From an optimization exercise on the open Yosys and OpenROAD flow, aimed at small area, a short achievable clock period and few clock cycles; shortcuts taken in it are not production practice. At most, simulation tests tie the RTL to the original design; equivalence was not proved. The series may have gaps, and a smaller design here may also do less where the tests do not look. For runs 5 to 11, only the layout was checked, not whether the RTL still works.

--- flow/config.mk ---
export PLATFORM = sky130hd
export DESIGN_NAME = multipler_top
export DESIGN_NICKNAME = multipler_top
export VERILOG_FILES = /design/flow/design.v
export SDC_FILE = /design/flow/constraint.sdc
export NUM_CORES = 4
export LEC_CHECK = 0
export CAP_MARGIN = 20
export CORE_MARGIN = 2
export CORE_UTILIZATION = 45
export SLEW_MARGIN = 20
--- flow/constraint.sdc ---
create_clock -name core_clock -period 10.0 [get_ports {clk_i}]
set_input_delay 2.0000 -clock core_clock [delete_from_list [all_inputs] [get_ports {clk_i}]]
set_output_delay 2.0000 -clock core_clock [all_outputs]
set_load 0.01 [all_outputs]
--- flow/design.v ---
module multipler_16x16 #(
    parameter integer BLOCK_LENGTH = 16
) (
    input  logic                        clk_i,           
    input  logic [BLOCK_LENGTH-1:0]     indata_a_i,      
    input  logic [BLOCK_LENGTH-1:0]     indata_b_i,      
    output logic [BLOCK_LENGTH*2-1:0]   outdata_r_o      
);
logic [BLOCK_LENGTH*2-1:0] result_buffer;
always_ff @(posedge clk_i) begin
    result_buffer <= indata_a_i * indata_b_i;
end
assign outdata_r_o = result_buffer;
endmodule
module multipler_top #(
    parameter integer DATA_LENGTH       = 64,
    parameter integer BLOCK_LENGTH      = 16,
    parameter integer LENGTH            = 16
) (
    input  logic                        clk_i,
    input  logic                        rst_ni,
    input  logic                        start_i,
    output logic                        busy_o,
    output logic                        finish_o,
    input  logic [DATA_LENGTH-1:0]      indata_a_i,
    input  logic [DATA_LENGTH-1:0]      indata_b_i,
    output logic [DATA_LENGTH*2-1:0]    outdata_r_o
);
localparam integer K  = 6;
localparam integer R  = 3;
localparam integer N  = 11;
localparam integer NK = 66;
localparam integer M  = 67;
localparam integer W  = 73;
logic st_run, st_cpa, st_fin;
logic [3:0] cnt_q;
wire  st_idle = ~(st_run | st_cpa | st_fin);
wire  first   = (cnt_q == '0);
logic [63:0]   a_q;       
logic [NK-1:0] b_q;       
logic [M-1:0]  s_q;       
logic [M-1:0]  c_q;       
logic [K-1:0]  ls_q;      
logic [K-1:0]  lc_q;      
logic          cy_q;      
logic [R-1:0]  one_q;     
logic [R-1:0]  two_q;     
logic [R-1:0]  neg_q;     
always_ff @(posedge clk_i) begin
    if (!rst_ni) begin
        st_run <= 1'b0;
        st_cpa <= 1'b0;
        st_fin <= 1'b0;
        cnt_q  <= '0;
    end else begin
        st_run <= (st_idle & start_i) | (st_run & ~(cnt_q == N-1));
        st_cpa <= st_run & (cnt_q == N-1);
        st_fin <= st_cpa;
        cnt_q  <= st_run ? cnt_q + 1'b1 : '0;
    end
end
wire [R-1:0] one_in, two_in, neg_in, one_nx, two_nx, neg_nx;
assign one_in[0] = (indata_b_i[0] ^ 1'b0); assign two_in[0] = ((indata_b_i[1] & ~indata_b_i[0] & ~1'b0) | (~indata_b_i[1] & indata_b_i[0] & 1'b0)); assign neg_in[0] = indata_b_i[1];
assign one_nx[0] = (b_q[6] ^ b_q[5]); assign two_nx[0] = ((b_q[7] & ~b_q[6] & ~b_q[5]) | (~b_q[7] & b_q[6] & b_q[5])); assign neg_nx[0] = b_q[7];
assign one_in[1] = (indata_b_i[2] ^ indata_b_i[1]); assign two_in[1] = ((indata_b_i[3] & ~indata_b_i[2] & ~indata_b_i[1]) | (~indata_b_i[3] & indata_b_i[2] & indata_b_i[1])); assign neg_in[1] = indata_b_i[3];
assign one_nx[1] = (b_q[8] ^ b_q[7]); assign two_nx[1] = ((b_q[9] & ~b_q[8] & ~b_q[7]) | (~b_q[9] & b_q[8] & b_q[7])); assign neg_nx[1] = b_q[9];
assign one_in[2] = (indata_b_i[4] ^ indata_b_i[3]); assign two_in[2] = ((indata_b_i[5] & ~indata_b_i[4] & ~indata_b_i[3]) | (~indata_b_i[5] & indata_b_i[4] & indata_b_i[3])); assign neg_in[2] = indata_b_i[5];
assign one_nx[2] = (b_q[10] ^ b_q[9]); assign two_nx[2] = ((b_q[11] & ~b_q[10] & ~b_q[9]) | (~b_q[11] & b_q[10] & b_q[9])); assign neg_nx[2] = b_q[11];
wire [64:0] a_x1 = {1'b0, a_q};
wire [64:0] a_x2 = {a_q, 1'b0};
wire [65:0] pp0 = {~neg_q[0], ((a_x1 & {65{one_q[0]}}) | (a_x2 & {65{two_q[0]}})) ^ {65{neg_q[0]}}};
wire [65:0] pp1 = {~neg_q[1], ((a_x1 & {65{one_q[1]}}) | (a_x2 & {65{two_q[1]}})) ^ {65{neg_q[1]}}};
wire [65:0] pp2 = {~neg_q[2], ((a_x1 & {65{one_q[2]}}) | (a_x2 & {65{two_q[2]}})) ^ {65{neg_q[2]}}};
wire [R-1:0] cb;
assign cb[0] = 1'b1;
assign cb[1] = (cnt_q <= 4'd9);
assign cb[2] = (cnt_q <= 4'd9);
wire [M-1:0] s_g = s_q & {M{~first}};
wire [M-1:0] c_g = c_q & {M{~first}};
wire [W-1:0] csa_s;
wire [W-1:0] csa_c;
wire hs1, hc2, hs3, hc4, fs5, fc6, hs7, hc8, fs9, fc10, hs11, hc12, fs13, fc14, hs15, hc16, fs17, fc18, hs19, hc20, fs21, fc22, hs23, hc24, fs25, fc26, hs27, hc28, fs29, fc30, hs31, hc32, fs33, fc34, hs35, hc36, fs37, fc38, hs39, hc40, fs41, fc42, hs43, hc44, fs45, fc46, hs47, hc48, fs49, fc50, hs51, hc52, fs53, fc54, hs55, hc56, fs57, fc58, hs59, hc60, fs61, fc62, hs63, hc64, fs65, fc66, hs67, hc68, fs69, fc70, hs71, hc72, fs73, fc74, hs75, hc76, fs77, fc78, hs79, hc80, fs81, fc82, hs83, hc84, fs85, fc86, hs87, hc88, fs89, fc90, hs91, hc92, fs93, fc94, hs95, hc96, fs97, fc98, hs99, hc100, fs101, fc102, hs103, hc104, fs105, fc106, hs107, hc108, fs109, fc110, hs111, hc112, fs113, fc114, hs115, hc116, fs117, fc118, hs119, hc120, fs121, fc122, hs123, hc124, fs125, fc126, hs127, hc128, fs129, fc130, hs131, hc132, fs133, fc134, hs135, hc136, fs137, fc138, hs139, hc140, fs141, fc142, hs143, hc144, fs145, fc146, hs147, hc148, fs149, fc150, hs151, hc152, fs153, fc154, hs155, hc156, fs157, fc158, hs159, hc160, fs161, fc162, hs163, hc164, fs165, fc166, hs167, hc168, fs169, fc170, hs171, hc172, fs173, fc174, hs175, hc176, fs177, fc178, hs179, hc180, fs181, fc182, hs183, hc184, fs185, fc186, hs187, hc188, fs189, fc190, hs191, hc192, fs193, fc194, hs195, hc196, fs197, fc198, hs199, hc200, fs201, fc202, hs203, hc204, fs205, fc206, hs207, hc208, fs209, fc210, hs211, hc212, fs213, fc214, hs215, hc216, fs217, fc218, hs219, hc220, fs221, fc222, hs223, hc224, fs225, fc226, hs227, hc228, fs229, fc230, hs231, hc232, fs233, fc234, hs235, hc236, fs237, fc238, hs239, hc240, fs241, fc242, hs243, hc244, fs245, fc246, hs247, hc248, fs249, fc250, fs251, fc252, fs253, fc254, hs255, hc256, hs257, hc258, hs259, hc260, fs261, fc262, fs263, fc264, fs265, fc266, fs267, fc268, fs269, fc270, fs271, fc272, fs273, fc274, fs275, fc276, fs277, fc278, fs279, fc280, fs281, fc282, fs283, fc284, fs285, fc286, fs287, fc288, fs289, fc290, fs291, fc292, fs293, fc294, fs295, fc296, fs297, fc298, fs299, fc300, fs301, fc302, fs303, fc304, fs305, fc306, fs307, fc308, fs309, fc310, fs311, fc312, fs313, fc314, fs315, fc316, fs317, fc318, fs319, fc320, fs321, fc322, fs323, fc324, fs325, fc326, fs327, fc328, fs329, fc330, fs331, fc332, fs333, fc334, fs335, fc336, fs337, fc338, fs339, fc340, fs341, fc342, fs343, fc344, fs345, fc346, fs347, fc348, fs349, fc350, fs351, fc352, fs353, fc354, fs355, fc356, fs357, fc358, fs359, fc360, fs361, fc362, fs363, fc364, fs365, fc366, fs367, fc368, fs369, fc370, fs371, fc372, fs373, fc374, fs375, fc376, fs377, fc378, fs379, fc380, fs381, fc382, fs383, fc384, fs385, fc386, fs387, fc388, fs389, fc390, fs391, fc392, hs393, hc394, fs395, fc396, fs397, fc398, fs399, fc400, fs401, fc402, fs403, fc404, fs405, fc406, fs407, fc408, fs409, fc410, fs411, fc412, fs413, fc414, fs415, fc416, fs417, fc418, fs419, fc420, fs421, fc422, fs423, fc424, fs425, fc426, fs427, fc428, fs429, fc430, fs431, fc432, fs433, fc434, fs435, fc436, fs437, fc438, fs439, fc440, fs441, fc442, fs443, fc444, fs445, fc446, fs447, fc448, fs449, fc450, fs451, fc452, fs453, fc454, fs455, fc456, fs457, fc458, fs459, fc460, fs461, fc462, fs463, fc464, fs465, fc466, fs467, fc468, fs469, fc470, fs471, fc472, fs473, fc474, fs475, fc476, fs477, fc478, fs479, fc480, fs481, fc482, fs483, fc484, fs485, fc486, fs487, fc488, fs489, fc490, fs491, fc492, fs493, fc494, fs495, fc496, fs497, fc498, fs499, fc500, fs501, fc502, fs503, fc504, fs505, fc506, fs507, fc508, fs509, fc510, fs511, fc512, fs513, fc514, fs515, fc516, fs517, fc518, fs519, fc520, fs521, fc522, fs523, fc524, fs525, fc526, fs527, fc528, fs529, fc530;
assign hs1 = pp0[2] ^ pp1[0];
assign hc2 = pp0[2] & pp1[0];
assign hs3 = pp0[3] ^ pp1[1];
assign hc4 = pp0[3] & pp1[1];
assign fs5 = pp0[4] ^ pp1[2] ^ pp2[0];
assign fc6 = (pp0[4] & pp1[2]) | (pp0[4] & pp2[0]) | (pp1[2] & pp2[0]);
assign hs7 = neg_q[2] ^ s_g[4];
assign hc8 = neg_q[2] & s_g[4];
assign fs9 = pp0[5] ^ pp1[3] ^ pp2[1];
assign fc10 = (pp0[5] & pp1[3]) | (pp0[5] & pp2[1]) | (pp1[3] & pp2[1]);
assign hs11 = s_g[5] ^ c_g[5];
assign hc12 = s_g[5] & c_g[5];
assign fs13 = pp0[6] ^ pp1[4] ^ pp2[2];
assign fc14 = (pp0[6] & pp1[4]) | (pp0[6] & pp2[2]) | (pp1[4] & pp2[2]);
assign hs15 = s_g[6] ^ c_g[6];
assign hc16 = s_g[6] & c_g[6];
assign fs17 = pp0[7] ^ pp1[5] ^ pp2[3];
assign fc18 = (pp0[7] & pp1[5]) | (pp0[7] & pp2[3]) | (pp1[5] & pp2[3]);
assign hs19 = s_g[7] ^ c_g[7];
assign hc20 = s_g[7] & c_g[7];
assign fs21 = pp0[8] ^ pp1[6] ^ pp2[4];
assign fc22 = (pp0[8] & pp1[6]) | (pp0[8] & pp2[4]) | (pp1[6] & pp2[4]);
assign hs23 = s_g[8] ^ c_g[8];
assign hc24 = s_g[8] & c_g[8];
assign fs25 = pp0[9] ^ pp1[7] ^ pp2[5];
assign fc26 = (pp0[9] & pp1[7]) | (pp0[9] & pp2[5]) | (pp1[7] & pp2[5]);
assign hs27 = s_g[9] ^ c_g[9];
assign hc28 = s_g[9] & c_g[9];
assign fs29 = pp0[10] ^ pp1[8] ^ pp2[6];
assign fc30 = (pp0[10] & pp1[8]) | (pp0[10] & pp2[6]) | (pp1[8] & pp2[6]);
assign hs31 = s_g[10] ^ c_g[10];
assign hc32 = s_g[10] & c_g[10];
assign fs33 = pp0[11] ^ pp1[9] ^ pp2[7];
assign fc34 = (pp0[11] & pp1[9]) | (pp0[11] & pp2[7]) | (pp1[9] & pp2[7]);
assign hs35 = s_g[11] ^ c_g[11];
assign hc36 = s_g[11] & c_g[11];
assign fs37 = pp0[12] ^ pp1[10] ^ pp2[8];
assign fc38 = (pp0[12] & pp1[10]) | (pp0[12] & pp2[8]) | (pp1[10] & pp2[8]);
assign hs39 = s_g[12] ^ c_g[12];
assign hc40 = s_g[12] & c_g[12];
assign fs41 = pp0[13] ^ pp1[11] ^ pp2[9];
assign fc42 = (pp0[13] & pp1[11]) | (pp0[13] & pp2[9]) | (pp1[11] & pp2[9]);
assign hs43 = s_g[13] ^ c_g[13];
assign hc44 = s_g[13] & c_g[13];
assign fs45 = pp0[14] ^ pp1[12] ^ pp2[10];
assign fc46 = (pp0[14] & pp1[12]) | (pp0[14] & pp2[10]) | (pp1[12] & pp2[10]);
assign hs47 = s_g[14] ^ c_g[14];
assign hc48 = s_g[14] & c_g[14];
assign fs49 = pp0[15] ^ pp1[13] ^ pp2[11];
assign fc50 = (pp0[15] & pp1[13]) | (pp0[15] & pp2[11]) | (pp1[13] & pp2[11]);
assign hs51 = s_g[15] ^ c_g[15];
assign hc52 = s_g[15] & c_g[15];
assign fs53 = pp0[16] ^ pp1[14] ^ pp2[12];
assign fc54 = (pp0[16] & pp1[14]) | (pp0[16] & pp2[12]) | (pp1[14] & pp2[12]);
assign hs55 = s_g[16] ^ c_g[16];
assign hc56 = s_g[16] & c_g[16];
assign fs57 = pp0[17] ^ pp1[15] ^ pp2[13];
assign fc58 = (pp0[17] & pp1[15]) | (pp0[17] & pp2[13]) | (pp1[15] & pp2[13]);
assign hs59 = s_g[17] ^ c_g[17];
assign hc60 = s_g[17] & c_g[17];
assign fs61 = pp0[18] ^ pp1[16] ^ pp2[14];
assign fc62 = (pp0[18] & pp1[16]) | (pp0[18] & pp2[14]) | (pp1[16] & pp2[14]);
assign hs63 = s_g[18] ^ c_g[18];
assign hc64 = s_g[18] & c_g[18];
assign fs65 = pp0[19] ^ pp1[17] ^ pp2[15];
assign fc66 = (pp0[19] & pp1[17]) | (pp0[19] & pp2[15]) | (pp1[17] & pp2[15]);
assign hs67 = s_g[19] ^ c_g[19];
assign hc68 = s_g[19] & c_g[19];
assign fs69 = pp0[20] ^ pp1[18] ^ pp2[16];
assign fc70 = (pp0[20] & pp1[18]) | (pp0[20] & pp2[16]) | (pp1[18] & pp2[16]);
assign hs71 = s_g[20] ^ c_g[20];
assign hc72 = s_g[20] & c_g[20];
assign fs73 = pp0[21] ^ pp1[19] ^ pp2[17];
assign fc74 = (pp0[21] & pp1[19]) | (pp0[21] & pp2[17]) | (pp1[19] & pp2[17]);
assign hs75 = s_g[21] ^ c_g[21];
assign hc76 = s_g[21] & c_g[21];
assign fs77 = pp0[22] ^ pp1[20] ^ pp2[18];
assign fc78 = (pp0[22] & pp1[20]) | (pp0[22] & pp2[18]) | (pp1[20] & pp2[18]);
assign hs79 = s_g[22] ^ c_g[22];
assign hc80 = s_g[22] & c_g[22];
assign fs81 = pp0[23] ^ pp1[21] ^ pp2[19];
assign fc82 = (pp0[23] & pp1[21]) | (pp0[23] & pp2[19]) | (pp1[21] & pp2[19]);
assign hs83 = s_g[23] ^ c_g[23];
assign hc84 = s_g[23] & c_g[23];
assign fs85 = pp0[24] ^ pp1[22] ^ pp2[20];
assign fc86 = (pp0[24] & pp1[22]) | (pp0[24] & pp2[20]) | (pp1[22] & pp2[20]);
assign hs87 = s_g[24] ^ c_g[24];
assign hc88 = s_g[24] & c_g[24];
assign fs89 = pp0[25] ^ pp1[23] ^ pp2[21];
assign fc90 = (pp0[25] & pp1[23]) | (pp0[25] & pp2[21]) | (pp1[23] & pp2[21]);
assign hs91 = s_g[25] ^ c_g[25];
assign hc92 = s_g[25] & c_g[25];
assign fs93 = pp0[26] ^ pp1[24] ^ pp2[22];
assign fc94 = (pp0[26] & pp1[24]) | (pp0[26] & pp2[22]) | (pp1[24] & pp2[22]);
assign hs95 = s_g[26] ^ c_g[26];
assign hc96 = s_g[26] & c_g[26];
assign fs97 = pp0[27] ^ pp1[25] ^ pp2[23];
assign fc98 = (pp0[27] & pp1[25]) | (pp0[27] & pp2[23]) | (pp1[25] & pp2[23]);
assign hs99 = s_g[27] ^ c_g[27];
assign hc100 = s_g[27] & c_g[27];
assign fs101 = pp0[28] ^ pp1[26] ^ pp2[24];
assign fc102 = (pp0[28] & pp1[26]) | (pp0[28] & pp2[24]) | (pp1[26] & pp2[24]);
assign hs103 = s_g[28] ^ c_g[28];
assign hc104 = s_g[28] & c_g[28];
assign fs105 = pp0[29] ^ pp1[27] ^ pp2[25];
assign fc106 = (pp0[29] & pp1[27]) | (pp0[29] & pp2[25]) | (pp1[27] & pp2[25]);
assign hs107 = s_g[29] ^ c_g[29];
assign hc108 = s_g[29] & c_g[29];
assign fs109 = pp0[30] ^ pp1[28] ^ pp2[26];
assign fc110 = (pp0[30] & pp1[28]) | (pp0[30] & pp2[26]) | (pp1[28] & pp2[26]);
assign hs111 = s_g[30] ^ c_g[30];
assign hc112 = s_g[30] & c_g[30];
assign fs113 = pp0[31] ^ pp1[29] ^ pp2[27];
assign fc114 = (pp0[31] & pp1[29]) | (pp0[31] & pp2[27]) | (pp1[29] & pp2[27]);
assign hs115 = s_g[31] ^ c_g[31];
assign hc116 = s_g[31] & c_g[31];
assign fs117 = pp0[32] ^ pp1[30] ^ pp2[28];
assign fc118 = (pp0[32] & pp1[30]) | (pp0[32] & pp2[28]) | (pp1[30] & pp2[28]);
assign hs119 = s_g[32] ^ c_g[32];
assign hc120 = s_g[32] & c_g[32];
assign fs121 = pp0[33] ^ pp1[31] ^ pp2[29];
assign fc122 = (pp0[33] & pp1[31]) | (pp0[33] & pp2[29]) | (pp1[31] & pp2[29]);
assign hs123 = s_g[33] ^ c_g[33];
assign hc124 = s_g[33] & c_g[33];
assign fs125 = pp0[34] ^ pp1[32] ^ pp2[30];
assign fc126 = (pp0[34] & pp1[32]) | (pp0[34] & pp2[30]) | (pp1[32] & pp2[30]);
assign hs127 = s_g[34] ^ c_g[34];
assign hc128 = s_g[34] & c_g[34];
assign fs129 = pp0[35] ^ pp1[33] ^ pp2[31];
assign fc130 = (pp0[35] & pp1[33]) | (pp0[35] & pp2[31]) | (pp1[33] & pp2[31]);
assign hs131 = s_g[35] ^ c_g[35];
assign hc132 = s_g[35] & c_g[35];
assign fs133 = pp0[36] ^ pp1[34] ^ pp2[32];
assign fc134 = (pp0[36] & pp1[34]) | (pp0[36] & pp2[32]) | (pp1[34] & pp2[32]);
assign hs135 = s_g[36] ^ c_g[36];
assign hc136 = s_g[36] & c_g[36];
assign fs137 = pp0[37] ^ pp1[35] ^ pp2[33];
assign fc138 = (pp0[37] & pp1[35]) | (pp0[37] & pp2[33]) | (pp1[35] & pp2[33]);
assign hs139 = s_g[37] ^ c_g[37];
assign hc140 = s_g[37] & c_g[37];
assign fs141 = pp0[38] ^ pp1[36] ^ pp2[34];
assign fc142 = (pp0[38] & pp1[36]) | (pp0[38] & pp2[34]) | (pp1[36] & pp2[34]);
assign hs143 = s_g[38] ^ c_g[38];
assign hc144 = s_g[38] & c_g[38];
assign fs145 = pp0[39] ^ pp1[37] ^ pp2[35];
assign fc146 = (pp0[39] & pp1[37]) | (pp0[39] & pp2[35]) | (pp1[37] & pp2[35]);
assign hs147 = s_g[39] ^ c_g[39];
assign hc148 = s_g[39] & c_g[39];
assign fs149 = pp0[40] ^ pp1[38] ^ pp2[36];
assign fc150 = (pp0[40] & pp1[38]) | (pp0[40] & pp2[36]) | (pp1[38] & pp2[36]);
assign hs151 = s_g[40] ^ c_g[40];
assign hc152 = s_g[40] & c_g[40];
assign fs153 = pp0[41] ^ pp1[39] ^ pp2[37];
assign fc154 = (pp0[41] & pp1[39]) | (pp0[41] & pp2[37]) | (pp1[39] & pp2[37]);
assign hs155 = s_g[41] ^ c_g[41];
assign hc156 = s_g[41] & c_g[41];
assign fs157 = pp0[42] ^ pp1[40] ^ pp2[38];
assign fc158 = (pp0[42] & pp1[40]) | (pp0[42] & pp2[38]) | (pp1[40] & pp2[38]);
assign hs159 = s_g[42] ^ c_g[42];
assign hc160 = s_g[42] & c_g[42];
assign fs161 = pp0[43] ^ pp1[41] ^ pp2[39];
assign fc162 = (pp0[43] & pp1[41]) | (pp0[43] & pp2[39]) | (pp1[41] & pp2[39]);
assign hs163 = s_g[43] ^ c_g[43];
assign hc164 = s_g[43] & c_g[43];
assign fs165 = pp0[44] ^ pp1[42] ^ pp2[40];
assign fc166 = (pp0[44] & pp1[42]) | (pp0[44] & pp2[40]) | (pp1[42] & pp2[40]);
assign hs167 = s_g[44] ^ c_g[44];
assign hc168 = s_g[44] & c_g[44];
assign fs169 = pp0[45] ^ pp1[43] ^ pp2[41];
assign fc170 = (pp0[45] & pp1[43]) | (pp0[45] & pp2[41]) | (pp1[43] & pp2[41]);
assign hs171 = s_g[45] ^ c_g[45];
assign hc172 = s_g[45] & c_g[45];
assign fs173 = pp0[46] ^ pp1[44] ^ pp2[42];
assign fc174 = (pp0[46] & pp1[44]) | (pp0[46] & pp2[42]) | (pp1[44] & pp2[42]);
assign hs175 = s_g[46] ^ c_g[46];
assign hc176 = s_g[46] & c_g[46];
assign fs177 = pp0[47] ^ pp1[45] ^ pp2[43];
assign fc178 = (pp0[47] & pp1[45]) | (pp0[47] & pp2[43]) | (pp1[45] & pp2[43]);
assign hs179 = s_g[47] ^ c_g[47];
assign hc180 = s_g[47] & c_g[47];
assign fs181 = pp0[48] ^ pp1[46] ^ pp2[44];
assign fc182 = (pp0[48] & pp1[46]) | (pp0[48] & pp2[44]) | (pp1[46] & pp2[44]);
assign hs183 = s_g[48] ^ c_g[48];
assign hc184 = s_g[48] & c_g[48];
assign fs185 = pp0[49] ^ pp1[47] ^ pp2[45];
assign fc186 = (pp0[49] & pp1[47]) | (pp0[49] & pp2[45]) | (pp1[47] & pp2[45]);
assign hs187 = s_g[49] ^ c_g[49];
assign hc188 = s_g[49] & c_g[49];
assign fs189 = pp0[50] ^ pp1[48] ^ pp2[46];
assign fc190 = (pp0[50] & pp1[48]) | (pp0[50] & pp2[46]) | (pp1[48] & pp2[46]);
assign hs191 = s_g[50] ^ c_g[50];
assign hc192 = s_g[50] & c_g[50];
assign fs193 = pp0[51] ^ pp1[49] ^ pp2[47];
assign fc194 = (pp0[51] & pp1[49]) | (pp0[51] & pp2[47]) | (pp1[49] & pp2[47]);
assign hs195 = s_g[51] ^ c_g[51];
assign hc196 = s_g[51] & c_g[51];
assign fs197 = pp0[52] ^ pp1[50] ^ pp2[48];
assign fc198 = (pp0[52] & pp1[50]) | (pp0[52] & pp2[48]) | (pp1[50] & pp2[48]);
assign hs199 = s_g[52] ^ c_g[52];
assign hc200 = s_g[52] & c_g[52];
assign fs201 = pp0[53] ^ pp1[51] ^ pp2[49];
assign fc202 = (pp0[53] & pp1[51]) | (pp0[53] & pp2[49]) | (pp1[51] & pp2[49]);
assign hs203 = s_g[53] ^ c_g[53];
assign hc204 = s_g[53] & c_g[53];
assign fs205 = pp0[54] ^ pp1[52] ^ pp2[50];
assign fc206 = (pp0[54] & pp1[52]) | (pp0[54] & pp2[50]) | (pp1[52] & pp2[50]);
assign hs207 = s_g[54] ^ c_g[54];
assign hc208 = s_g[54] & c_g[54];
assign fs209 = pp0[55] ^ pp1[53] ^ pp2[51];
assign fc210 = (pp0[55] & pp1[53]) | (pp0[55] & pp2[51]) | (pp1[53] & pp2[51]);
assign hs211 = s_g[55] ^ c_g[55];
assign hc212 = s_g[55] & c_g[55];
assign fs213 = pp0[56] ^ pp1[54] ^ pp2[52];
assign fc214 = (pp0[56] & pp1[54]) | (pp0[56] & pp2[52]) | (pp1[54] & pp2[52]);
assign hs215 = s_g[56] ^ c_g[56];
assign hc216 = s_g[56] & c_g[56];
assign fs217 = pp0[57] ^ pp1[55] ^ pp2[53];
assign fc218 = (pp0[57] & pp1[55]) | (pp0[57] & pp2[53]) | (pp1[55] & pp2[53]);
assign hs219 = s_g[57] ^ c_g[57];
assign hc220 = s_g[57] & c_g[57];
assign fs221 = pp0[58] ^ pp1[56] ^ pp2[54];
assign fc222 = (pp0[58] & pp1[56]) | (pp0[58] & pp2[54]) | (pp1[56] & pp2[54]);
assign hs223 = s_g[58] ^ c_g[58];
assign hc224 = s_g[58] & c_g[58];
assign fs225 = pp0[59] ^ pp1[57] ^ pp2[55];
assign fc226 = (pp0[59] & pp1[57]) | (pp0[59] & pp2[55]) | (pp1[57] & pp2[55]);
assign hs227 = s_g[59] ^ c_g[59];
assign hc228 = s_g[59] & c_g[59];
assign fs229 = pp0[60] ^ pp1[58] ^ pp2[56];
assign fc230 = (pp0[60] & pp1[58]) | (pp0[60] & pp2[56]) | (pp1[58] & pp2[56]);
assign hs231 = s_g[60] ^ c_g[60];
assign hc232 = s_g[60] & c_g[60];
assign fs233 = pp0[61] ^ pp1[59] ^ pp2[57];
assign fc234 = (pp0[61] & pp1[59]) | (pp0[61] & pp2[57]) | (pp1[59] & pp2[57]);
assign hs235 = s_g[61] ^ c_g[61];
assign hc236 = s_g[61] & c_g[61];
assign fs237 = pp0[62] ^ pp1[60] ^ pp2[58];
assign fc238 = (pp0[62] & pp1[60]) | (pp0[62] & pp2[58]) | (pp1[60] & pp2[58]);
assign hs239 = s_g[62] ^ c_g[62];
assign hc240 = s_g[62] & c_g[62];
assign fs241 = pp0[63] ^ pp1[61] ^ pp2[59];
assign fc242 = (pp0[63] & pp1[61]) | (pp0[63] & pp2[59]) | (pp1[61] & pp2[59]);
assign hs243 = s_g[63] ^ c_g[63];
assign hc244 = s_g[63] & c_g[63];
assign fs245 = pp0[64] ^ pp1[62] ^ pp2[60];
assign fc246 = (pp0[64] & pp1[62]) | (pp0[64] & pp2[60]) | (pp1[62] & pp2[60]);
assign hs247 = s_g[64] ^ c_g[64];
assign hc248 = s_g[64] & c_g[64];
assign fs249 = pp0[65] ^ pp1[63] ^ pp2[61];
assign fc250 = (pp0[65] & pp1[63]) | (pp0[65] & pp2[61]) | (pp1[63] & pp2[61]);
assign fs251 = first ^ s_g[65] ^ c_g[65];
assign fc252 = (first & s_g[65]) | (first & c_g[65]) | (s_g[65] & c_g[65]);
assign fs253 = cb[0] ^ pp1[64] ^ pp2[62];
assign fc254 = (cb[0] & pp1[64]) | (cb[0] & pp2[62]) | (pp1[64] & pp2[62]);
assign hs255 = s_g[66] ^ c_g[66];
assign hc256 = s_g[66] & c_g[66];
assign hs257 = pp0[0] ^ neg_q[0];
assign hc258 = pp0[0] & neg_q[0];
assign hs259 = pp0[1] ^ s_g[1];
assign hc260 = pp0[1] & s_g[1];
assign fs261 = neg_q[1] ^ s_g[2] ^ c_g[2];
assign fc262 = (neg_q[1] & s_g[2]) | (neg_q[1] & c_g[2]) | (s_g[2] & c_g[2]);
assign fs263 = s_g[3] ^ c_g[3] ^ hs3;
assign fc264 = (s_g[3] & c_g[3]) | (s_g[3] & hs3) | (c_g[3] & hs3);
assign fs265 = c_g[4] ^ fs5 ^ hs7;
assign fc266 = (c_g[4] & fs5) | (c_g[4] & hs7) | (fs5 & hs7);
assign fs267 = fs9 ^ hs11 ^ fc6;
assign fc268 = (fs9 & hs11) | (fs9 & fc6) | (hs11 & fc6);
assign fs269 = fs13 ^ hs15 ^ fc10;
assign fc270 = (fs13 & hs15) | (fs13 & fc10) | (hs15 & fc10);
assign fs271 = fs17 ^ hs19 ^ fc14;
assign fc272 = (fs17 & hs19) | (fs17 & fc14) | (hs19 & fc14);
assign fs273 = fs21 ^ hs23 ^ fc18;
assign fc274 = (fs21 & hs23) | (fs21 & fc18) | (hs23 & fc18);
assign fs275 = fs25 ^ hs27 ^ fc22;
assign fc276 = (fs25 & hs27) | (fs25 & fc22) | (hs27 & fc22);
assign fs277 = fs29 ^ hs31 ^ fc26;
assign fc278 = (fs29 & hs31) | (fs29 & fc26) | (hs31 & fc26);
assign fs279 = fs33 ^ hs35 ^ fc30;
assign fc280 = (fs33 & hs35) | (fs33 & fc30) | (hs35 & fc30);
assign fs281 = fs37 ^ hs39 ^ fc34;
assign fc282 = (fs37 & hs39) | (fs37 & fc34) | (hs39 & fc34);
assign fs283 = fs41 ^ hs43 ^ fc38;
assign fc284 = (fs41 & hs43) | (fs41 & fc38) | (hs43 & fc38);
assign fs285 = fs45 ^ hs47 ^ fc42;
assign fc286 = (fs45 & hs47) | (fs45 & fc42) | (hs47 & fc42);
assign fs287 = fs49 ^ hs51 ^ fc46;
assign fc288 = (fs49 & hs51) | (fs49 & fc46) | (hs51 & fc46);
assign fs289 = fs53 ^ hs55 ^ fc50;
assign fc290 = (fs53 & hs55) | (fs53 & fc50) | (hs55 & fc50);
assign fs291 = fs57 ^ hs59 ^ fc54;
assign fc292 = (fs57 & hs59) | (fs57 & fc54) | (hs59 & fc54);
assign fs293 = fs61 ^ hs63 ^ fc58;
assign fc294 = (fs61 & hs63) | (fs61 & fc58) | (hs63 & fc58);
assign fs295 = fs65 ^ hs67 ^ fc62;
assign fc296 = (fs65 & hs67) | (fs65 & fc62) | (hs67 & fc62);
assign fs297 = fs69 ^ hs71 ^ fc66;
assign fc298 = (fs69 & hs71) | (fs69 & fc66) | (hs71 & fc66);
assign fs299 = fs73 ^ hs75 ^ fc70;
assign fc300 = (fs73 & hs75) | (fs73 & fc70) | (hs75 & fc70);
assign fs301 = fs77 ^ hs79 ^ fc74;
assign fc302 = (fs77 & hs79) | (fs77 & fc74) | (hs79 & fc74);
assign fs303 = fs81 ^ hs83 ^ fc78;
assign fc304 = (fs81 & hs83) | (fs81 & fc78) | (hs83 & fc78);
assign fs305 = fs85 ^ hs87 ^ fc82;
assign fc306 = (fs85 & hs87) | (fs85 & fc82) | (hs87 & fc82);
assign fs307 = fs89 ^ hs91 ^ fc86;
assign fc308 = (fs89 & hs91) | (fs89 & fc86) | (hs91 & fc86);
assign fs309 = fs93 ^ hs95 ^ fc90;
assign fc310 = (fs93 & hs95) | (fs93 & fc90) | (hs95 & fc90);
assign fs311 = fs97 ^ hs99 ^ fc94;
assign fc312 = (fs97 & hs99) | (fs97 & fc94) | (hs99 & fc94);
assign fs313 = fs101 ^ hs103 ^ fc98;
assign fc314 = (fs101 & hs103) | (fs101 & fc98) | (hs103 & fc98);
assign fs315 = fs105 ^ hs107 ^ fc102;
assign fc316 = (fs105 & hs107) | (fs105 & fc102) | (hs107 & fc102);
assign fs317 = fs109 ^ hs111 ^ fc106;
assign fc318 = (fs109 & hs111) | (fs109 & fc106) | (hs111 & fc106);
assign fs319 = fs113 ^ hs115 ^ fc110;
assign fc320 = (fs113 & hs115) | (fs113 & fc110) | (hs115 & fc110);
assign fs321 = fs117 ^ hs119 ^ fc114;
assign fc322 = (fs117 & hs119) | (fs117 & fc114) | (hs119 & fc114);
assign fs323 = fs121 ^ hs123 ^ fc118;
assign fc324 = (fs121 & hs123) | (fs121 & fc118) | (hs123 & fc118);
assign fs325 = fs125 ^ hs127 ^ fc122;
assign fc326 = (fs125 & hs127) | (fs125 & fc122) | (hs127 & fc122);
assign fs327 = fs129 ^ hs131 ^ fc126;
assign fc328 = (fs129 & hs131) | (fs129 & fc126) | (hs131 & fc126);
assign fs329 = fs133 ^ hs135 ^ fc130;
assign fc330 = (fs133 & hs135) | (fs133 & fc130) | (hs135 & fc130);
assign fs331 = fs137 ^ hs139 ^ fc134;
assign fc332 = (fs137 & hs139) | (fs137 & fc134) | (hs139 & fc134);
assign fs333 = fs141 ^ hs143 ^ fc138;
assign fc334 = (fs141 & hs143) | (fs141 & fc138) | (hs143 & fc138);
assign fs335 = fs145 ^ hs147 ^ fc142;
assign fc336 = (fs145 & hs147) | (fs145 & fc142) | (hs147 & fc142);
assign fs337 = fs149 ^ hs151 ^ fc146;
assign fc338 = (fs149 & hs151) | (fs149 & fc146) | (hs151 & fc146);
assign fs339 = fs153 ^ hs155 ^ fc150;
assign fc340 = (fs153 & hs155) | (fs153 & fc150) | (hs155 & fc150);
assign fs341 = fs157 ^ hs159 ^ fc154;
assign fc342 = (fs157 & hs159) | (fs157 & fc154) | (hs159 & fc154);
assign fs343 = fs161 ^ hs163 ^ fc158;
assign fc344 = (fs161 & hs163) | (fs161 & fc158) | (hs163 & fc158);
assign fs345 = fs165 ^ hs167 ^ fc162;
assign fc346 = (fs165 & hs167) | (fs165 & fc162) | (hs167 & fc162);
assign fs347 = fs169 ^ hs171 ^ fc166;
assign fc348 = (fs169 & hs171) | (fs169 & fc166) | (hs171 & fc166);
assign fs349 = fs173 ^ hs175 ^ fc170;
assign fc350 = (fs173 & hs175) | (fs173 & fc170) | (hs175 & fc170);
assign fs351 = fs177 ^ hs179 ^ fc174;
assign fc352 = (fs177 & hs179) | (fs177 & fc174) | (hs179 & fc174);
assign fs353 = fs181 ^ hs183 ^ fc178;
assign fc354 = (fs181 & hs183) | (fs181 & fc178) | (hs183 & fc178);
assign fs355 = fs185 ^ hs187 ^ fc182;
assign fc356 = (fs185 & hs187) | (fs185 & fc182) | (hs187 & fc182);
assign fs357 = fs189 ^ hs191 ^ fc186;
assign fc358 = (fs189 & hs191) | (fs189 & fc186) | (hs191 & fc186);
assign fs359 = fs193 ^ hs195 ^ fc190;
assign fc360 = (fs193 & hs195) | (fs193 & fc190) | (hs195 & fc190);
assign fs361 = fs197 ^ hs199 ^ fc194;
assign fc362 = (fs197 & hs199) | (fs197 & fc194) | (hs199 & fc194);
assign fs363 = fs201 ^ hs203 ^ fc198;
assign fc364 = (fs201 & hs203) | (fs201 & fc198) | (hs203 & fc198);
assign fs365 = fs205 ^ hs207 ^ fc202;
assign fc366 = (fs205 & hs207) | (fs205 & fc202) | (hs207 & fc202);
assign fs367 = fs209 ^ hs211 ^ fc206;
assign fc368 = (fs209 & hs211) | (fs209 & fc206) | (hs211 & fc206);
assign fs369 = fs213 ^ hs215 ^ fc210;
assign fc370 = (fs213 & hs215) | (fs213 & fc210) | (hs215 & fc210);
assign fs371 = fs217 ^ hs219 ^ fc214;
assign fc372 = (fs217 & hs219) | (fs217 & fc214) | (hs219 & fc214);
assign fs373 = fs221 ^ hs223 ^ fc218;
assign fc374 = (fs221 & hs223) | (fs221 & fc218) | (hs223 & fc218);
assign fs375 = fs225 ^ hs227 ^ fc222;
assign fc376 = (fs225 & hs227) | (fs225 & fc222) | (hs227 & fc222);
assign fs377 = fs229 ^ hs231 ^ fc226;
assign fc378 = (fs229 & hs231) | (fs229 & fc226) | (hs231 & fc226);
assign fs379 = fs233 ^ hs235 ^ fc230;
assign fc380 = (fs233 & hs235) | (fs233 & fc230) | (hs235 & fc230);
assign fs381 = fs237 ^ hs239 ^ fc234;
assign fc382 = (fs237 & hs239) | (fs237 & fc234) | (hs239 & fc234);
assign fs383 = fs241 ^ hs243 ^ fc238;
assign fc384 = (fs241 & hs243) | (fs241 & fc238) | (hs243 & fc238);
assign fs385 = fs245 ^ hs247 ^ fc242;
assign fc386 = (fs245 & hs247) | (fs245 & fc242) | (hs247 & fc242);
assign fs387 = fs249 ^ fs251 ^ fc246;
assign fc388 = (fs249 & fs251) | (fs249 & fc246) | (fs251 & fc246);
assign fs389 = fs253 ^ hs255 ^ fc250;
assign fc390 = (fs253 & hs255) | (fs253 & fc250) | (hs255 & fc250);
assign fs391 = pp1[65] ^ pp2[63] ^ fc254;
assign fc392 = (pp1[65] & pp2[63]) | (pp1[65] & fc254) | (pp2[63] & fc254);
assign hs393 = s_g[0] ^ c_g[0];
assign hc394 = s_g[0] & c_g[0];
assign fs395 = c_g[1] ^ hs259 ^ hc258;
assign fc396 = (c_g[1] & hs259) | (c_g[1] & hc258) | (hs259 & hc258);
assign fs397 = hs1 ^ fs261 ^ hc260;
assign fc398 = (hs1 & fs261) | (hs1 & hc260) | (fs261 & hc260);
assign fs399 = hc2 ^ fs263 ^ fc262;
assign fc400 = (hc2 & fs263) | (hc2 & fc262) | (fs263 & fc262);
assign fs401 = hc4 ^ fs265 ^ fc264;
assign fc402 = (hc4 & fs265) | (hc4 & fc264) | (fs265 & fc264);
assign fs403 = hc8 ^ fs267 ^ fc266;
assign fc404 = (hc8 & fs267) | (hc8 & fc266) | (fs267 & fc266);
assign fs405 = hc12 ^ fs269 ^ fc268;
assign fc406 = (hc12 & fs269) | (hc12 & fc268) | (fs269 & fc268);
assign fs407 = hc16 ^ fs271 ^ fc270;
assign fc408 = (hc16 & fs271) | (hc16 & fc270) | (fs271 & fc270);
assign fs409 = hc20 ^ fs273 ^ fc272;
assign fc410 = (hc20 & fs273) | (hc20 & fc272) | (fs273 & fc272);
assign fs411 = hc24 ^ fs275 ^ fc274;
assign fc412 = (hc24 & fs275) | (hc24 & fc274) | (fs275 & fc274);
assign fs413 = hc28 ^ fs277 ^ fc276;
assign fc414 = (hc28 & fs277) | (hc28 & fc276) | (fs277 & fc276);
assign fs415 = hc32 ^ fs279 ^ fc278;
assign fc416 = (hc32 & fs279) | (hc32 & fc278) | (fs279 & fc278);
assign fs417 = hc36 ^ fs281 ^ fc280;
assign fc418 = (hc36 & fs281) | (hc36 & fc280) | (fs281 & fc280);
assign fs419 = hc40 ^ fs283 ^ fc282;
assign fc420 = (hc40 & fs283) | (hc40 & fc282) | (fs283 & fc282);
assign fs421 = hc44 ^ fs285 ^ fc284;
assign fc422 = (hc44 & fs285) | (hc44 & fc284) | (fs285 & fc284);
assign fs423 = hc48 ^ fs287 ^ fc286;
assign fc424 = (hc48 & fs287) | (hc48 & fc286) | (fs287 & fc286);
assign fs425 = hc52 ^ fs289 ^ fc288;
assign fc426 = (hc52 & fs289) | (hc52 & fc288) | (fs289 & fc288);
assign fs427 = hc56 ^ fs291 ^ fc290;
assign fc428 = (hc56 & fs291) | (hc56 & fc290) | (fs291 & fc290);
assign fs429 = hc60 ^ fs293 ^ fc292;
assign fc430 = (hc60 & fs293) | (hc60 & fc292) | (fs293 & fc292);
assign fs431 = hc64 ^ fs295 ^ fc294;
assign fc432 = (hc64 & fs295) | (hc64 & fc294) | (fs295 & fc294);
assign fs433 = hc68 ^ fs297 ^ fc296;
assign fc434 = (hc68 & fs297) | (hc68 & fc296) | (fs297 & fc296);
assign fs435 = hc72 ^ fs299 ^ fc298;
assign fc436 = (hc72 & fs299) | (hc72 & fc298) | (fs299 & fc298);
assign fs437 = hc76 ^ fs301 ^ fc300;
assign fc438 = (hc76 & fs301) | (hc76 & fc300) | (fs301 & fc300);
assign fs439 = hc80 ^ fs303 ^ fc302;
assign fc440 = (hc80 & fs303) | (hc80 & fc302) | (fs303 & fc302);
assign fs441 = hc84 ^ fs305 ^ fc304;
assign fc442 = (hc84 & fs305) | (hc84 & fc304) | (fs305 & fc304);
assign fs443 = hc88 ^ fs307 ^ fc306;
assign fc444 = (hc88 & fs307) | (hc88 & fc306) | (fs307 & fc306);
assign fs445 = hc92 ^ fs309 ^ fc308;
assign fc446 = (hc92 & fs309) | (hc92 & fc308) | (fs309 & fc308);
assign fs447 = hc96 ^ fs311 ^ fc310;
assign fc448 = (hc96 & fs311) | (hc96 & fc310) | (fs311 & fc310);
assign fs449 = hc100 ^ fs313 ^ fc312;
assign fc450 = (hc100 & fs313) | (hc100 & fc312) | (fs313 & fc312);
assign fs451 = hc104 ^ fs315 ^ fc314;
assign fc452 = (hc104 & fs315) | (hc104 & fc314) | (fs315 & fc314);
assign fs453 = hc108 ^ fs317 ^ fc316;
assign fc454 = (hc108 & fs317) | (hc108 & fc316) | (fs317 & fc316);
assign fs455 = hc112 ^ fs319 ^ fc318;
assign fc456 = (hc112 & fs319) | (hc112 & fc318) | (fs319 & fc318);
assign fs457 = hc116 ^ fs321 ^ fc320;
assign fc458 = (hc116 & fs321) | (hc116 & fc320) | (fs321 & fc320);
assign fs459 = hc120 ^ fs323 ^ fc322;
assign fc460 = (hc120 & fs323) | (hc120 & fc322) | (fs323 & fc322);
assign fs461 = hc124 ^ fs325 ^ fc324;
assign fc462 = (hc124 & fs325) | (hc124 & fc324) | (fs325 & fc324);
assign fs463 = hc128 ^ fs327 ^ fc326;
assign fc464 = (hc128 & fs327) | (hc128 & fc326) | (fs327 & fc326);
assign fs465 = hc132 ^ fs329 ^ fc328;
assign fc466 = (hc132 & fs329) | (hc132 & fc328) | (fs329 & fc328);
assign fs467 = hc136 ^ fs331 ^ fc330;
assign fc468 = (hc136 & fs331) | (hc136 & fc330) | (fs331 & fc330);
assign fs469 = hc140 ^ fs333 ^ fc332;
assign fc470 = (hc140 & fs333) | (hc140 & fc332) | (fs333 & fc332);
assign fs471 = hc144 ^ fs335 ^ fc334;
assign fc472 = (hc144 & fs335) | (hc144 & fc334) | (fs335 & fc334);
assign fs473 = hc148 ^ fs337 ^ fc336;
assign fc474 = (hc148 & fs337) | (hc148 & fc336) | (fs337 & fc336);
assign fs475 = hc152 ^ fs339 ^ fc338;
assign fc476 = (hc152 & fs339) | (hc152 & fc338) | (fs339 & fc338);
assign fs477 = hc156 ^ fs341 ^ fc340;
assign fc478 = (hc156 & fs341) | (hc156 & fc340) | (fs341 & fc340);
assign fs479 = hc160 ^ fs343 ^ fc342;
assign fc480 = (hc160 & fs343) | (hc160 & fc342) | (fs343 & fc342);
assign fs481 = hc164 ^ fs345 ^ fc344;
assign fc482 = (hc164 & fs345) | (hc164 & fc344) | (fs345 & fc344);
assign fs483 = hc168 ^ fs347 ^ fc346;
assign fc484 = (hc168 & fs347) | (hc168 & fc346) | (fs347 & fc346);
assign fs485 = hc172 ^ fs349 ^ fc348;
assign fc486 = (hc172 & fs349) | (hc172 & fc348) | (fs349 & fc348);
assign fs487 = hc176 ^ fs351 ^ fc350;
assign fc488 = (hc176 & fs351) | (hc176 & fc350) | (fs351 & fc350);
assign fs489 = hc180 ^ fs353 ^ fc352;
assign fc490 = (hc180 & fs353) | (hc180 & fc352) | (fs353 & fc352);
assign fs491 = hc184 ^ fs355 ^ fc354;
assign fc492 = (hc184 & fs355) | (hc184 & fc354) | (fs355 & fc354);
assign fs493 = hc188 ^ fs357 ^ fc356;
assign fc494 = (hc188 & fs357) | (hc188 & fc356) | (fs357 & fc356);
assign fs495 = hc192 ^ fs359 ^ fc358;
assign fc496 = (hc192 & fs359) | (hc192 & fc358) | (fs359 & fc358);
assign fs497 = hc196 ^ fs361 ^ fc360;
assign fc498 = (hc196 & fs361) | (hc196 & fc360) | (fs361 & fc360);
assign fs499 = hc200 ^ fs363 ^ fc362;
assign fc500 = (hc200 & fs363) | (hc200 & fc362) | (fs363 & fc362);
assign fs501 = hc204 ^ fs365 ^ fc364;
assign fc502 = (hc204 & fs365) | (hc204 & fc364) | (fs365 & fc364);
assign fs503 = hc208 ^ fs367 ^ fc366;
assign fc504 = (hc208 & fs367) | (hc208 & fc366) | (fs367 & fc366);
assign fs505 = hc212 ^ fs369 ^ fc368;
assign fc506 = (hc212 & fs369) | (hc212 & fc368) | (fs369 & fc368);
assign fs507 = hc216 ^ fs371 ^ fc370;
assign fc508 = (hc216 & fs371) | (hc216 & fc370) | (fs371 & fc370);
assign fs509 = hc220 ^ fs373 ^ fc372;
assign fc510 = (hc220 & fs373) | (hc220 & fc372) | (fs373 & fc372);
assign fs511 = hc224 ^ fs375 ^ fc374;
assign fc512 = (hc224 & fs375) | (hc224 & fc374) | (fs375 & fc374);
assign fs513 = hc228 ^ fs377 ^ fc376;
assign fc514 = (hc228 & fs377) | (hc228 & fc376) | (fs377 & fc376);
assign fs515 = hc232 ^ fs379 ^ fc378;
assign fc516 = (hc232 & fs379) | (hc232 & fc378) | (fs379 & fc378);
assign fs517 = hc236 ^ fs381 ^ fc380;
assign fc518 = (hc236 & fs381) | (hc236 & fc380) | (fs381 & fc380);
assign fs519 = hc240 ^ fs383 ^ fc382;
assign fc520 = (hc240 & fs383) | (hc240 & fc382) | (fs383 & fc382);
assign fs521 = hc244 ^ fs385 ^ fc384;
assign fc522 = (hc244 & fs385) | (hc244 & fc384) | (fs385 & fc384);
assign fs523 = hc248 ^ fs387 ^ fc386;
assign fc524 = (hc248 & fs387) | (hc248 & fc386) | (fs387 & fc386);
assign fs525 = fc252 ^ fs389 ^ fc388;
assign fc526 = (fc252 & fs389) | (fc252 & fc388) | (fs389 & fc388);
assign fs527 = hc256 ^ fs391 ^ fc390;
assign fc528 = (hc256 & fs391) | (hc256 & fc390) | (fs391 & fc390);
assign fs529 = cb[1] ^ pp2[64] ^ fc392;
assign fc530 = (cb[1] & pp2[64]) | (cb[1] & fc392) | (pp2[64] & fc392);
assign csa_s[0] = hs257;
assign csa_c[0] = hs393;
assign csa_s[1] = fs395;
assign csa_c[1] = hc394;
assign csa_s[2] = fs397;
assign csa_c[2] = fc396;
assign csa_s[3] = fs399;
assign csa_c[3] = fc398;
assign csa_s[4] = fs401;
assign csa_c[4] = fc400;
assign csa_s[5] = fs403;
assign csa_c[5] = fc402;
assign csa_s[6] = fs405;
assign csa_c[6] = fc404;
assign csa_s[7] = fs407;
assign csa_c[7] = fc406;
assign csa_s[8] = fs409;
assign csa_c[8] = fc408;
assign csa_s[9] = fs411;
assign csa_c[9] = fc410;
assign csa_s[10] = fs413;
assign csa_c[10] = fc412;
assign csa_s[11] = fs415;
assign csa_c[11] = fc414;
assign csa_s[12] = fs417;
assign csa_c[12] = fc416;
assign csa_s[13] = fs419;
assign csa_c[13] = fc418;
assign csa_s[14] = fs421;
assign csa_c[14] = fc420;
assign csa_s[15] = fs423;
assign csa_c[15] = fc422;
assign csa_s[16] = fs425;
assign csa_c[16] = fc424;
assign csa_s[17] = fs427;
assign csa_c[17] = fc426;
assign csa_s[18] = fs429;
assign csa_c[18] = fc428;
assign csa_s[19] = fs431;
assign csa_c[19] = fc430;
assign csa_s[20] = fs433;
assign csa_c[20] = fc432;
assign csa_s[21] = fs435;
assign csa_c[21] = fc434;
assign csa_s[22] = fs437;
assign csa_c[22] = fc436;
assign csa_s[23] = fs439;
assign csa_c[23] = fc438;
assign csa_s[24] = fs441;
assign csa_c[24] = fc440;
assign csa_s[25] = fs443;
assign csa_c[25] = fc442;
assign csa_s[26] = fs445;
assign csa_c[26] = fc444;
assign csa_s[27] = fs447;
assign csa_c[27] = fc446;
assign csa_s[28] = fs449;
assign csa_c[28] = fc448;
assign csa_s[29] = fs451;
assign csa_c[29] = fc450;
assign csa_s[30] = fs453;
assign csa_c[30] = fc452;
assign csa_s[31] = fs455;
assign csa_c[31] = fc454;
assign csa_s[32] = fs457;
assign csa_c[32] = fc456;
assign csa_s[33] = fs459;
assign csa_c[33] = fc458;
assign csa_s[34] = fs461;
assign csa_c[34] = fc460;
assign csa_s[35] = fs463;
assign csa_c[35] = fc462;
assign csa_s[36] = fs465;
assign csa_c[36] = fc464;
assign csa_s[37] = fs467;
assign csa_c[37] = fc466;
assign csa_s[38] = fs469;
assign csa_c[38] = fc468;
assign csa_s[39] = fs471;
assign csa_c[39] = fc470;
assign csa_s[40] = fs473;
assign csa_c[40] = fc472;
assign csa_s[41] = fs475;
assign csa_c[41] = fc474;
assign csa_s[42] = fs477;
assign csa_c[42] = fc476;
assign csa_s[43] = fs479;
assign csa_c[43] = fc478;
assign csa_s[44] = fs481;
assign csa_c[44] = fc480;
assign csa_s[45] = fs483;
assign csa_c[45] = fc482;
assign csa_s[46] = fs485;
assign csa_c[46] = fc484;
assign csa_s[47] = fs487;
assign csa_c[47] = fc486;
assign csa_s[48] = fs489;
assign csa_c[48] = fc488;
assign csa_s[49] = fs491;
assign csa_c[49] = fc490;
assign csa_s[50] = fs493;
assign csa_c[50] = fc492;
assign csa_s[51] = fs495;
assign csa_c[51] = fc494;
assign csa_s[52] = fs497;
assign csa_c[52] = fc496;
assign csa_s[53] = fs499;
assign csa_c[53] = fc498;
assign csa_s[54] = fs501;
assign csa_c[54] = fc500;
assign csa_s[55] = fs503;
assign csa_c[55] = fc502;
assign csa_s[56] = fs505;
assign csa_c[56] = fc504;
assign csa_s[57] = fs507;
assign csa_c[57] = fc506;
assign csa_s[58] = fs509;
assign csa_c[58] = fc508;
assign csa_s[59] = fs511;
assign csa_c[59] = fc510;
assign csa_s[60] = fs513;
assign csa_c[60] = fc512;
assign csa_s[61] = fs515;
assign csa_c[61] = fc514;
assign csa_s[62] = fs517;
assign csa_c[62] = fc516;
assign csa_s[63] = fs519;
assign csa_c[63] = fc518;
assign csa_s[64] = fs521;
assign csa_c[64] = fc520;
assign csa_s[65] = fs523;
assign csa_c[65] = fc522;
assign csa_s[66] = fs525;
assign csa_c[66] = fc524;
assign csa_s[67] = fs527;
assign csa_c[67] = fc526;
assign csa_s[68] = fs529;
assign csa_c[68] = fc528;
assign csa_s[69] = pp2[65];
assign csa_c[69] = fc530;
assign csa_s[70] = cb[2];
assign csa_c[70] = 1'b0;
assign csa_s[71] = 1'b0;
assign csa_c[71] = 1'b0;
assign csa_s[72] = 1'b0;
assign csa_c[72] = 1'b0;
wire [67:0] full_sum;
wire low_cy;
wire [67:0] pa_p0, pa_g0;
assign pa_p0 = {s_q[61:0], ls_q} ^ {c_q[61:0], lc_q};
assign pa_g0 = {s_q[61:0], ls_q} & {c_q[61:0], lc_q};
wire [67:0] pa_G_0, pa_P_0;
assign pa_G_0 = {pa_g0[67:1], pa_g0[0] | (pa_p0[0] & cy_q)};
assign pa_P_0 = pa_p0;
wire [67:0] pa_G_1, pa_P_1;
assign pa_G_1[0] = pa_G_0[0];
assign pa_P_1[0] = pa_P_0[0];
assign pa_G_1[1] = pa_G_0[1] | (pa_P_0[1] & pa_G_0[0]);
assign pa_P_1[1] = pa_P_0[1] & pa_P_0[0];
assign pa_G_1[2] = pa_G_0[2];
assign pa_P_1[2] = pa_P_0[2];
assign pa_G_1[3] = pa_G_0[3] | (pa_P_0[3] & pa_G_0[2]);
assign pa_P_1[3] = pa_P_0[3] & pa_P_0[2];
assign pa_G_1[4] = pa_G_0[4];
assign pa_P_1[4] = pa_P_0[4];
assign pa_G_1[5] = pa_G_0[5] | (pa_P_0[5] & pa_G_0[4]);
assign pa_P_1[5] = pa_P_0[5] & pa_P_0[4];
assign pa_G_1[6] = pa_G_0[6];
assign pa_P_1[6] = pa_P_0[6];
assign pa_G_1[7] = pa_G_0[7] | (pa_P_0[7] & pa_G_0[6]);
assign pa_P_1[7] = pa_P_0[7] & pa_P_0[6];
assign pa_G_1[8] = pa_G_0[8];
assign pa_P_1[8] = pa_P_0[8];
assign pa_G_1[9] = pa_G_0[9] | (pa_P_0[9] & pa_G_0[8]);
assign pa_P_1[9] = pa_P_0[9] & pa_P_0[8];
assign pa_G_1[10] = pa_G_0[10];
assign pa_P_1[10] = pa_P_0[10];
assign pa_G_1[11] = pa_G_0[11] | (pa_P_0[11] & pa_G_0[10]);
assign pa_P_1[11] = pa_P_0[11] & pa_P_0[10];
assign pa_G_1[12] = pa_G_0[12];
assign pa_P_1[12] = pa_P_0[12];
assign pa_G_1[13] = pa_G_0[13] | (pa_P_0[13] & pa_G_0[12]);
assign pa_P_1[13] = pa_P_0[13] & pa_P_0[12];
assign pa_G_1[14] = pa_G_0[14];
assign pa_P_1[14] = pa_P_0[14];
assign pa_G_1[15] = pa_G_0[15] | (pa_P_0[15] & pa_G_0[14]);
assign pa_P_1[15] = pa_P_0[15] & pa_P_0[14];
assign pa_G_1[16] = pa_G_0[16];
assign pa_P_1[16] = pa_P_0[16];
assign pa_G_1[17] = pa_G_0[17] | (pa_P_0[17] & pa_G_0[16]);
assign pa_P_1[17] = pa_P_0[17] & pa_P_0[16];
assign pa_G_1[18] = pa_G_0[18];
assign pa_P_1[18] = pa_P_0[18];
assign pa_G_1[19] = pa_G_0[19] | (pa_P_0[19] & pa_G_0[18]);
assign pa_P_1[19] = pa_P_0[19] & pa_P_0[18];
assign pa_G_1[20] = pa_G_0[20];
assign pa_P_1[20] = pa_P_0[20];
assign pa_G_1[21] = pa_G_0[21] | (pa_P_0[21] & pa_G_0[20]);
assign pa_P_1[21] = pa_P_0[21] & pa_P_0[20];
assign pa_G_1[22] = pa_G_0[22];
assign pa_P_1[22] = pa_P_0[22];
assign pa_G_1[23] = pa_G_0[23] | (pa_P_0[23] & pa_G_0[22]);
assign pa_P_1[23] = pa_P_0[23] & pa_P_0[22];
assign pa_G_1[24] = pa_G_0[24];
assign pa_P_1[24] = pa_P_0[24];
assign pa_G_1[25] = pa_G_0[25] | (pa_P_0[25] & pa_G_0[24]);
assign pa_P_1[25] = pa_P_0[25] & pa_P_0[24];
assign pa_G_1[26] = pa_G_0[26];
assign pa_P_1[26] = pa_P_0[26];
assign pa_G_1[27] = pa_G_0[27] | (pa_P_0[27] & pa_G_0[26]);
assign pa_P_1[27] = pa_P_0[27] & pa_P_0[26];
assign pa_G_1[28] = pa_G_0[28];
assign pa_P_1[28] = pa_P_0[28];
assign pa_G_1[29] = pa_G_0[29] | (pa_P_0[29] & pa_G_0[28]);
assign pa_P_1[29] = pa_P_0[29] & pa_P_0[28];
assign pa_G_1[30] = pa_G_0[30];
assign pa_P_1[30] = pa_P_0[30];
assign pa_G_1[31] = pa_G_0[31] | (pa_P_0[31] & pa_G_0[30]);
assign pa_P_1[31] = pa_P_0[31] & pa_P_0[30];
assign pa_G_1[32] = pa_G_0[32];
assign pa_P_1[32] = pa_P_0[32];
assign pa_G_1[33] = pa_G_0[33] | (pa_P_0[33] & pa_G_0[32]);
assign pa_P_1[33] = pa_P_0[33] & pa_P_0[32];
assign pa_G_1[34] = pa_G_0[34];
assign pa_P_1[34] = pa_P_0[34];
assign pa_G_1[35] = pa_G_0[35] | (pa_P_0[35] & pa_G_0[34]);
assign pa_P_1[35] = pa_P_0[35] & pa_P_0[34];
assign pa_G_1[36] = pa_G_0[36];
assign pa_P_1[36] = pa_P_0[36];
assign pa_G_1[37] = pa_G_0[37] | (pa_P_0[37] & pa_G_0[36]);
assign pa_P_1[37] = pa_P_0[37] & pa_P_0[36];
assign pa_G_1[38] = pa_G_0[38];
assign pa_P_1[38] = pa_P_0[38];
assign pa_G_1[39] = pa_G_0[39] | (pa_P_0[39] & pa_G_0[38]);
assign pa_P_1[39] = pa_P_0[39] & pa_P_0[38];
assign pa_G_1[40] = pa_G_0[40];
assign pa_P_1[40] = pa_P_0[40];
assign pa_G_1[41] = pa_G_0[41] | (pa_P_0[41] & pa_G_0[40]);
assign pa_P_1[41] = pa_P_0[41] & pa_P_0[40];
assign pa_G_1[42] = pa_G_0[42];
assign pa_P_1[42] = pa_P_0[42];
assign pa_G_1[43] = pa_G_0[43] | (pa_P_0[43] & pa_G_0[42]);
assign pa_P_1[43] = pa_P_0[43] & pa_P_0[42];
assign pa_G_1[44] = pa_G_0[44];
assign pa_P_1[44] = pa_P_0[44];
assign pa_G_1[45] = pa_G_0[45] | (pa_P_0[45] & pa_G_0[44]);
assign pa_P_1[45] = pa_P_0[45] & pa_P_0[44];
assign pa_G_1[46] = pa_G_0[46];
assign pa_P_1[46] = pa_P_0[46];
assign pa_G_1[47] = pa_G_0[47] | (pa_P_0[47] & pa_G_0[46]);
assign pa_P_1[47] = pa_P_0[47] & pa_P_0[46];
assign pa_G_1[48] = pa_G_0[48];
assign pa_P_1[48] = pa_P_0[48];
assign pa_G_1[49] = pa_G_0[49] | (pa_P_0[49] & pa_G_0[48]);
assign pa_P_1[49] = pa_P_0[49] & pa_P_0[48];
assign pa_G_1[50] = pa_G_0[50];
assign pa_P_1[50] = pa_P_0[50];
assign pa_G_1[51] = pa_G_0[51] | (pa_P_0[51] & pa_G_0[50]);
assign pa_P_1[51] = pa_P_0[51] & pa_P_0[50];
assign pa_G_1[52] = pa_G_0[52];
assign pa_P_1[52] = pa_P_0[52];
assign pa_G_1[53] = pa_G_0[53] | (pa_P_0[53] & pa_G_0[52]);
assign pa_P_1[53] = pa_P_0[53] & pa_P_0[52];
assign pa_G_1[54] = pa_G_0[54];
assign pa_P_1[54] = pa_P_0[54];
assign pa_G_1[55] = pa_G_0[55] | (pa_P_0[55] & pa_G_0[54]);
assign pa_P_1[55] = pa_P_0[55] & pa_P_0[54];
assign pa_G_1[56] = pa_G_0[56];
assign pa_P_1[56] = pa_P_0[56];
assign pa_G_1[57] = pa_G_0[57] | (pa_P_0[57] & pa_G_0[56]);
assign pa_P_1[57] = pa_P_0[57] & pa_P_0[56];
assign pa_G_1[58] = pa_G_0[58];
assign pa_P_1[58] = pa_P_0[58];
assign pa_G_1[59] = pa_G_0[59] | (pa_P_0[59] & pa_G_0[58]);
assign pa_P_1[59] = pa_P_0[59] & pa_P_0[58];
assign pa_G_1[60] = pa_G_0[60];
assign pa_P_1[60] = pa_P_0[60];
assign pa_G_1[61] = pa_G_0[61] | (pa_P_0[61] & pa_G_0[60]);
assign pa_P_1[61] = pa_P_0[61] & pa_P_0[60];
assign pa_G_1[62] = pa_G_0[62];
assign pa_P_1[62] = pa_P_0[62];
assign pa_G_1[63] = pa_G_0[63] | (pa_P_0[63] & pa_G_0[62]);
assign pa_P_1[63] = pa_P_0[63] & pa_P_0[62];
assign pa_G_1[64] = pa_G_0[64];
assign pa_P_1[64] = pa_P_0[64];
assign pa_G_1[65] = pa_G_0[65] | (pa_P_0[65] & pa_G_0[64]);
assign pa_P_1[65] = pa_P_0[65] & pa_P_0[64];
assign pa_G_1[66] = pa_G_0[66];
assign pa_P_1[66] = pa_P_0[66];
assign pa_G_1[67] = pa_G_0[67] | (pa_P_0[67] & pa_G_0[66]);
assign pa_P_1[67] = pa_P_0[67] & pa_P_0[66];
wire [67:0] pa_G_2, pa_P_2;
assign pa_G_2[0] = pa_G_1[0];
assign pa_P_2[0] = pa_P_1[0];
assign pa_G_2[1] = pa_G_1[1];
assign pa_P_2[1] = pa_P_1[1];
assign pa_G_2[2] = pa_G_1[2] | (pa_P_1[2] & pa_G_1[1]);
assign pa_P_2[2] = pa_P_1[2] & pa_P_1[1];
assign pa_G_2[3] = pa_G_1[3] | (pa_P_1[3] & pa_G_1[1]);
assign pa_P_2[3] = pa_P_1[3] & pa_P_1[1];
assign pa_G_2[4] = pa_G_1[4];
assign pa_P_2[4] = pa_P_1[4];
assign pa_G_2[5] = pa_G_1[5];
assign pa_P_2[5] = pa_P_1[5];
assign pa_G_2[6] = pa_G_1[6] | (pa_P_1[6] & pa_G_1[5]);
assign pa_P_2[6] = pa_P_1[6] & pa_P_1[5];
assign pa_G_2[7] = pa_G_1[7] | (pa_P_1[7] & pa_G_1[5]);
assign pa_P_2[7] = pa_P_1[7] & pa_P_1[5];
assign pa_G_2[8] = pa_G_1[8];
assign pa_P_2[8] = pa_P_1[8];
assign pa_G_2[9] = pa_G_1[9];
assign pa_P_2[9] = pa_P_1[9];
assign pa_G_2[10] = pa_G_1[10] | (pa_P_1[10] & pa_G_1[9]);
assign pa_P_2[10] = pa_P_1[10] & pa_P_1[9];
assign pa_G_2[11] = pa_G_1[11] | (pa_P_1[11] & pa_G_1[9]);
assign pa_P_2[11] = pa_P_1[11] & pa_P_1[9];
assign pa_G_2[12] = pa_G_1[12];
assign pa_P_2[12] = pa_P_1[12];
assign pa_G_2[13] = pa_G_1[13];
assign pa_P_2[13] = pa_P_1[13];
assign pa_G_2[14] = pa_G_1[14] | (pa_P_1[14] & pa_G_1[13]);
assign pa_P_2[14] = pa_P_1[14] & pa_P_1[13];
assign pa_G_2[15] = pa_G_1[15] | (pa_P_1[15] & pa_G_1[13]);
assign pa_P_2[15] = pa_P_1[15] & pa_P_1[13];
assign pa_G_2[16] = pa_G_1[16];
assign pa_P_2[16] = pa_P_1[16];
assign pa_G_2[17] = pa_G_1[17];
assign pa_P_2[17] = pa_P_1[17];
assign pa_G_2[18] = pa_G_1[18] | (pa_P_1[18] & pa_G_1[17]);
assign pa_P_2[18] = pa_P_1[18] & pa_P_1[17];
assign pa_G_2[19] = pa_G_1[19] | (pa_P_1[19] & pa_G_1[17]);
assign pa_P_2[19] = pa_P_1[19] & pa_P_1[17];
assign pa_G_2[20] = pa_G_1[20];
assign pa_P_2[20] = pa_P_1[20];
assign pa_G_2[21] = pa_G_1[21];
assign pa_P_2[21] = pa_P_1[21];
assign pa_G_2[22] = pa_G_1[22] | (pa_P_1[22] & pa_G_1[21]);
assign pa_P_2[22] = pa_P_1[22] & pa_P_1[21];
assign pa_G_2[23] = pa_G_1[23] | (pa_P_1[23] & pa_G_1[21]);
assign pa_P_2[23] = pa_P_1[23] & pa_P_1[21];
assign pa_G_2[24] = pa_G_1[24];
assign pa_P_2[24] = pa_P_1[24];
assign pa_G_2[25] = pa_G_1[25];
assign pa_P_2[25] = pa_P_1[25];
assign pa_G_2[26] = pa_G_1[26] | (pa_P_1[26] & pa_G_1[25]);
assign pa_P_2[26] = pa_P_1[26] & pa_P_1[25];
assign pa_G_2[27] = pa_G_1[27] | (pa_P_1[27] & pa_G_1[25]);
assign pa_P_2[27] = pa_P_1[27] & pa_P_1[25];
assign pa_G_2[28] = pa_G_1[28];
assign pa_P_2[28] = pa_P_1[28];
assign pa_G_2[29] = pa_G_1[29];
assign pa_P_2[29] = pa_P_1[29];
assign pa_G_2[30] = pa_G_1[30] | (pa_P_1[30] & pa_G_1[29]);
assign pa_P_2[30] = pa_P_1[30] & pa_P_1[29];
assign pa_G_2[31] = pa_G_1[31] | (pa_P_1[31] & pa_G_1[29]);
assign pa_P_2[31] = pa_P_1[31] & pa_P_1[29];
assign pa_G_2[32] = pa_G_1[32];
assign pa_P_2[32] = pa_P_1[32];
assign pa_G_2[33] = pa_G_1[33];
assign pa_P_2[33] = pa_P_1[33];
assign pa_G_2[34] = pa_G_1[34] | (pa_P_1[34] & pa_G_1[33]);
assign pa_P_2[34] = pa_P_1[34] & pa_P_1[33];
assign pa_G_2[35] = pa_G_1[35] | (pa_P_1[35] & pa_G_1[33]);
assign pa_P_2[35] = pa_P_1[35] & pa_P_1[33];
assign pa_G_2[36] = pa_G_1[36];
assign pa_P_2[36] = pa_P_1[36];
assign pa_G_2[37] = pa_G_1[37];
assign pa_P_2[37] = pa_P_1[37];
assign pa_G_2[38] = pa_G_1[38] | (pa_P_1[38] & pa_G_1[37]);
assign pa_P_2[38] = pa_P_1[38] & pa_P_1[37];
assign pa_G_2[39] = pa_G_1[39] | (pa_P_1[39] & pa_G_1[37]);
assign pa_P_2[39] = pa_P_1[39] & pa_P_1[37];
assign pa_G_2[40] = pa_G_1[40];
assign pa_P_2[40] = pa_P_1[40];
assign pa_G_2[41] = pa_G_1[41];
assign pa_P_2[41] = pa_P_1[41];
assign pa_G_2[42] = pa_G_1[42] | (pa_P_1[42] & pa_G_1[41]);
assign pa_P_2[42] = pa_P_1[42] & pa_P_1[41];
assign pa_G_2[43] = pa_G_1[43] | (pa_P_1[43] & pa_G_1[41]);
assign pa_P_2[43] = pa_P_1[43] & pa_P_1[41];
assign pa_G_2[44] = pa_G_1[44];
assign pa_P_2[44] = pa_P_1[44];
assign pa_G_2[45] = pa_G_1[45];
assign pa_P_2[45] = pa_P_1[45];
assign pa_G_2[46] = pa_G_1[46] | (pa_P_1[46] & pa_G_1[45]);
assign pa_P_2[46] = pa_P_1[46] & pa_P_1[45];
assign pa_G_2[47] = pa_G_1[47] | (pa_P_1[47] & pa_G_1[45]);
assign pa_P_2[47] = pa_P_1[47] & pa_P_1[45];
assign pa_G_2[48] = pa_G_1[48];
assign pa_P_2[48] = pa_P_1[48];
assign pa_G_2[49] = pa_G_1[49];
assign pa_P_2[49] = pa_P_1[49];
assign pa_G_2[50] = pa_G_1[50] | (pa_P_1[50] & pa_G_1[49]);
assign pa_P_2[50] = pa_P_1[50] & pa_P_1[49];
assign pa_G_2[51] = pa_G_1[51] | (pa_P_1[51] & pa_G_1[49]);
assign pa_P_2[51] = pa_P_1[51] & pa_P_1[49];
assign pa_G_2[52] = pa_G_1[52];
assign pa_P_2[52] = pa_P_1[52];
assign pa_G_2[53] = pa_G_1[53];
assign pa_P_2[53] = pa_P_1[53];
assign pa_G_2[54] = pa_G_1[54] | (pa_P_1[54] & pa_G_1[53]);
assign pa_P_2[54] = pa_P_1[54] & pa_P_1[53];
assign pa_G_2[55] = pa_G_1[55] | (pa_P_1[55] & pa_G_1[53]);
assign pa_P_2[55] = pa_P_1[55] & pa_P_1[53];
assign pa_G_2[56] = pa_G_1[56];
assign pa_P_2[56] = pa_P_1[56];
assign pa_G_2[57] = pa_G_1[57];
assign pa_P_2[57] = pa_P_1[57];
assign pa_G_2[58] = pa_G_1[58] | (pa_P_1[58] & pa_G_1[57]);
assign pa_P_2[58] = pa_P_1[58] & pa_P_1[57];
assign pa_G_2[59] = pa_G_1[59] | (pa_P_1[59] & pa_G_1[57]);
assign pa_P_2[59] = pa_P_1[59] & pa_P_1[57];
assign pa_G_2[60] = pa_G_1[60];
assign pa_P_2[60] = pa_P_1[60];
assign pa_G_2[61] = pa_G_1[61];
assign pa_P_2[61] = pa_P_1[61];
assign pa_G_2[62] = pa_G_1[62] | (pa_P_1[62] & pa_G_1[61]);
assign pa_P_2[62] = pa_P_1[62] & pa_P_1[61];
assign pa_G_2[63] = pa_G_1[63] | (pa_P_1[63] & pa_G_1[61]);
assign pa_P_2[63] = pa_P_1[63] & pa_P_1[61];
assign pa_G_2[64] = pa_G_1[64];
assign pa_P_2[64] = pa_P_1[64];
assign pa_G_2[65] = pa_G_1[65];
assign pa_P_2[65] = pa_P_1[65];
assign pa_G_2[66] = pa_G_1[66] | (pa_P_1[66] & pa_G_1[65]);
assign pa_P_2[66] = pa_P_1[66] & pa_P_1[65];
assign pa_G_2[67] = pa_G_1[67] | (pa_P_1[67] & pa_G_1[65]);
assign pa_P_2[67] = pa_P_1[67] & pa_P_1[65];
wire [67:0] pa_G_3, pa_P_3;
assign pa_G_3[0] = pa_G_2[0];
assign pa_P_3[0] = pa_P_2[0];
assign pa_G_3[1] = pa_G_2[1];
assign pa_P_3[1] = pa_P_2[1];
assign pa_G_3[2] = pa_G_2[2];
assign pa_P_3[2] = pa_P_2[2];
assign pa_G_3[3] = pa_G_2[3];
assign pa_P_3[3] = pa_P_2[3];
assign pa_G_3[4] = pa_G_2[4] | (pa_P_2[4] & pa_G_2[3]);
assign pa_P_3[4] = pa_P_2[4] & pa_P_2[3];
assign pa_G_3[5] = pa_G_2[5] | (pa_P_2[5] & pa_G_2[3]);
assign pa_P_3[5] = pa_P_2[5] & pa_P_2[3];
assign pa_G_3[6] = pa_G_2[6] | (pa_P_2[6] & pa_G_2[3]);
assign pa_P_3[6] = pa_P_2[6] & pa_P_2[3];
assign pa_G_3[7] = pa_G_2[7] | (pa_P_2[7] & pa_G_2[3]);
assign pa_P_3[7] = pa_P_2[7] & pa_P_2[3];
assign pa_G_3[8] = pa_G_2[8];
assign pa_P_3[8] = pa_P_2[8];
assign pa_G_3[9] = pa_G_2[9];
assign pa_P_3[9] = pa_P_2[9];
assign pa_G_3[10] = pa_G_2[10];
assign pa_P_3[10] = pa_P_2[10];
assign pa_G_3[11] = pa_G_2[11];
assign pa_P_3[11] = pa_P_2[11];
assign pa_G_3[12] = pa_G_2[12] | (pa_P_2[12] & pa_G_2[11]);
assign pa_P_3[12] = pa_P_2[12] & pa_P_2[11];
assign pa_G_3[13] = pa_G_2[13] | (pa_P_2[13] & pa_G_2[11]);
assign pa_P_3[13] = pa_P_2[13] & pa_P_2[11];
assign pa_G_3[14] = pa_G_2[14] | (pa_P_2[14] & pa_G_2[11]);
assign pa_P_3[14] = pa_P_2[14] & pa_P_2[11];
assign pa_G_3[15] = pa_G_2[15] | (pa_P_2[15] & pa_G_2[11]);
assign pa_P_3[15] = pa_P_2[15] & pa_P_2[11];
assign pa_G_3[16] = pa_G_2[16];
assign pa_P_3[16] = pa_P_2[16];
assign pa_G_3[17] = pa_G_2[17];
assign pa_P_3[17] = pa_P_2[17];
assign pa_G_3[18] = pa_G_2[18];
assign pa_P_3[18] = pa_P_2[18];
assign pa_G_3[19] = pa_G_2[19];
assign pa_P_3[19] = pa_P_2[19];
assign pa_G_3[20] = pa_G_2[20] | (pa_P_2[20] & pa_G_2[19]);
assign pa_P_3[20] = pa_P_2[20] & pa_P_2[19];
assign pa_G_3[21] = pa_G_2[21] | (pa_P_2[21] & pa_G_2[19]);
assign pa_P_3[21] = pa_P_2[21] & pa_P_2[19];
assign pa_G_3[22] = pa_G_2[22] | (pa_P_2[22] & pa_G_2[19]);
assign pa_P_3[22] = pa_P_2[22] & pa_P_2[19];
assign pa_G_3[23] = pa_G_2[23] | (pa_P_2[23] & pa_G_2[19]);
assign pa_P_3[23] = pa_P_2[23] & pa_P_2[19];
assign pa_G_3[24] = pa_G_2[24];
assign pa_P_3[24] = pa_P_2[24];
assign pa_G_3[25] = pa_G_2[25];
assign pa_P_3[25] = pa_P_2[25];
assign pa_G_3[26] = pa_G_2[26];
assign pa_P_3[26] = pa_P_2[26];
assign pa_G_3[27] = pa_G_2[27];
assign pa_P_3[27] = pa_P_2[27];
assign pa_G_3[28] = pa_G_2[28] | (pa_P_2[28] & pa_G_2[27]);
assign pa_P_3[28] = pa_P_2[28] & pa_P_2[27];
assign pa_G_3[29] = pa_G_2[29] | (pa_P_2[29] & pa_G_2[27]);
assign pa_P_3[29] = pa_P_2[29] & pa_P_2[27];
assign pa_G_3[30] = pa_G_2[30] | (pa_P_2[30] & pa_G_2[27]);
assign pa_P_3[30] = pa_P_2[30] & pa_P_2[27];
assign pa_G_3[31] = pa_G_2[31] | (pa_P_2[31] & pa_G_2[27]);
assign pa_P_3[31] = pa_P_2[31] & pa_P_2[27];
assign pa_G_3[32] = pa_G_2[32];
assign pa_P_3[32] = pa_P_2[32];
assign pa_G_3[33] = pa_G_2[33];
assign pa_P_3[33] = pa_P_2[33];
assign pa_G_3[34] = pa_G_2[34];
assign pa_P_3[34] = pa_P_2[34];
assign pa_G_3[35] = pa_G_2[35];
assign pa_P_3[35] = pa_P_2[35];
assign pa_G_3[36] = pa_G_2[36] | (pa_P_2[36] & pa_G_2[35]);
assign pa_P_3[36] = pa_P_2[36] & pa_P_2[35];
assign pa_G_3[37] = pa_G_2[37] | (pa_P_2[37] & pa_G_2[35]);
assign pa_P_3[37] = pa_P_2[37] & pa_P_2[35];
assign pa_G_3[38] = pa_G_2[38] | (pa_P_2[38] & pa_G_2[35]);
assign pa_P_3[38] = pa_P_2[38] & pa_P_2[35];
assign pa_G_3[39] = pa_G_2[39] | (pa_P_2[39] & pa_G_2[35]);
assign pa_P_3[39] = pa_P_2[39] & pa_P_2[35];
assign pa_G_3[40] = pa_G_2[40];
assign pa_P_3[40] = pa_P_2[40];
assign pa_G_3[41] = pa_G_2[41];
assign pa_P_3[41] = pa_P_2[41];
assign pa_G_3[42] = pa_G_2[42];
assign pa_P_3[42] = pa_P_2[42];
assign pa_G_3[43] = pa_G_2[43];
assign pa_P_3[43] = pa_P_2[43];
assign pa_G_3[44] = pa_G_2[44] | (pa_P_2[44] & pa_G_2[43]);
assign pa_P_3[44] = pa_P_2[44] & pa_P_2[43];
assign pa_G_3[45] = pa_G_2[45] | (pa_P_2[45] & pa_G_2[43]);
assign pa_P_3[45] = pa_P_2[45] & pa_P_2[43];
assign pa_G_3[46] = pa_G_2[46] | (pa_P_2[46] & pa_G_2[43]);
assign pa_P_3[46] = pa_P_2[46] & pa_P_2[43];
assign pa_G_3[47] = pa_G_2[47] | (pa_P_2[47] & pa_G_2[43]);
assign pa_P_3[47] = pa_P_2[47] & pa_P_2[43];
assign pa_G_3[48] = pa_G_2[48];
assign pa_P_3[48] = pa_P_2[48];
assign pa_G_3[49] = pa_G_2[49];
assign pa_P_3[49] = pa_P_2[49];
assign pa_G_3[50] = pa_G_2[50];
assign pa_P_3[50] = pa_P_2[50];
assign pa_G_3[51] = pa_G_2[51];
assign pa_P_3[51] = pa_P_2[51];
assign pa_G_3[52] = pa_G_2[52] | (pa_P_2[52] & pa_G_2[51]);
assign pa_P_3[52] = pa_P_2[52] & pa_P_2[51];
assign pa_G_3[53] = pa_G_2[53] | (pa_P_2[53] & pa_G_2[51]);
assign pa_P_3[53] = pa_P_2[53] & pa_P_2[51];
assign pa_G_3[54] = pa_G_2[54] | (pa_P_2[54] & pa_G_2[51]);
assign pa_P_3[54] = pa_P_2[54] & pa_P_2[51];
assign pa_G_3[55] = pa_G_2[55] | (pa_P_2[55] & pa_G_2[51]);
assign pa_P_3[55] = pa_P_2[55] & pa_P_2[51];
assign pa_G_3[56] = pa_G_2[56];
assign pa_P_3[56] = pa_P_2[56];
assign pa_G_3[57] = pa_G_2[57];
assign pa_P_3[57] = pa_P_2[57];
assign pa_G_3[58] = pa_G_2[58];
assign pa_P_3[58] = pa_P_2[58];
assign pa_G_3[59] = pa_G_2[59];
assign pa_P_3[59] = pa_P_2[59];
assign pa_G_3[60] = pa_G_2[60] | (pa_P_2[60] & pa_G_2[59]);
assign pa_P_3[60] = pa_P_2[60] & pa_P_2[59];
assign pa_G_3[61] = pa_G_2[61] | (pa_P_2[61] & pa_G_2[59]);
assign pa_P_3[61] = pa_P_2[61] & pa_P_2[59];
assign pa_G_3[62] = pa_G_2[62] | (pa_P_2[62] & pa_G_2[59]);
assign pa_P_3[62] = pa_P_2[62] & pa_P_2[59];
assign pa_G_3[63] = pa_G_2[63] | (pa_P_2[63] & pa_G_2[59]);
assign pa_P_3[63] = pa_P_2[63] & pa_P_2[59];
assign pa_G_3[64] = pa_G_2[64];
assign pa_P_3[64] = pa_P_2[64];
assign pa_G_3[65] = pa_G_2[65];
assign pa_P_3[65] = pa_P_2[65];
assign pa_G_3[66] = pa_G_2[66];
assign pa_P_3[66] = pa_P_2[66];
assign pa_G_3[67] = pa_G_2[67];
assign pa_P_3[67] = pa_P_2[67];
wire [67:0] pa_G_4, pa_P_4;
assign pa_G_4[0] = pa_G_3[0];
assign pa_P_4[0] = pa_P_3[0];
assign pa_G_4[1] = pa_G_3[1];
assign pa_P_4[1] = pa_P_3[1];
assign pa_G_4[2] = pa_G_3[2];
assign pa_P_4[2] = pa_P_3[2];
assign pa_G_4[3] = pa_G_3[3];
assign pa_P_4[3] = pa_P_3[3];
assign pa_G_4[4] = pa_G_3[4];
assign pa_P_4[4] = pa_P_3[4];
assign pa_G_4[5] = pa_G_3[5];
assign pa_P_4[5] = pa_P_3[5];
assign pa_G_4[6] = pa_G_3[6];
assign pa_P_4[6] = pa_P_3[6];
assign pa_G_4[7] = pa_G_3[7];
assign pa_P_4[7] = pa_P_3[7];
assign pa_G_4[8] = pa_G_3[8] | (pa_P_3[8] & pa_G_3[7]);
assign pa_P_4[8] = pa_P_3[8] & pa_P_3[7];
assign pa_G_4[9] = pa_G_3[9] | (pa_P_3[9] & pa_G_3[7]);
assign pa_P_4[9] = pa_P_3[9] & pa_P_3[7];
assign pa_G_4[10] = pa_G_3[10] | (pa_P_3[10] & pa_G_3[7]);
assign pa_P_4[10] = pa_P_3[10] & pa_P_3[7];
assign pa_G_4[11] = pa_G_3[11] | (pa_P_3[11] & pa_G_3[7]);
assign pa_P_4[11] = pa_P_3[11] & pa_P_3[7];
assign pa_G_4[12] = pa_G_3[12] | (pa_P_3[12] & pa_G_3[7]);
assign pa_P_4[12] = pa_P_3[12] & pa_P_3[7];
assign pa_G_4[13] = pa_G_3[13] | (pa_P_3[13] & pa_G_3[7]);
assign pa_P_4[13] = pa_P_3[13] & pa_P_3[7];
assign pa_G_4[14] = pa_G_3[14] | (pa_P_3[14] & pa_G_3[7]);
assign pa_P_4[14] = pa_P_3[14] & pa_P_3[7];
assign pa_G_4[15] = pa_G_3[15] | (pa_P_3[15] & pa_G_3[7]);
assign pa_P_4[15] = pa_P_3[15] & pa_P_3[7];
assign pa_G_4[16] = pa_G_3[16];
assign pa_P_4[16] = pa_P_3[16];
assign pa_G_4[17] = pa_G_3[17];
assign pa_P_4[17] = pa_P_3[17];
assign pa_G_4[18] = pa_G_3[18];
assign pa_P_4[18] = pa_P_3[18];
assign pa_G_4[19] = pa_G_3[19];
assign pa_P_4[19] = pa_P_3[19];
assign pa_G_4[20] = pa_G_3[20];
assign pa_P_4[20] = pa_P_3[20];
assign pa_G_4[21] = pa_G_3[21];
assign pa_P_4[21] = pa_P_3[21];
assign pa_G_4[22] = pa_G_3[22];
assign pa_P_4[22] = pa_P_3[22];
assign pa_G_4[23] = pa_G_3[23];
assign pa_P_4[23] = pa_P_3[23];
assign pa_G_4[24] = pa_G_3[24] | (pa_P_3[24] & pa_G_3[23]);
assign pa_P_4[24] = pa_P_3[24] & pa_P_3[23];
assign pa_G_4[25] = pa_G_3[25] | (pa_P_3[25] & pa_G_3[23]);
assign pa_P_4[25] = pa_P_3[25] & pa_P_3[23];
assign pa_G_4[26] = pa_G_3[26] | (pa_P_3[26] & pa_G_3[23]);
assign pa_P_4[26] = pa_P_3[26] & pa_P_3[23];
assign pa_G_4[27] = pa_G_3[27] | (pa_P_3[27] & pa_G_3[23]);
assign pa_P_4[27] = pa_P_3[27] & pa_P_3[23];
assign pa_G_4[28] = pa_G_3[28] | (pa_P_3[28] & pa_G_3[23]);
assign pa_P_4[28] = pa_P_3[28] & pa_P_3[23];
assign pa_G_4[29] = pa_G_3[29] | (pa_P_3[29] & pa_G_3[23]);
assign pa_P_4[29] = pa_P_3[29] & pa_P_3[23];
assign pa_G_4[30] = pa_G_3[30] | (pa_P_3[30] & pa_G_3[23]);
assign pa_P_4[30] = pa_P_3[30] & pa_P_3[23];
assign pa_G_4[31] = pa_G_3[31] | (pa_P_3[31] & pa_G_3[23]);
assign pa_P_4[31] = pa_P_3[31] & pa_P_3[23];
assign pa_G_4[32] = pa_G_3[32];
assign pa_P_4[32] = pa_P_3[32];
assign pa_G_4[33] = pa_G_3[33];
assign pa_P_4[33] = pa_P_3[33];
assign pa_G_4[34] = pa_G_3[34];
assign pa_P_4[34] = pa_P_3[34];
assign pa_G_4[35] = pa_G_3[35];
assign pa_P_4[35] = pa_P_3[35];
assign pa_G_4[36] = pa_G_3[36];
assign pa_P_4[36] = pa_P_3[36];
assign pa_G_4[37] = pa_G_3[37];
assign pa_P_4[37] = pa_P_3[37];
assign pa_G_4[38] = pa_G_3[38];
assign pa_P_4[38] = pa_P_3[38];
assign pa_G_4[39] = pa_G_3[39];
assign pa_P_4[39] = pa_P_3[39];
assign pa_G_4[40] = pa_G_3[40] | (pa_P_3[40] & pa_G_3[39]);
assign pa_P_4[40] = pa_P_3[40] & pa_P_3[39];
assign pa_G_4[41] = pa_G_3[41] | (pa_P_3[41] & pa_G_3[39]);
assign pa_P_4[41] = pa_P_3[41] & pa_P_3[39];
assign pa_G_4[42] = pa_G_3[42] | (pa_P_3[42] & pa_G_3[39]);
assign pa_P_4[42] = pa_P_3[42] & pa_P_3[39];
assign pa_G_4[43] = pa_G_3[43] | (pa_P_3[43] & pa_G_3[39]);
assign pa_P_4[43] = pa_P_3[43] & pa_P_3[39];
assign pa_G_4[44] = pa_G_3[44] | (pa_P_3[44] & pa_G_3[39]);
assign pa_P_4[44] = pa_P_3[44] & pa_P_3[39];
assign pa_G_4[45] = pa_G_3[45] | (pa_P_3[45] & pa_G_3[39]);
assign pa_P_4[45] = pa_P_3[45] & pa_P_3[39];
assign pa_G_4[46] = pa_G_3[46] | (pa_P_3[46] & pa_G_3[39]);
assign pa_P_4[46] = pa_P_3[46] & pa_P_3[39];
assign pa_G_4[47] = pa_G_3[47] | (pa_P_3[47] & pa_G_3[39]);
assign pa_P_4[47] = pa_P_3[47] & pa_P_3[39];
assign pa_G_4[48] = pa_G_3[48];
assign pa_P_4[48] = pa_P_3[48];
assign pa_G_4[49] = pa_G_3[49];
assign pa_P_4[49] = pa_P_3[49];
assign pa_G_4[50] = pa_G_3[50];
assign pa_P_4[50] = pa_P_3[50];
assign pa_G_4[51] = pa_G_3[51];
assign pa_P_4[51] = pa_P_3[51];
assign pa_G_4[52] = pa_G_3[52];
assign pa_P_4[52] = pa_P_3[52];
assign pa_G_4[53] = pa_G_3[53];
assign pa_P_4[53] = pa_P_3[53];
assign pa_G_4[54] = pa_G_3[54];
assign pa_P_4[54] = pa_P_3[54];
assign pa_G_4[55] = pa_G_3[55];
assign pa_P_4[55] = pa_P_3[55];
assign pa_G_4[56] = pa_G_3[56] | (pa_P_3[56] & pa_G_3[55]);
assign pa_P_4[56] = pa_P_3[56] & pa_P_3[55];
assign pa_G_4[57] = pa_G_3[57] | (pa_P_3[57] & pa_G_3[55]);
assign pa_P_4[57] = pa_P_3[57] & pa_P_3[55];
assign pa_G_4[58] = pa_G_3[58] | (pa_P_3[58] & pa_G_3[55]);
assign pa_P_4[58] = pa_P_3[58] & pa_P_3[55];
assign pa_G_4[59] = pa_G_3[59] | (pa_P_3[59] & pa_G_3[55]);
assign pa_P_4[59] = pa_P_3[59] & pa_P_3[55];
assign pa_G_4[60] = pa_G_3[60] | (pa_P_3[60] & pa_G_3[55]);
assign pa_P_4[60] = pa_P_3[60] & pa_P_3[55];
assign pa_G_4[61] = pa_G_3[61] | (pa_P_3[61] & pa_G_3[55]);
assign pa_P_4[61] = pa_P_3[61] & pa_P_3[55];
assign pa_G_4[62] = pa_G_3[62] | (pa_P_3[62] & pa_G_3[55]);
assign pa_P_4[62] = pa_P_3[62] & pa_P_3[55];
assign pa_G_4[63] = pa_G_3[63] | (pa_P_3[63] & pa_G_3[55]);
assign pa_P_4[63] = pa_P_3[63] & pa_P_3[55];
assign pa_G_4[64] = pa_G_3[64];
assign pa_P_4[64] = pa_P_3[64];
assign pa_G_4[65] = pa_G_3[65];
assign pa_P_4[65] = pa_P_3[65];
assign pa_G_4[66] = pa_G_3[66];
assign pa_P_4[66] = pa_P_3[66];
assign pa_G_4[67] = pa_G_3[67];
assign pa_P_4[67] = pa_P_3[67];
wire [67:0] pa_G_5, pa_P_5;
assign pa_G_5[0] = pa_G_4[0];
assign pa_P_5[0] = pa_P_4[0];
assign pa_G_5[1] = pa_G_4[1];
assign pa_P_5[1] = pa_P_4[1];
assign pa_G_5[2] = pa_G_4[2];
assign pa_P_5[2] = pa_P_4[2];
assign pa_G_5[3] = pa_G_4[3];
assign pa_P_5[3] = pa_P_4[3];
assign pa_G_5[4] = pa_G_4[4];
assign pa_P_5[4] = pa_P_4[4];
assign pa_G_5[5] = pa_G_4[5];
assign pa_P_5[5] = pa_P_4[5];
assign pa_G_5[6] = pa_G_4[6];
assign pa_P_5[6] = pa_P_4[6];
assign pa_G_5[7] = pa_G_4[7];
assign pa_P_5[7] = pa_P_4[7];
assign pa_G_5[8] = pa_G_4[8];
assign pa_P_5[8] = pa_P_4[8];
assign pa_G_5[9] = pa_G_4[9];
assign pa_P_5[9] = pa_P_4[9];
assign pa_G_5[10] = pa_G_4[10];
assign pa_P_5[10] = pa_P_4[10];
assign pa_G_5[11] = pa_G_4[11];
assign pa_P_5[11] = pa_P_4[11];
assign pa_G_5[12] = pa_G_4[12];
assign pa_P_5[12] = pa_P_4[12];
assign pa_G_5[13] = pa_G_4[13];
assign pa_P_5[13] = pa_P_4[13];
assign pa_G_5[14] = pa_G_4[14];
assign pa_P_5[14] = pa_P_4[14];
assign pa_G_5[15] = pa_G_4[15];
assign pa_P_5[15] = pa_P_4[15];
assign pa_G_5[16] = pa_G_4[16] | (pa_P_4[16] & pa_G_4[15]);
assign pa_P_5[16] = pa_P_4[16] & pa_P_4[15];
assign pa_G_5[17] = pa_G_4[17] | (pa_P_4[17] & pa_G_4[15]);
assign pa_P_5[17] = pa_P_4[17] & pa_P_4[15];
assign pa_G_5[18] = pa_G_4[18] | (pa_P_4[18] & pa_G_4[15]);
assign pa_P_5[18] = pa_P_4[18] & pa_P_4[15];
assign pa_G_5[19] = pa_G_4[19] | (pa_P_4[19] & pa_G_4[15]);
assign pa_P_5[19] = pa_P_4[19] & pa_P_4[15];
assign pa_G_5[20] = pa_G_4[20] | (pa_P_4[20] & pa_G_4[15]);
assign pa_P_5[20] = pa_P_4[20] & pa_P_4[15];
assign pa_G_5[21] = pa_G_4[21] | (pa_P_4[21] & pa_G_4[15]);
assign pa_P_5[21] = pa_P_4[21] & pa_P_4[15];
assign pa_G_5[22] = pa_G_4[22] | (pa_P_4[22] & pa_G_4[15]);
assign pa_P_5[22] = pa_P_4[22] & pa_P_4[15];
assign pa_G_5[23] = pa_G_4[23] | (pa_P_4[23] & pa_G_4[15]);
assign pa_P_5[23] = pa_P_4[23] & pa_P_4[15];
assign pa_G_5[24] = pa_G_4[24] | (pa_P_4[24] & pa_G_4[15]);
assign pa_P_5[24] = pa_P_4[24] & pa_P_4[15];
assign pa_G_5[25] = pa_G_4[25] | (pa_P_4[25] & pa_G_4[15]);
assign pa_P_5[25] = pa_P_4[25] & pa_P_4[15];
assign pa_G_5[26] = pa_G_4[26] | (pa_P_4[26] & pa_G_4[15]);
assign pa_P_5[26] = pa_P_4[26] & pa_P_4[15];
assign pa_G_5[27] = pa_G_4[27] | (pa_P_4[27] & pa_G_4[15]);
assign pa_P_5[27] = pa_P_4[27] & pa_P_4[15];
assign pa_G_5[28] = pa_G_4[28] | (pa_P_4[28] & pa_G_4[15]);
assign pa_P_5[28] = pa_P_4[28] & pa_P_4[15];
assign pa_G_5[29] = pa_G_4[29] | (pa_P_4[29] & pa_G_4[15]);
assign pa_P_5[29] = pa_P_4[29] & pa_P_4[15];
assign pa_G_5[30] = pa_G_4[30] | (pa_P_4[30] & pa_G_4[15]);
assign pa_P_5[30] = pa_P_4[30] & pa_P_4[15];
assign pa_G_5[31] = pa_G_4[31] | (pa_P_4[31] & pa_G_4[15]);
assign pa_P_5[31] = pa_P_4[31] & pa_P_4[15];
assign pa_G_5[32] = pa_G_4[32];
assign pa_P_5[32] = pa_P_4[32];
assign pa_G_5[33] = pa_G_4[33];
assign pa_P_5[33] = pa_P_4[33];
assign pa_G_5[34] = pa_G_4[34];
assign pa_P_5[34] = pa_P_4[34];
assign pa_G_5[35] = pa_G_4[35];
assign pa_P_5[35] = pa_P_4[35];
assign pa_G_5[36] = pa_G_4[36];
assign pa_P_5[36] = pa_P_4[36];
assign pa_G_5[37] = pa_G_4[37];
assign pa_P_5[37] = pa_P_4[37];
assign pa_G_5[38] = pa_G_4[38];
assign pa_P_5[38] = pa_P_4[38];
assign pa_G_5[39] = pa_G_4[39];
assign pa_P_5[39] = pa_P_4[39];
assign pa_G_5[40] = pa_G_4[40];
assign pa_P_5[40] = pa_P_4[40];
assign pa_G_5[41] = pa_G_4[41];
assign pa_P_5[41] = pa_P_4[41];
assign pa_G_5[42] = pa_G_4[42];
assign pa_P_5[42] = pa_P_4[42];
assign pa_G_5[43] = pa_G_4[43];
assign pa_P_5[43] = pa_P_4[43];
assign pa_G_5[44] = pa_G_4[44];
assign pa_P_5[44] = pa_P_4[44];
assign pa_G_5[45] = pa_G_4[45];
assign pa_P_5[45] = pa_P_4[45];
assign pa_G_5[46] = pa_G_4[46];
assign pa_P_5[46] = pa_P_4[46];
assign pa_G_5[47] = pa_G_4[47];
assign pa_P_5[47] = pa_P_4[47];
assign pa_G_5[48] = pa_G_4[48] | (pa_P_4[48] & pa_G_4[47]);
assign pa_P_5[48] = pa_P_4[48] & pa_P_4[47];
assign pa_G_5[49] = pa_G_4[49] | (pa_P_4[49] & pa_G_4[47]);
assign pa_P_5[49] = pa_P_4[49] & pa_P_4[47];
assign pa_G_5[50] = pa_G_4[50] | (pa_P_4[50] & pa_G_4[47]);
assign pa_P_5[50] = pa_P_4[50] & pa_P_4[47];
assign pa_G_5[51] = pa_G_4[51] | (pa_P_4[51] & pa_G_4[47]);
assign pa_P_5[51] = pa_P_4[51] & pa_P_4[47];
assign pa_G_5[52] = pa_G_4[52] | (pa_P_4[52] & pa_G_4[47]);
assign pa_P_5[52] = pa_P_4[52] & pa_P_4[47];
assign pa_G_5[53] = pa_G_4[53] | (pa_P_4[53] & pa_G_4[47]);
assign pa_P_5[53] = pa_P_4[53] & pa_P_4[47];
assign pa_G_5[54] = pa_G_4[54] | (pa_P_4[54] & pa_G_4[47]);
assign pa_P_5[54] = pa_P_4[54] & pa_P_4[47];
assign pa_G_5[55] = pa_G_4[55] | (pa_P_4[55] & pa_G_4[47]);
assign pa_P_5[55] = pa_P_4[55] & pa_P_4[47];
assign pa_G_5[56] = pa_G_4[56] | (pa_P_4[56] & pa_G_4[47]);
assign pa_P_5[56] = pa_P_4[56] & pa_P_4[47];
assign pa_G_5[57] = pa_G_4[57] | (pa_P_4[57] & pa_G_4[47]);
assign pa_P_5[57] = pa_P_4[57] & pa_P_4[47];
assign pa_G_5[58] = pa_G_4[58] | (pa_P_4[58] & pa_G_4[47]);
assign pa_P_5[58] = pa_P_4[58] & pa_P_4[47];
assign pa_G_5[59] = pa_G_4[59] | (pa_P_4[59] & pa_G_4[47]);
assign pa_P_5[59] = pa_P_4[59] & pa_P_4[47];
assign pa_G_5[60] = pa_G_4[60] | (pa_P_4[60] & pa_G_4[47]);
assign pa_P_5[60] = pa_P_4[60] & pa_P_4[47];
assign pa_G_5[61] = pa_G_4[61] | (pa_P_4[61] & pa_G_4[47]);
assign pa_P_5[61] = pa_P_4[61] & pa_P_4[47];
assign pa_G_5[62] = pa_G_4[62] | (pa_P_4[62] & pa_G_4[47]);
assign pa_P_5[62] = pa_P_4[62] & pa_P_4[47];
assign pa_G_5[63] = pa_G_4[63] | (pa_P_4[63] & pa_G_4[47]);
assign pa_P_5[63] = pa_P_4[63] & pa_P_4[47];
assign pa_G_5[64] = pa_G_4[64];
assign pa_P_5[64] = pa_P_4[64];
assign pa_G_5[65] = pa_G_4[65];
assign pa_P_5[65] = pa_P_4[65];
assign pa_G_5[66] = pa_G_4[66];
assign pa_P_5[66] = pa_P_4[66];
assign pa_G_5[67] = pa_G_4[67];
assign pa_P_5[67] = pa_P_4[67];
wire [67:0] pa_G_6, pa_P_6;
assign pa_G_6[0] = pa_G_5[0];
assign pa_P_6[0] = pa_P_5[0];
assign pa_G_6[1] = pa_G_5[1];
assign pa_P_6[1] = pa_P_5[1];
assign pa_G_6[2] = pa_G_5[2];
assign pa_P_6[2] = pa_P_5[2];
assign pa_G_6[3] = pa_G_5[3];
assign pa_P_6[3] = pa_P_5[3];
assign pa_G_6[4] = pa_G_5[4];
assign pa_P_6[4] = pa_P_5[4];
assign pa_G_6[5] = pa_G_5[5];
assign pa_P_6[5] = pa_P_5[5];
assign pa_G_6[6] = pa_G_5[6];
assign pa_P_6[6] = pa_P_5[6];
assign pa_G_6[7] = pa_G_5[7];
assign pa_P_6[7] = pa_P_5[7];
assign pa_G_6[8] = pa_G_5[8];
assign pa_P_6[8] = pa_P_5[8];
assign pa_G_6[9] = pa_G_5[9];
assign pa_P_6[9] = pa_P_5[9];
assign pa_G_6[10] = pa_G_5[10];
assign pa_P_6[10] = pa_P_5[10];
assign pa_G_6[11] = pa_G_5[11];
assign pa_P_6[11] = pa_P_5[11];
assign pa_G_6[12] = pa_G_5[12];
assign pa_P_6[12] = pa_P_5[12];
assign pa_G_6[13] = pa_G_5[13];
assign pa_P_6[13] = pa_P_5[13];
assign pa_G_6[14] = pa_G_5[14];
assign pa_P_6[14] = pa_P_5[14];
assign pa_G_6[15] = pa_G_5[15];
assign pa_P_6[15] = pa_P_5[15];
assign pa_G_6[16] = pa_G_5[16];
assign pa_P_6[16] = pa_P_5[16];
assign pa_G_6[17] = pa_G_5[17];
assign pa_P_6[17] = pa_P_5[17];
assign pa_G_6[18] = pa_G_5[18];
assign pa_P_6[18] = pa_P_5[18];
assign pa_G_6[19] = pa_G_5[19];
assign pa_P_6[19] = pa_P_5[19];
assign pa_G_6[20] = pa_G_5[20];
assign pa_P_6[20] = pa_P_5[20];
assign pa_G_6[21] = pa_G_5[21];
assign pa_P_6[21] = pa_P_5[21];
assign pa_G_6[22] = pa_G_5[22];
assign pa_P_6[22] = pa_P_5[22];
assign pa_G_6[23] = pa_G_5[23];
assign pa_P_6[23] = pa_P_5[23];
assign pa_G_6[24] = pa_G_5[24];
assign pa_P_6[24] = pa_P_5[24];
assign pa_G_6[25] = pa_G_5[25];
assign pa_P_6[25] = pa_P_5[25];
assign pa_G_6[26] = pa_G_5[26];
assign pa_P_6[26] = pa_P_5[26];
assign pa_G_6[27] = pa_G_5[27];
assign pa_P_6[27] = pa_P_5[27];
assign pa_G_6[28] = pa_G_5[28];
assign pa_P_6[28] = pa_P_5[28];
assign pa_G_6[29] = pa_G_5[29];
assign pa_P_6[29] = pa_P_5[29];
assign pa_G_6[30] = pa_G_5[30];
assign pa_P_6[30] = pa_P_5[30];
assign pa_G_6[31] = pa_G_5[31];
assign pa_P_6[31] = pa_P_5[31];
assign pa_G_6[32] = pa_G_5[32] | (pa_P_5[32] & pa_G_5[31]);
assign pa_P_6[32] = pa_P_5[32] & pa_P_5[31];
assign pa_G_6[33] = pa_G_5[33] | (pa_P_5[33] & pa_G_5[31]);
assign pa_P_6[33] = pa_P_5[33] & pa_P_5[31];
assign pa_G_6[34] = pa_G_5[34] | (pa_P_5[34] & pa_G_5[31]);
assign pa_P_6[34] = pa_P_5[34] & pa_P_5[31];
assign pa_G_6[35] = pa_G_5[35] | (pa_P_5[35] & pa_G_5[31]);
assign pa_P_6[35] = pa_P_5[35] & pa_P_5[31];
assign pa_G_6[36] = pa_G_5[36] | (pa_P_5[36] & pa_G_5[31]);
assign pa_P_6[36] = pa_P_5[36] & pa_P_5[31];
assign pa_G_6[37] = pa_G_5[37] | (pa_P_5[37] & pa_G_5[31]);
assign pa_P_6[37] = pa_P_5[37] & pa_P_5[31];
assign pa_G_6[38] = pa_G_5[38] | (pa_P_5[38] & pa_G_5[31]);
assign pa_P_6[38] = pa_P_5[38] & pa_P_5[31];
assign pa_G_6[39] = pa_G_5[39] | (pa_P_5[39] & pa_G_5[31]);
assign pa_P_6[39] = pa_P_5[39] & pa_P_5[31];
assign pa_G_6[40] = pa_G_5[40] | (pa_P_5[40] & pa_G_5[31]);
assign pa_P_6[40] = pa_P_5[40] & pa_P_5[31];
assign pa_G_6[41] = pa_G_5[41] | (pa_P_5[41] & pa_G_5[31]);
assign pa_P_6[41] = pa_P_5[41] & pa_P_5[31];
assign pa_G_6[42] = pa_G_5[42] | (pa_P_5[42] & pa_G_5[31]);
assign pa_P_6[42] = pa_P_5[42] & pa_P_5[31];
assign pa_G_6[43] = pa_G_5[43] | (pa_P_5[43] & pa_G_5[31]);
assign pa_P_6[43] = pa_P_5[43] & pa_P_5[31];
assign pa_G_6[44] = pa_G_5[44] | (pa_P_5[44] & pa_G_5[31]);
assign pa_P_6[44] = pa_P_5[44] & pa_P_5[31];
assign pa_G_6[45] = pa_G_5[45] | (pa_P_5[45] & pa_G_5[31]);
assign pa_P_6[45] = pa_P_5[45] & pa_P_5[31];
assign pa_G_6[46] = pa_G_5[46] | (pa_P_5[46] & pa_G_5[31]);
assign pa_P_6[46] = pa_P_5[46] & pa_P_5[31];
assign pa_G_6[47] = pa_G_5[47] | (pa_P_5[47] & pa_G_5[31]);
assign pa_P_6[47] = pa_P_5[47] & pa_P_5[31];
assign pa_G_6[48] = pa_G_5[48] | (pa_P_5[48] & pa_G_5[31]);
assign pa_P_6[48] = pa_P_5[48] & pa_P_5[31];
assign pa_G_6[49] = pa_G_5[49] | (pa_P_5[49] & pa_G_5[31]);
assign pa_P_6[49] = pa_P_5[49] & pa_P_5[31];
assign pa_G_6[50] = pa_G_5[50] | (pa_P_5[50] & pa_G_5[31]);
assign pa_P_6[50] = pa_P_5[50] & pa_P_5[31];
assign pa_G_6[51] = pa_G_5[51] | (pa_P_5[51] & pa_G_5[31]);
assign pa_P_6[51] = pa_P_5[51] & pa_P_5[31];
assign pa_G_6[52] = pa_G_5[52] | (pa_P_5[52] & pa_G_5[31]);
assign pa_P_6[52] = pa_P_5[52] & pa_P_5[31];
assign pa_G_6[53] = pa_G_5[53] | (pa_P_5[53] & pa_G_5[31]);
assign pa_P_6[53] = pa_P_5[53] & pa_P_5[31];
assign pa_G_6[54] = pa_G_5[54] | (pa_P_5[54] & pa_G_5[31]);
assign pa_P_6[54] = pa_P_5[54] & pa_P_5[31];
assign pa_G_6[55] = pa_G_5[55] | (pa_P_5[55] & pa_G_5[31]);
assign pa_P_6[55] = pa_P_5[55] & pa_P_5[31];
assign pa_G_6[56] = pa_G_5[56] | (pa_P_5[56] & pa_G_5[31]);
assign pa_P_6[56] = pa_P_5[56] & pa_P_5[31];
assign pa_G_6[57] = pa_G_5[57] | (pa_P_5[57] & pa_G_5[31]);
assign pa_P_6[57] = pa_P_5[57] & pa_P_5[31];
assign pa_G_6[58] = pa_G_5[58] | (pa_P_5[58] & pa_G_5[31]);
assign pa_P_6[58] = pa_P_5[58] & pa_P_5[31];
assign pa_G_6[59] = pa_G_5[59] | (pa_P_5[59] & pa_G_5[31]);
assign pa_P_6[59] = pa_P_5[59] & pa_P_5[31];
assign pa_G_6[60] = pa_G_5[60] | (pa_P_5[60] & pa_G_5[31]);
assign pa_P_6[60] = pa_P_5[60] & pa_P_5[31];
assign pa_G_6[61] = pa_G_5[61] | (pa_P_5[61] & pa_G_5[31]);
assign pa_P_6[61] = pa_P_5[61] & pa_P_5[31];
assign pa_G_6[62] = pa_G_5[62] | (pa_P_5[62] & pa_G_5[31]);
assign pa_P_6[62] = pa_P_5[62] & pa_P_5[31];
assign pa_G_6[63] = pa_G_5[63] | (pa_P_5[63] & pa_G_5[31]);
assign pa_P_6[63] = pa_P_5[63] & pa_P_5[31];
assign pa_G_6[64] = pa_G_5[64];
assign pa_P_6[64] = pa_P_5[64];
assign pa_G_6[65] = pa_G_5[65];
assign pa_P_6[65] = pa_P_5[65];
assign pa_G_6[66] = pa_G_5[66];
assign pa_P_6[66] = pa_P_5[66];
assign pa_G_6[67] = pa_G_5[67];
assign pa_P_6[67] = pa_P_5[67];
wire [67:0] pa_G_7, pa_P_7;
assign pa_G_7[0] = pa_G_6[0];
assign pa_P_7[0] = pa_P_6[0];
assign pa_G_7[1] = pa_G_6[1];
assign pa_P_7[1] = pa_P_6[1];
assign pa_G_7[2] = pa_G_6[2];
assign pa_P_7[2] = pa_P_6[2];
assign pa_G_7[3] = pa_G_6[3];
assign pa_P_7[3] = pa_P_6[3];
assign pa_G_7[4] = pa_G_6[4];
assign pa_P_7[4] = pa_P_6[4];
assign pa_G_7[5] = pa_G_6[5];
assign pa_P_7[5] = pa_P_6[5];
assign pa_G_7[6] = pa_G_6[6];
assign pa_P_7[6] = pa_P_6[6];
assign pa_G_7[7] = pa_G_6[7];
assign pa_P_7[7] = pa_P_6[7];
assign pa_G_7[8] = pa_G_6[8];
assign pa_P_7[8] = pa_P_6[8];
assign pa_G_7[9] = pa_G_6[9];
assign pa_P_7[9] = pa_P_6[9];
assign pa_G_7[10] = pa_G_6[10];
assign pa_P_7[10] = pa_P_6[10];
assign pa_G_7[11] = pa_G_6[11];
assign pa_P_7[11] = pa_P_6[11];
assign pa_G_7[12] = pa_G_6[12];
assign pa_P_7[12] = pa_P_6[12];
assign pa_G_7[13] = pa_G_6[13];
assign pa_P_7[13] = pa_P_6[13];
assign pa_G_7[14] = pa_G_6[14];
assign pa_P_7[14] = pa_P_6[14];
assign pa_G_7[15] = pa_G_6[15];
assign pa_P_7[15] = pa_P_6[15];
assign pa_G_7[16] = pa_G_6[16];
assign pa_P_7[16] = pa_P_6[16];
assign pa_G_7[17] = pa_G_6[17];
assign pa_P_7[17] = pa_P_6[17];
assign pa_G_7[18] = pa_G_6[18];
assign pa_P_7[18] = pa_P_6[18];
assign pa_G_7[19] = pa_G_6[19];
assign pa_P_7[19] = pa_P_6[19];
assign pa_G_7[20] = pa_G_6[20];
assign pa_P_7[20] = pa_P_6[20];
assign pa_G_7[21] = pa_G_6[21];
assign pa_P_7[21] = pa_P_6[21];
assign pa_G_7[22] = pa_G_6[22];
assign pa_P_7[22] = pa_P_6[22];
assign pa_G_7[23] = pa_G_6[23];
assign pa_P_7[23] = pa_P_6[23];
assign pa_G_7[24] = pa_G_6[24];
assign pa_P_7[24] = pa_P_6[24];
assign pa_G_7[25] = pa_G_6[25];
assign pa_P_7[25] = pa_P_6[25];
assign pa_G_7[26] = pa_G_6[26];
assign pa_P_7[26] = pa_P_6[26];
assign pa_G_7[27] = pa_G_6[27];
assign pa_P_7[27] = pa_P_6[27];
assign pa_G_7[28] = pa_G_6[28];
assign pa_P_7[28] = pa_P_6[28];
assign pa_G_7[29] = pa_G_6[29];
assign pa_P_7[29] = pa_P_6[29];
assign pa_G_7[30] = pa_G_6[30];
assign pa_P_7[30] = pa_P_6[30];
assign pa_G_7[31] = pa_G_6[31];
assign pa_P_7[31] = pa_P_6[31];
assign pa_G_7[32] = pa_G_6[32];
assign pa_P_7[32] = pa_P_6[32];
assign pa_G_7[33] = pa_G_6[33];
assign pa_P_7[33] = pa_P_6[33];
assign pa_G_7[34] = pa_G_6[34];
assign pa_P_7[34] = pa_P_6[34];
assign pa_G_7[35] = pa_G_6[35];
assign pa_P_7[35] = pa_P_6[35];
assign pa_G_7[36] = pa_G_6[36];
assign pa_P_7[36] = pa_P_6[36];
assign pa_G_7[37] = pa_G_6[37];
assign pa_P_7[37] = pa_P_6[37];
assign pa_G_7[38] = pa_G_6[38];
assign pa_P_7[38] = pa_P_6[38];
assign pa_G_7[39] = pa_G_6[39];
assign pa_P_7[39] = pa_P_6[39];
assign pa_G_7[40] = pa_G_6[40];
assign pa_P_7[40] = pa_P_6[40];
assign pa_G_7[41] = pa_G_6[41];
assign pa_P_7[41] = pa_P_6[41];
assign pa_G_7[42] = pa_G_6[42];
assign pa_P_7[42] = pa_P_6[42];
assign pa_G_7[43] = pa_G_6[43];
assign pa_P_7[43] = pa_P_6[43];
assign pa_G_7[44] = pa_G_6[44];
assign pa_P_7[44] = pa_P_6[44];
assign pa_G_7[45] = pa_G_6[45];
assign pa_P_7[45] = pa_P_6[45];
assign pa_G_7[46] = pa_G_6[46];
assign pa_P_7[46] = pa_P_6[46];
assign pa_G_7[47] = pa_G_6[47];
assign pa_P_7[47] = pa_P_6[47];
assign pa_G_7[48] = pa_G_6[48];
assign pa_P_7[48] = pa_P_6[48];
assign pa_G_7[49] = pa_G_6[49];
assign pa_P_7[49] = pa_P_6[49];
assign pa_G_7[50] = pa_G_6[50];
assign pa_P_7[50] = pa_P_6[50];
assign pa_G_7[51] = pa_G_6[51];
assign pa_P_7[51] = pa_P_6[51];
assign pa_G_7[52] = pa_G_6[52];
assign pa_P_7[52] = pa_P_6[52];
assign pa_G_7[53] = pa_G_6[53];
assign pa_P_7[53] = pa_P_6[53];
assign pa_G_7[54] = pa_G_6[54];
assign pa_P_7[54] = pa_P_6[54];
assign pa_G_7[55] = pa_G_6[55];
assign pa_P_7[55] = pa_P_6[55];
assign pa_G_7[56] = pa_G_6[56];
assign pa_P_7[56] = pa_P_6[56];
assign pa_G_7[57] = pa_G_6[57];
assign pa_P_7[57] = pa_P_6[57];
assign pa_G_7[58] = pa_G_6[58];
assign pa_P_7[58] = pa_P_6[58];
assign pa_G_7[59] = pa_G_6[59];
assign pa_P_7[59] = pa_P_6[59];
assign pa_G_7[60] = pa_G_6[60];
assign pa_P_7[60] = pa_P_6[60];
assign pa_G_7[61] = pa_G_6[61];
assign pa_P_7[61] = pa_P_6[61];
assign pa_G_7[62] = pa_G_6[62];
assign pa_P_7[62] = pa_P_6[62];
assign pa_G_7[63] = pa_G_6[63];
assign pa_P_7[63] = pa_P_6[63];
assign pa_G_7[64] = pa_G_6[64] | (pa_P_6[64] & pa_G_6[63]);
assign pa_P_7[64] = pa_P_6[64] & pa_P_6[63];
assign pa_G_7[65] = pa_G_6[65] | (pa_P_6[65] & pa_G_6[63]);
assign pa_P_7[65] = pa_P_6[65] & pa_P_6[63];
assign pa_G_7[66] = pa_G_6[66] | (pa_P_6[66] & pa_G_6[63]);
assign pa_P_7[66] = pa_P_6[66] & pa_P_6[63];
assign pa_G_7[67] = pa_G_6[67] | (pa_P_6[67] & pa_G_6[63]);
assign pa_P_7[67] = pa_P_6[67] & pa_P_6[63];
assign full_sum = pa_p0 ^ {pa_G_7[66:0], cy_q};
assign low_cy = pa_G_7[5];
always_ff @(posedge clk_i) begin
    a_q   <= st_idle ? indata_a_i : a_q;
    b_q   <= st_idle ? {{(NK-64){1'b0}}, indata_b_i} : {full_sum[K-1:0], b_q[NK-1:K]};
    one_q <= st_idle ? one_in : one_nx;
    two_q <= st_idle ? two_in : two_nx;
    neg_q <= st_idle ? neg_in : neg_nx;
    s_q   <= st_cpa ? {{(M-62){1'b0}}, full_sum[67:K]} : csa_s[W-1:K];
    c_q   <= csa_c[W-1:K];
    ls_q  <= csa_s[K-1:0];
    lc_q  <= csa_c[K-1:0];
    cy_q  <= st_run & ~first & low_cy;
end
assign busy_o      = st_run | st_cpa;
assign finish_o    = st_fin;
assign outdata_r_o = {s_q[61:0], b_q};
endmodule
--- flow/flow/run.sh ---
#!/bin/bash
set -euo pipefail
MARGIN=$(cat flow/margin.txt)
{
  echo "include $(pwd)/config.mk"
  echo "export SETUP_SLACK_MARGIN = $MARGIN"
} > margin_config.mk
sed "s#DESIGN_CONFIG=[^ ]*#DESIGN_CONFIG=$(pwd)/margin_config.mk#" standard.sh > standard_margin.sh
bash standard_margin.sh > standard.log 2>&1
--- flow/flow/margin.txt ---
6.5
--- flow/standard.sh ---
#!/bin/bash
# synth_recipe.tcl (not shown) runs the flow's synth.tcl, then flattens the netlist and writes it again
# the make line also repeats each setting of config.mk as NAME=value (left out here)
make -C /OpenROAD-flow-scripts/flow DESIGN_CONFIG=/design/flow/config.mk WORK_HOME=/design/flow/orfs CLKGATE_MAP_FILE= SYNTH_SCRIPT=/design/flow/synth_recipe.tcl "${@:-finish}"
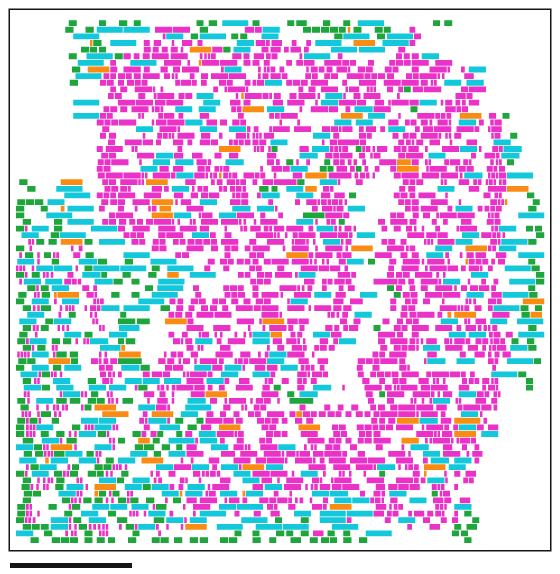
Figure 1: run 1, cell classes on the final placement.
Bar = 50 um.
| class | color | cells |
|---|---|---|
| combinational and other logic | magenta | 1,701 |
| sequential cells | cyan | 285 |
| clock drivers and dummy loads | orange | 66 |
| remaining buffers and delay cells | green | 289 |

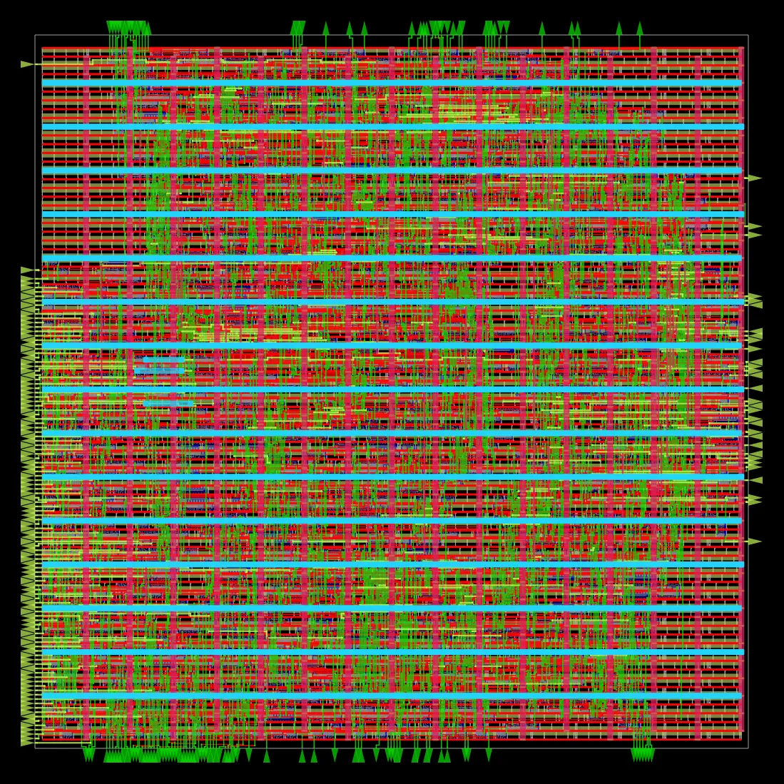
Figure 2: run 1, top view of the die.
total die area: 49,100 um^2
FP Rows: 79
final core utilization: 54.7%
design area: 25,500 um^2
Post-Layout Cell Count: 2,948

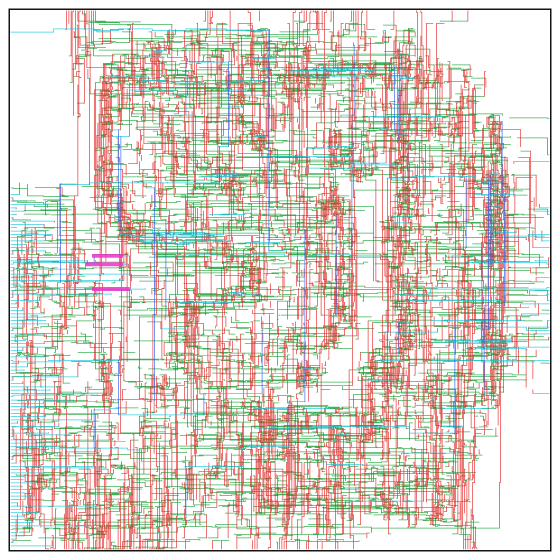
Figure 3: run 1, signal wires by layer.
| layer | color | wire length |
|---|---|---|
| metal 3 | cyan | 4,560 um |
| metal 4 | blue | 1,440 um |
| metal 1 | green | 25.3 mm |
| metal 5 | magenta | 38.6 um |
| metal 2 | red | 27.1 mm |

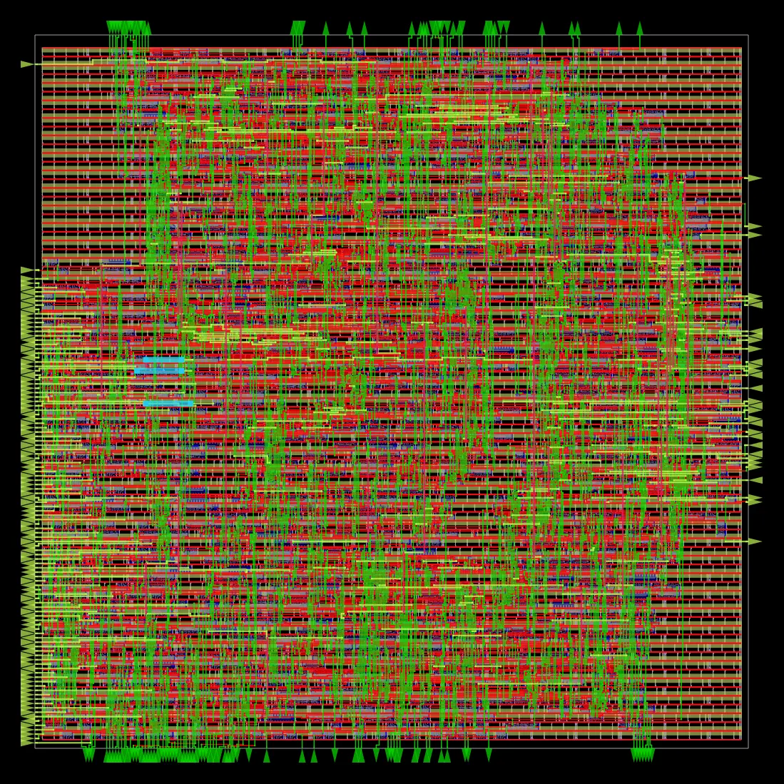
Figure 4: run 1, signal routing as the flow saved it.
Total GRT Usage: 23.7%
routed wire length: 58.5 mm
DRT met1 WL: 25.3 mm

==> notes.md, run 1 <==
* Outcome: complete, no violations
* Inverters at 221
* Max_cap viols at 0
* Well Taps at 607
* Wire per inst at 19.8 um
* Mean number of vias per cell at 5.37
* Layout clock buffers at 56
* Fin Hold WS at 0.434 ns
* Post-cts hold buffer count at 0
* Required time of the critical path at 8.00 ns
* R2r startpoint: outdata_r_o[79]$_DFF_P_
* Routed wl met2 at 27.1 mm
* GR Util met2 at 38.5%
* Post-detail-place hpwl at 41.8 mm
* Reg2reg setup slack at 6.57 ns
* Die width at 222 um
* WP depth at 1
* Dpl cell area at 24,000 um^2
* Min-Delay Path Class: reg -> reg
* Avg Cell Area, Syn at 9.90 um^2
* Clock Skew at 0.0130 ns
* DRC viols at 0
* Clock latency on the worst-skew pair at 0.56 ns
* Crit path capture type: output pin
* Initial antenna violation count at 3
* Startpoint type of the worst setup path: flip-flop
* Post-synth ARST share at 0%
* Tcrit/Tclk final at 34.7%
* GPL Wtd Cong at 0.827
* Worst-path clk slew at 0.06 ns
* DR vias at 15,800
* CTS max path bufs at 3
* Biggest cell delay along the critical path at 0.56 ns
* Place WS at 5.67 ns
* Register Area at 6390 um^2
* Most common cell after layout, fill and taps aside: nand2_1
* Post-Synth XOR/XNOR Area at 9.86%
* ANT cells at 0
* Clock buf/inv share at 4.82%
* Simple-gate portion of the synthesized area at 11.2%
* Setup crit end: outdata_r_o[32]
* Vias in the first global route at 16,500
* CTS root buf: clkbuf_16
* Total gr overflow at 0
* Primary FF master, synth: dfxtp_1
* Multi-input logic area at 13,400 um^2
* Hold Crit Start: b_q[15]$_DFF_P_
* Clock sinks at 285
* Filler Cell Count at 4,202
* Fraction of area in multi-input gates at 52.6%
* Drt initial violations at 1,071
* Count of cell types in the netlist at 71
* Main combinational cell family by area after synthesis: adder cells
* Met1 Use GR at 31.7%
* FFs & Latches at 285
* Synthesized area at 21,300 um^2
* Tmin final at 3.47 ns
* Hold violation count in the final report at 0
* CP max FO at 2
* Highest routed layer: met5
* Met3 usage at 5.51%
* Met3 WL at 4.56 mm
* RR Endpoint: outdata_r_o[124]$_DFF_P_
* Largest net degree at the start of global routing at 95
* Port bufs at 260
* Post-synth EDFFs at 64
* Synthesized instance count at 2,152
* WS Path Type: reg -> out
* Data buffer area share at 11.3%
* Area growth syn-to-layout at 19.7%
* Layout cell share with drive strength beyond 1 at 7.90%
* Hold depth at 2
* Seq/total area at 25.1%
* First-pass GRT wire length at 92.4 mm
* Num CTS Buffers at 37
* Post-Synth Adder-Cell Area at 26.9%
* Crit path DAT at 1.47 ns
* Slew @ Worst Pin at 0.957 ns
* Hold endpoint: b_q[9]$_DFF_P_
* Cell taking the most area after synthesis: dfxtp_1
* Most instantiated library cell after synthesis: nand2_1
* Synth Area in Compound Gates at 12.6%
* Synth area leaders: dfxtp_1, fa_1, edfxtp_1
* Resize count post-CTS at 120
* Seq/Total Area, Yosys at 29.8%
* Worst setup margin at 6.53 ns
* Post-CTS Setup Bufs at 8
* Largest cell class: multi-input gates
* Worst setup path start: b_q[32]$_DFF_P_
* Die Ht at 222 um
* Final net count at 2,784
* H-tree Lvls at 2
* Multi-input gates at 1,480
* CTS tree: yes
* Critical path's slowest cell: clkdlybuf4s50_1
* Top cells by count, synth: nand2_1, dfxtp_1, inv_1
* Top flop regs: a_q x64, b_q x64, c_q x64
* Synth warn at 1
* Post-route ant nets at 0
* Final TNS setup at 0 ns
* CP top delay family: buffers and inverters
* RSZ-0062 raised after global routing: false
* Most frequent cells in the layout: nand2_1, inv_1, fa_1, a22oi_1, dfxtp_1
* Critical Path, Cell by Cell: clkdlybuf4s50_1
* Post-synthesis mux area share at 1.70%
* Synth Register Bits at 285
* Slew HR at 35.6%
* Grt peak-use layer: met2
* Slew Viols, Final at 0
* Worst path bufs/invs at 1
* Non-CTS buffers at 289
* Core Area at 46,700 um^2
* Starting Density at 45.7%
* Yosys top cell area share at 20.8%
* Max frequency at 0.288 GHz
* Synthesized Nets at 2,622
* Pre-antenna DRT Iters at 16
* IO Count at 261
* R2R cell count at 10
* Final setup violation count at 0
* Post-Place Cells at 2,867
Testbench counts for the RTL of run 1, summed over its fixed seeds: cycles 33,600.
Figure 5. Power grid (run 1).
Bar = 50 um. Pins as bars on the die edge.
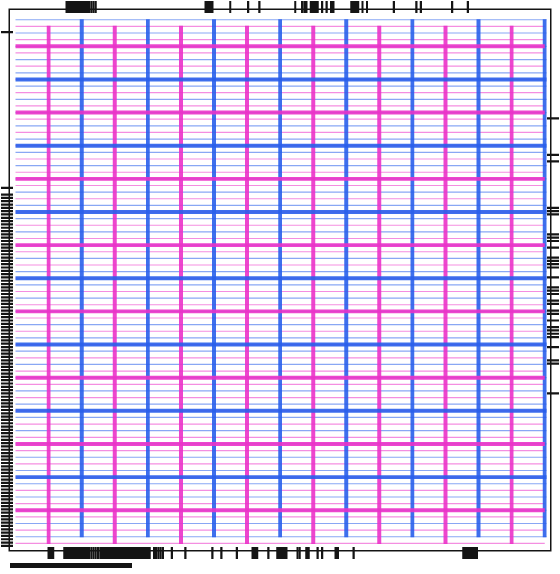

==> inputs of run 2 (changes only) <==
--- a/flow/design.v
+++ b/flow/design.v
@@ -756,8 +756,8 @@
 assign csa_c[71] = 1'b0;
 assign csa_s[72] = 1'b0;
 assign csa_c[72] = 1'b0;
+wire [K:0]  low_sum = {1'b0, ls_q} + {1'b0, lc_q} + {{K{1'b0}}, cy_q};
 wire [67:0] full_sum;
-wire low_cy;
 wire [67:0] pa_p0, pa_g0;
 assign pa_p0 = {s_q[61:0], ls_q} ^ {c_q[61:0], lc_q};
 assign pa_g0 = {s_q[61:0], ls_q} & {c_q[61:0], lc_q};
@@ -1724,10 +1724,9 @@
 assign pa_G_7[67] = pa_G_6[67] | (pa_P_6[67] & pa_G_6[63]);
 assign pa_P_7[67] = pa_P_6[67] & pa_P_6[63];
 assign full_sum = pa_p0 ^ {pa_G_7[66:0], cy_q};
-assign low_cy = pa_G_7[5];
 always_ff @(posedge clk_i) begin
     a_q   <= st_idle ? indata_a_i : a_q;
-    b_q   <= st_idle ? {{(NK-64){1'b0}}, indata_b_i} : {full_sum[K-1:0], b_q[NK-1:K]};
+    b_q   <= st_idle ? {{(NK-64){1'b0}}, indata_b_i} : {low_sum[K-1:0], b_q[NK-1:K]};
     one_q <= st_idle ? one_in : one_nx;
     two_q <= st_idle ? two_in : two_nx;
     neg_q <= st_idle ? neg_in : neg_nx;
@@ -1735,7 +1734,7 @@
     c_q   <= csa_c[W-1:K];
     ls_q  <= csa_s[K-1:0];
     lc_q  <= csa_c[K-1:0];
-    cy_q  <= st_run & ~first & low_cy;
+    cy_q  <= st_run & ~first & low_sum[K];
 end
 assign busy_o      = st_run | st_cpa;
 assign finish_o    = st_fin;
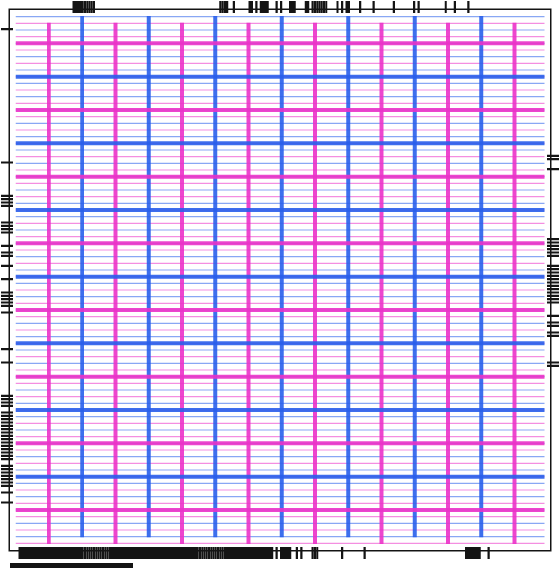
Figure 6: run 2, power grid.
Bar = 50 um. Pins as bars on the die edge.
| net | color |
|---|---|
| VSS | magenta |
| VDD | blue |
signal pins: 261
met5 straps: 15
rows: 79

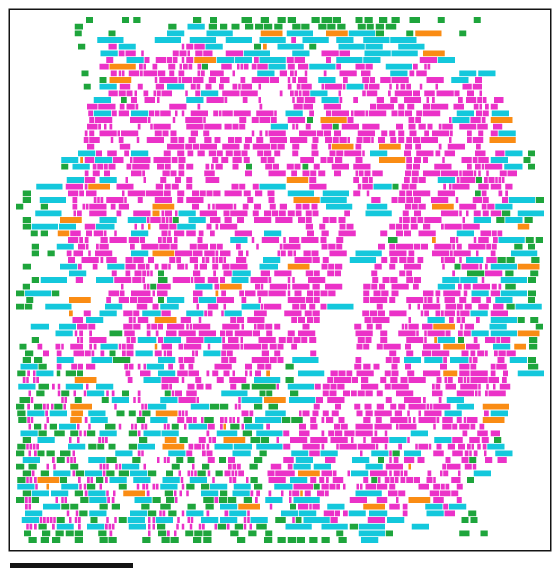
Figure 7: run 2, cell classes on the final placement.
Bar = 50 um.
| class | color | cells |
|---|---|---|
| combinational and other logic | magenta | 1,654 |
| remaining buffers and delay cells | green | 298 |
| sequential cells | cyan | 285 |
| clock drivers and dummy loads | orange | 63 |

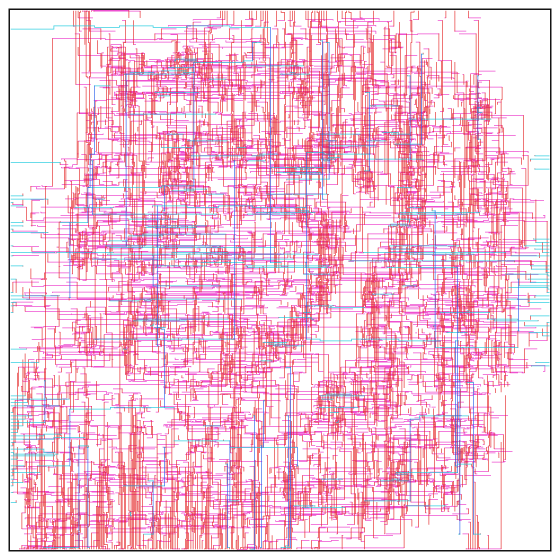
Figure 8: run 2, signal wires by layer.
| layer | color | wire length |
|---|---|---|
| metal 3 | cyan | 3,270 um |
| metal 1 | magenta | 26.0 mm |
| metal 2 | red | 26.5 mm |
| metal 4 | blue | 1,680 um |
DR vias: 15,300
routed wire length: 57.5 mm
wire per inst: 19.7 um
Total GRT Usage: 24.1%

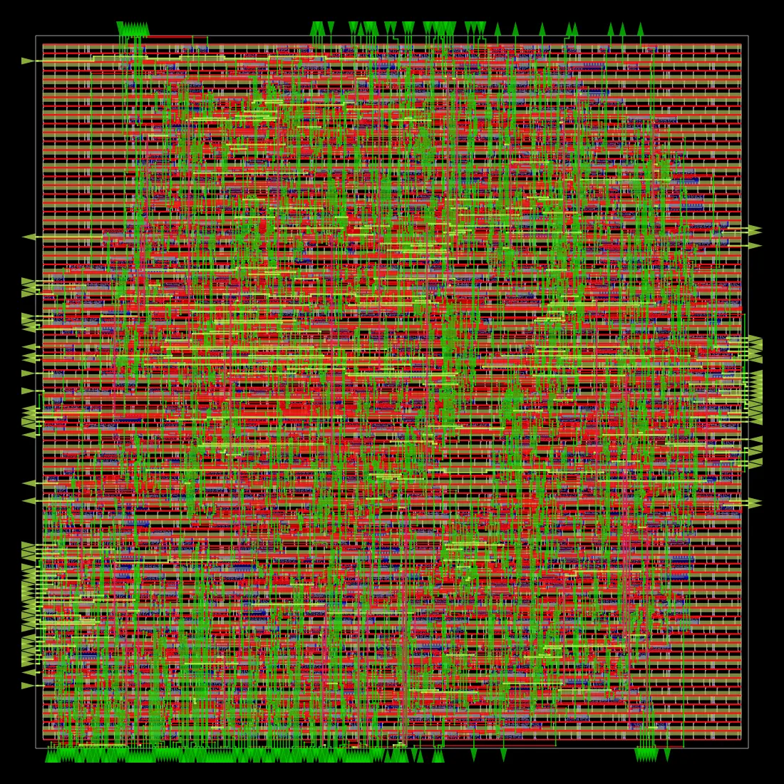
Figure 9: run 2, signal routing as the flow saved it.
routed wl met2: 26.5 mm
highest routed layer: met4
met3 WL: 3.27 mm

==> run 2 against run 1 <==
Cell count down 1.3%. First-iteration DRC count down 6.1%. Critical path depth up 16. Area after synthesis down 1.2%. Design area down 0.55%. Highest routed layer is now met4.
==> notes.md, run 2 <==
* Biggest cell delay along the critical path at 0.43 ns (-0.13 ns)
* H-tree Lvls at 2 (unchanged)
* Post-Synth XOR/XNOR Area at 10.5% (+0.66 points)
* Fin Hold WS at 0.436 ns (+0.00200 ns)
* Port bufs at 260 (unchanged)
* RR Endpoint: outdata_r_o[124]$_DFF_P_
* Post-synth EDFFs at 64 (unchanged)
* Final setup violation count at 0 (unchanged)
* Slew @ Worst Pin at 0.930 ns (-0.0273 ns)
* Min-Delay Path Class: reg -> reg
* Hold Crit Start: b_q[20]$_DFF_P_
* Die width at 220 um (-0.58%)
* Worst setup path start: ls_q[0]$_DFF_P_
* Clock sinks at 285 (unchanged)
* Pre-antenna DRT Iters at 5 (-11)
* Post-synthesis mux area share at 2.35% (+0.66 points)
* Num CTS Buffers at 35 (-5.4%)
* Hold violation count in the final report at 0 (unchanged)
* DRT met1 WL at 26.0 mm (+2.7%)
* Final core utilization at 54.7% (about the same)
* Count of cell types in the netlist at 61 (-14%)
* GPL Wtd Cong at 0.853 (+3.1%)
* Setup crit end: outdata_r_o[124]$_DFF_P_
* Register Area at 6390 um^2 (unchanged)
* Drt initial violations at 1,006 (-6.1%)
* Data buffer area share at 11.5% (+0.27 points)
* Top cells by count, synth: inv_1, dfxtp_1, nand2_1
* FFs & Latches at 285 (unchanged)
* Worst setup margin at 6.38 ns (-0.150 ns)
* IO Count at 261 (unchanged)
* Final net count at 2,743 (-1.5%)
* Largest net degree at the start of global routing at 76 (-20%)
* Multi-input logic area at 13,200 um^2 (-1.8%)
* Tmin final at 3.62 ns (+0.150 ns)
* Cell taking the most area after synthesis: dfxtp_1
* FP Rows at 79 (unchanged)
* Required time of the critical path at 10.45 ns (+2.45 ns)
* Design area at 25,400 um^2 (-0.55%)
* R2R cell count at 17 (+7)
* Primary FF master, synth: dfxtp_1
* CP top delay family: compound AO/OA/AOI/OAI gates
* Worst-path clk slew at 0.06 ns (about the same)
* Hold endpoint: b_q[14]$_DFF_P_
* Seq/total area at 25.2% (+0.14 points)
* Synth Area in Compound Gates at 11.6% (-0.95 points)
* Layout clock buffers at 47 (-16%)
* CTS max path bufs at 3 (unchanged)
* Worst path bufs/invs at 3 (+2)
* Core Area at 46,400 um^2 (-0.64%)
* Vias in the first global route at 16,000 (-3.1%)
* Clock buf/inv share at 4.92% (+0.10 points)
* Max frequency at 0.276 GHz (-4.1%)
* Inverters at 227 (+2.7%)
* Grt peak-use layer: met2
* WP depth at 17 (+16)
* Post-route ant nets at 0 (unchanged)
* CTS tree: yes
* Post-Place Cells at 2,819 (-1.7%)
* Met1 Use GR at 33.7% (+2.0 points)
* Startpoint type of the worst setup path: flip-flop
* Clock latency on the worst-skew pair at 0.56 ns (about the same)
* Layout cell share with drive strength beyond 1 at 9.04% (+1.1 points)
* Synth Register Bits at 285 (unchanged)
* Post-cts hold buffer count at 0 (unchanged)
* Avg Cell Area, Syn at 10.0 um^2 (+1.2%)
* Post-Layout Cell Count at 2,911 (-1.3%)
* Largest cell class: multi-input gates
* Fraction of area in multi-input gates at 51.9% (-0.64 points)
* Initial antenna violation count at 6 (+3)
* Outcome: complete, no violations
* Non-CTS buffers at 298 (+3.1%)
* Crit path capture type: flip-flop
* Hold depth at 2 (unchanged)
* Reg2reg setup slack at 6.38 ns (-0.19 ns)
* Starting Density at 45.4% (-0.25 points)
* ANT cells at 4 (+4)
* Total die area at 48,500 um^2 (-1.2%)
* Area growth syn-to-layout at 20.4%
* Final TNS setup at 0 ns (unchanged)
* Critical Path Most Common Cell: fa_2
* Yosys top cell area share at 21.0% (+0.25 points)
* Total gr overflow at 0 (unchanged)
* Post-synth ARST share at 0% (unchanged)
* Slew HR at 38.0% (+2.4 points)
* Main combinational cell family by area after synthesis: adder cells
* Critical path's slowest cell: fa_2
* RSZ-0062 raised after global routing: true
* Resize count post-CTS at 121 (+0.83%)
* CP max FO at 3 (+1)
* Most instantiated library cell after synthesis: inv_1
* Top flop regs: a_q x64, b_q x64, c_q x64
* Slew Viols, Final at 0 (unchanged)
* Synth area leaders: dfxtp_1, fa_1, edfxtp_1
* CTS root buf: clkbuf_16
* Most frequent cells in the layout: inv_1, nand2_1, fa_1, dfxtp_1, a22oi_1
* Synthesized Nets at 2,571 (-1.9%)
* Filler Cell Count at 4,098 (-2.5%)
* Seq/Total Area, Yosys at 30.1% (+0.36 points)
* GR Util met2 at 37.7% (-0.77 points)
* Synth warn at 1 (unchanged)
* Crit path DAT at 4.07 ns (+2.60 ns)
* Multi-input gates at 1,427 (-3.6%)
* Synthesized area at 21,100 um^2 (-1.2%)
* Mean number of vias per cell at 5.25 (-2.2%)
* First-pass GRT wire length at 90.0 mm (-2.6%)
* Post-Synth Adder-Cell Area at 27.1% (+0.19 points)
* Place WS at 5.95 ns (+0.278 ns)
* Synthesized instance count at 2,102 (-2.3%)
* Max_cap viols at 0 (unchanged)
* R2r startpoint: ls_q[0]$_DFF_P_
* Met3 usage at 4.07% (-1.4 points)
* Simple-gate portion of the synthesized area at 10.1% (-1.1 points)
* Tcrit/Tclk final at 36.2% (+1.5 points)
* Post-detail-place hpwl at 41.2 mm (-1.3%)
* Dpl cell area at 23,700 um^2 (-1.0%)
* WS Path Type: reg -> reg
* Critical Path, Cell by Cell: inv_2 -> fa_2 -> inv_2 -> fa_2 -> a21oi_2 -> o22ai_2 -> a21oi_2 -> o21ai_4 -> a21oi_4 -> o31a_4 -> clkinv_4 -> a21oi_4 -> o21a_1 -> o21bai_1 -> a21o_1 -> fa_2 -> mux2_2
* Clock Skew at 0.0235 ns (+0.0105 ns)
* DRC viols at 0 (unchanged)
* Well Taps at 607 (unchanged)
* Die Ht at 220 um (-0.58%)
* Post-CTS Setup Bufs at 17 (+9)
Testbench counts for the RTL of run 2, summed over its fixed seeds: cycles 33,600.
Figure 10. Routed clock nets over the placement (run 2).
Bar = 50 um.
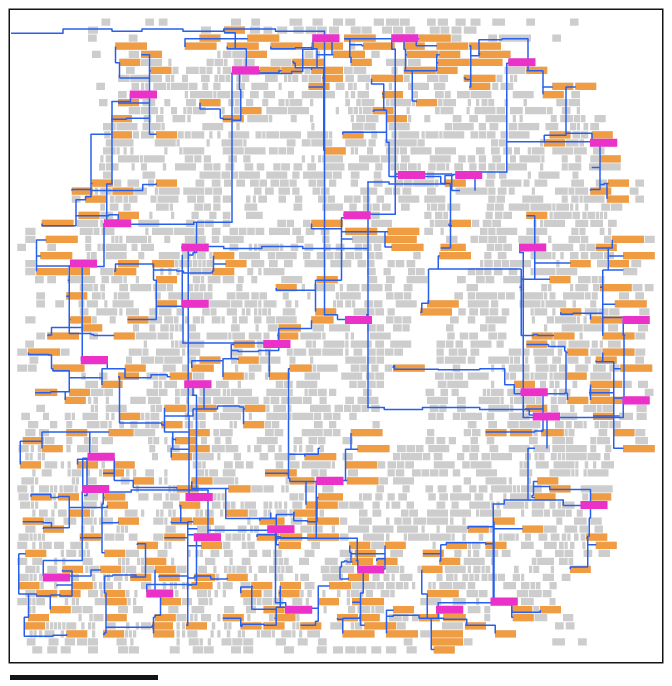

==> inputs of run 3 (changes only) <==
--- a/flow/design.v
+++ b/flow/design.v
@@ -756,8 +756,8 @@
 assign csa_c[71] = 1'b0;
 assign csa_s[72] = 1'b0;
 assign csa_c[72] = 1'b0;
-wire [K:0]  low_sum = {1'b0, ls_q} + {1'b0, lc_q} + {{K{1'b0}}, cy_q};
 wire [67:0] full_sum;
+wire low_cy;
 wire [67:0] pa_p0, pa_g0;
 assign pa_p0 = {s_q[61:0], ls_q} ^ {c_q[61:0], lc_q};
 assign pa_g0 = {s_q[61:0], ls_q} & {c_q[61:0], lc_q};
@@ -1724,9 +1724,10 @@
 assign pa_G_7[67] = pa_G_6[67] | (pa_P_6[67] & pa_G_6[63]);
 assign pa_P_7[67] = pa_P_6[67] & pa_P_6[63];
 assign full_sum = pa_p0 ^ {pa_G_7[66:0], cy_q};
+assign low_cy = pa_G_7[5];
 always_ff @(posedge clk_i) begin
     a_q   <= st_idle ? indata_a_i : a_q;
-    b_q   <= st_idle ? {{(NK-64){1'b0}}, indata_b_i} : {low_sum[K-1:0], b_q[NK-1:K]};
+    b_q   <= st_idle ? {{(NK-64){1'b0}}, indata_b_i} : {full_sum[K-1:0], b_q[NK-1:K]};
     one_q <= st_idle ? one_in : one_nx;
     two_q <= st_idle ? two_in : two_nx;
     neg_q <= st_idle ? neg_in : neg_nx;
@@ -1734,7 +1735,7 @@
     c_q   <= csa_c[W-1:K];
     ls_q  <= csa_s[K-1:0];
     lc_q  <= csa_c[K-1:0];
-    cy_q  <= st_run & ~first & low_sum[K];
+    cy_q  <= st_run & ~first & low_cy;
 end
 assign busy_o      = st_run | st_cpa;
 assign finish_o    = st_fin;
==> flow/flow/run.sh (replaced) <==
#!/bin/bash
set -euo pipefail
{
  echo "include $(pwd)/config.mk"
  cat flow/extra.mk
} > extra_config.mk
sed "s#DESIGN_CONFIG=[^ ]*#DESIGN_CONFIG=$(pwd)/extra_config.mk#" standard.sh > standard_extra.sh
bash standard_extra.sh > standard.log 2>&1
==> flow/flow/extra.mk (new file) <==
export SETUP_SLACK_MARGIN = 7
export BUFFER_PORTS_ARGS = -buffer_cell sky130_fd_sc_hd__buf_1
removed: flow/flow/margin.txt
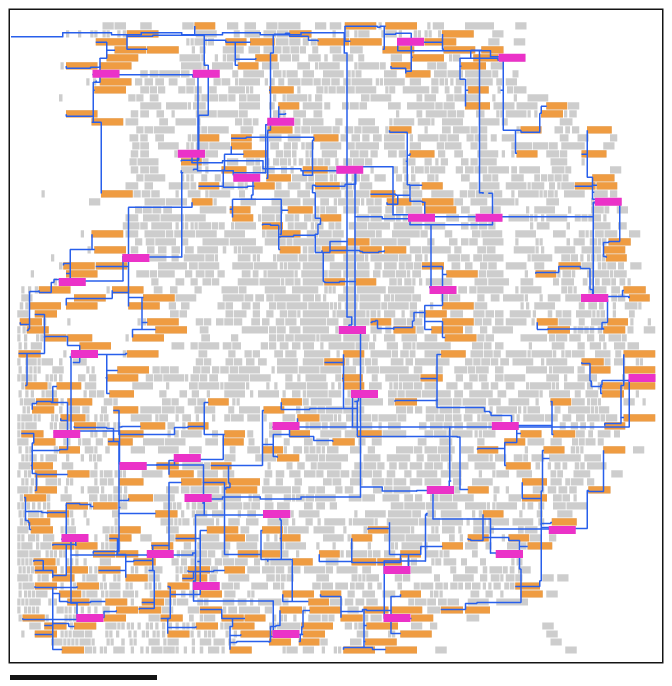
Figure 11: run 3, routed clock nets over the placement.
Bar = 50 um.
[clock wires] blue | length: 4,580 um
[clock drivers] magenta | count: 36
[flip-flops] orange | count: 285
flops lie: spread over the die
Clock Skew: 0.0205 ns

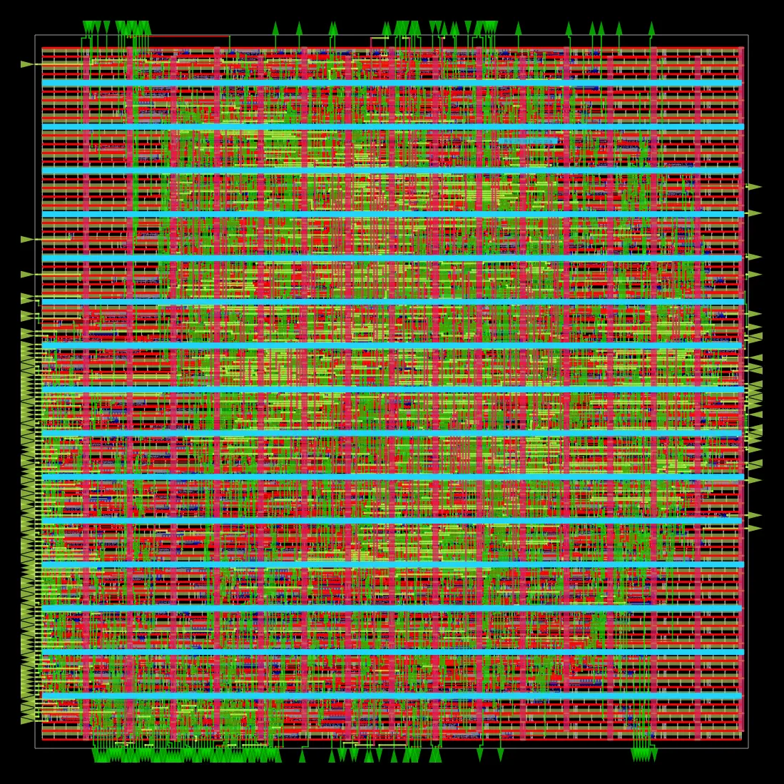
Figure 12: run 3, top view of the die.
Die Ht: 222 um
IO Count: 261
routed wire length: 76.1 mm

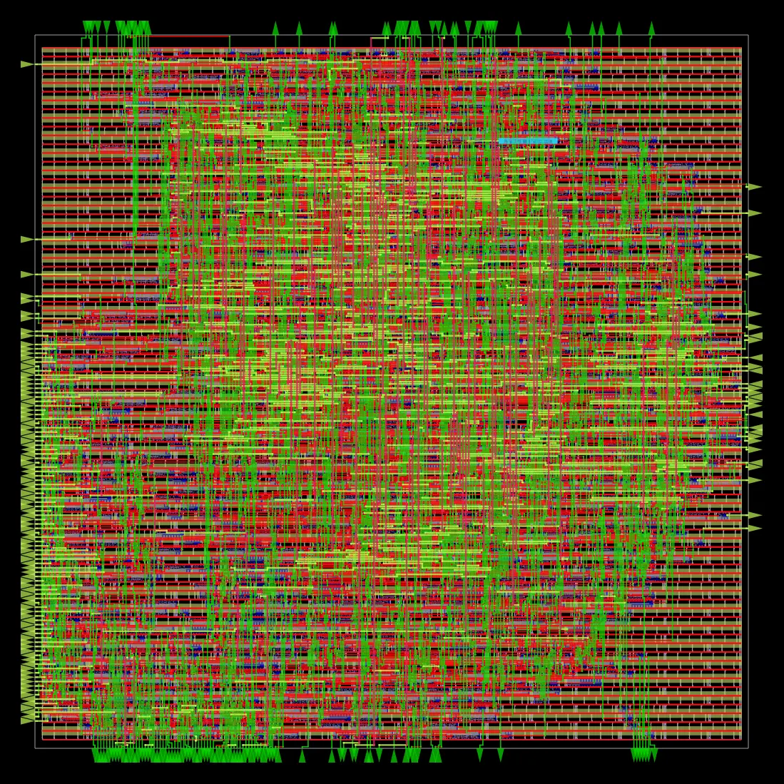
Figure 13: run 3, signal routing as the flow saved it.
wire per inst: 24.8 um
DR vias: 17,500
Total GRT Usage: 24.9%

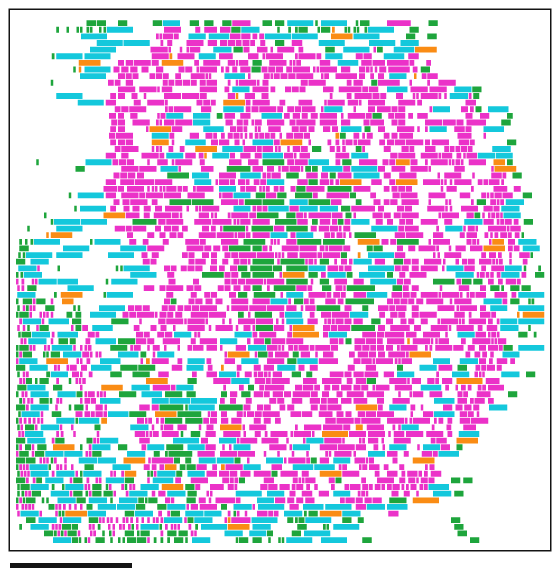
Figure 14: run 3, cell classes on the final placement.
Bar = 50 um.
| class | color | cells |
|---|---|---|
| combinational and other logic | magenta | 1,702 |
| remaining buffers and delay cells | green | 409 |
| sequential cells | cyan | 285 |
| clock drivers and dummy loads | orange | 64 |
Core Area: 46,700 um^2
Seq/total area: 23.9%
final core utilization: 59.7%

==> run 3 against run 2 <==
Setup slack improved by 0.24 ns. Cell count grew 5.4%. Wire length increased by 32%. Maximum frequency is 7.1% higher. Sequential cell count did not move. First-iteration DRC count grew 77%. Die area is 1.2% higher. Critical endpoint is now busy_o. Highest routed layer is now met5.
==> notes.md, run 3 <==
* Post-Synth Adder-Cell Area at 26.9% (-0.19 points)
* Post-route ant nets at 0 (unchanged)
* Tcrit/Tclk final at 33.8% (-2.4 points)
* First-pass GRT wire length at 95.9 mm (+6.5%)
* Biggest cell delay along the critical path at 0.36 ns (-0.07 ns)
* CTS tree: yes
* Final setup violation count at 0 (unchanged)
* Post-detail-place hpwl at 40.1 mm (-2.7%)
* GPL Wtd Cong at 0.871 (+2.2%)
* Count of cell types in the netlist at 71 (+16%)
* Avg Cell Area, Syn at 9.90 um^2 (-1.2%)
* Post-Place Cells at 2,866 (+1.7%)
* Hold violation count in the final report at 0 (unchanged)
* Largest net degree at the start of global routing at 78 (+2.6%)
* Seq/Total Area, Yosys at 29.8% (-0.36 points)
* FP Rows at 79 (unchanged)
* Drt initial violations at 1,776 (+77%)
* Synthesized area at 21,300 um^2 (+1.2%)
* DRC viols at 0 (unchanged)
* Met3 usage at 5.38% (+1.3 points)
* Dpl cell area at 22,400 um^2 (-5.5%)
* Layout cell share with drive strength beyond 1 at 27.6% (+19 points)
* Post-Layout Cell Count at 3,067 (+5.4%)
* Worst setup margin at 6.62 ns (+0.238 ns)
* Final TNS setup at 0 ns (unchanged)
* Fraction of area in multi-input gates at 51.4% (-0.54 points)
* ANT cells at 0 (-4)
* Primary FF master, synth: dfxtp_1
* Port bufs at 260 (unchanged)
* Fin Hold WS at 0.444 ns (+0.00802 ns)
* H-tree Lvls at 2 (unchanged)
* R2r startpoint: outdata_r_o[109]$_DFF_P_
* Required time of the critical path at 8.00 ns (-2.45 ns)
* Top cells by count, synth: nand2_1, dfxtp_1, inv_1
* Die width at 222 um (+0.59%)
* Synth Register Bits at 285 (unchanged)
* Simple-gate portion of the synthesized area at 11.2% (+1.1 points)
* Crit path DAT at 1.38 ns (-2.69 ns)
* Highest routed layer: met5
* Largest cell class: multi-input gates
* WP depth at 3 (-14)
* Top flop regs: a_q x64, b_q x64, c_q x64
* Reg2reg setup slack at 6.70 ns (+0.32 ns)
* Tmin final at 3.38 ns (-0.238 ns)
* GR Util met2 at 39.7% (+2.0 points)
* Slew HR at 25.2% (-13 points)
* FFs & Latches at 285 (unchanged)
* Layout clock buffers at 49 (+4.3%)
* Non-CTS buffers at 409 (+37%)
* Total gr overflow at 0 (unchanged)
* Well Taps at 607 (unchanged)
* Starting Density at 45.7% (+0.25 points)
* WS Path Type: reg -> out
* Num CTS Buffers at 36 (+2.9%)
* Resize count post-CTS at 535 (+340%)
* Worst path bufs/invs at 2 (-1)
* Outcome: complete, no violations
* Data buffer area share at 14.7% (+3.2 points)
* Multi-input logic area at 14,300 um^2 (+8.6%)
* Synthesized Nets at 2,622 (+2.0%)
* Final net count at 2,904 (+5.9%)
* RSZ-0062 raised after global routing: true
Testbench counts for the RTL of run 3, summed over its fixed seeds: cycles 33,600.
Figure 15. Signal wires by layer (run 3).
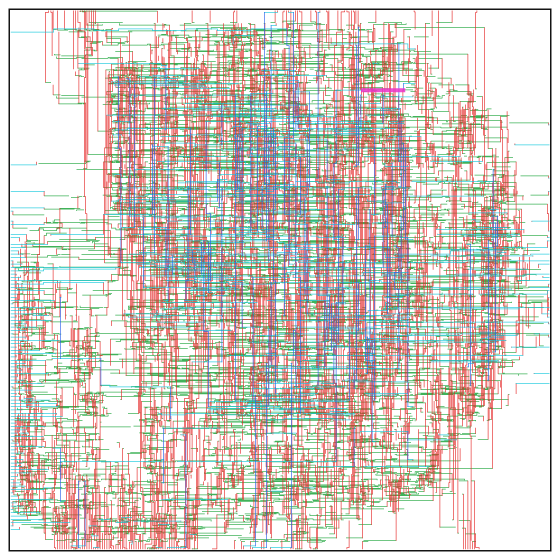

==> inputs of run 4 (changes only) <==
==> flow/flow/extra.mk (replaced) <==
export SETUP_SLACK_MARGIN = 6.5
export BUFFER_PORTS_ARGS = -buffer_cell sky130_fd_sc_hd__buf_1
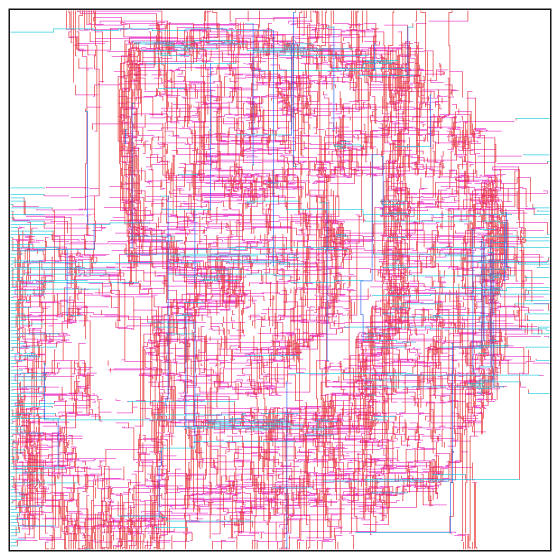
Figure 16: run 4, signal wires by layer.
| layer | color | wire length |
|---|---|---|
| metal 4 | blue | 1,450 um |
| metal 3 | cyan | 4,340 um |
| metal 1 | magenta | 24.3 mm |
| metal 2 | red | 25.3 mm |

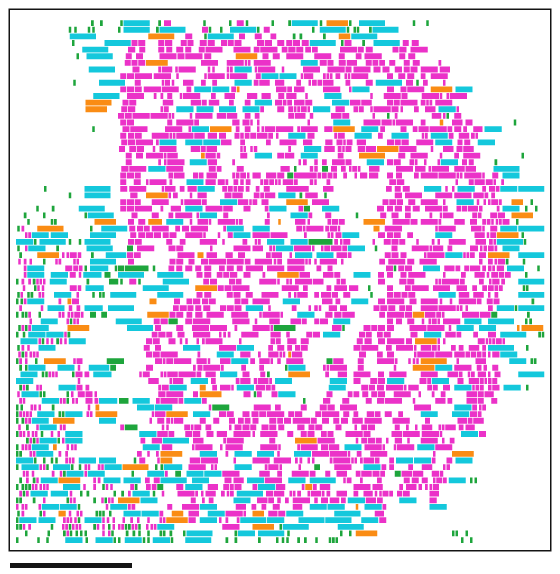
Figure 17: run 4, cell classes on the final placement.
Bar = 50 um.
| class | color | cells |
|---|---|---|
| remaining buffers and delay cells | green | 284 |
| sequential cells | cyan | 285 |
| clock drivers and dummy loads | orange | 66 |
| combinational and other logic | magenta | 1,701 |
final core utilization: 51.2%
design area: 23,900 um^2
Seq/total area: 26.7%

==> run 4 against run 3 <==
Critical endpoint unchanged. Maximum frequency shrank 2.0%. Wire length shrank 27%. Setup slack got worse by 0.068 ns.
==> notes.md, run 4 <==
* R2r startpoint: outdata_r_o[109]$_DFF_P_
* Reg2reg setup slack at 6.61 ns (-0.09 ns)
* Avg Cell Area, Syn at 9.90 um^2 (unchanged)
* Slew HR at 33.5% (+8.3 points)
* Grt peak-use layer: met2
* Yosys top cell area share at 20.8%
* Register Area at 6360 um^2
* Synth Register Bits at 285 (unchanged)
* Final net count at 2,778 (-4.3%)
* Crit path capture type: output pin
* Post-Synth XOR/XNOR Area at 9.86%
* Total gr overflow at 0 (unchanged)
* Total GRT Usage at 22.4% (-2.5 points)
* Post-route ant nets at 0 (unchanged)
* Most common cell after layout, fill and taps aside: buf_1
* Final TNS setup at 0 ns (unchanged)
* Simple-gate portion of the synthesized area at 11.2% (unchanged)
* Largest cell class: multi-input gates
* H-tree Lvls at 2 (unchanged)
* Dpl cell area at 22,300 um^2 (-0.31%)
* GPL Wtd Cong at 0.860 (-1.3%)
* Seq/Total Area, Yosys at 29.8% (unchanged)
* CTS root buf: clkbuf_16
* Max frequency at 0.290 GHz
* Place WS at 6.16 ns
* Most frequent cells in the layout: buf_1, nand2_1, inv_1, dfxtp_1, fa_1
* WS Path Type: reg -> out
* CP max FO at 13
* Met1 Use GR at 30.2%
* First-pass GRT wire length at 88.4 mm (-7.8%)
* Post-cts hold buffer count at 0
* Met3 usage at 4.94% (-0.44 points)
* Primary FF master, synth: dfxtp_1
* Tcrit/Tclk final at 34.5% (+0.68 points)
* Wire per inst at 18.8 um (-24%)
* Hold violation count in the final report at 0 (unchanged)
* Num CTS Buffers at 36 (unchanged)
* R2R cell count at 10
* CTS tree: yes
* Crit path DAT at 1.45 ns (+0.07 ns)
* Fin Hold WS at 0.438 ns (-0.00628 ns)
* Post-detail-place hpwl at 40.0 mm (-0.41%)
* RSZ-0062 raised after global routing: true
* Data buffer area share at 5.27% (-9.4 points)
* Layout cell share with drive strength beyond 1 at 6.93% (-21 points)
* Well Taps at 607 (unchanged)
* Routed wl met2 at 25.3 mm
* Critical Path, Cell by Cell: or2_2 -> buf_1
* Required time of the critical path at 8.00 ns (about the same)
* Layout clock buffers at 47 (-4.1%)
* Hold depth at 2
* Hold Crit Start: b_q[15]$_DFF_P_
* Clock buf/inv share at 5.44%
* FFs & Latches at 285 (unchanged)
* Mean number of vias per cell at 5.31
* Post-Place Cells at 2,867 (+0.035%)
* Post-synth EDFFs at 64
* Core Area at 46,700 um^2 (unchanged)
* Synthesized area at 21,300 um^2 (unchanged)
* Top flop regs: a_q x64, b_q x64, c_q x64
* Synthesized Nets at 2,622 (unchanged)
* Worst setup path start: st_cpa$_SDFF_PN0_
* Fraction of area in multi-input gates at 55.9% (+4.6 points)
* Drt initial violations at 1,176 (-34%)
* Largest net degree at the start of global routing at 108 (+38%)
* Count of cell types in the netlist at 71 (unchanged)
* GR Util met2 at 36.2% (-3.5 points)
* Synth warn at 1
* IO Count at 261 (unchanged)
* Resize count post-CTS at 12 (-98%)
* Post-synth ARST share at 0%
* Slew @ Worst Pin at 0.998 ns
* Inverters at 221
* FP Rows at 79 (unchanged)
* Synth area leaders: dfxtp_1, fa_1, edfxtp_1
* CTS max path bufs at 3
* WP depth at 2 (-1)
* Multi-input logic area at 13,300 um^2 (-6.7%)
* Worst path bufs/invs at 1 (-1)
* Post-Synth Adder-Cell Area at 26.9% (unchanged)
* Starting Density at 45.7% (unchanged)
* Top cells by count, synth: nand2_1, dfxtp_1, inv_1
* Most instantiated library cell after synthesis: nand2_1
* Synthesized instance count at 2,152
* DR vias at 15,600 (-10%)
* Outcome: complete, no violations
* Port bufs at 260 (unchanged)
* Biggest cell delay along the critical path at 0.42 ns (+0.06 ns)
* ANT cells at 2 (+2)
* Worst setup margin at 6.55 ns (-0.0676 ns)
* Pre-antenna DRT Iters at 18
* Highest routed layer: met4
* Vias in the first global route at 16,200
* DRC viols at 0 (unchanged)
* Total die area at 49,100 um^2
* Tmin final at 3.45 ns (+0.0676 ns)
* Final setup violation count at 0 (unchanged)
* Non-CTS buffers at 284 (-31%)
* Area growth syn-to-layout at 12.0%
* Min-Delay Path Class: reg -> reg
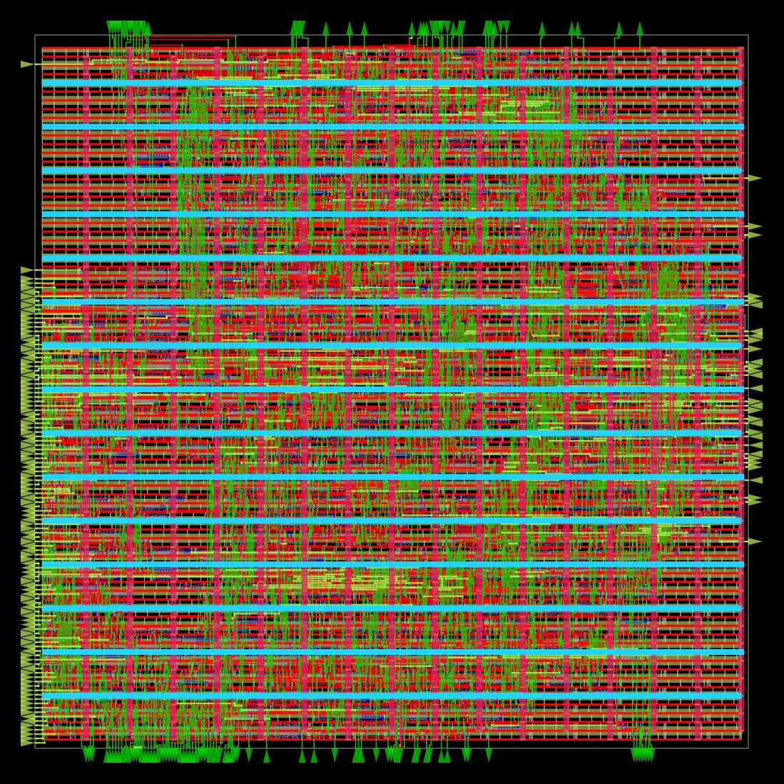
Figure 18: run 4, top view of the die.
die width: 222 um
routed wire length: 55.4 mm
Post-Layout Cell Count: 2,945

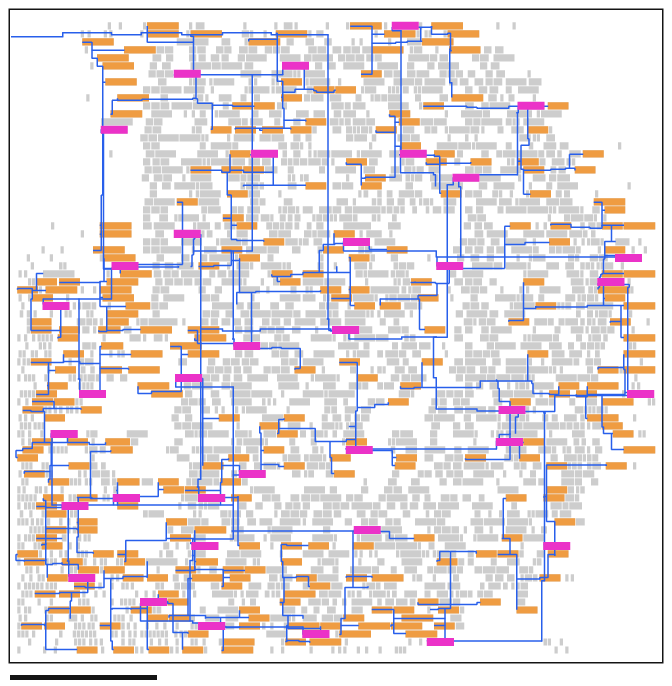
Figure 19: run 4, routed clock nets over the placement.
Bar = 50 um.
[clock wires] blue | length: 4,750 um
[flip-flops] orange | count: 285
[clock drivers] magenta | count: 36
routed clock nets: 37
clock latency on the worst-skew pair: 0.57 ns
Clock Skew: 0.0208 ns

Figure 20. Signal routing as the flow saved it (run 4).
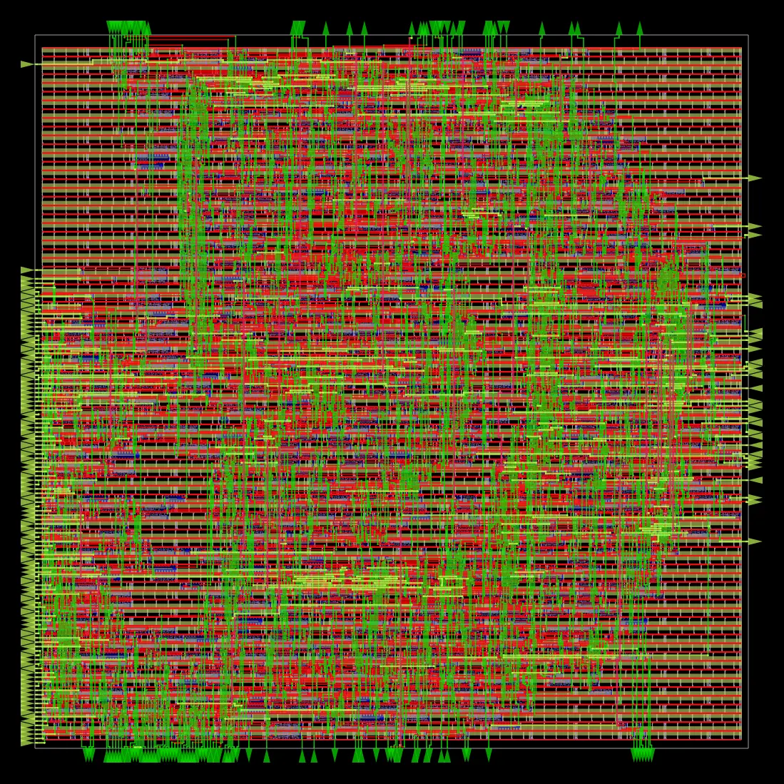

==> inputs of run 5 (changes only) <==
--- a/flow/design.v
+++ b/flow/design.v
@@ -33,6 +33,7 @@
 localparam integer M  = 67;
 localparam integer W  = 73;
 logic st_run, st_cpa, st_fin;
+logic busy_q;
 logic [3:0] cnt_q;
 wire  st_idle = ~(st_run | st_cpa | st_fin);
 wire  first   = (cnt_q == '0);
@@ -45,14 +46,16 @@
 logic          cy_q;      
 logic [R-1:0]  one_q;     
 logic [R-1:0]  two_q;     
-logic [R-1:0]  neg_q;     
+logic [R-1:0]  pos_q;     
 always_ff @(posedge clk_i) begin
     if (!rst_ni) begin
         st_run <= 1'b0;
         st_cpa <= 1'b0;
         st_fin <= 1'b0;
+        busy_q <= 1'b0;
         cnt_q  <= '0;
     end else begin
+        busy_q <= (st_idle & start_i) | st_run;
         st_run <= (st_idle & start_i) | (st_run & ~(cnt_q == N-1));
         st_cpa <= st_run & (cnt_q == N-1);
         st_fin <= st_cpa;
@@ -66,11 +69,12 @@
 assign one_nx[1] = (b_q[8] ^ b_q[7]); assign two_nx[1] = ((b_q[9] & ~b_q[8] & ~b_q[7]) | (~b_q[9] & b_q[8] & b_q[7])); assign neg_nx[1] = b_q[9];
 assign one_in[2] = (indata_b_i[4] ^ indata_b_i[3]); assign two_in[2] = ((indata_b_i[5] & ~indata_b_i[4] & ~indata_b_i[3]) | (~indata_b_i[5] & indata_b_i[4] & indata_b_i[3])); assign neg_in[2] = indata_b_i[5];
 assign one_nx[2] = (b_q[10] ^ b_q[9]); assign two_nx[2] = ((b_q[11] & ~b_q[10] & ~b_q[9]) | (~b_q[11] & b_q[10] & b_q[9])); assign neg_nx[2] = b_q[11];
+wire [R-1:0] neg = ~pos_q;
 wire [64:0] a_x1 = {1'b0, a_q};
 wire [64:0] a_x2 = {a_q, 1'b0};
-wire [65:0] pp0 = {~neg_q[0], ((a_x1 & {65{one_q[0]}}) | (a_x2 & {65{two_q[0]}})) ^ {65{neg_q[0]}}};
-wire [65:0] pp1 = {~neg_q[1], ((a_x1 & {65{one_q[1]}}) | (a_x2 & {65{two_q[1]}})) ^ {65{neg_q[1]}}};
-wire [65:0] pp2 = {~neg_q[2], ((a_x1 & {65{one_q[2]}}) | (a_x2 & {65{two_q[2]}})) ^ {65{neg_q[2]}}};
+wire [65:0] pp0 = {pos_q[0], ~(((a_x1 & {65{one_q[0]}}) | (a_x2 & {65{two_q[0]}})) ^ {65{pos_q[0]}})};
+wire [65:0] pp1 = {pos_q[1], ~(((a_x1 & {65{one_q[1]}}) | (a_x2 & {65{two_q[1]}})) ^ {65{pos_q[1]}})};
+wire [65:0] pp2 = {pos_q[2], ~(((a_x1 & {65{one_q[2]}}) | (a_x2 & {65{two_q[2]}})) ^ {65{pos_q[2]}})};
 wire [R-1:0] cb;
 assign cb[0] = 1'b1;
 assign cb[1] = (cnt_q <= 4'd9);
@@ -86,8 +90,8 @@
 assign hc4 = pp0[3] & pp1[1];
 assign fs5 = pp0[4] ^ pp1[2] ^ pp2[0];
 assign fc6 = (pp0[4] & pp1[2]) | (pp0[4] & pp2[0]) | (pp1[2] & pp2[0]);
-assign hs7 = neg_q[2] ^ s_g[4];
-assign hc8 = neg_q[2] & s_g[4];
+assign hs7 = neg[2] ^ s_g[4];
+assign hc8 = neg[2] & s_g[4];
 assign fs9 = pp0[5] ^ pp1[3] ^ pp2[1];
 assign fc10 = (pp0[5] & pp1[3]) | (pp0[5] & pp2[1]) | (pp1[3] & pp2[1]);
 assign hs11 = s_g[5] ^ c_g[5];
@@ -336,12 +340,12 @@
 assign fc254 = (cb[0] & pp1[64]) | (cb[0] & pp2[62]) | (pp1[64] & pp2[62]);
 assign hs255 = s_g[66] ^ c_g[66];
 assign hc256 = s_g[66] & c_g[66];
-assign hs257 = pp0[0] ^ neg_q[0];
-assign hc258 = pp0[0] & neg_q[0];
+assign hs257 = pp0[0] ^ neg[0];
+assign hc258 = pp0[0] & neg[0];
 assign hs259 = pp0[1] ^ s_g[1];
 assign hc260 = pp0[1] & s_g[1];
-assign fs261 = neg_q[1] ^ s_g[2] ^ c_g[2];
-assign fc262 = (neg_q[1] & s_g[2]) | (neg_q[1] & c_g[2]) | (s_g[2] & c_g[2]);
+assign fs261 = neg[1] ^ s_g[2] ^ c_g[2];
+assign fc262 = (neg[1] & s_g[2]) | (neg[1] & c_g[2]) | (s_g[2] & c_g[2]);
 assign fs263 = s_g[3] ^ c_g[3] ^ hs3;
 assign fc264 = (s_g[3] & c_g[3]) | (s_g[3] & hs3) | (c_g[3] & hs3);
 assign fs265 = c_g[4] ^ fs5 ^ hs7;
@@ -1730,14 +1734,14 @@
     b_q   <= st_idle ? {{(NK-64){1'b0}}, indata_b_i} : {full_sum[K-1:0], b_q[NK-1:K]};
     one_q <= st_idle ? one_in : one_nx;
     two_q <= st_idle ? two_in : two_nx;
-    neg_q <= st_idle ? neg_in : neg_nx;
+    pos_q <= st_idle ? ~neg_in : ~neg_nx;
     s_q   <= st_cpa ? {{(M-62){1'b0}}, full_sum[67:K]} : csa_s[W-1:K];
     c_q   <= csa_c[W-1:K];
     ls_q  <= csa_s[K-1:0];
     lc_q  <= csa_c[K-1:0];
     cy_q  <= st_run & ~first & low_cy;
 end
-assign busy_o      = st_run | st_cpa;
+assign busy_o      = busy_q;
 assign finish_o    = st_fin;
 assign outdata_r_o = {s_q[61:0], b_q};
 endmodule
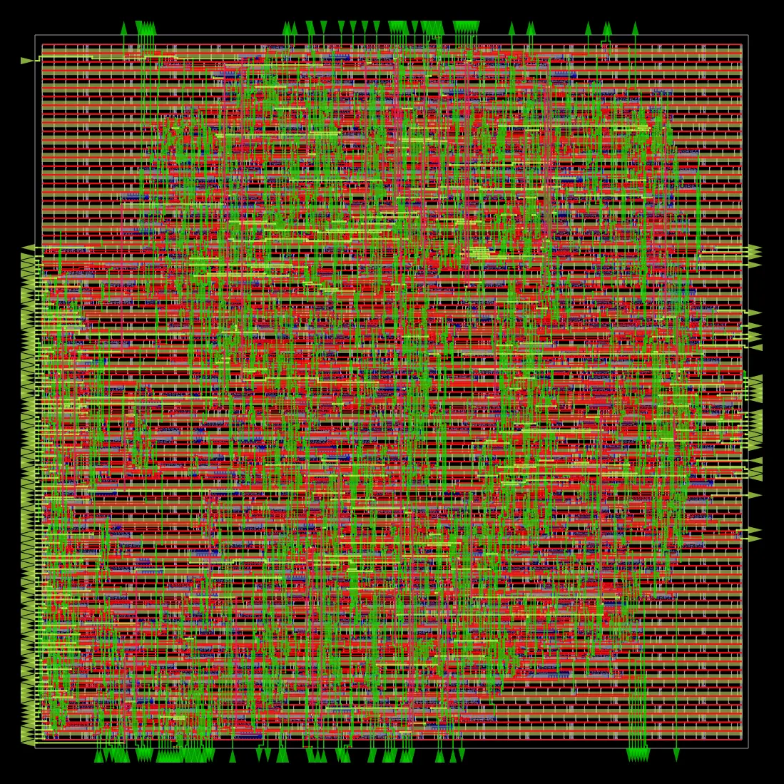
Figure 21: run 5, signal routing as the flow saved it.
routed wire length: 55.4 mm
DR vias: 15,700
met3 WL: 3.34 mm
DRT met1 WL: 24.5 mm

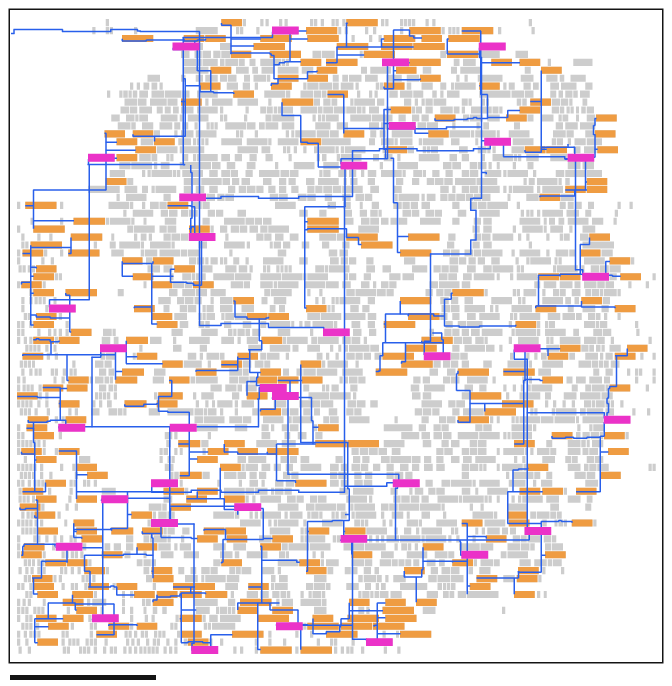
Figure 22: run 5, routed clock nets over the placement.
Bar = 50 um.
[clock drivers] magenta | count: 35
[flip-flops] orange | count: 289
[clock wires] blue | length: 4,690 um
flops lie: spread over the die

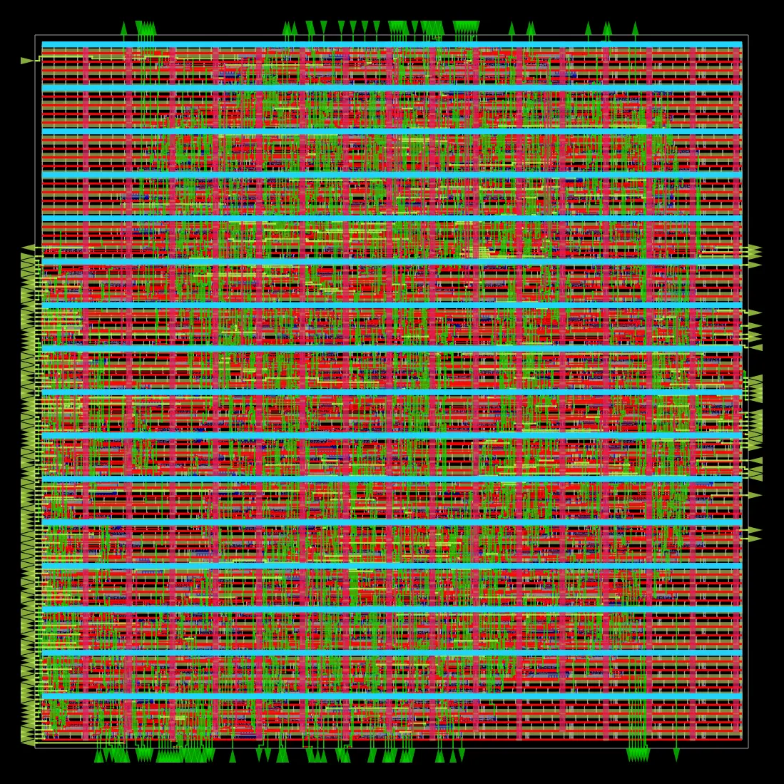
Figure 23: run 5, top view of the die.
total die area: 49,900 um^2
die width: 223 um
design area: 24,500 um^2
Die Ht: 223 um
Post-Layout Cell Count: 3,036

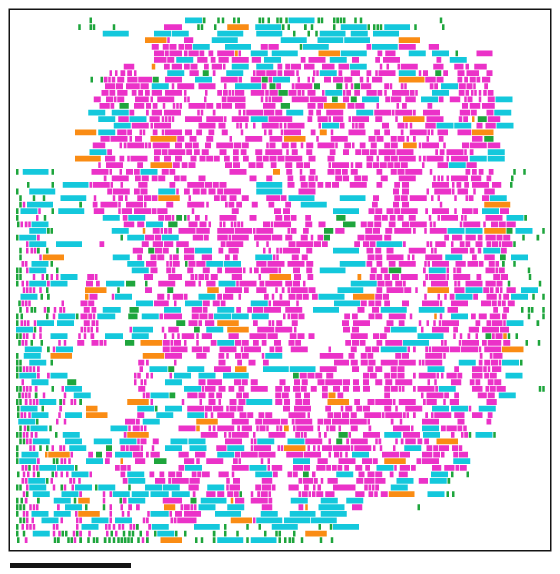
Figure 24: run 5, cell classes on the final placement.
Bar = 50 um.
| class | color | cells |
|---|---|---|
| combinational and other logic | magenta | 1,764 |
| remaining buffers and delay cells | green | 304 |
| sequential cells | cyan | 289 |
| clock drivers and dummy loads | orange | 64 |

==> run 5 against run 4 <==
Non-clock buffer count increased by 20. Still clean. Maximum frequency is 6.2% lower. Hold slack got worse by 0.0034 ns.
==> notes.md, run 5 <==
* Well Taps at 615 (+1.3%)
* Met3 usage at 5.27% (+0.32 points)
* Hold depth at 2 (unchanged)
* Max frequency at 0.272 GHz (-6.2%)
* Num CTS Buffers at 35 (-2.8%)
* Clock buf/inv share at 4.99% (-0.45 points)
* Critical Path, Cell by Cell: inv_2 -> fa_2 -> inv_2 -> fa_2 -> a211oi_2 -> o211a_1 -> or3_4 -> a2111oi_4 -> o211ai_2 -> a21oi_4 -> a41oi_2 -> nor2_1 -> fa_1 -> mux2_4
* Post-Synth Adder-Cell Area at 26.5% (-0.41 points)
* Clock latency on the worst-skew pair at 0.57 ns (about the same)
* First-pass GRT wire length at 88.4 mm (about the same)
* Hold Crit Start: b_q[52]$_DFF_P_
* CTS tree: yes
* Total GRT Usage at 22.4% (+0.028 points)
* Most common cell after layout, fill and taps aside: inv_1
* GR Util met2 at 35.6% (-0.53 points)
* Largest net degree at the start of global routing at 130 (+20%)
* Final net count at 2,864 (+3.1%)
* Area growth syn-to-layout at 13.4%
* Outcome: complete, no violations
* Min-Delay Path Class: reg -> reg
* Post-route ant nets at 0 (unchanged)
* Synthesized area at 21,600 um^2 (+1.5%)
* Wire per inst at 18.2 um (-3.0%)
* Fin Hold WS at 0.434 ns (-0.00336 ns)
* Dpl cell area at 22,700 um^2 (+1.6%)
* Yosys top cell area share at 20.8% (+0.054 points)
* Required time of the critical path at 10.45 ns (+2.45 ns)
* Largest Register: b_q
* Total gr overflow at 0 (unchanged)
* Resize count post-CTS at 43 (+31)
* Slew @ Worst Pin at 1.02 ns (+0.0249 ns)
* Critical path's slowest cell: a2111oi_4
* CTS max path bufs at 3 (unchanged)
* Most instantiated library cell after synthesis: inv_1
* Simple-gate portion of the synthesized area at 9.93% (-1.3 points)
* Grt peak-use layer: met2
* FFs & Latches at 289 (+1.4%)
* Highest routed layer: met4
* Layout clock buffers at 48 (+2.1%)
* Tcrit/Tclk final at 36.7% (+2.3 points)
* Clock Skew at 0.0298 ns (+0.00898 ns)
* Layout cell share with drive strength beyond 1 at 8.63% (+1.7 points)
* GPL Wtd Cong at 0.864 (+0.45%)
* DRC viols at 0 (unchanged)
* Post-synth ARST share at 0% (unchanged)
* Synthesized instance count at 2,217 (+3.0%)
* WS Path Type: reg -> reg
* Largest cell class: multi-input gates
* Multi-input logic area at 13,400 um^2 (+0.53%)
* ANT cells at 0 (-2)
* R2R cell count at 14 (+4)
* Post-Synth XOR/XNOR Area at 10.2% (+0.34 points)
* Crit path capture type: flip-flop
* Vias in the first global route at 16,200 (-0.068%)
* Hold violation count in the final report at 0 (unchanged)
* Core Area at 47,600 um^2 (+2.1%)
* Non-CTS buffers at 304 (+7.0%)
* Top flop regs: b_q x66, a_q x64, c_q x64
* Avg Cell Area, Syn at 9.76 um^2 (-1.4%)
* Primary FF master, synth: dfxtp_1
* Slew Viols, Final at 0
* Synth warn at 1 (unchanged)
* CTS root buf: clkbuf_16
* Worst setup path start: cy_q$_DFF_P_
* Inverters at 336 (+52%)
* Register Area at 6440 um^2 (+1.3%)
* Data buffer area share at 5.65% (+0.38 points)
* Most frequent cells in the layout: inv_1, buf_1, nand2_1, dfxtp_1, fa_1
* Worst setup margin at 6.33 ns (-0.227 ns)
* IO Count at 261 (unchanged)
* Drt initial violations at 1,137 (-3.3%)
* Pre-antenna DRT Iters at 5 (-13)
* Port bufs at 260 (unchanged)
* Met1 Use GR at 29.5% (-0.68 points)
* CP max FO at 2 (-11)
* Max_cap viols at 0
* R2r startpoint: cy_q$_DFF_P_
* Fraction of area in multi-input gates at 54.7% (-1.2 points)
* H-tree Lvls at 2 (unchanged)
* Worst path bufs/invs at 2 (+1)
* Tmin final at 3.67 ns (+0.227 ns)
* Final TNS setup at 0 ns (unchanged)
* Seq/total area at 26.3% (-0.40 points)
* RSZ-0062 raised after global routing: true
* WP depth at 14 (+12)
* Synth Register Bits at 289 (+1.4%)
* Post-detail-place hpwl at 40.2 mm (+0.62%)
* Count of cell types in the netlist at 61 (-14%)
* Mean number of vias per cell at 5.18 (-2.4%)
* Starting Density at 45.4% (-0.26 points)
* Synthesized Nets at 2,687 (+2.5%)
* Top cells by count, synth: inv_1, dfxtp_1, nand2_1
* Reg2reg setup slack at 6.33 ns (-0.28 ns)
* FP Rows at 80 (+1.3%)
* Slew HR at 31.4% (-2.1 points)
* Filler Cell Count at 4,405
* Post-cts hold buffer count at 0 (unchanged)
* Final core utilization at 51.5% (+0.34 points)
* Crit path DAT at 4.13 ns (+2.68 ns)
* Startpoint type of the worst setup path: flip-flop
* Final setup violation count at 0 (unchanged)
* Seq/Total Area, Yosys at 29.7% (-0.083 points)
* Routed wl met2 at 25.5 mm (+0.84%)
* Synth area leaders: dfxtp_1, fa_1, edfxtp_1
* Post-Place Cells at 2,943 (+2.7%)
* Post-synth EDFFs at 64 (unchanged)
* Place WS at 5.90 ns (-0.261 ns)
* Biggest cell delay along the critical path at 0.44 ns (+0.02 ns)
Figure 25. Signal wires by layer (run 5).
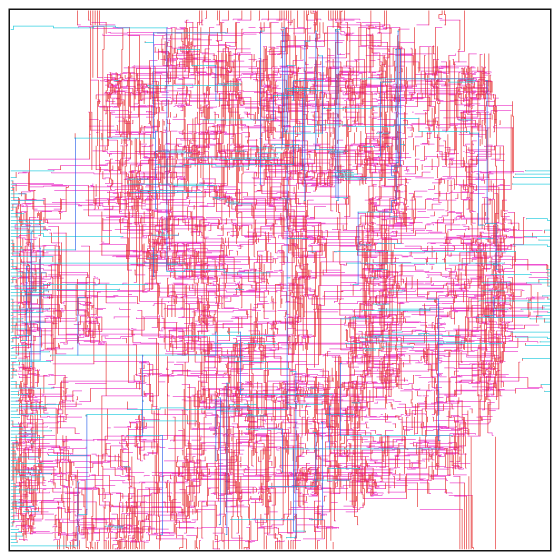

==> inputs of run 6 (changes only) <==
==> flow/flow/extra.mk (replaced) <==
export SETUP_SLACK_MARGIN = 7
export BUFFER_PORTS_ARGS = -buffer_cell sky130_fd_sc_hd__buf_1
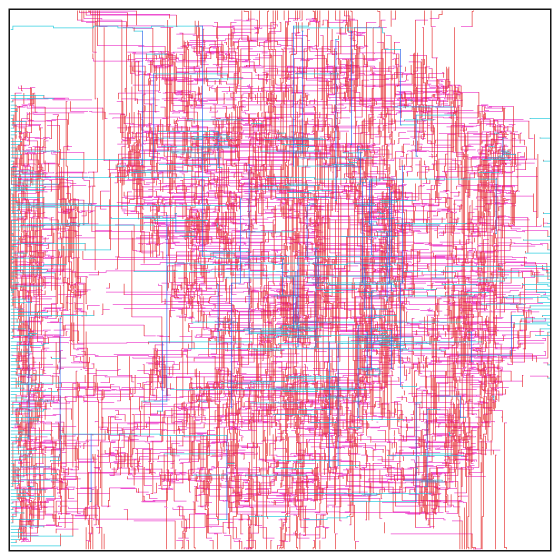
Figure 26: run 6, signal wires by layer.
| layer | color | wire length |
|---|---|---|
| metal 4 | blue | 1,780 um |
| metal 1 | magenta | 27.2 mm |
| metal 2 | red | 30.8 mm |
| metal 3 | cyan | 4,790 um |

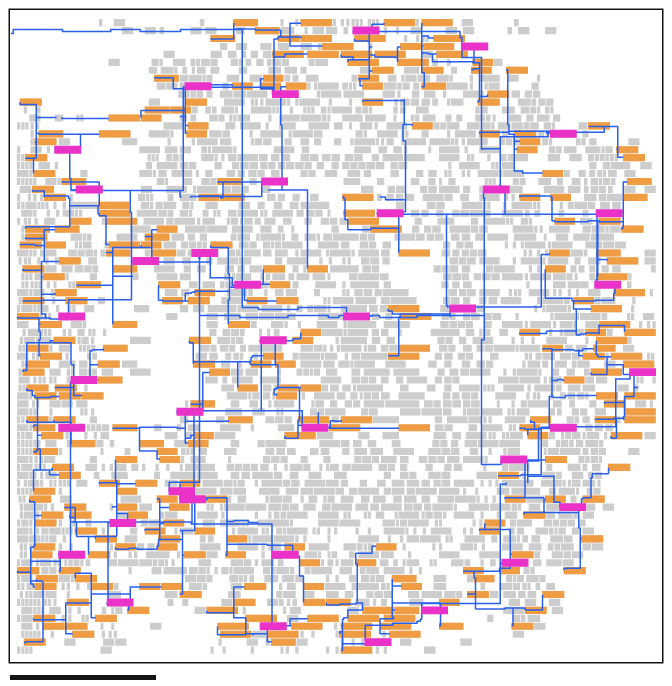
Figure 27: run 6, routed clock nets over the placement.
Bar = 50 um.
[clock wires] blue | length: 4,540 um
[flip-flops] orange | count: 289
[clock drivers] magenta | count: 37
routed clock nets: 38
flops lie: spread over the die
Clock Skew: 0.0291 ns

==> run 6 against run 5 <==
Setup slack worse by 0.050 ns. Cell count increased by 2.6%. Non-clock buffer count grew 70. Die area unchanged. Synthesized cell count stayed put. Global-route usage rose by 1.7 points.
==> notes.md, run 6 <==
* Post-Synth XOR/XNOR Area at 10.2% (unchanged)
* Layout cell share with drive strength beyond 1 at 23.4% (+15 points)
* Crit path capture type: flip-flop
* Post-synth ARST share at 0% (unchanged)
* Worst setup margin at 6.28 ns (-0.0497 ns)
* Yosys top cell area share at 20.8% (unchanged)
* Post-synth EDFFs at 64 (unchanged)
* Largest Register: b_q
* Core Area at 47,600 um^2 (unchanged)
* Most frequent cells in the layout: inv_1, nand2_1, fa_1, a22oi_1, xnor2_1
* DR vias at 16,600 (+5.9%)
* Design area at 26,900 um^2 (+9.7%)
* Fin Hold WS at 0.449 ns (+0.0143 ns)
* Top cells by count, synth: inv_1, dfxtp_1, nand2_1
* Post-cts hold buffer count at 0 (unchanged)
* Primary FF master, synth: dfxtp_1
* Post-detail-place hpwl at 41.3 mm (+2.6%)
* CP max FO at 2 (unchanged)
* Dpl cell area at 22,700 um^2 (+0.28%)
* Min-Delay Path Class: reg -> reg
* FFs & Latches at 289 (unchanged)
* Top flop regs: b_q x66, a_q x64, c_q x64
* Slew Viols, Final at 0 (unchanged)
* Mean number of vias per cell at 5.34 (+3.2%)
* Count of cell types in the netlist at 61 (unchanged)
* Final net count at 2,942 (+2.7%)
* GR Util met2 at 40.8% (+5.2 points)
* Well Taps at 615 (unchanged)
* Post-Layout Cell Count at 3,116 (+2.6%)
* GPL Wtd Cong at 0.867 (+0.37%)
* Outcome: complete, no violations
* Critical Path, Cell by Cell: inv_2 -> fa_2 -> inv_2 -> fa_2 -> a211oi_2 -> o211a_1 -> or3_4 -> a2111oi_4 -> buf_4 -> o211ai_4 -> a21oi_4 -> a41oi_2 -> nor2_2 -> fa_1 -> mux2_4
* Seq/total area at 24.9% (-1.4 points)
* Max_cap viols at 0 (unchanged)
* Hold Crit Start: b_q[16]$_DFF_P_
* RSZ-0062 raised after global routing: true
* Clock latency on the worst-skew pair at 0.57 ns (about the same)
* Post-Place Cells at 2,943 (unchanged)
* First-pass GRT wire length at 94.1 mm (+6.5%)
* Hold depth at 2 (unchanged)
* Met3 usage at 4.78% (-0.49 points)
* Worst path bufs/invs at 3 (+1)
* Filler Cell Count at 4,153 (-5.7%)
* Pre-antenna DRT Iters at 5 (unchanged)
* Reg2reg setup slack at 6.28 ns (-0.05 ns)
* Highest routed layer: met4
* CTS tree: yes
* Most common cell after layout, fill and taps aside: inv_1
* Total die area at 49,900 um^2 (unchanged)
* Slew @ Worst Pin at 1.07 ns (+0.0503 ns)
* Synthesized area at 21,600 um^2 (unchanged)
* R2R cell count at 15 (+1)
* Post-Synth Adder-Cell Area at 26.5% (unchanged)
* Multi-input logic area at 13,600 um^2 (+1.2%)
* Inverters at 339 (+0.89%)
* Layout clock buffers at 53 (+10%)
* WS Path Type: reg -> reg
* Area growth syn-to-layout at 24.3%
* Die width at 223 um (unchanged)
* Data buffer area share at 12.2% (+6.6 points)
* Most instantiated library cell after synthesis: inv_1
* Post-synthesis mux area share at 2.44%
* WP depth at 15 (+1)
* Critical path's slowest cell: or3_4
* H-tree Lvls at 2 (unchanged)
* Startpoint type of the worst setup path: flip-flop
* Avg Cell Area, Syn at 9.76 um^2 (unchanged)
* Largest cell class: multi-input gates
* Num CTS Buffers at 37 (+5.7%)
* DRC viols at 0 (unchanged)
* Port bufs at 260 (unchanged)
* Starting Density at 45.4% (unchanged)
* Hold violation count in the final report at 0 (unchanged)
* Place WS at 5.84 ns (-0.0615 ns)
* CTS root buf: clkbuf_16
* Synthesized instance count at 2,217 (unchanged)
* Vias in the first global route at 17,000 (+4.6%)
* ANT cells at 0 (unchanged)
* Routed wl met2 at 30.8 mm (+21%)
* Simple-gate portion of the synthesized area at 9.93% (unchanged)
* Max reg flops at 66
* Largest net degree at the start of global routing at 77 (-41%)
* Resize count post-CTS at 462 (+970%)
* FP Rows at 80 (unchanged)
* R2r startpoint: cy_q$_DFF_P_
* Drt initial violations at 1,153 (+1.4%)
* Biggest cell delay along the critical path at 0.44 ns (about the same)
* Register Area at 6690 um^2 (+3.8%)
* Routed wire length at 64.6 mm (+17%)
* Wire per inst at 20.7 um (+14%)
* Crit path DAT at 4.17 ns (+0.04 ns)
* Synthesized Nets at 2,687 (unchanged)
* Total gr overflow at 0 (unchanged)
* Max frequency at 0.269 GHz (-1.3%)
* Non-CTS buffers at 374 (+23%)
* CTS max path bufs at 3 (unchanged)
* Grt peak-use layer: met2
* Clock buf/inv share at 4.65% (-0.33 points)
* Synth area leaders: dfxtp_1, fa_1, edfxtp_1
* Required time of the critical path at 10.45 ns (about the same)
* Final setup violation count at 0 (unchanged)
* Seq/Total Area, Yosys at 29.7% (unchanged)
* Setup crit end: outdata_r_o[124]$_DFF_P_
* Post-route ant nets at 0 (unchanged)
* Met1 Use GR at 31.7% (+2.1 points)
* Synth warn at 1 (unchanged)
* Fraction of area in multi-input gates at 50.5% (-4.2 points)
* Worst setup path start: cy_q$_DFF_P_
* IO Count at 261 (unchanged)
* Die Ht at 223 um (unchanged)
* Tcrit/Tclk final at 37.2% (+0.50 points)
* Tmin final at 3.72 ns (+0.0497 ns)
* Slew HR at 28.0% (-3.4 points)
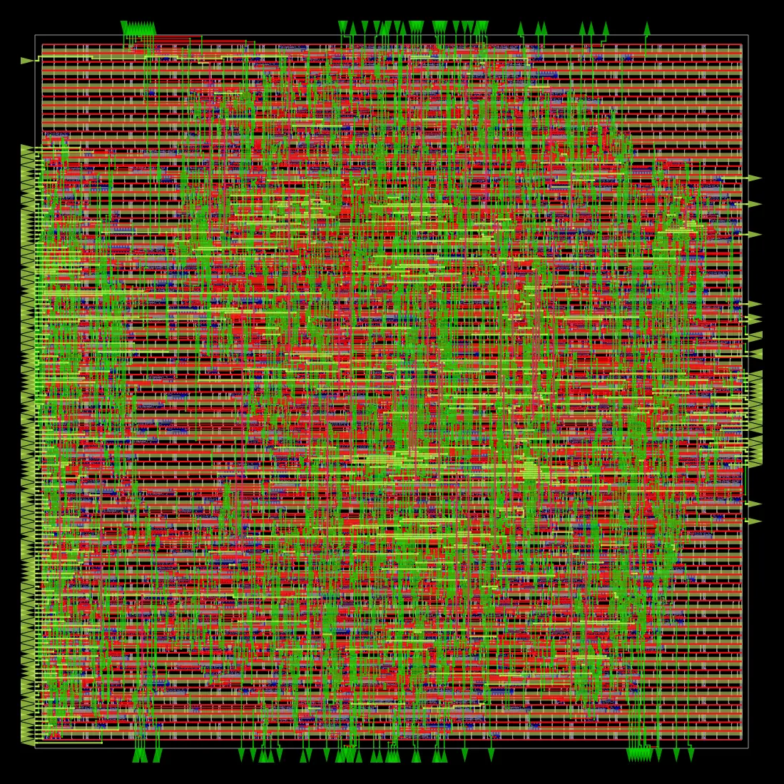
Figure 28: run 6, signal routing as the flow saved it.
Total GRT Usage: 24.2%
DRT met1 WL: 27.2 mm
met3 WL: 4.79 mm

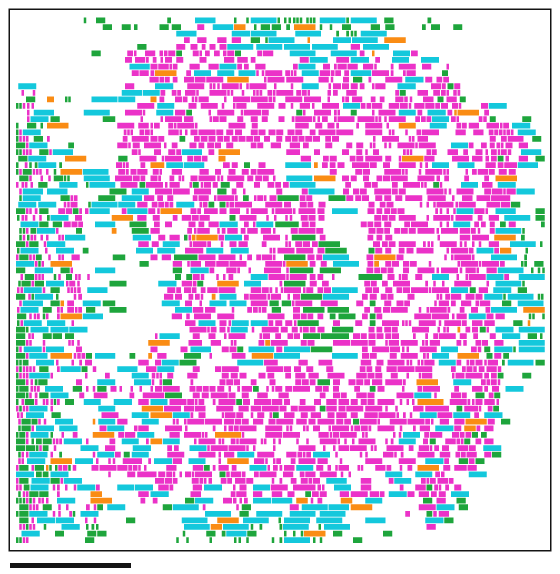
Figure 29: run 6, cell classes on the final placement.
Bar = 50 um.
| class | color | cells |
|---|---|---|
| clock drivers and dummy loads | orange | 68 |
| sequential cells | cyan | 289 |
| remaining buffers and delay cells | green | 374 |
| combinational and other logic | magenta | 1,770 |

Figure 30. Power grid (run 6).
Bar = 50 um. Pins as bars on the die edge.
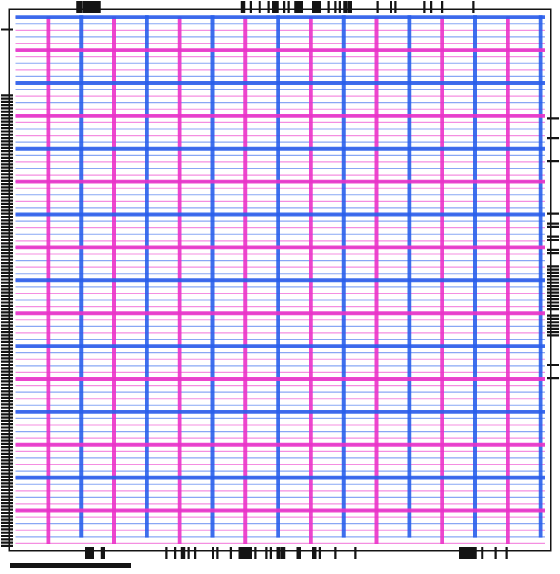

==> inputs of run 7 (changes only) <==
--- a/flow/design.v
+++ b/flow/design.v
@@ -80,9 +80,11 @@
 assign cb[1] = (cnt_q <= 4'd9);
 assign cb[2] = (cnt_q <= 4'd9);
 wire [M-1:0] s_g = s_q & {M{~first}};
-wire [M-1:0] c_g = c_q & {M{~first}};
+wire [M-1:0] c_g = {c_q[M-2:0], 1'b0} & {M{~first}};
 wire [W-1:0] csa_s;
 wire [W-1:0] csa_c;
+wire [W-1:0] csa_p = csa_s ^ csa_c;
+wire [W-1:0] csa_h = csa_s & csa_c;
 wire hs1, hc2, hs3, hc4, fs5, fc6, hs7, hc8, fs9, fc10, hs11, hc12, fs13, fc14, hs15, hc16, fs17, fc18, hs19, hc20, fs21, fc22, hs23, hc24, fs25, fc26, hs27, hc28, fs29, fc30, hs31, hc32, fs33, fc34, hs35, hc36, fs37, fc38, hs39, hc40, fs41, fc42, hs43, hc44, fs45, fc46, hs47, hc48, fs49, fc50, hs51, hc52, fs53, fc54, hs55, hc56, fs57, fc58, hs59, hc60, fs61, fc62, hs63, hc64, fs65, fc66, hs67, hc68, fs69, fc70, hs71, hc72, fs73, fc74, hs75, hc76, fs77, fc78, hs79, hc80, fs81, fc82, hs83, hc84, fs85, fc86, hs87, hc88, fs89, fc90, hs91, hc92, fs93, fc94, hs95, hc96, fs97, fc98, hs99, hc100, fs101, fc102, hs103, hc104, fs105, fc106, hs107, hc108, fs109, fc110, hs111, hc112, fs113, fc114, hs115, hc116, fs117, fc118, hs119, hc120, fs121, fc122, hs123, hc124, fs125, fc126, hs127, hc128, fs129, fc130, hs131, hc132, fs133, fc134, hs135, hc136, fs137, fc138, hs139, hc140, fs141, fc142, hs143, hc144, fs145, fc146, hs147, hc148, fs149, fc150, hs151, hc152, fs153, fc154, hs155, hc156, fs157, fc158, hs159, hc160, fs161, fc162, hs163, hc164, fs165, fc166, hs167, hc168, fs169, fc170, hs171, hc172, fs173, fc174, hs175, hc176, fs177, fc178, hs179, hc180, fs181, fc182, hs183, hc184, fs185, fc186, hs187, hc188, fs189, fc190, hs191, hc192, fs193, fc194, hs195, hc196, fs197, fc198, hs199, hc200, fs201, fc202, hs203, hc204, fs205, fc206, hs207, hc208, fs209, fc210, hs211, hc212, fs213, fc214, hs215, hc216, fs217, fc218, hs219, hc220, fs221, fc222, hs223, hc224, fs225, fc226, hs227, hc228, fs229, fc230, hs231, hc232, fs233, fc234, hs235, hc236, fs237, fc238, hs239, hc240, fs241, fc242, hs243, hc244, fs245, fc246, hs247, hc248, fs249, fc250, fs251, fc252, fs253, fc254, hs255, hc256, hs257, hc258, hs259, hc260, fs261, fc262, fs263, fc264, fs265, fc266, fs267, fc268, fs269, fc270, fs271, fc272, fs273, fc274, fs275, fc276, fs277, fc278, fs279, fc280, fs281, fc282, fs283, fc284, fs285, fc286, fs287, fc288, fs289, fc290, fs291, fc292, fs293, fc294, fs295, fc296, fs297, fc298, fs299, fc300, fs301, fc302, fs303, fc304, fs305, fc306, fs307, fc308, fs309, fc310, fs311, fc312, fs313, fc314, fs315, fc316, fs317, fc318, fs319, fc320, fs321, fc322, fs323, fc324, fs325, fc326, fs327, fc328, fs329, fc330, fs331, fc332, fs333, fc334, fs335, fc336, fs337, fc338, fs339, fc340, fs341, fc342, fs343, fc344, fs345, fc346, fs347, fc348, fs349, fc350, fs351, fc352, fs353, fc354, fs355, fc356, fs357, fc358, fs359, fc360, fs361, fc362, fs363, fc364, fs365, fc366, fs367, fc368, fs369, fc370, fs371, fc372, fs373, fc374, fs375, fc376, fs377, fc378, fs379, fc380, fs381, fc382, fs383, fc384, fs385, fc386, fs387, fc388, fs389, fc390, fs391, fc392, hs393, hc394, fs395, fc396, fs397, fc398, fs399, fc400, fs401, fc402, fs403, fc404, fs405, fc406, fs407, fc408, fs409, fc410, fs411, fc412, fs413, fc414, fs415, fc416, fs417, fc418, fs419, fc420, fs421, fc422, fs423, fc424, fs425, fc426, fs427, fc428, fs429, fc430, fs431, fc432, fs433, fc434, fs435, fc436, fs437, fc438, fs439, fc440, fs441, fc442, fs443, fc444, fs445, fc446, fs447, fc448, fs449, fc450, fs451, fc452, fs453, fc454, fs455, fc456, fs457, fc458, fs459, fc460, fs461, fc462, fs463, fc464, fs465, fc466, fs467, fc468, fs469, fc470, fs471, fc472, fs473, fc474, fs475, fc476, fs477, fc478, fs479, fc480, fs481, fc482, fs483, fc484, fs485, fc486, fs487, fc488, fs489, fc490, fs491, fc492, fs493, fc494, fs495, fc496, fs497, fc498, fs499, fc500, fs501, fc502, fs503, fc504, fs505, fc506, fs507, fc508, fs509, fc510, fs511, fc512, fs513, fc514, fs515, fc516, fs517, fc518, fs519, fc520, fs521, fc522, fs523, fc524, fs525, fc526, fs527, fc528, fs529, fc530;
 assign hs1 = pp0[2] ^ pp1[0];
 assign hc2 = pp0[2] & pp1[0];
@@ -763,8 +765,8 @@
 wire [67:0] full_sum;
 wire low_cy;
 wire [67:0] pa_p0, pa_g0;
-assign pa_p0 = {s_q[61:0], ls_q} ^ {c_q[61:0], lc_q};
-assign pa_g0 = {s_q[61:0], ls_q} & {c_q[61:0], lc_q};
+assign pa_p0 = {s_q[61:0], ls_q};
+assign pa_g0 = {c_q[61:0], lc_q};
 wire [67:0] pa_G_0, pa_P_0;
 assign pa_G_0 = {pa_g0[67:1], pa_g0[0] | (pa_p0[0] & cy_q)};
 assign pa_P_0 = pa_p0;
@@ -1735,10 +1737,10 @@
     one_q <= st_idle ? one_in : one_nx;
     two_q <= st_idle ? two_in : two_nx;
     pos_q <= st_idle ? ~neg_in : ~neg_nx;
-    s_q   <= st_cpa ? {{(M-62){1'b0}}, full_sum[67:K]} : csa_s[W-1:K];
-    c_q   <= csa_c[W-1:K];
-    ls_q  <= csa_s[K-1:0];
-    lc_q  <= csa_c[K-1:0];
+    s_q   <= st_cpa ? {{(M-62){1'b0}}, full_sum[67:K]} : csa_p[W-1:K];
+    c_q   <= csa_h[W-1:K];
+    ls_q  <= csa_p[K-1:0];
+    lc_q  <= csa_h[K-1:0];
     cy_q  <= st_run & ~first & low_cy;
 end
 assign busy_o      = busy_q;
==> flow/flow/extra.mk (replaced) <==
export SETUP_SLACK_MARGIN = 6.5
export BUFFER_PORTS_ARGS = -buffer_cell sky130_fd_sc_hd__buf_1
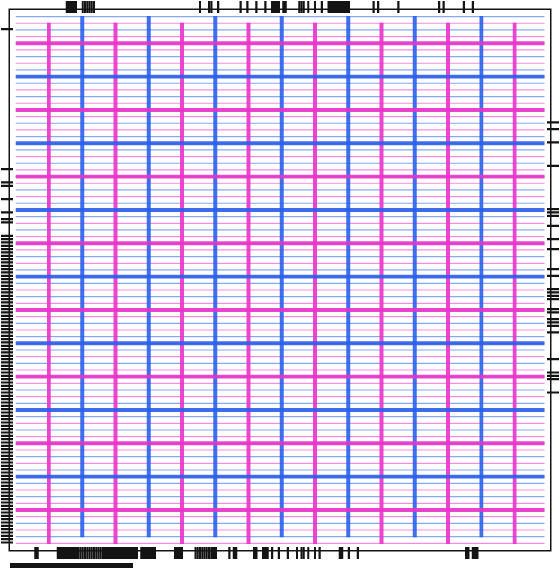
Figure 31: run 7, power grid.
Bar = 50 um. Pins as bars on the die edge.
| net | color |
|---|---|
| VDD | blue |
| VSS | magenta |
met1 rails: 80
signal pins: 261
met5 straps: 15

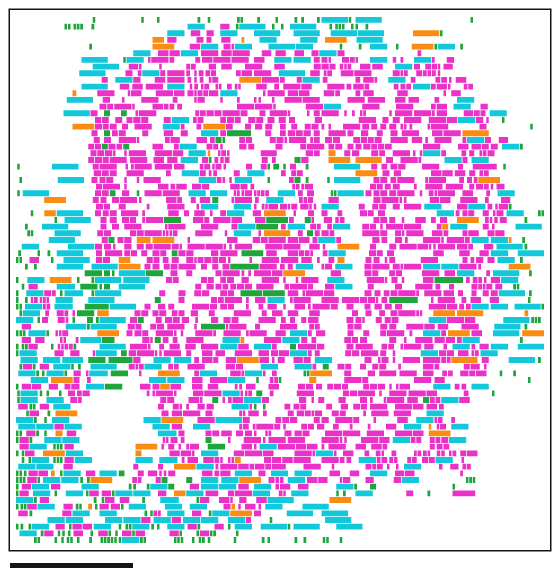
Figure 32: run 7, cell classes on the final placement.
Bar = 50 um.
| class | color | cells |
|---|---|---|
| clock drivers and dummy loads | orange | 66 |
| remaining buffers and delay cells | green | 315 |
| sequential cells | cyan | 288 |
| combinational and other logic | magenta | 1,503 |
final core utilization: 52.1%
design area: 24,100 um^2
Core Area: 46,400 um^2

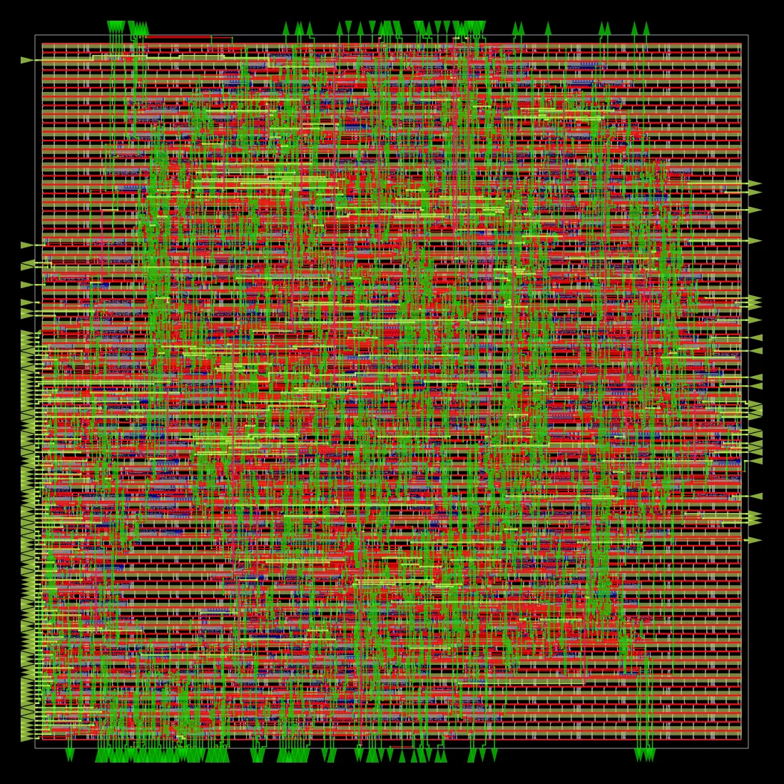
Figure 33: run 7, signal routing as the flow saved it.
routed wl met2: 25.5 mm
wire per inst: 19.7 um
DRT met1 WL: 24.6 mm
routed wire length: 54.6 mm

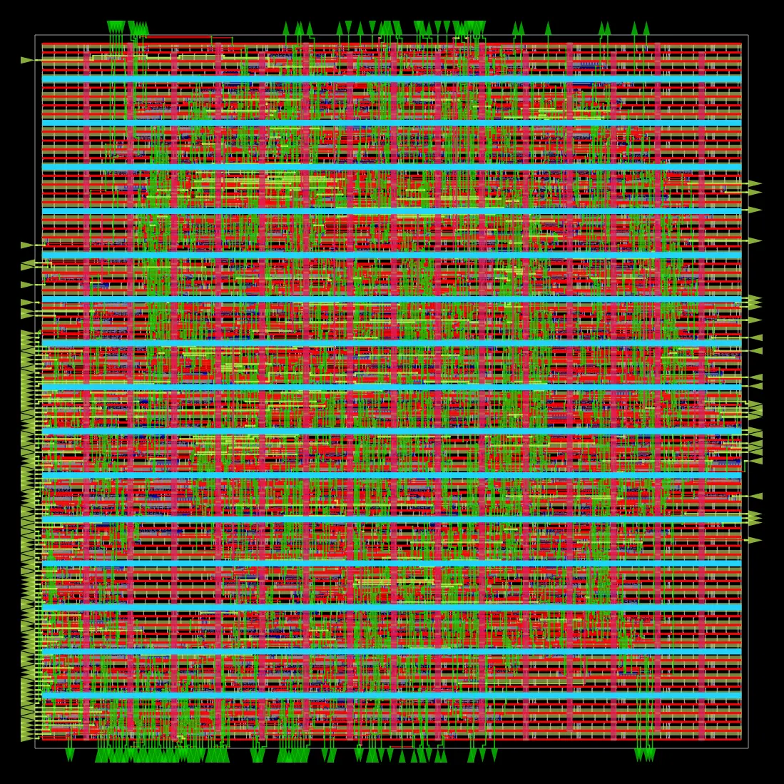
Figure 34: run 7, top view of the die.
Post-Layout Cell Count: 2,779
Die Ht: 220 um
total die area: 48,500 um^2

==> run 7 against run 6 <==
Still clean. Hold slack better by 0.0089 ns. Setup slack better by 0.33 ns. Area after synthesis is 2.7% lower. Wire length is 15% lower. Sequential share of layout area is 1.8 points higher. Maximum frequency is 9.7% higher. First-iteration DRC count is 3.6% lower. Core utilization is 4.4 points lower. Via count is 11% lower. Register-to-register slack better by 0.33 ns. Critical path type unchanged.
==> notes.md, run 7 <==
* CTS root buf: clkbuf_16
* Mean number of vias per cell at 5.34 (about the same)
* Top cells by count, synth: dfxtp_1, xnor2_1, fa_1
* Non-CTS buffers at 315 (-16%)
* Met3 usage at 3.89% (-0.89 points)
* GPL Wtd Cong at 0.832 (-4.0%)
* Post-Synth Adder-Cell Area at 27.3% (+0.73 points)
* RSZ-0062 raised after global routing: true
* Clock latency on the worst-skew pair at 0.56 ns (about the same)
* Avg Cell Area, Syn at 10.8 um^2 (+11%)
* Starting Density at 45.4% (about the same)
* Port bufs at 260 (unchanged)
* Place WS at 5.82 ns (-0.0168 ns)
* Hold depth at 1 (-1)
* Worst setup path start: cnt_q[0]$_SDFF_PN0_
* Clock buf/inv share at 5.30% (+0.65 points)
* Outcome: complete, no violations
* Layout clock buffers at 43 (-19%)
* Synth warn at 1 (unchanged)
* Slew Viols, Final at 0 (unchanged)
* Required time of the critical path at 10.45 ns (about the same)
* Synthesized area at 21,100 um^2 (-2.7%)
* Post-detail-place hpwl at 37.5 mm (-9.0%)
* Synthesized instance count at 1,948 (-12%)
* Max_cap viols at 0 (unchanged)
* Critical Path, Cell by Cell: inv_1 -> ha_1 -> nand2_4 -> buf_12 -> buf_16 -> and2_1 -> ha_1 -> fa_1 -> fa_1 -> ha_1 -> a22o_1 -> a211o_1
* Highest routed layer: met4
* Drt initial violations at 1,112 (-3.6%)
* Data buffer area share at 7.26% (-5.0 points)
* Reg2reg setup slack at 6.61 ns (+0.33 ns)
* ANT cells at 0 (unchanged)
* Most instantiated library cell after synthesis: dfxtp_1
* Worst setup margin at 6.61 ns (+0.329 ns)
* Dpl cell area at 22,100 um^2 (-2.7%)
* Crit path capture type: flip-flop
* Slew @ Worst Pin at 1.01 ns (-0.0661 ns)
* Largest Register: b_q
* Post-Place Cells at 2,675 (-9.1%)
* FP Rows at 79 (-1.3%)
* DRC viols at 0 (unchanged)
* Fraction of area in multi-input gates at 55.1% (+4.7 points)
* Worst path bufs/invs at 3 (unchanged)
* Met3 WL at 3.35 mm (-30%)
* First-pass GRT wire length at 83.3 mm (-12%)
* Post-Synth XOR/XNOR Area at 10.1% (-0.090 points)
* Primary FF master, synth: dfxtp_1
* Well Taps at 607 (-1.3%)
* Max frequency at 0.295 GHz (+9.7%)
* Synth area leaders: dfxtp_1, fa_1, edfxtp_1
* Num CTS Buffers at 36 (-2.7%)
* Inverters at 160 (-53%)
* Tmin final at 3.39 ns (-0.329 ns)
* Crit path DAT at 3.84 ns (-0.33 ns)
* Post-route ant nets at 0 (unchanged)
* Simple-gate portion of the synthesized area at 7.85% (-2.1 points)
* Seq/total area at 26.6% (+1.8 points)
* Multi-input logic area at 13,300 um^2 (-2.0%)
* Count of cell types in the netlist at 77 (+26%)
* Post-synthesis mux area share at 5.61% (+3.2 points)
* Startpoint type of the worst setup path: flip-flop
* DR vias at 14,800 (-11%)
* Die width at 220 um (-1.3%)
* Total GRT Usage at 21.9% (-2.3 points)
* R2R cell count at 12 (-3)
* Yosys top cell area share at 21.3% (+0.49 points)
* Register Area at 6430 um^2 (-3.9%)
* Hold Crit Start: cnt_q[0]$_SDFF_PN0_
Figure 35. Signal wires by layer (run 7).
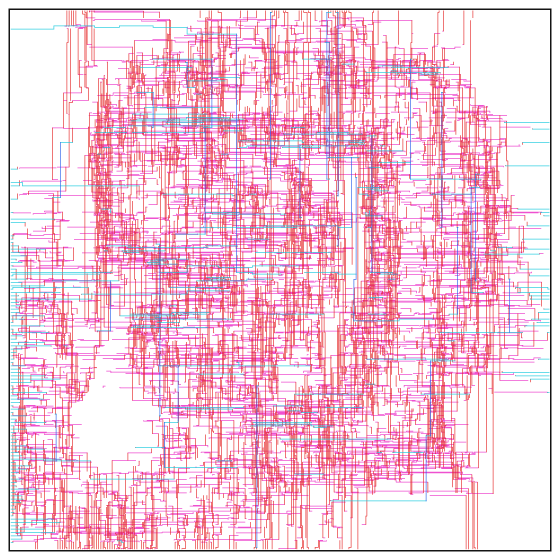

==> inputs of run 8 (changes only) <==
--- a/flow/config.mk
+++ b/flow/config.mk
@@ -7,5 +7,6 @@
 export LEC_CHECK = 0
 export CAP_MARGIN = 20
 export CORE_MARGIN = 2
-export CORE_UTILIZATION = 45
+export CORE_UTILIZATION = 55
+export PLACE_DENSITY = 0.65
 export SLEW_MARGIN = 20
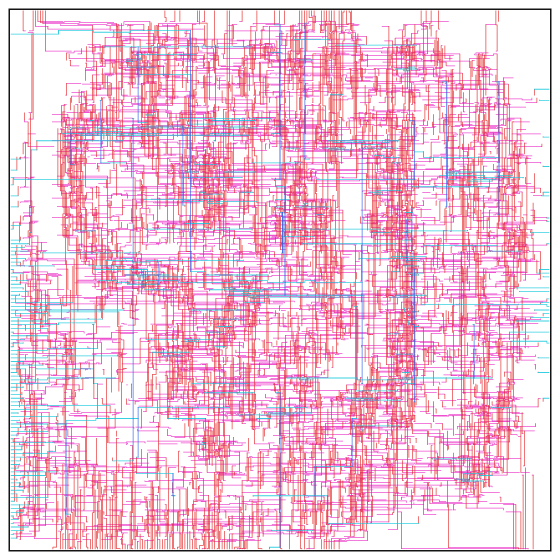
Figure 36: run 8, signal wires by layer.
| layer | color | wire length |
|---|---|---|
| metal 1 | magenta | 23.8 mm |
| metal 4 | blue | 1,270 um |
| metal 3 | cyan | 3,410 um |
| metal 2 | red | 24.4 mm |
DR vias: 15,000
wire per inst: 19.7 um
Total GRT Usage: 26.1%
routed wire length: 52.8 mm

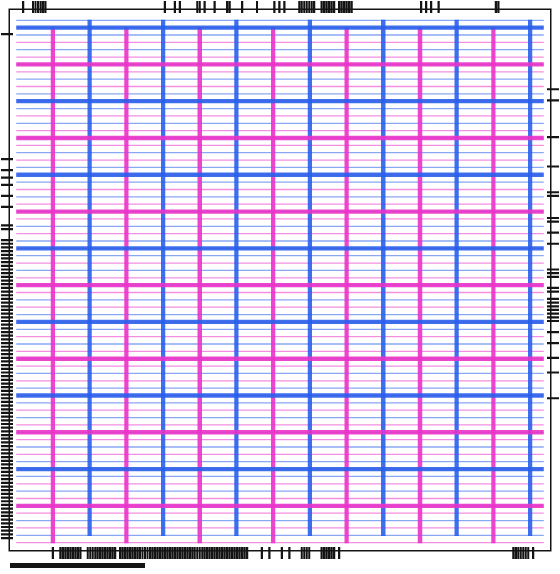
Figure 37: run 8, power grid.
Bar = 50 um. Pins as bars on the die edge.
| net | color |
|---|---|
| VSS | magenta |
| VDD | blue |
met4 straps: 14
rows: 71

==> run 8 against run 7 <==
Setup slack worse by 0.025 ns. First-iteration DRC count up 4.9%. Sequential cell count unchanged. Sequential share of layout area is 0.36 points higher. Design area fell by 1.4%.
==> notes.md, run 8 <==
* Fraction of area in multi-input gates at 55.9% (+0.75 points)
* Most common cell after layout, fill and taps aside: buf_1
* CTS tree: yes
* Starting Density at 55.9% (+10 points)
* RR Endpoint: outdata_r_o[114]$_DFF_P_
* FP Rows at 71 (-10%)
* Slew @ Worst Pin at 0.933 ns (-0.0735 ns)
* Layout cell share with drive strength beyond 1 at 11.9%
* Highest routed layer: met4
* Register Area at 6430 um^2 (about the same)
* CTS root buf: clkbuf_16
* Min-Delay Path Class: reg -> reg
* Clock sinks at 288
* Clock Skew at 0.0229 ns
* Final setup violation count at 0
* Post-synthesis mux area share at 5.61% (unchanged)
* Num CTS Buffers at 35 (-2.8%)
* Seq/Total Area, Yosys at 30.4%
* Max frequency at 0.293 GHz (-0.72%)
* Post-Synth XOR/XNOR Area at 10.1% (unchanged)
* Count of cell types in the netlist at 77 (unchanged)
* DRC viols at 0 (unchanged)
* Critical Path, Cell by Cell: buf_12 -> a22oi_1 -> xnor2_1 -> fa_1 -> inv_1 -> fa_1 -> fa_1 -> ha_1 -> a22o_1 -> a211o_1
* Synth area leaders: dfxtp_1, fa_1, edfxtp_1
* Synthesized Nets at 2,422
* Post-Layout Cell Count at 2,679 (-3.6%)
* GR Util met2 at 41.2%
* Hold Crit Start: b_q[41]$_DFF_P_
* Final net count at 2,616
* Most instantiated library cell after synthesis: dfxtp_1
* ANT cells at 0 (unchanged)
* Worst path bufs/invs at 2 (-1)
* Reg2reg setup slack at 6.58 ns (-0.02 ns)
* Mean number of vias per cell at 5.61 (+5.2%)
* Post-Synth Adder-Cell Area at 27.3% (unchanged)
* Worst setup path start: one_q[2]$_DFF_P_
* Port bufs at 260 (unchanged)
* Synthesized area at 21,100 um^2 (unchanged)
* Die Ht at 200 um (-9.4%)
* Seq/total area at 27.0% (+0.36 points)
* Met3 usage at 4.29% (+0.40 points)
* Biggest cell delay along the critical path at 0.56 ns
* Critical Path Most Common Cell: fa_1
* Data buffer area share at 6.82% (-0.44 points)
* IO Count at 261
* Multi-input logic area at 13,300 um^2 (about the same)
* Total die area at 39,900 um^2 (-18%)
* Layout clock buffers at 46 (+7.0%)
* Multi-input gates at 1,343
* Required time of the critical path at 10.44 ns (about the same)
* Primary FF master, synth: dfxtp_1
* Inverters at 161 (+0.63%)
* Post-route ant nets at 0 (unchanged)
* Crit path DAT at 3.86 ns (+0.02 ns)
* Met1 Use GR at 36.7%
* Fin Hold WS at 0.479 ns
* Largest cell class: multi-input gates
* Main combinational cell family by area after synthesis: adder cells
* Vias in the first global route at 15,100
* Filler Cell Count at 3,137
* H-tree Lvls at 2
* Tcrit/Tclk final at 34.2%
* Yosys top cell area share at 21.3% (unchanged)
* Startpoint type of the worst setup path: flip-flop
* Worst setup margin at 6.58 ns (-0.0247 ns)
* Synth warn at 1 (unchanged)
* Synth Area in Compound Gates at 12.0%
* Hold endpoint: b_q[35]$_DFF_P_
* Slew HR at 37.8%
* Synthesized instance count at 1,948 (unchanged)
* WS Path Type: reg -> reg
* Critical path's slowest cell: fa_1
* Core Area at 37,700 um^2 (-19%)
* Clock buf/inv share at 5.03% (-0.27 points)
* CTS max path bufs at 3
* Post-CTS Setup Bufs at 10
* Largest net degree at the start of global routing at 118
* Post-Place Cells at 2,576 (-3.7%)
* Max_cap viols at 0 (unchanged)
* R2r startpoint: one_q[2]$_DFF_P_
* Well Taps at 511 (-16%)
* Total gr overflow at 0
* Post-detail-place hpwl at 36.5 mm (-2.8%)
* Resize count post-CTS at 26
* Largest Register: b_q
* R2R cell count at 10 (-2)
* Clock latency on the worst-skew pair at 0.56 ns (about the same)
* First-pass GRT wire length at 81.0 mm (-2.7%)
* Drt initial violations at 1,166 (+4.9%)
* Final core utilization at 63.2% (+11 points)
* Die width at 200 um (-9.4%)
* FFs & Latches at 288
* Non-CTS buffers at 313 (-0.63%)
* Top cells by count, synth: dfxtp_1, xnor2_1, fa_1
* Tmin final at 3.42 ns (+0.0247 ns)
* Cell taking the most area after synthesis: dfxtp_1
* Initial antenna violation count at 0
* Pre-antenna DRT Iters at 6
* Slew Viols, Final at 0 (unchanged)
* Worst-path clk slew at 0.06 ns
* Setup crit end: outdata_r_o[114]$_DFF_P_
* CP max FO at 16
* Max reg flops at 66
* Hold depth at 1 (unchanged)
* Place WS at 5.99 ns (+0.164 ns)
* Synth Register Bits at 288
* Design area at 23,800 um^2 (-1.4%)
* GPL Wtd Cong at 0.850 (+2.1%)
* Outcome: complete, no violations
* CP top delay family: adder cells
* Most frequent cells in the layout: buf_1, xnor2_1, dfxtp_1, fa_1, a22oi_1
* Avg Cell Area, Syn at 10.8 um^2 (unchanged)
* Top flop regs: b_q x66, a_q x64, c_q x64
* Dpl cell area at 22,000 um^2 (-0.64%)
* Simple-gate portion of the synthesized area at 7.85% (unchanged)
* RSZ-0062 raised after global routing: false
* Crit path capture type: flip-flop
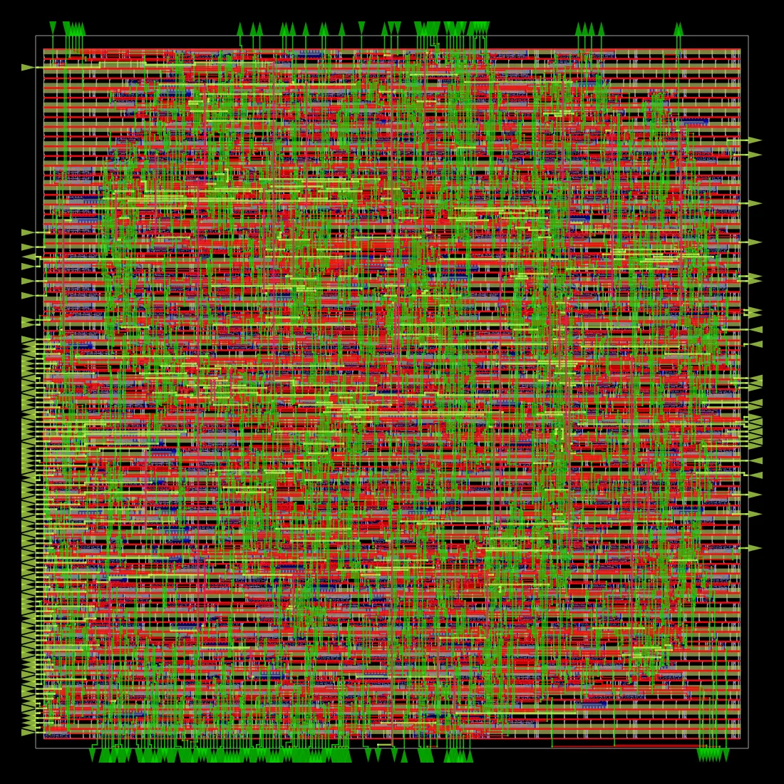
Figure 38: run 8, signal routing as the flow saved it.
DRT met1 WL: 23.8 mm
met3 WL: 3.41 mm
routed wl met2: 24.4 mm

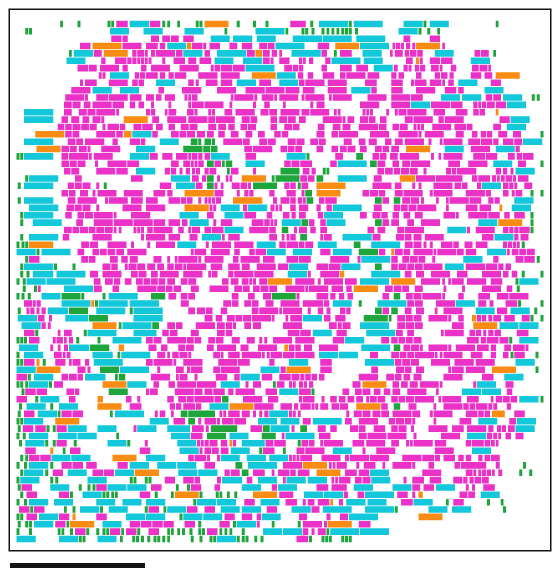
Figure 39: run 8, cell classes on the final placement.
Bar = 50 um.
| class | color | cells |
|---|---|---|
| combinational and other logic | magenta | 1,504 |
| clock drivers and dummy loads | orange | 63 |
| sequential cells | cyan | 288 |
| remaining buffers and delay cells | green | 313 |

Figure 40. Routed clock nets over the placement (run 8).
Bar = 50 um.
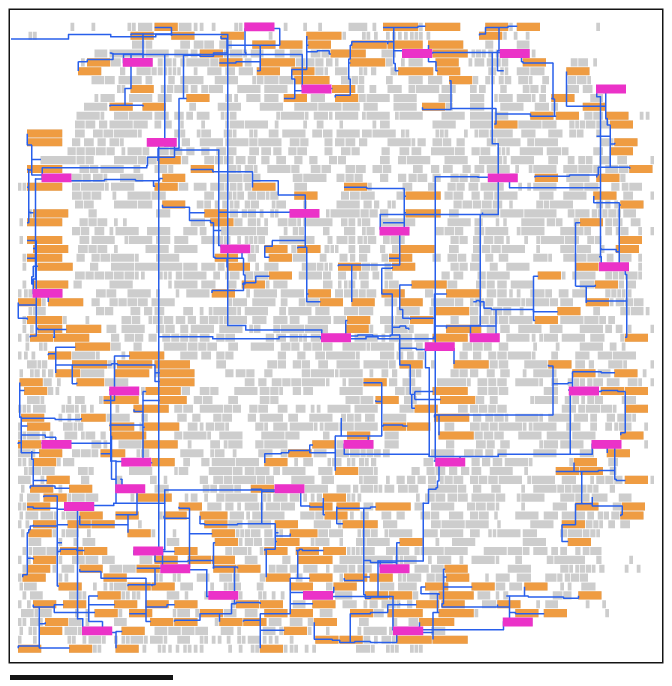

==> inputs of run 9 (changes only) <==
--- a/flow/design.v
+++ b/flow/design.v
@@ -35,8 +35,8 @@
 logic st_run, st_cpa, st_fin;
 logic busy_q;
 logic [3:0] cnt_q;
-wire  st_idle = ~(st_run | st_cpa | st_fin);
-wire  first   = (cnt_q == '0);
+logic st_idle;   
+logic first;     
 logic [63:0]   a_q;       
 logic [NK-1:0] b_q;       
 logic [M-1:0]  s_q;       
@@ -53,8 +53,12 @@
         st_cpa <= 1'b0;
         st_fin <= 1'b0;
         busy_q <= 1'b0;
+        first  <= 1'b1;
+        st_idle <= 1'b1;
         cnt_q  <= '0;
     end else begin
+        st_idle <= ~((st_idle & start_i) | st_run | st_cpa);
+        first  <= ~st_run;
         busy_q <= (st_idle & start_i) | st_run;
         st_run <= (st_idle & start_i) | (st_run & ~(cnt_q == N-1));
         st_cpa <= st_run & (cnt_q == N-1);
--- a/flow/config.mk
+++ b/flow/config.mk
@@ -7,6 +7,5 @@
 export LEC_CHECK = 0
 export CAP_MARGIN = 20
 export CORE_MARGIN = 2
-export CORE_UTILIZATION = 55
-export PLACE_DENSITY = 0.65
+export CORE_UTILIZATION = 45
 export SLEW_MARGIN = 20
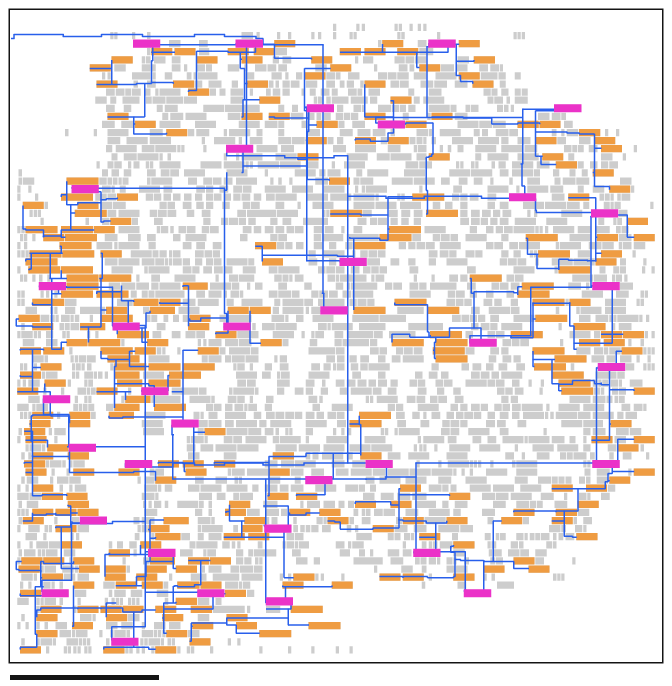
Figure 41: run 9, routed clock nets over the placement.
Bar = 50 um.
[clock drivers] magenta | count: 35
[clock wires] blue | length: 4,390 um
[flip-flops] orange | count: 290
flops lie: spread over the die
clock latency on the worst-skew pair: 0.56 ns
Clock Skew: 0.0156 ns

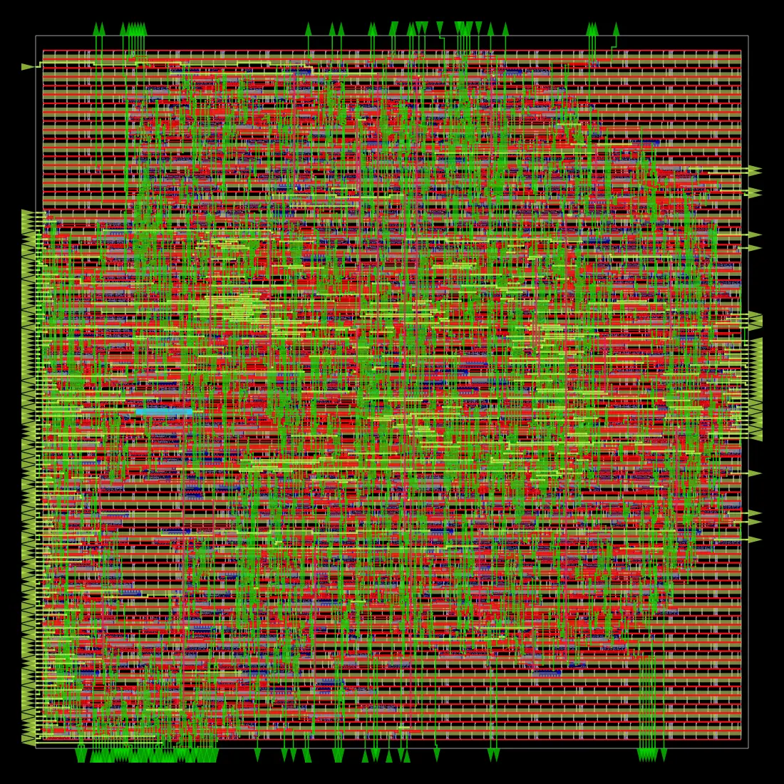
Figure 42: run 9, signal routing as the flow saved it.
DR vias: 14,800
met3 WL: 4.39 mm
Total GRT Usage: 22.3%
wire per inst: 20.5 um

==> run 9 against run 8 <==
Die area increased by 21%. Area after synthesis decreased by 0.82%. Maximum frequency decreased by 5.1%. Synthesized cell count decreased by 2.5%.
==> notes.md, run 9 <==
* Setup crit end: outdata_r_o[125]$_DFF_P_
* Multi-input gates at 1,286 (-4.2%)
* Post-Synth XOR/XNOR Area at 10.8% (+0.67 points)
* CP top delay family: compound AO/OA/AOI/OAI gates
* RR Endpoint: outdata_r_o[125]$_DFF_P_
* Post-Place Cells at 2,612 (+1.4%)
* R2r startpoint: ls_q[0]$_DFF_P_
* Max frequency at 0.278 GHz (-5.1%)
* Multi-input logic area at 13,100 um^2 (-1.3%)
* Post-detail-place hpwl at 37.2 mm (+1.8%)
* CTS root buf: clkbuf_16
* Required time of the critical path at 10.44 ns (about the same)
* ANT cells at 0 (unchanged)
* DRT met1 WL at 23.5 mm (-1.0%)
* Hold endpoint: b_q[36]$_DFF_P_
* Routed wl met2 at 26.6 mm (+9.4%)
* Seq/total area at 27.1% (+0.076 points)
* CTS max path bufs at 3 (unchanged)
* Synthesized instance count at 1,899 (-2.5%)
* Port bufs at 260 (unchanged)
* RSZ-0062 raised after global routing: true
* Tmin final at 3.60 ns (+0.184 ns)
* Routed wire length at 55.7 mm (+5.4%)
* Highest routed layer: met5
* Total die area at 48,100 um^2 (+21%)
* Largest cell class: multi-input gates
* Worst setup path start: ls_q[0]$_DFF_P_
* Seq/Total Area, Yosys at 30.9% (+0.44 points)
* Non-CTS buffers at 308 (-1.6%)
* Largest Register: b_q
* Primary FF master, synth: dfxtp_1
* Final setup violation count at 0 (unchanged)
* Clock sinks at 290 (+0.69%)
* Synthesized area at 20,900 um^2 (-0.82%)
* Inverters at 166 (+3.1%)
* Max_cap viols at 0 (unchanged)
* Outcome: complete, no violations
* DRC viols at 0 (unchanged)
* Most frequent cells in the layout: buf_1, xnor2_1, dfxtp_1, fa_1, a22oi_1
* Post-CTS Setup Bufs at 11 (+1)
* Post-route ant nets at 0 (unchanged)
* Clock buf/inv share at 5.06% (+0.027 points)
* Avg Cell Area, Syn at 11.0 um^2 (+1.7%)
* Met3 usage at 4.68% (+0.40 points)
* Reg2reg setup slack at 6.40 ns (-0.18 ns)
* Mean number of vias per cell at 5.46 (-2.7%)
* Worst-path clk slew at 0.06 ns (about the same)
* Crit path capture type: flip-flop
* Most instantiated library cell after synthesis: xnor2_1
* Layout clock buffers at 48 (+4.3%)
* Layout cell share with drive strength beyond 1 at 12.4% (+0.54 points)
* Data buffer area share at 7.34% (+0.52 points)
* Vias in the first global route at 15,200 (+1.0%)
* Yosys top cell area share at 21.7% (+0.37 points)
* Synth warn at 1 (unchanged)
* Critical Path, Cell by Cell: ha_2 -> or2_4 -> ha_4 -> a211oi_4 -> o211ai_4 -> a41oi_4 -> a21oi_4 -> o211ai_1 -> buf_4 -> a21oi_4 -> a41oi_2 -> nand2b_1 -> a21oi_2 -> o21bai_2 -> ha_2 -> nor2_2 -> xnor2_1 -> mux2_4
* Dpl cell area at 21,900 um^2 (-0.40%)
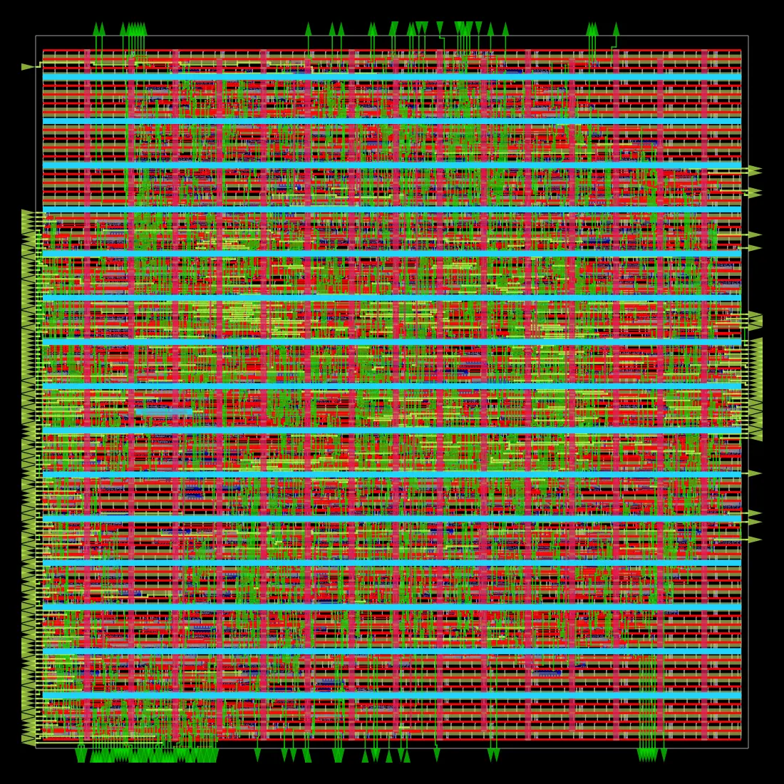
Figure 43: run 9, top view of the die.
design area: 24,000 um^2
FP Rows: 78

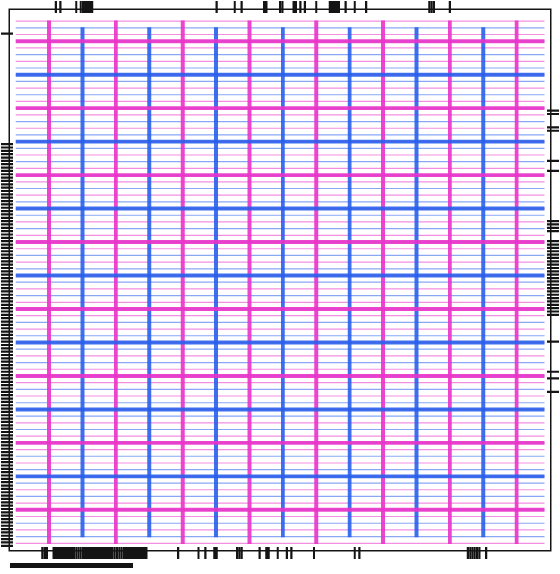
Figure 44: run 9, power grid.
Bar = 50 um. Pins as bars on the die edge.
| net | color |
|---|---|
| VDD | blue |
| VSS | magenta |
signal pins: 261
met5 straps: 15
met1 rails: 79
rows: 78
Core Area: 45,600 um^2
die width: 219 um
Die Ht: 219 um

Figure 45. Signal wires by layer (run 9).
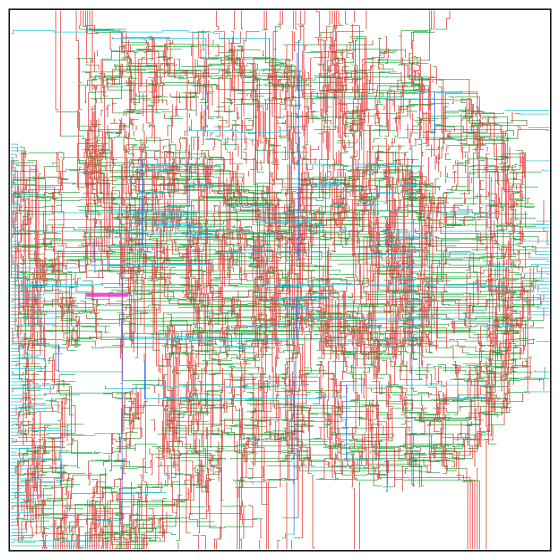

==> inputs of run 10 (changes only) <==
==> flow/flow/extra.mk (replaced) <==
export SETUP_SLACK_MARGIN = 6.0
export BUFFER_PORTS_ARGS = -buffer_cell sky130_fd_sc_hd__buf_1
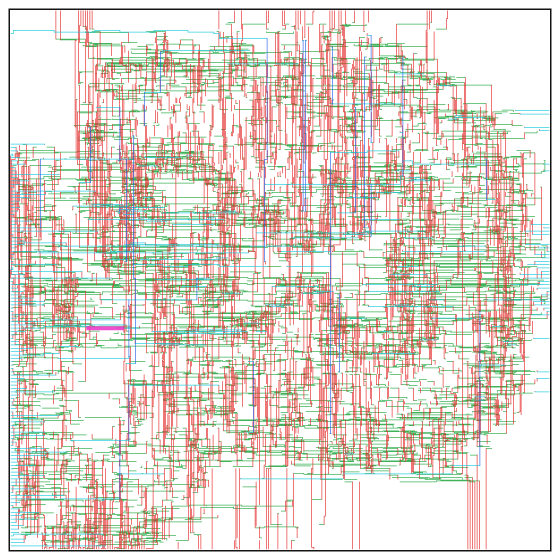
Figure 46: run 10, signal wires by layer.
| layer | color | wire length |
|---|---|---|
| metal 5 | magenta | 13.8 um |
| metal 4 | blue | 1,050 um |
| metal 2 | red | 24.5 mm |
| metal 3 | cyan | 3,250 um |
| metal 1 | green | 21.9 mm |

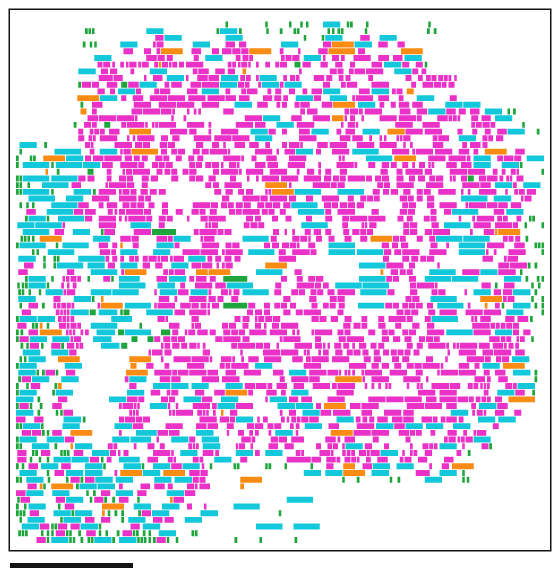
Figure 47: run 10, cell classes on the final placement.
Bar = 50 um.
| class | color | cells |
|---|---|---|
| combinational and other logic | magenta | 1,452 |
| sequential cells | cyan | 290 |
| remaining buffers and delay cells | green | 275 |
| clock drivers and dummy loads | orange | 63 |

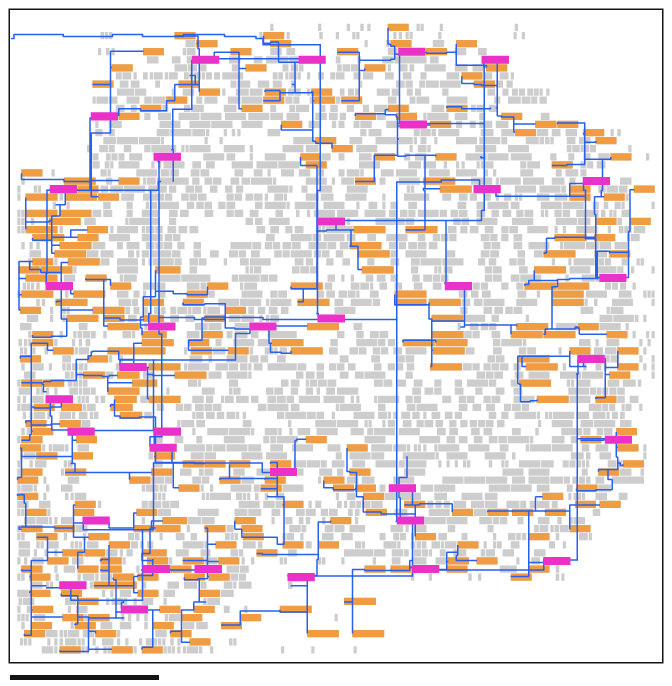
Figure 48: run 10, routed clock nets over the placement.
Bar = 50 um.
[clock drivers] magenta | count: 35
[clock wires] blue | length: 4,410 um
[flip-flops] orange | count: 290
routed clock nets: 36
flops lie: spread over the die
clock latency on the worst-skew pair: 0.57 ns
Clock Skew: 0.0218 ns

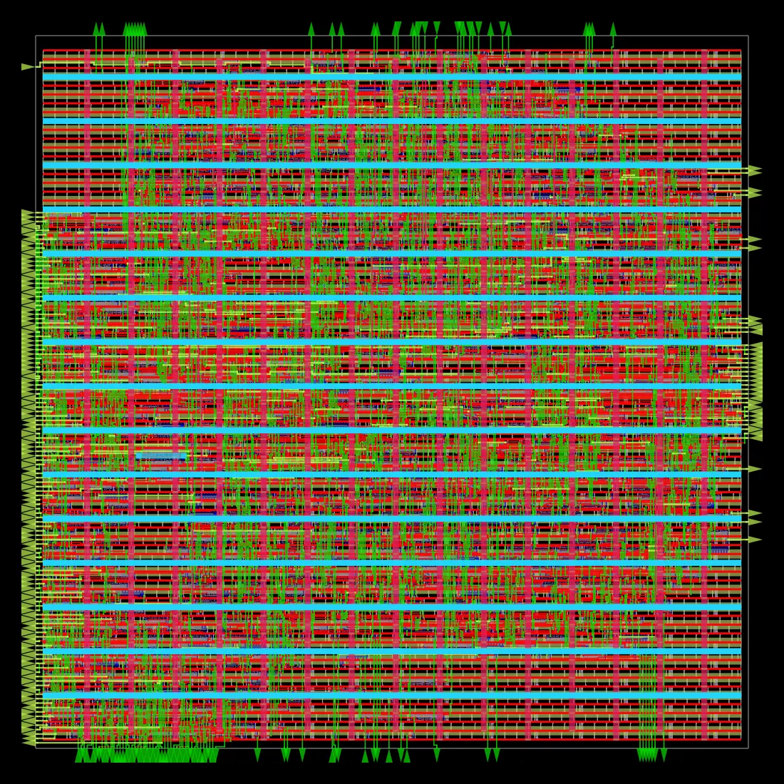
Figure 49: run 10, top view of the die.
routed wire length: 50.7 mm
total die area: 48,100 um^2
final core utilization: 50.9%

==> run 10 against run 9 <==
Still clean. Area after synthesis is the same. Count of clock-buffer cells in the layout unchanged. Setup slack worse by 0.31 ns. Hold slack worse by 0.0059 ns. Clock skew is 0.0062 ns higher. Register-to-register slack worse by 0.31 ns. Critical path type unchanged. Largest cell class unchanged.
==> notes.md, run 10 <==
* Register Area at 6480 um^2
* Synth warn at 1 (unchanged)
* Die Ht at 219 um (unchanged)
* Crit path DAT at 4.38 ns
* Post-Synth XOR/XNOR Area at 10.8% (unchanged)
* Critical Path Most Common Cell: ha_1
* Tmin final at 3.92 ns (+0.315 ns)
* Multi-input gates at 1,286 (unchanged)
* Most common cell after layout, fill and taps aside: buf_1
* IO Count at 261
* GR Util met2 at 35.8%
* RSZ-0062 raised after global routing: true
* Post-synth ARST share at 0%
* Data buffer area share at 4.97% (-2.4 points)
* Setup crit end: outdata_r_o[125]$_DFF_P_
* Post-route ant nets at 0 (unchanged)
* Post-cts hold buffer count at 0
* Final net count at 2,528
* WP depth at 18
* Pre-antenna DRT Iters at 5
* Worst setup path start: cy_q$_DFF_P_
* CTS max path bufs at 3 (unchanged)
* Routed wl met2 at 24.5 mm (-8.0%)
* Layout clock buffers at 48 (unchanged)
* Max_cap viols at 0 (unchanged)
* Hold depth at 1
* Post-Place Cells at 2,610 (-0.077%)
* Seq/total area at 27.9% (+0.87 points)
* CTS tree: yes
* Core Area at 45,600 um^2 (unchanged)
* Largest cell class: multi-input gates
* Area growth syn-to-layout at 11.1%
* Critical Path, Cell by Cell: ha_1 -> or2_2 -> ha_1 -> a211oi_2 -> o211ai_2 -> a41oi_4 -> a21oi_4 -> o211ai_1 -> buf_4 -> a21oi_2 -> a41oi_2 -> nand2b_1 -> a21oi_2 -> o21bai_1 -> ha_1 -> nor2_2 -> xnor2_1 -> mux2_2
* Synthesized Nets at 2,373
* Yosys top cell area share at 21.7% (unchanged)
* Post-synth EDFFs at 64
* Non-CTS buffers at 275 (-11%)
* DR vias at 14,200 (-4.2%)
* Initial antenna violation count at 1
* Num CTS Buffers at 35
* Hold violation count in the final report at 0
* Most instantiated library cell after synthesis: xnor2_1
* Post-Layout Cell Count at 2,680
* Mean number of vias per cell at 5.30 (-3.0%)
* Hold endpoint: b_q[43]$_DFF_P_
* Clock buf/inv share at 5.05% (-0.011 points)
* Top cells by count, synth: xnor2_1, dfxtp_1, fa_1
* Post-detail-place hpwl at 37.2 mm (+0.20%)
* Slew @ Worst Pin at 1.04 ns
* Met1 Use GR at 28.6%
* Highest routed layer: met5
* R2R cell count at 18
* DRT met1 WL at 21.9 mm (-7.1%)
* Outcome: complete, no violations
* FP Rows at 78 (unchanged)
* Largest Register: b_q
* Clock sinks at 290 (unchanged)
* Crit path capture type: flip-flop
* Total GRT Usage at 21.6% (-0.68 points)
* Post-synthesis mux area share at 6.27%
* Slew HR at 30.4%
* Count of cell types in the netlist at 55
* Worst-path clk slew at 0.06 ns (about the same)
* Synthesized area at 20,900 um^2 (unchanged)
* Synth Register Bits at 290
* Final setup violation count at 0 (unchanged)
* Reg2reg setup slack at 6.08 ns (-0.31 ns)
* Synth Area in Compound Gates at 11.2%
* Wire per inst at 18.9 um (-7.8%)
* Port bufs at 260 (unchanged)
* Filler Cell Count at 4,147
* DRC viols at 0 (unchanged)
* Post-CTS Setup Bufs at 3 (-8)
* Slew Viols, Final at 0
* Min-Delay Path Class: reg -> reg
* Met3 WL at 3.25 mm (-26%)
* Resize count post-CTS at 1
* GPL Wtd Cong at 0.817
* RR Endpoint: outdata_r_o[125]$_DFF_P_
* Critical path's slowest cell: a41oi_4
* CTS root buf: clkbuf_16
* First-pass GRT wire length at 81.1 mm
* Die width at 219 um (unchanged)
* Top flop regs: b_q x66, a_q x64, c_q x64
* Design area at 23,200 um^2 (-3.3%)
* Most frequent cells in the layout: buf_1, xnor2_1, dfxtp_1, fa_1, a22oi_1
* Starting Density at 45.8%
* FFs & Latches at 290
* CP top delay family: compound AO/OA/AOI/OAI gates
* Biggest cell delay along the critical path at 0.34 ns
* Inverters at 166 (unchanged)
* Fraction of area in multi-input gates at 56.1%
* ANT cells at 0 (unchanged)
* Synthesized instance count at 1,899 (unchanged)
* Max reg flops at 66
* WS Path Type: reg -> reg
* Seq/Total Area, Yosys at 30.9% (unchanged)
* Worst setup margin at 6.08 ns
* Simple-gate portion of the synthesized area at 6.48%
* Met3 usage at 4.34% (-0.35 points)
* Multi-input logic area at 13,000 um^2 (-0.97%)
* R2r startpoint: cy_q$_DFF_P_
* Primary FF master, synth: dfxtp_1
* H-tree Lvls at 2
* Total gr overflow at 0
* Max frequency at 0.255 GHz (-8.0%)
* Cell taking the most area after synthesis: dfxtp_1
* Fin Hold WS at 0.482 ns
* Dpl cell area at 21,900 um^2 (about the same)
* Final TNS setup at 0 ns
* Vias in the first global route at 14,800 (-2.6%)
* Place WS at 5.58 ns
* CP max FO at 6
* Main combinational cell family by area after synthesis: adder cells
* Well Taps at 600
* Synth area leaders: dfxtp_1, fa_1, xnor2_1
* Post-Synth Adder-Cell Area at 27.5%
* Avg Cell Area, Syn at 11.0 um^2 (unchanged)
* Grt peak-use layer: met2
* Layout cell share with drive strength beyond 1 at 10.0% (-2.4 points)
* Required time of the critical path at 10.46 ns (+0.02 ns)
Figure 50. Signal routing as the flow saved it (run 10).
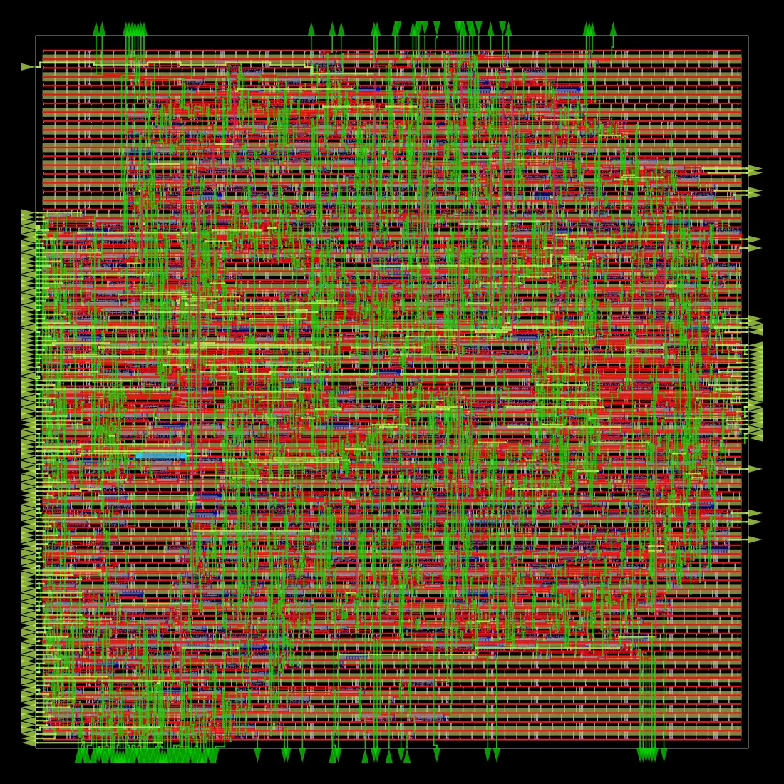

==> inputs of run 11 (changes only) <==
==> flow/flow/extra.mk (replaced) <==
export SETUP_SLACK_MARGIN = 6.5
export BUFFER_PORTS_ARGS = -buffer_cell sky130_fd_sc_hd__buf_1
--- a/flow/config.mk
+++ b/flow/config.mk
@@ -8,4 +8,6 @@
 export CAP_MARGIN = 20
 export CORE_MARGIN = 2
 export CORE_UTILIZATION = 45
+export CTS_CLUSTER_DIAMETER = 100
+export CTS_CLUSTER_SIZE = 30
 export SLEW_MARGIN = 20
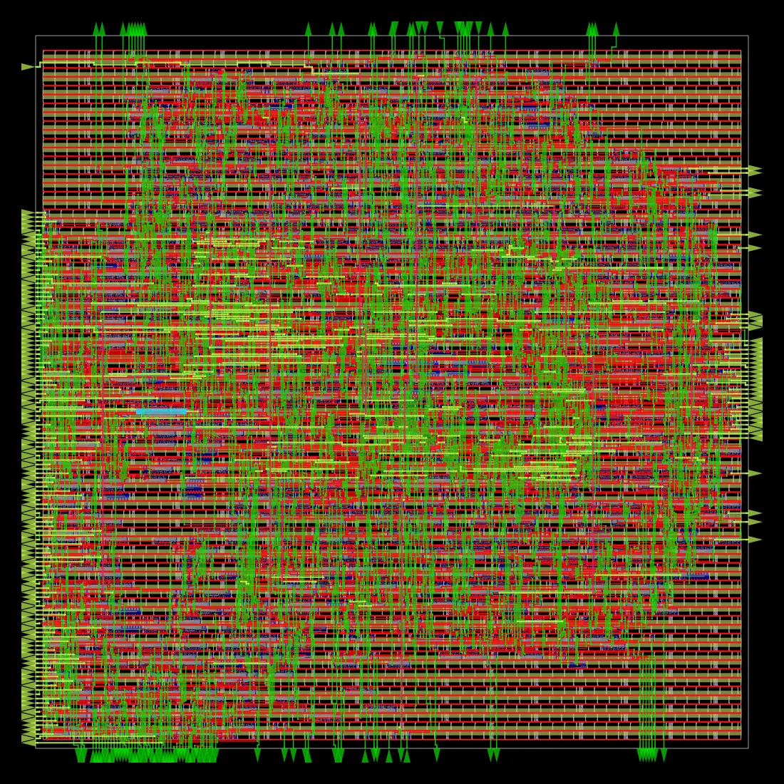
Figure 51: run 11, signal routing as the flow saved it.
highest routed layer: met5
DRT met1 WL: 23.3 mm
wire per inst: 20.1 um
met3 WL: 3.68 mm
DR vias: 14,500

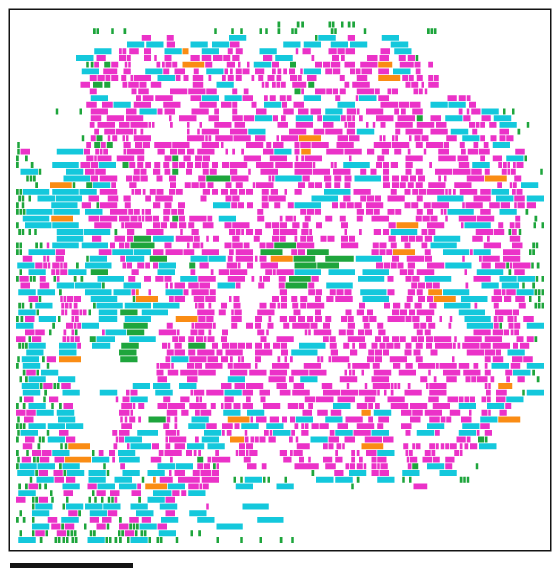
Figure 52: run 11, cell classes on the final placement.
Bar = 50 um.
| class | color | cells |
|---|---|---|
| clock drivers and dummy loads | orange | 28 |
| combinational and other logic | magenta | 1,452 |
| sequential cells | cyan | 290 |
| remaining buffers and delay cells | green | 302 |

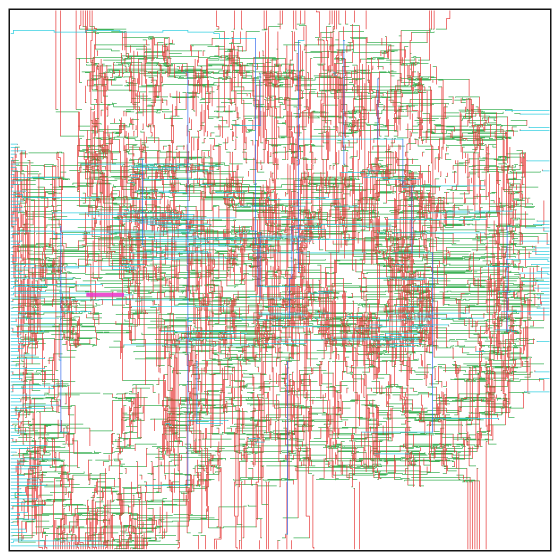
Figure 53: run 11, signal wires by layer.
| layer | color | wire length |
|---|---|---|
| metal 4 | blue | 897 um |
| metal 5 | magenta | 13.8 um |
| metal 2 | red | 25.8 mm |
| metal 3 | cyan | 3,680 um |
| metal 1 | green | 23.3 mm |
routed wire length: 53.7 mm
Total GRT Usage: 21.7%

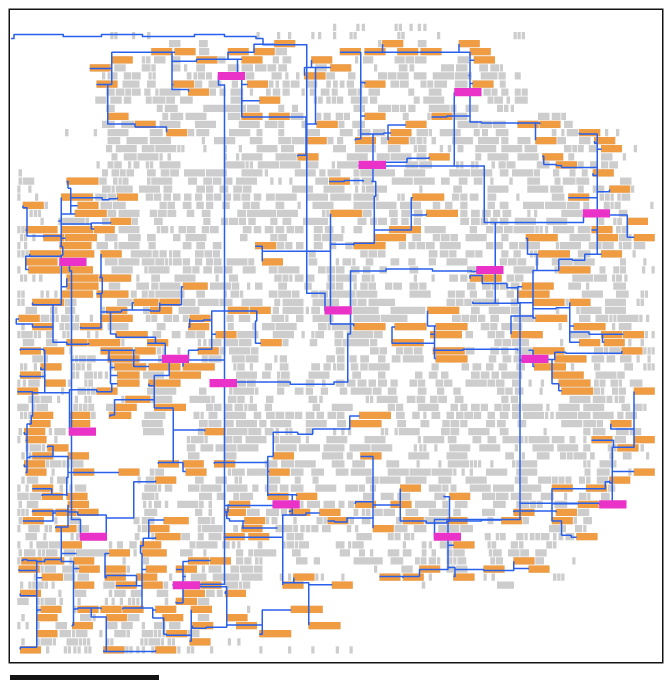
Figure 54: run 11, routed clock nets over the placement.
Bar = 50 um.
[clock drivers] magenta | count: 16
[flip-flops] orange | count: 290
[clock wires] blue | length: 3,730 um
flops lie: spread over the die
routed clock nets: 17

==> run 11 against run 10 <==
Non-clock buffer count increased by 27. Critical endpoint unchanged. Critical path type unchanged. Still clean on timing, DRC and antenna. Cell count decreased by 0.30%. Design area about the same.
==> notes.md, run 11 <==
* Outcome: complete, no violations
* Met1 Use GR at 29.1% (+0.55 points)
* Synth Register Bits at 290 (unchanged)
* Clock latency on the worst-skew pair at 0.55 ns (-0.02 ns)
* Max reg flops at 66 (unchanged)
* Hold endpoint: b_q[21]$_DFF_P_
* Final setup violation count at 0 (unchanged)
* Grt peak-use layer: met2
* Tcrit/Tclk final at 35.6%
* Layout cell share with drive strength beyond 1 at 10.8% (+0.71 points)
* Main combinational cell family by area after synthesis: adder cells
* Final net count at 2,536 (+0.32%)
* Clock sinks at 290 (unchanged)
* Largest Register: b_q
* Most frequent cells in the layout: buf_1, xnor2_1, dfxtp_1, fa_1, a22oi_1
* Multi-input gates at 1,286 (unchanged)
* Data buffer area share at 7.10% (+2.1 points)
* Synthesized instance count at 1,899 (unchanged)
* Register Area at 6480 um^2 (about the same)
* Dpl cell area at 21,900 um^2 (about the same)
* Post-Synth XOR/XNOR Area at 10.8% (unchanged)
* Core Area at 45,600 um^2 (unchanged)
* Simple-gate portion of the synthesized area at 6.48% (unchanged)
* Post-Layout Cell Count at 2,672 (-0.30%)
* Biggest cell delay along the critical path at 0.33 ns (about the same)
* Top cells by count, synth: xnor2_1, dfxtp_1, fa_1
* Resize count post-CTS at 30 (+29)
* GR Util met2 at 36.9% (+1.1 points)
* Design area at 23,200 um^2 (about the same)
* R2r startpoint: cy_q$_DFF_P_
* Worst setup path start: cy_q$_DFF_P_
* FFs & Latches at 290 (unchanged)
* Synthesized Nets at 2,373 (unchanged)
* Fraction of area in multi-input gates at 56.5% (+0.39 points)
* Hold depth at 1 (unchanged)
* Total die area at 48,100 um^2 (unchanged)
* DRC viols at 0 (unchanged)
* Die Ht at 219 um (unchanged)
* Initial antenna violation count at 1 (unchanged)
* Critical Path, Cell by Cell: ha_2 -> or2_4 -> ha_4 -> a211oi_4 -> o211ai_4 -> a41oi_4 -> a21oi_4 -> o211ai_1 -> buf_4 -> a21oi_4 -> a41oi_2 -> nand2b_1 -> a21oi_2 -> o21bai_2 -> ha_2 -> nor2_2 -> xnor2_1 -> mux2_2
* Total gr overflow at 0 (unchanged)
* GPL Wtd Cong at 0.846 (+3.6%)
* Well Taps at 600 (unchanged)
* Post-synthesis mux area share at 6.27% (unchanged)
* Drt initial violations at 1,147
* Reg2reg setup slack at 6.44 ns (+0.35 ns)
* Slew Viols, Final at 0 (unchanged)
* Routed wl met2 at 25.8 mm (+5.1%)
* Crit path capture type: flip-flop
* Inverters at 166 (unchanged)
* Met3 usage at 3.78% (-0.55 points)
* Hold violation count in the final report at 0 (unchanged)
* ANT cells at 0 (unchanged)
* CP top delay family: compound AO/OA/AOI/OAI gates
* Post-cts hold buffer count at 0 (unchanged)
* Final core utilization at 50.9% (about the same)
* Max frequency at 0.281 GHz (+9.9%)
* Post-detail-place hpwl at 37.2 mm (-0.20%)
* Largest net degree at the start of global routing at 80
* Fin Hold WS at 0.500 ns (+0.0181 ns)
* Non-CTS buffers at 302 (+9.8%)
* RR Endpoint: outdata_r_o[125]$_DFF_P_
* Post-CTS Setup Bufs at 12 (+9)
* Starting Density at 45.8% (unchanged)
* Yosys top cell area share at 21.7% (unchanged)
* Cell taking the most area after synthesis: dfxtp_1
* Die width at 219 um (unchanged)
* Pre-antenna DRT Iters at 5 (unchanged)
* Min-Delay Path Class: reg -> reg
* Synth Area in Compound Gates at 11.2% (unchanged)
* Largest cell class: multi-input gates
* WS Path Type: reg -> reg
* Layout clock buffers at 20 (-58%)
* Startpoint type of the worst setup path: flip-flop
* Max_cap viols at 0 (unchanged)
* Critical path's slowest cell: dfxtp_2
* Tmin final at 3.56 ns (-0.354 ns)
* Final TNS setup at 0 ns (unchanged)
* Synthesized area at 20,900 um^2 (unchanged)
* Mean number of vias per cell at 5.41 (+2.1%)
* Setup crit end: outdata_r_o[125]$_DFF_P_
* Slew @ Worst Pin at 0.945 ns (-0.0987 ns)
* Post-Synth Adder-Cell Area at 27.5% (unchanged)
* Required time of the critical path at 10.45 ns (about the same)
* Vias in the first global route at 15,000 (+1.1%)
* Worst setup margin at 6.44 ns (+0.354 ns)
* Place WS at 5.85 ns (+0.270 ns)
* Clock buf/inv share at 2.52% (-2.5 points)
* CP max FO at 3 (-3)
* Seq/total area at 27.9% (about the same)
* H-tree Lvls at 1 (-1)
* Multi-input logic area at 13,100 um^2 (+0.65%)
* Post-Place Cells at 2,612 (+0.077%)
* RSZ-0062 raised after global routing: true
* Area growth syn-to-layout at 11.0% (about the same)
* R2R cell count at 18 (unchanged)
* Post-route ant nets at 0 (unchanged)
* Crit path DAT at 4.02 ns (-0.36 ns)
* Hold Crit Start: b_q[27]$_DFF_P_
* Avg Cell Area, Syn at 11.0 um^2 (unchanged)
* CTS tree: yes
* Count of cell types in the netlist at 55 (unchanged)
* WP depth at 18 (unchanged)
* Seq/Total Area, Yosys at 30.9% (unchanged)
* Top flop regs: b_q x66, a_q x64, c_q x64
* First-pass GRT wire length at 82.1 mm (+1.2%)
* Worst path bufs/invs at 1
* CTS max path bufs at 3 (unchanged)
* Synth area leaders: dfxtp_1, fa_1, xnor2_1
* Post-synth EDFFs at 64 (unchanged)
* Slew HR at 37.0% (+6.6 points)
* Num CTS Buffers at 16 (-54%)
* CTS root buf: clkbuf_16
* Worst-path clk slew at 0.12 ns (+0.06 ns)
* Primary FF master, synth: dfxtp_1
* Most common cell after layout, fill and taps aside: buf_1
* Post-synth ARST share at 0% (unchanged)
* IO Count at 261 (unchanged)
* Port bufs at 260 (unchanged)
* FP Rows at 78 (unchanged)
* Clock Skew at 0.0384 ns (+0.0167 ns)
* Most instantiated library cell after synthesis: xnor2_1
* Synth warn at 1 (unchanged)
* Filler Cell Count at 4,156 (+0.22%)

==> layout pictures side by side <==
Top view of the die.
image #1
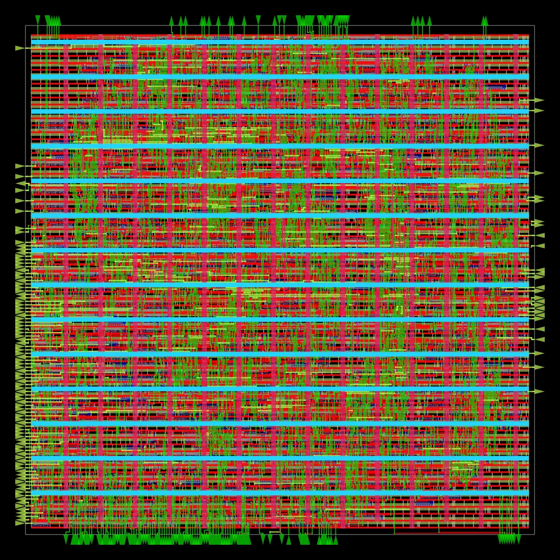
image #2
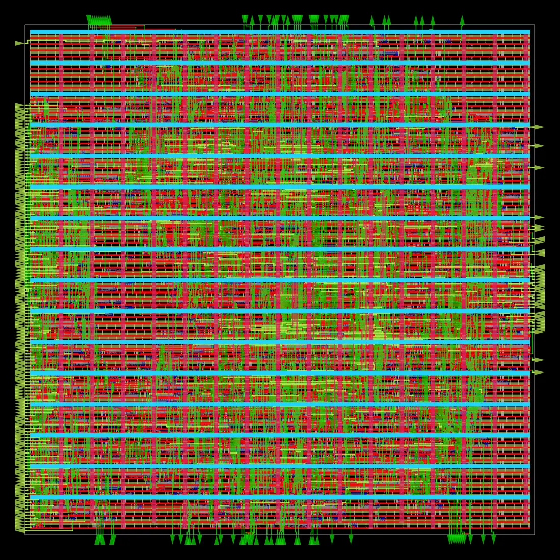
Run 8 is image #1.
Run 6 is image #2.
The one with the most cells is image #2.
The one with the largest die is image #2.


## Gallery

Power grid.
Bar = 50 um. Pins as bars on the die edge.
(a)
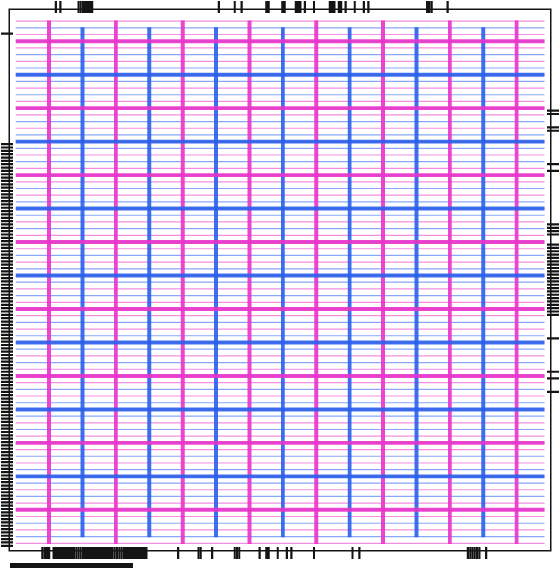
(b)
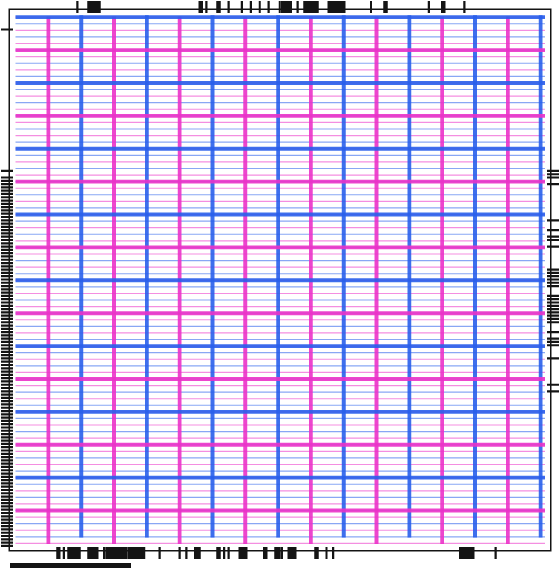
(a) comes from run 10.
(b) comes from run 5.

Key to (b):
| net | color |
|---|---|
| VDD | blue |
| VSS | magenta |
signal pins: 261
met1 rails: 81
met4 straps: 16
met5 straps: 16
rows: 80

## re-timing with driven ports
Ports are ideal in the flow. The routed layouts listed here were re-timed in OpenROAD.
Step 1 sets driving cells, clkbuf_16 on the clock port and buf_2 on the other inputs (assumed; they add their load-dependent delay and slew).
Step 2 also shifts input and output timing later by t, the mid clock arrival at the registers, as if the neighbouring blocks saw the same clock.
Slacks: ideal ports / drivers / drivers and shift; pairs: ideal ports / drivers.
run	t, ns	setup slack, ns	worst setup path after step 2	worst slew at a driven data input, ns
run 1	0.615	6.532 / 6.475 / 6.574	register to register	0.08
run 2	0.609	6.383 / 6.383 / 6.383	register to register	0.09
run 3	0.623	6.621 / 6.560 / 6.697	register to register	0.07
run 4	0.619	6.553 / 6.496 / 6.608	register to register	0.07
run 5	0.618	6.327 / 6.327 / 6.327	register to register	0.06
run 6	0.615	6.277 / 6.277 / 6.277	register to register	0.05
run 7	0.609	6.606 / 6.606 / 6.606	register to register	0.06
run 8	0.601	6.581 / 6.581 / 6.581	register to register	0.06
run 9	0.606	6.397 / 6.397 / 6.397	register to register	0.06
run 10	0.617	6.082 / 6.082 / 6.082	register to register	0.07
run 11	0.585	6.437 / 6.437 / 6.437	register to register	0.06
After both steps every run listed still meets setup and hold.
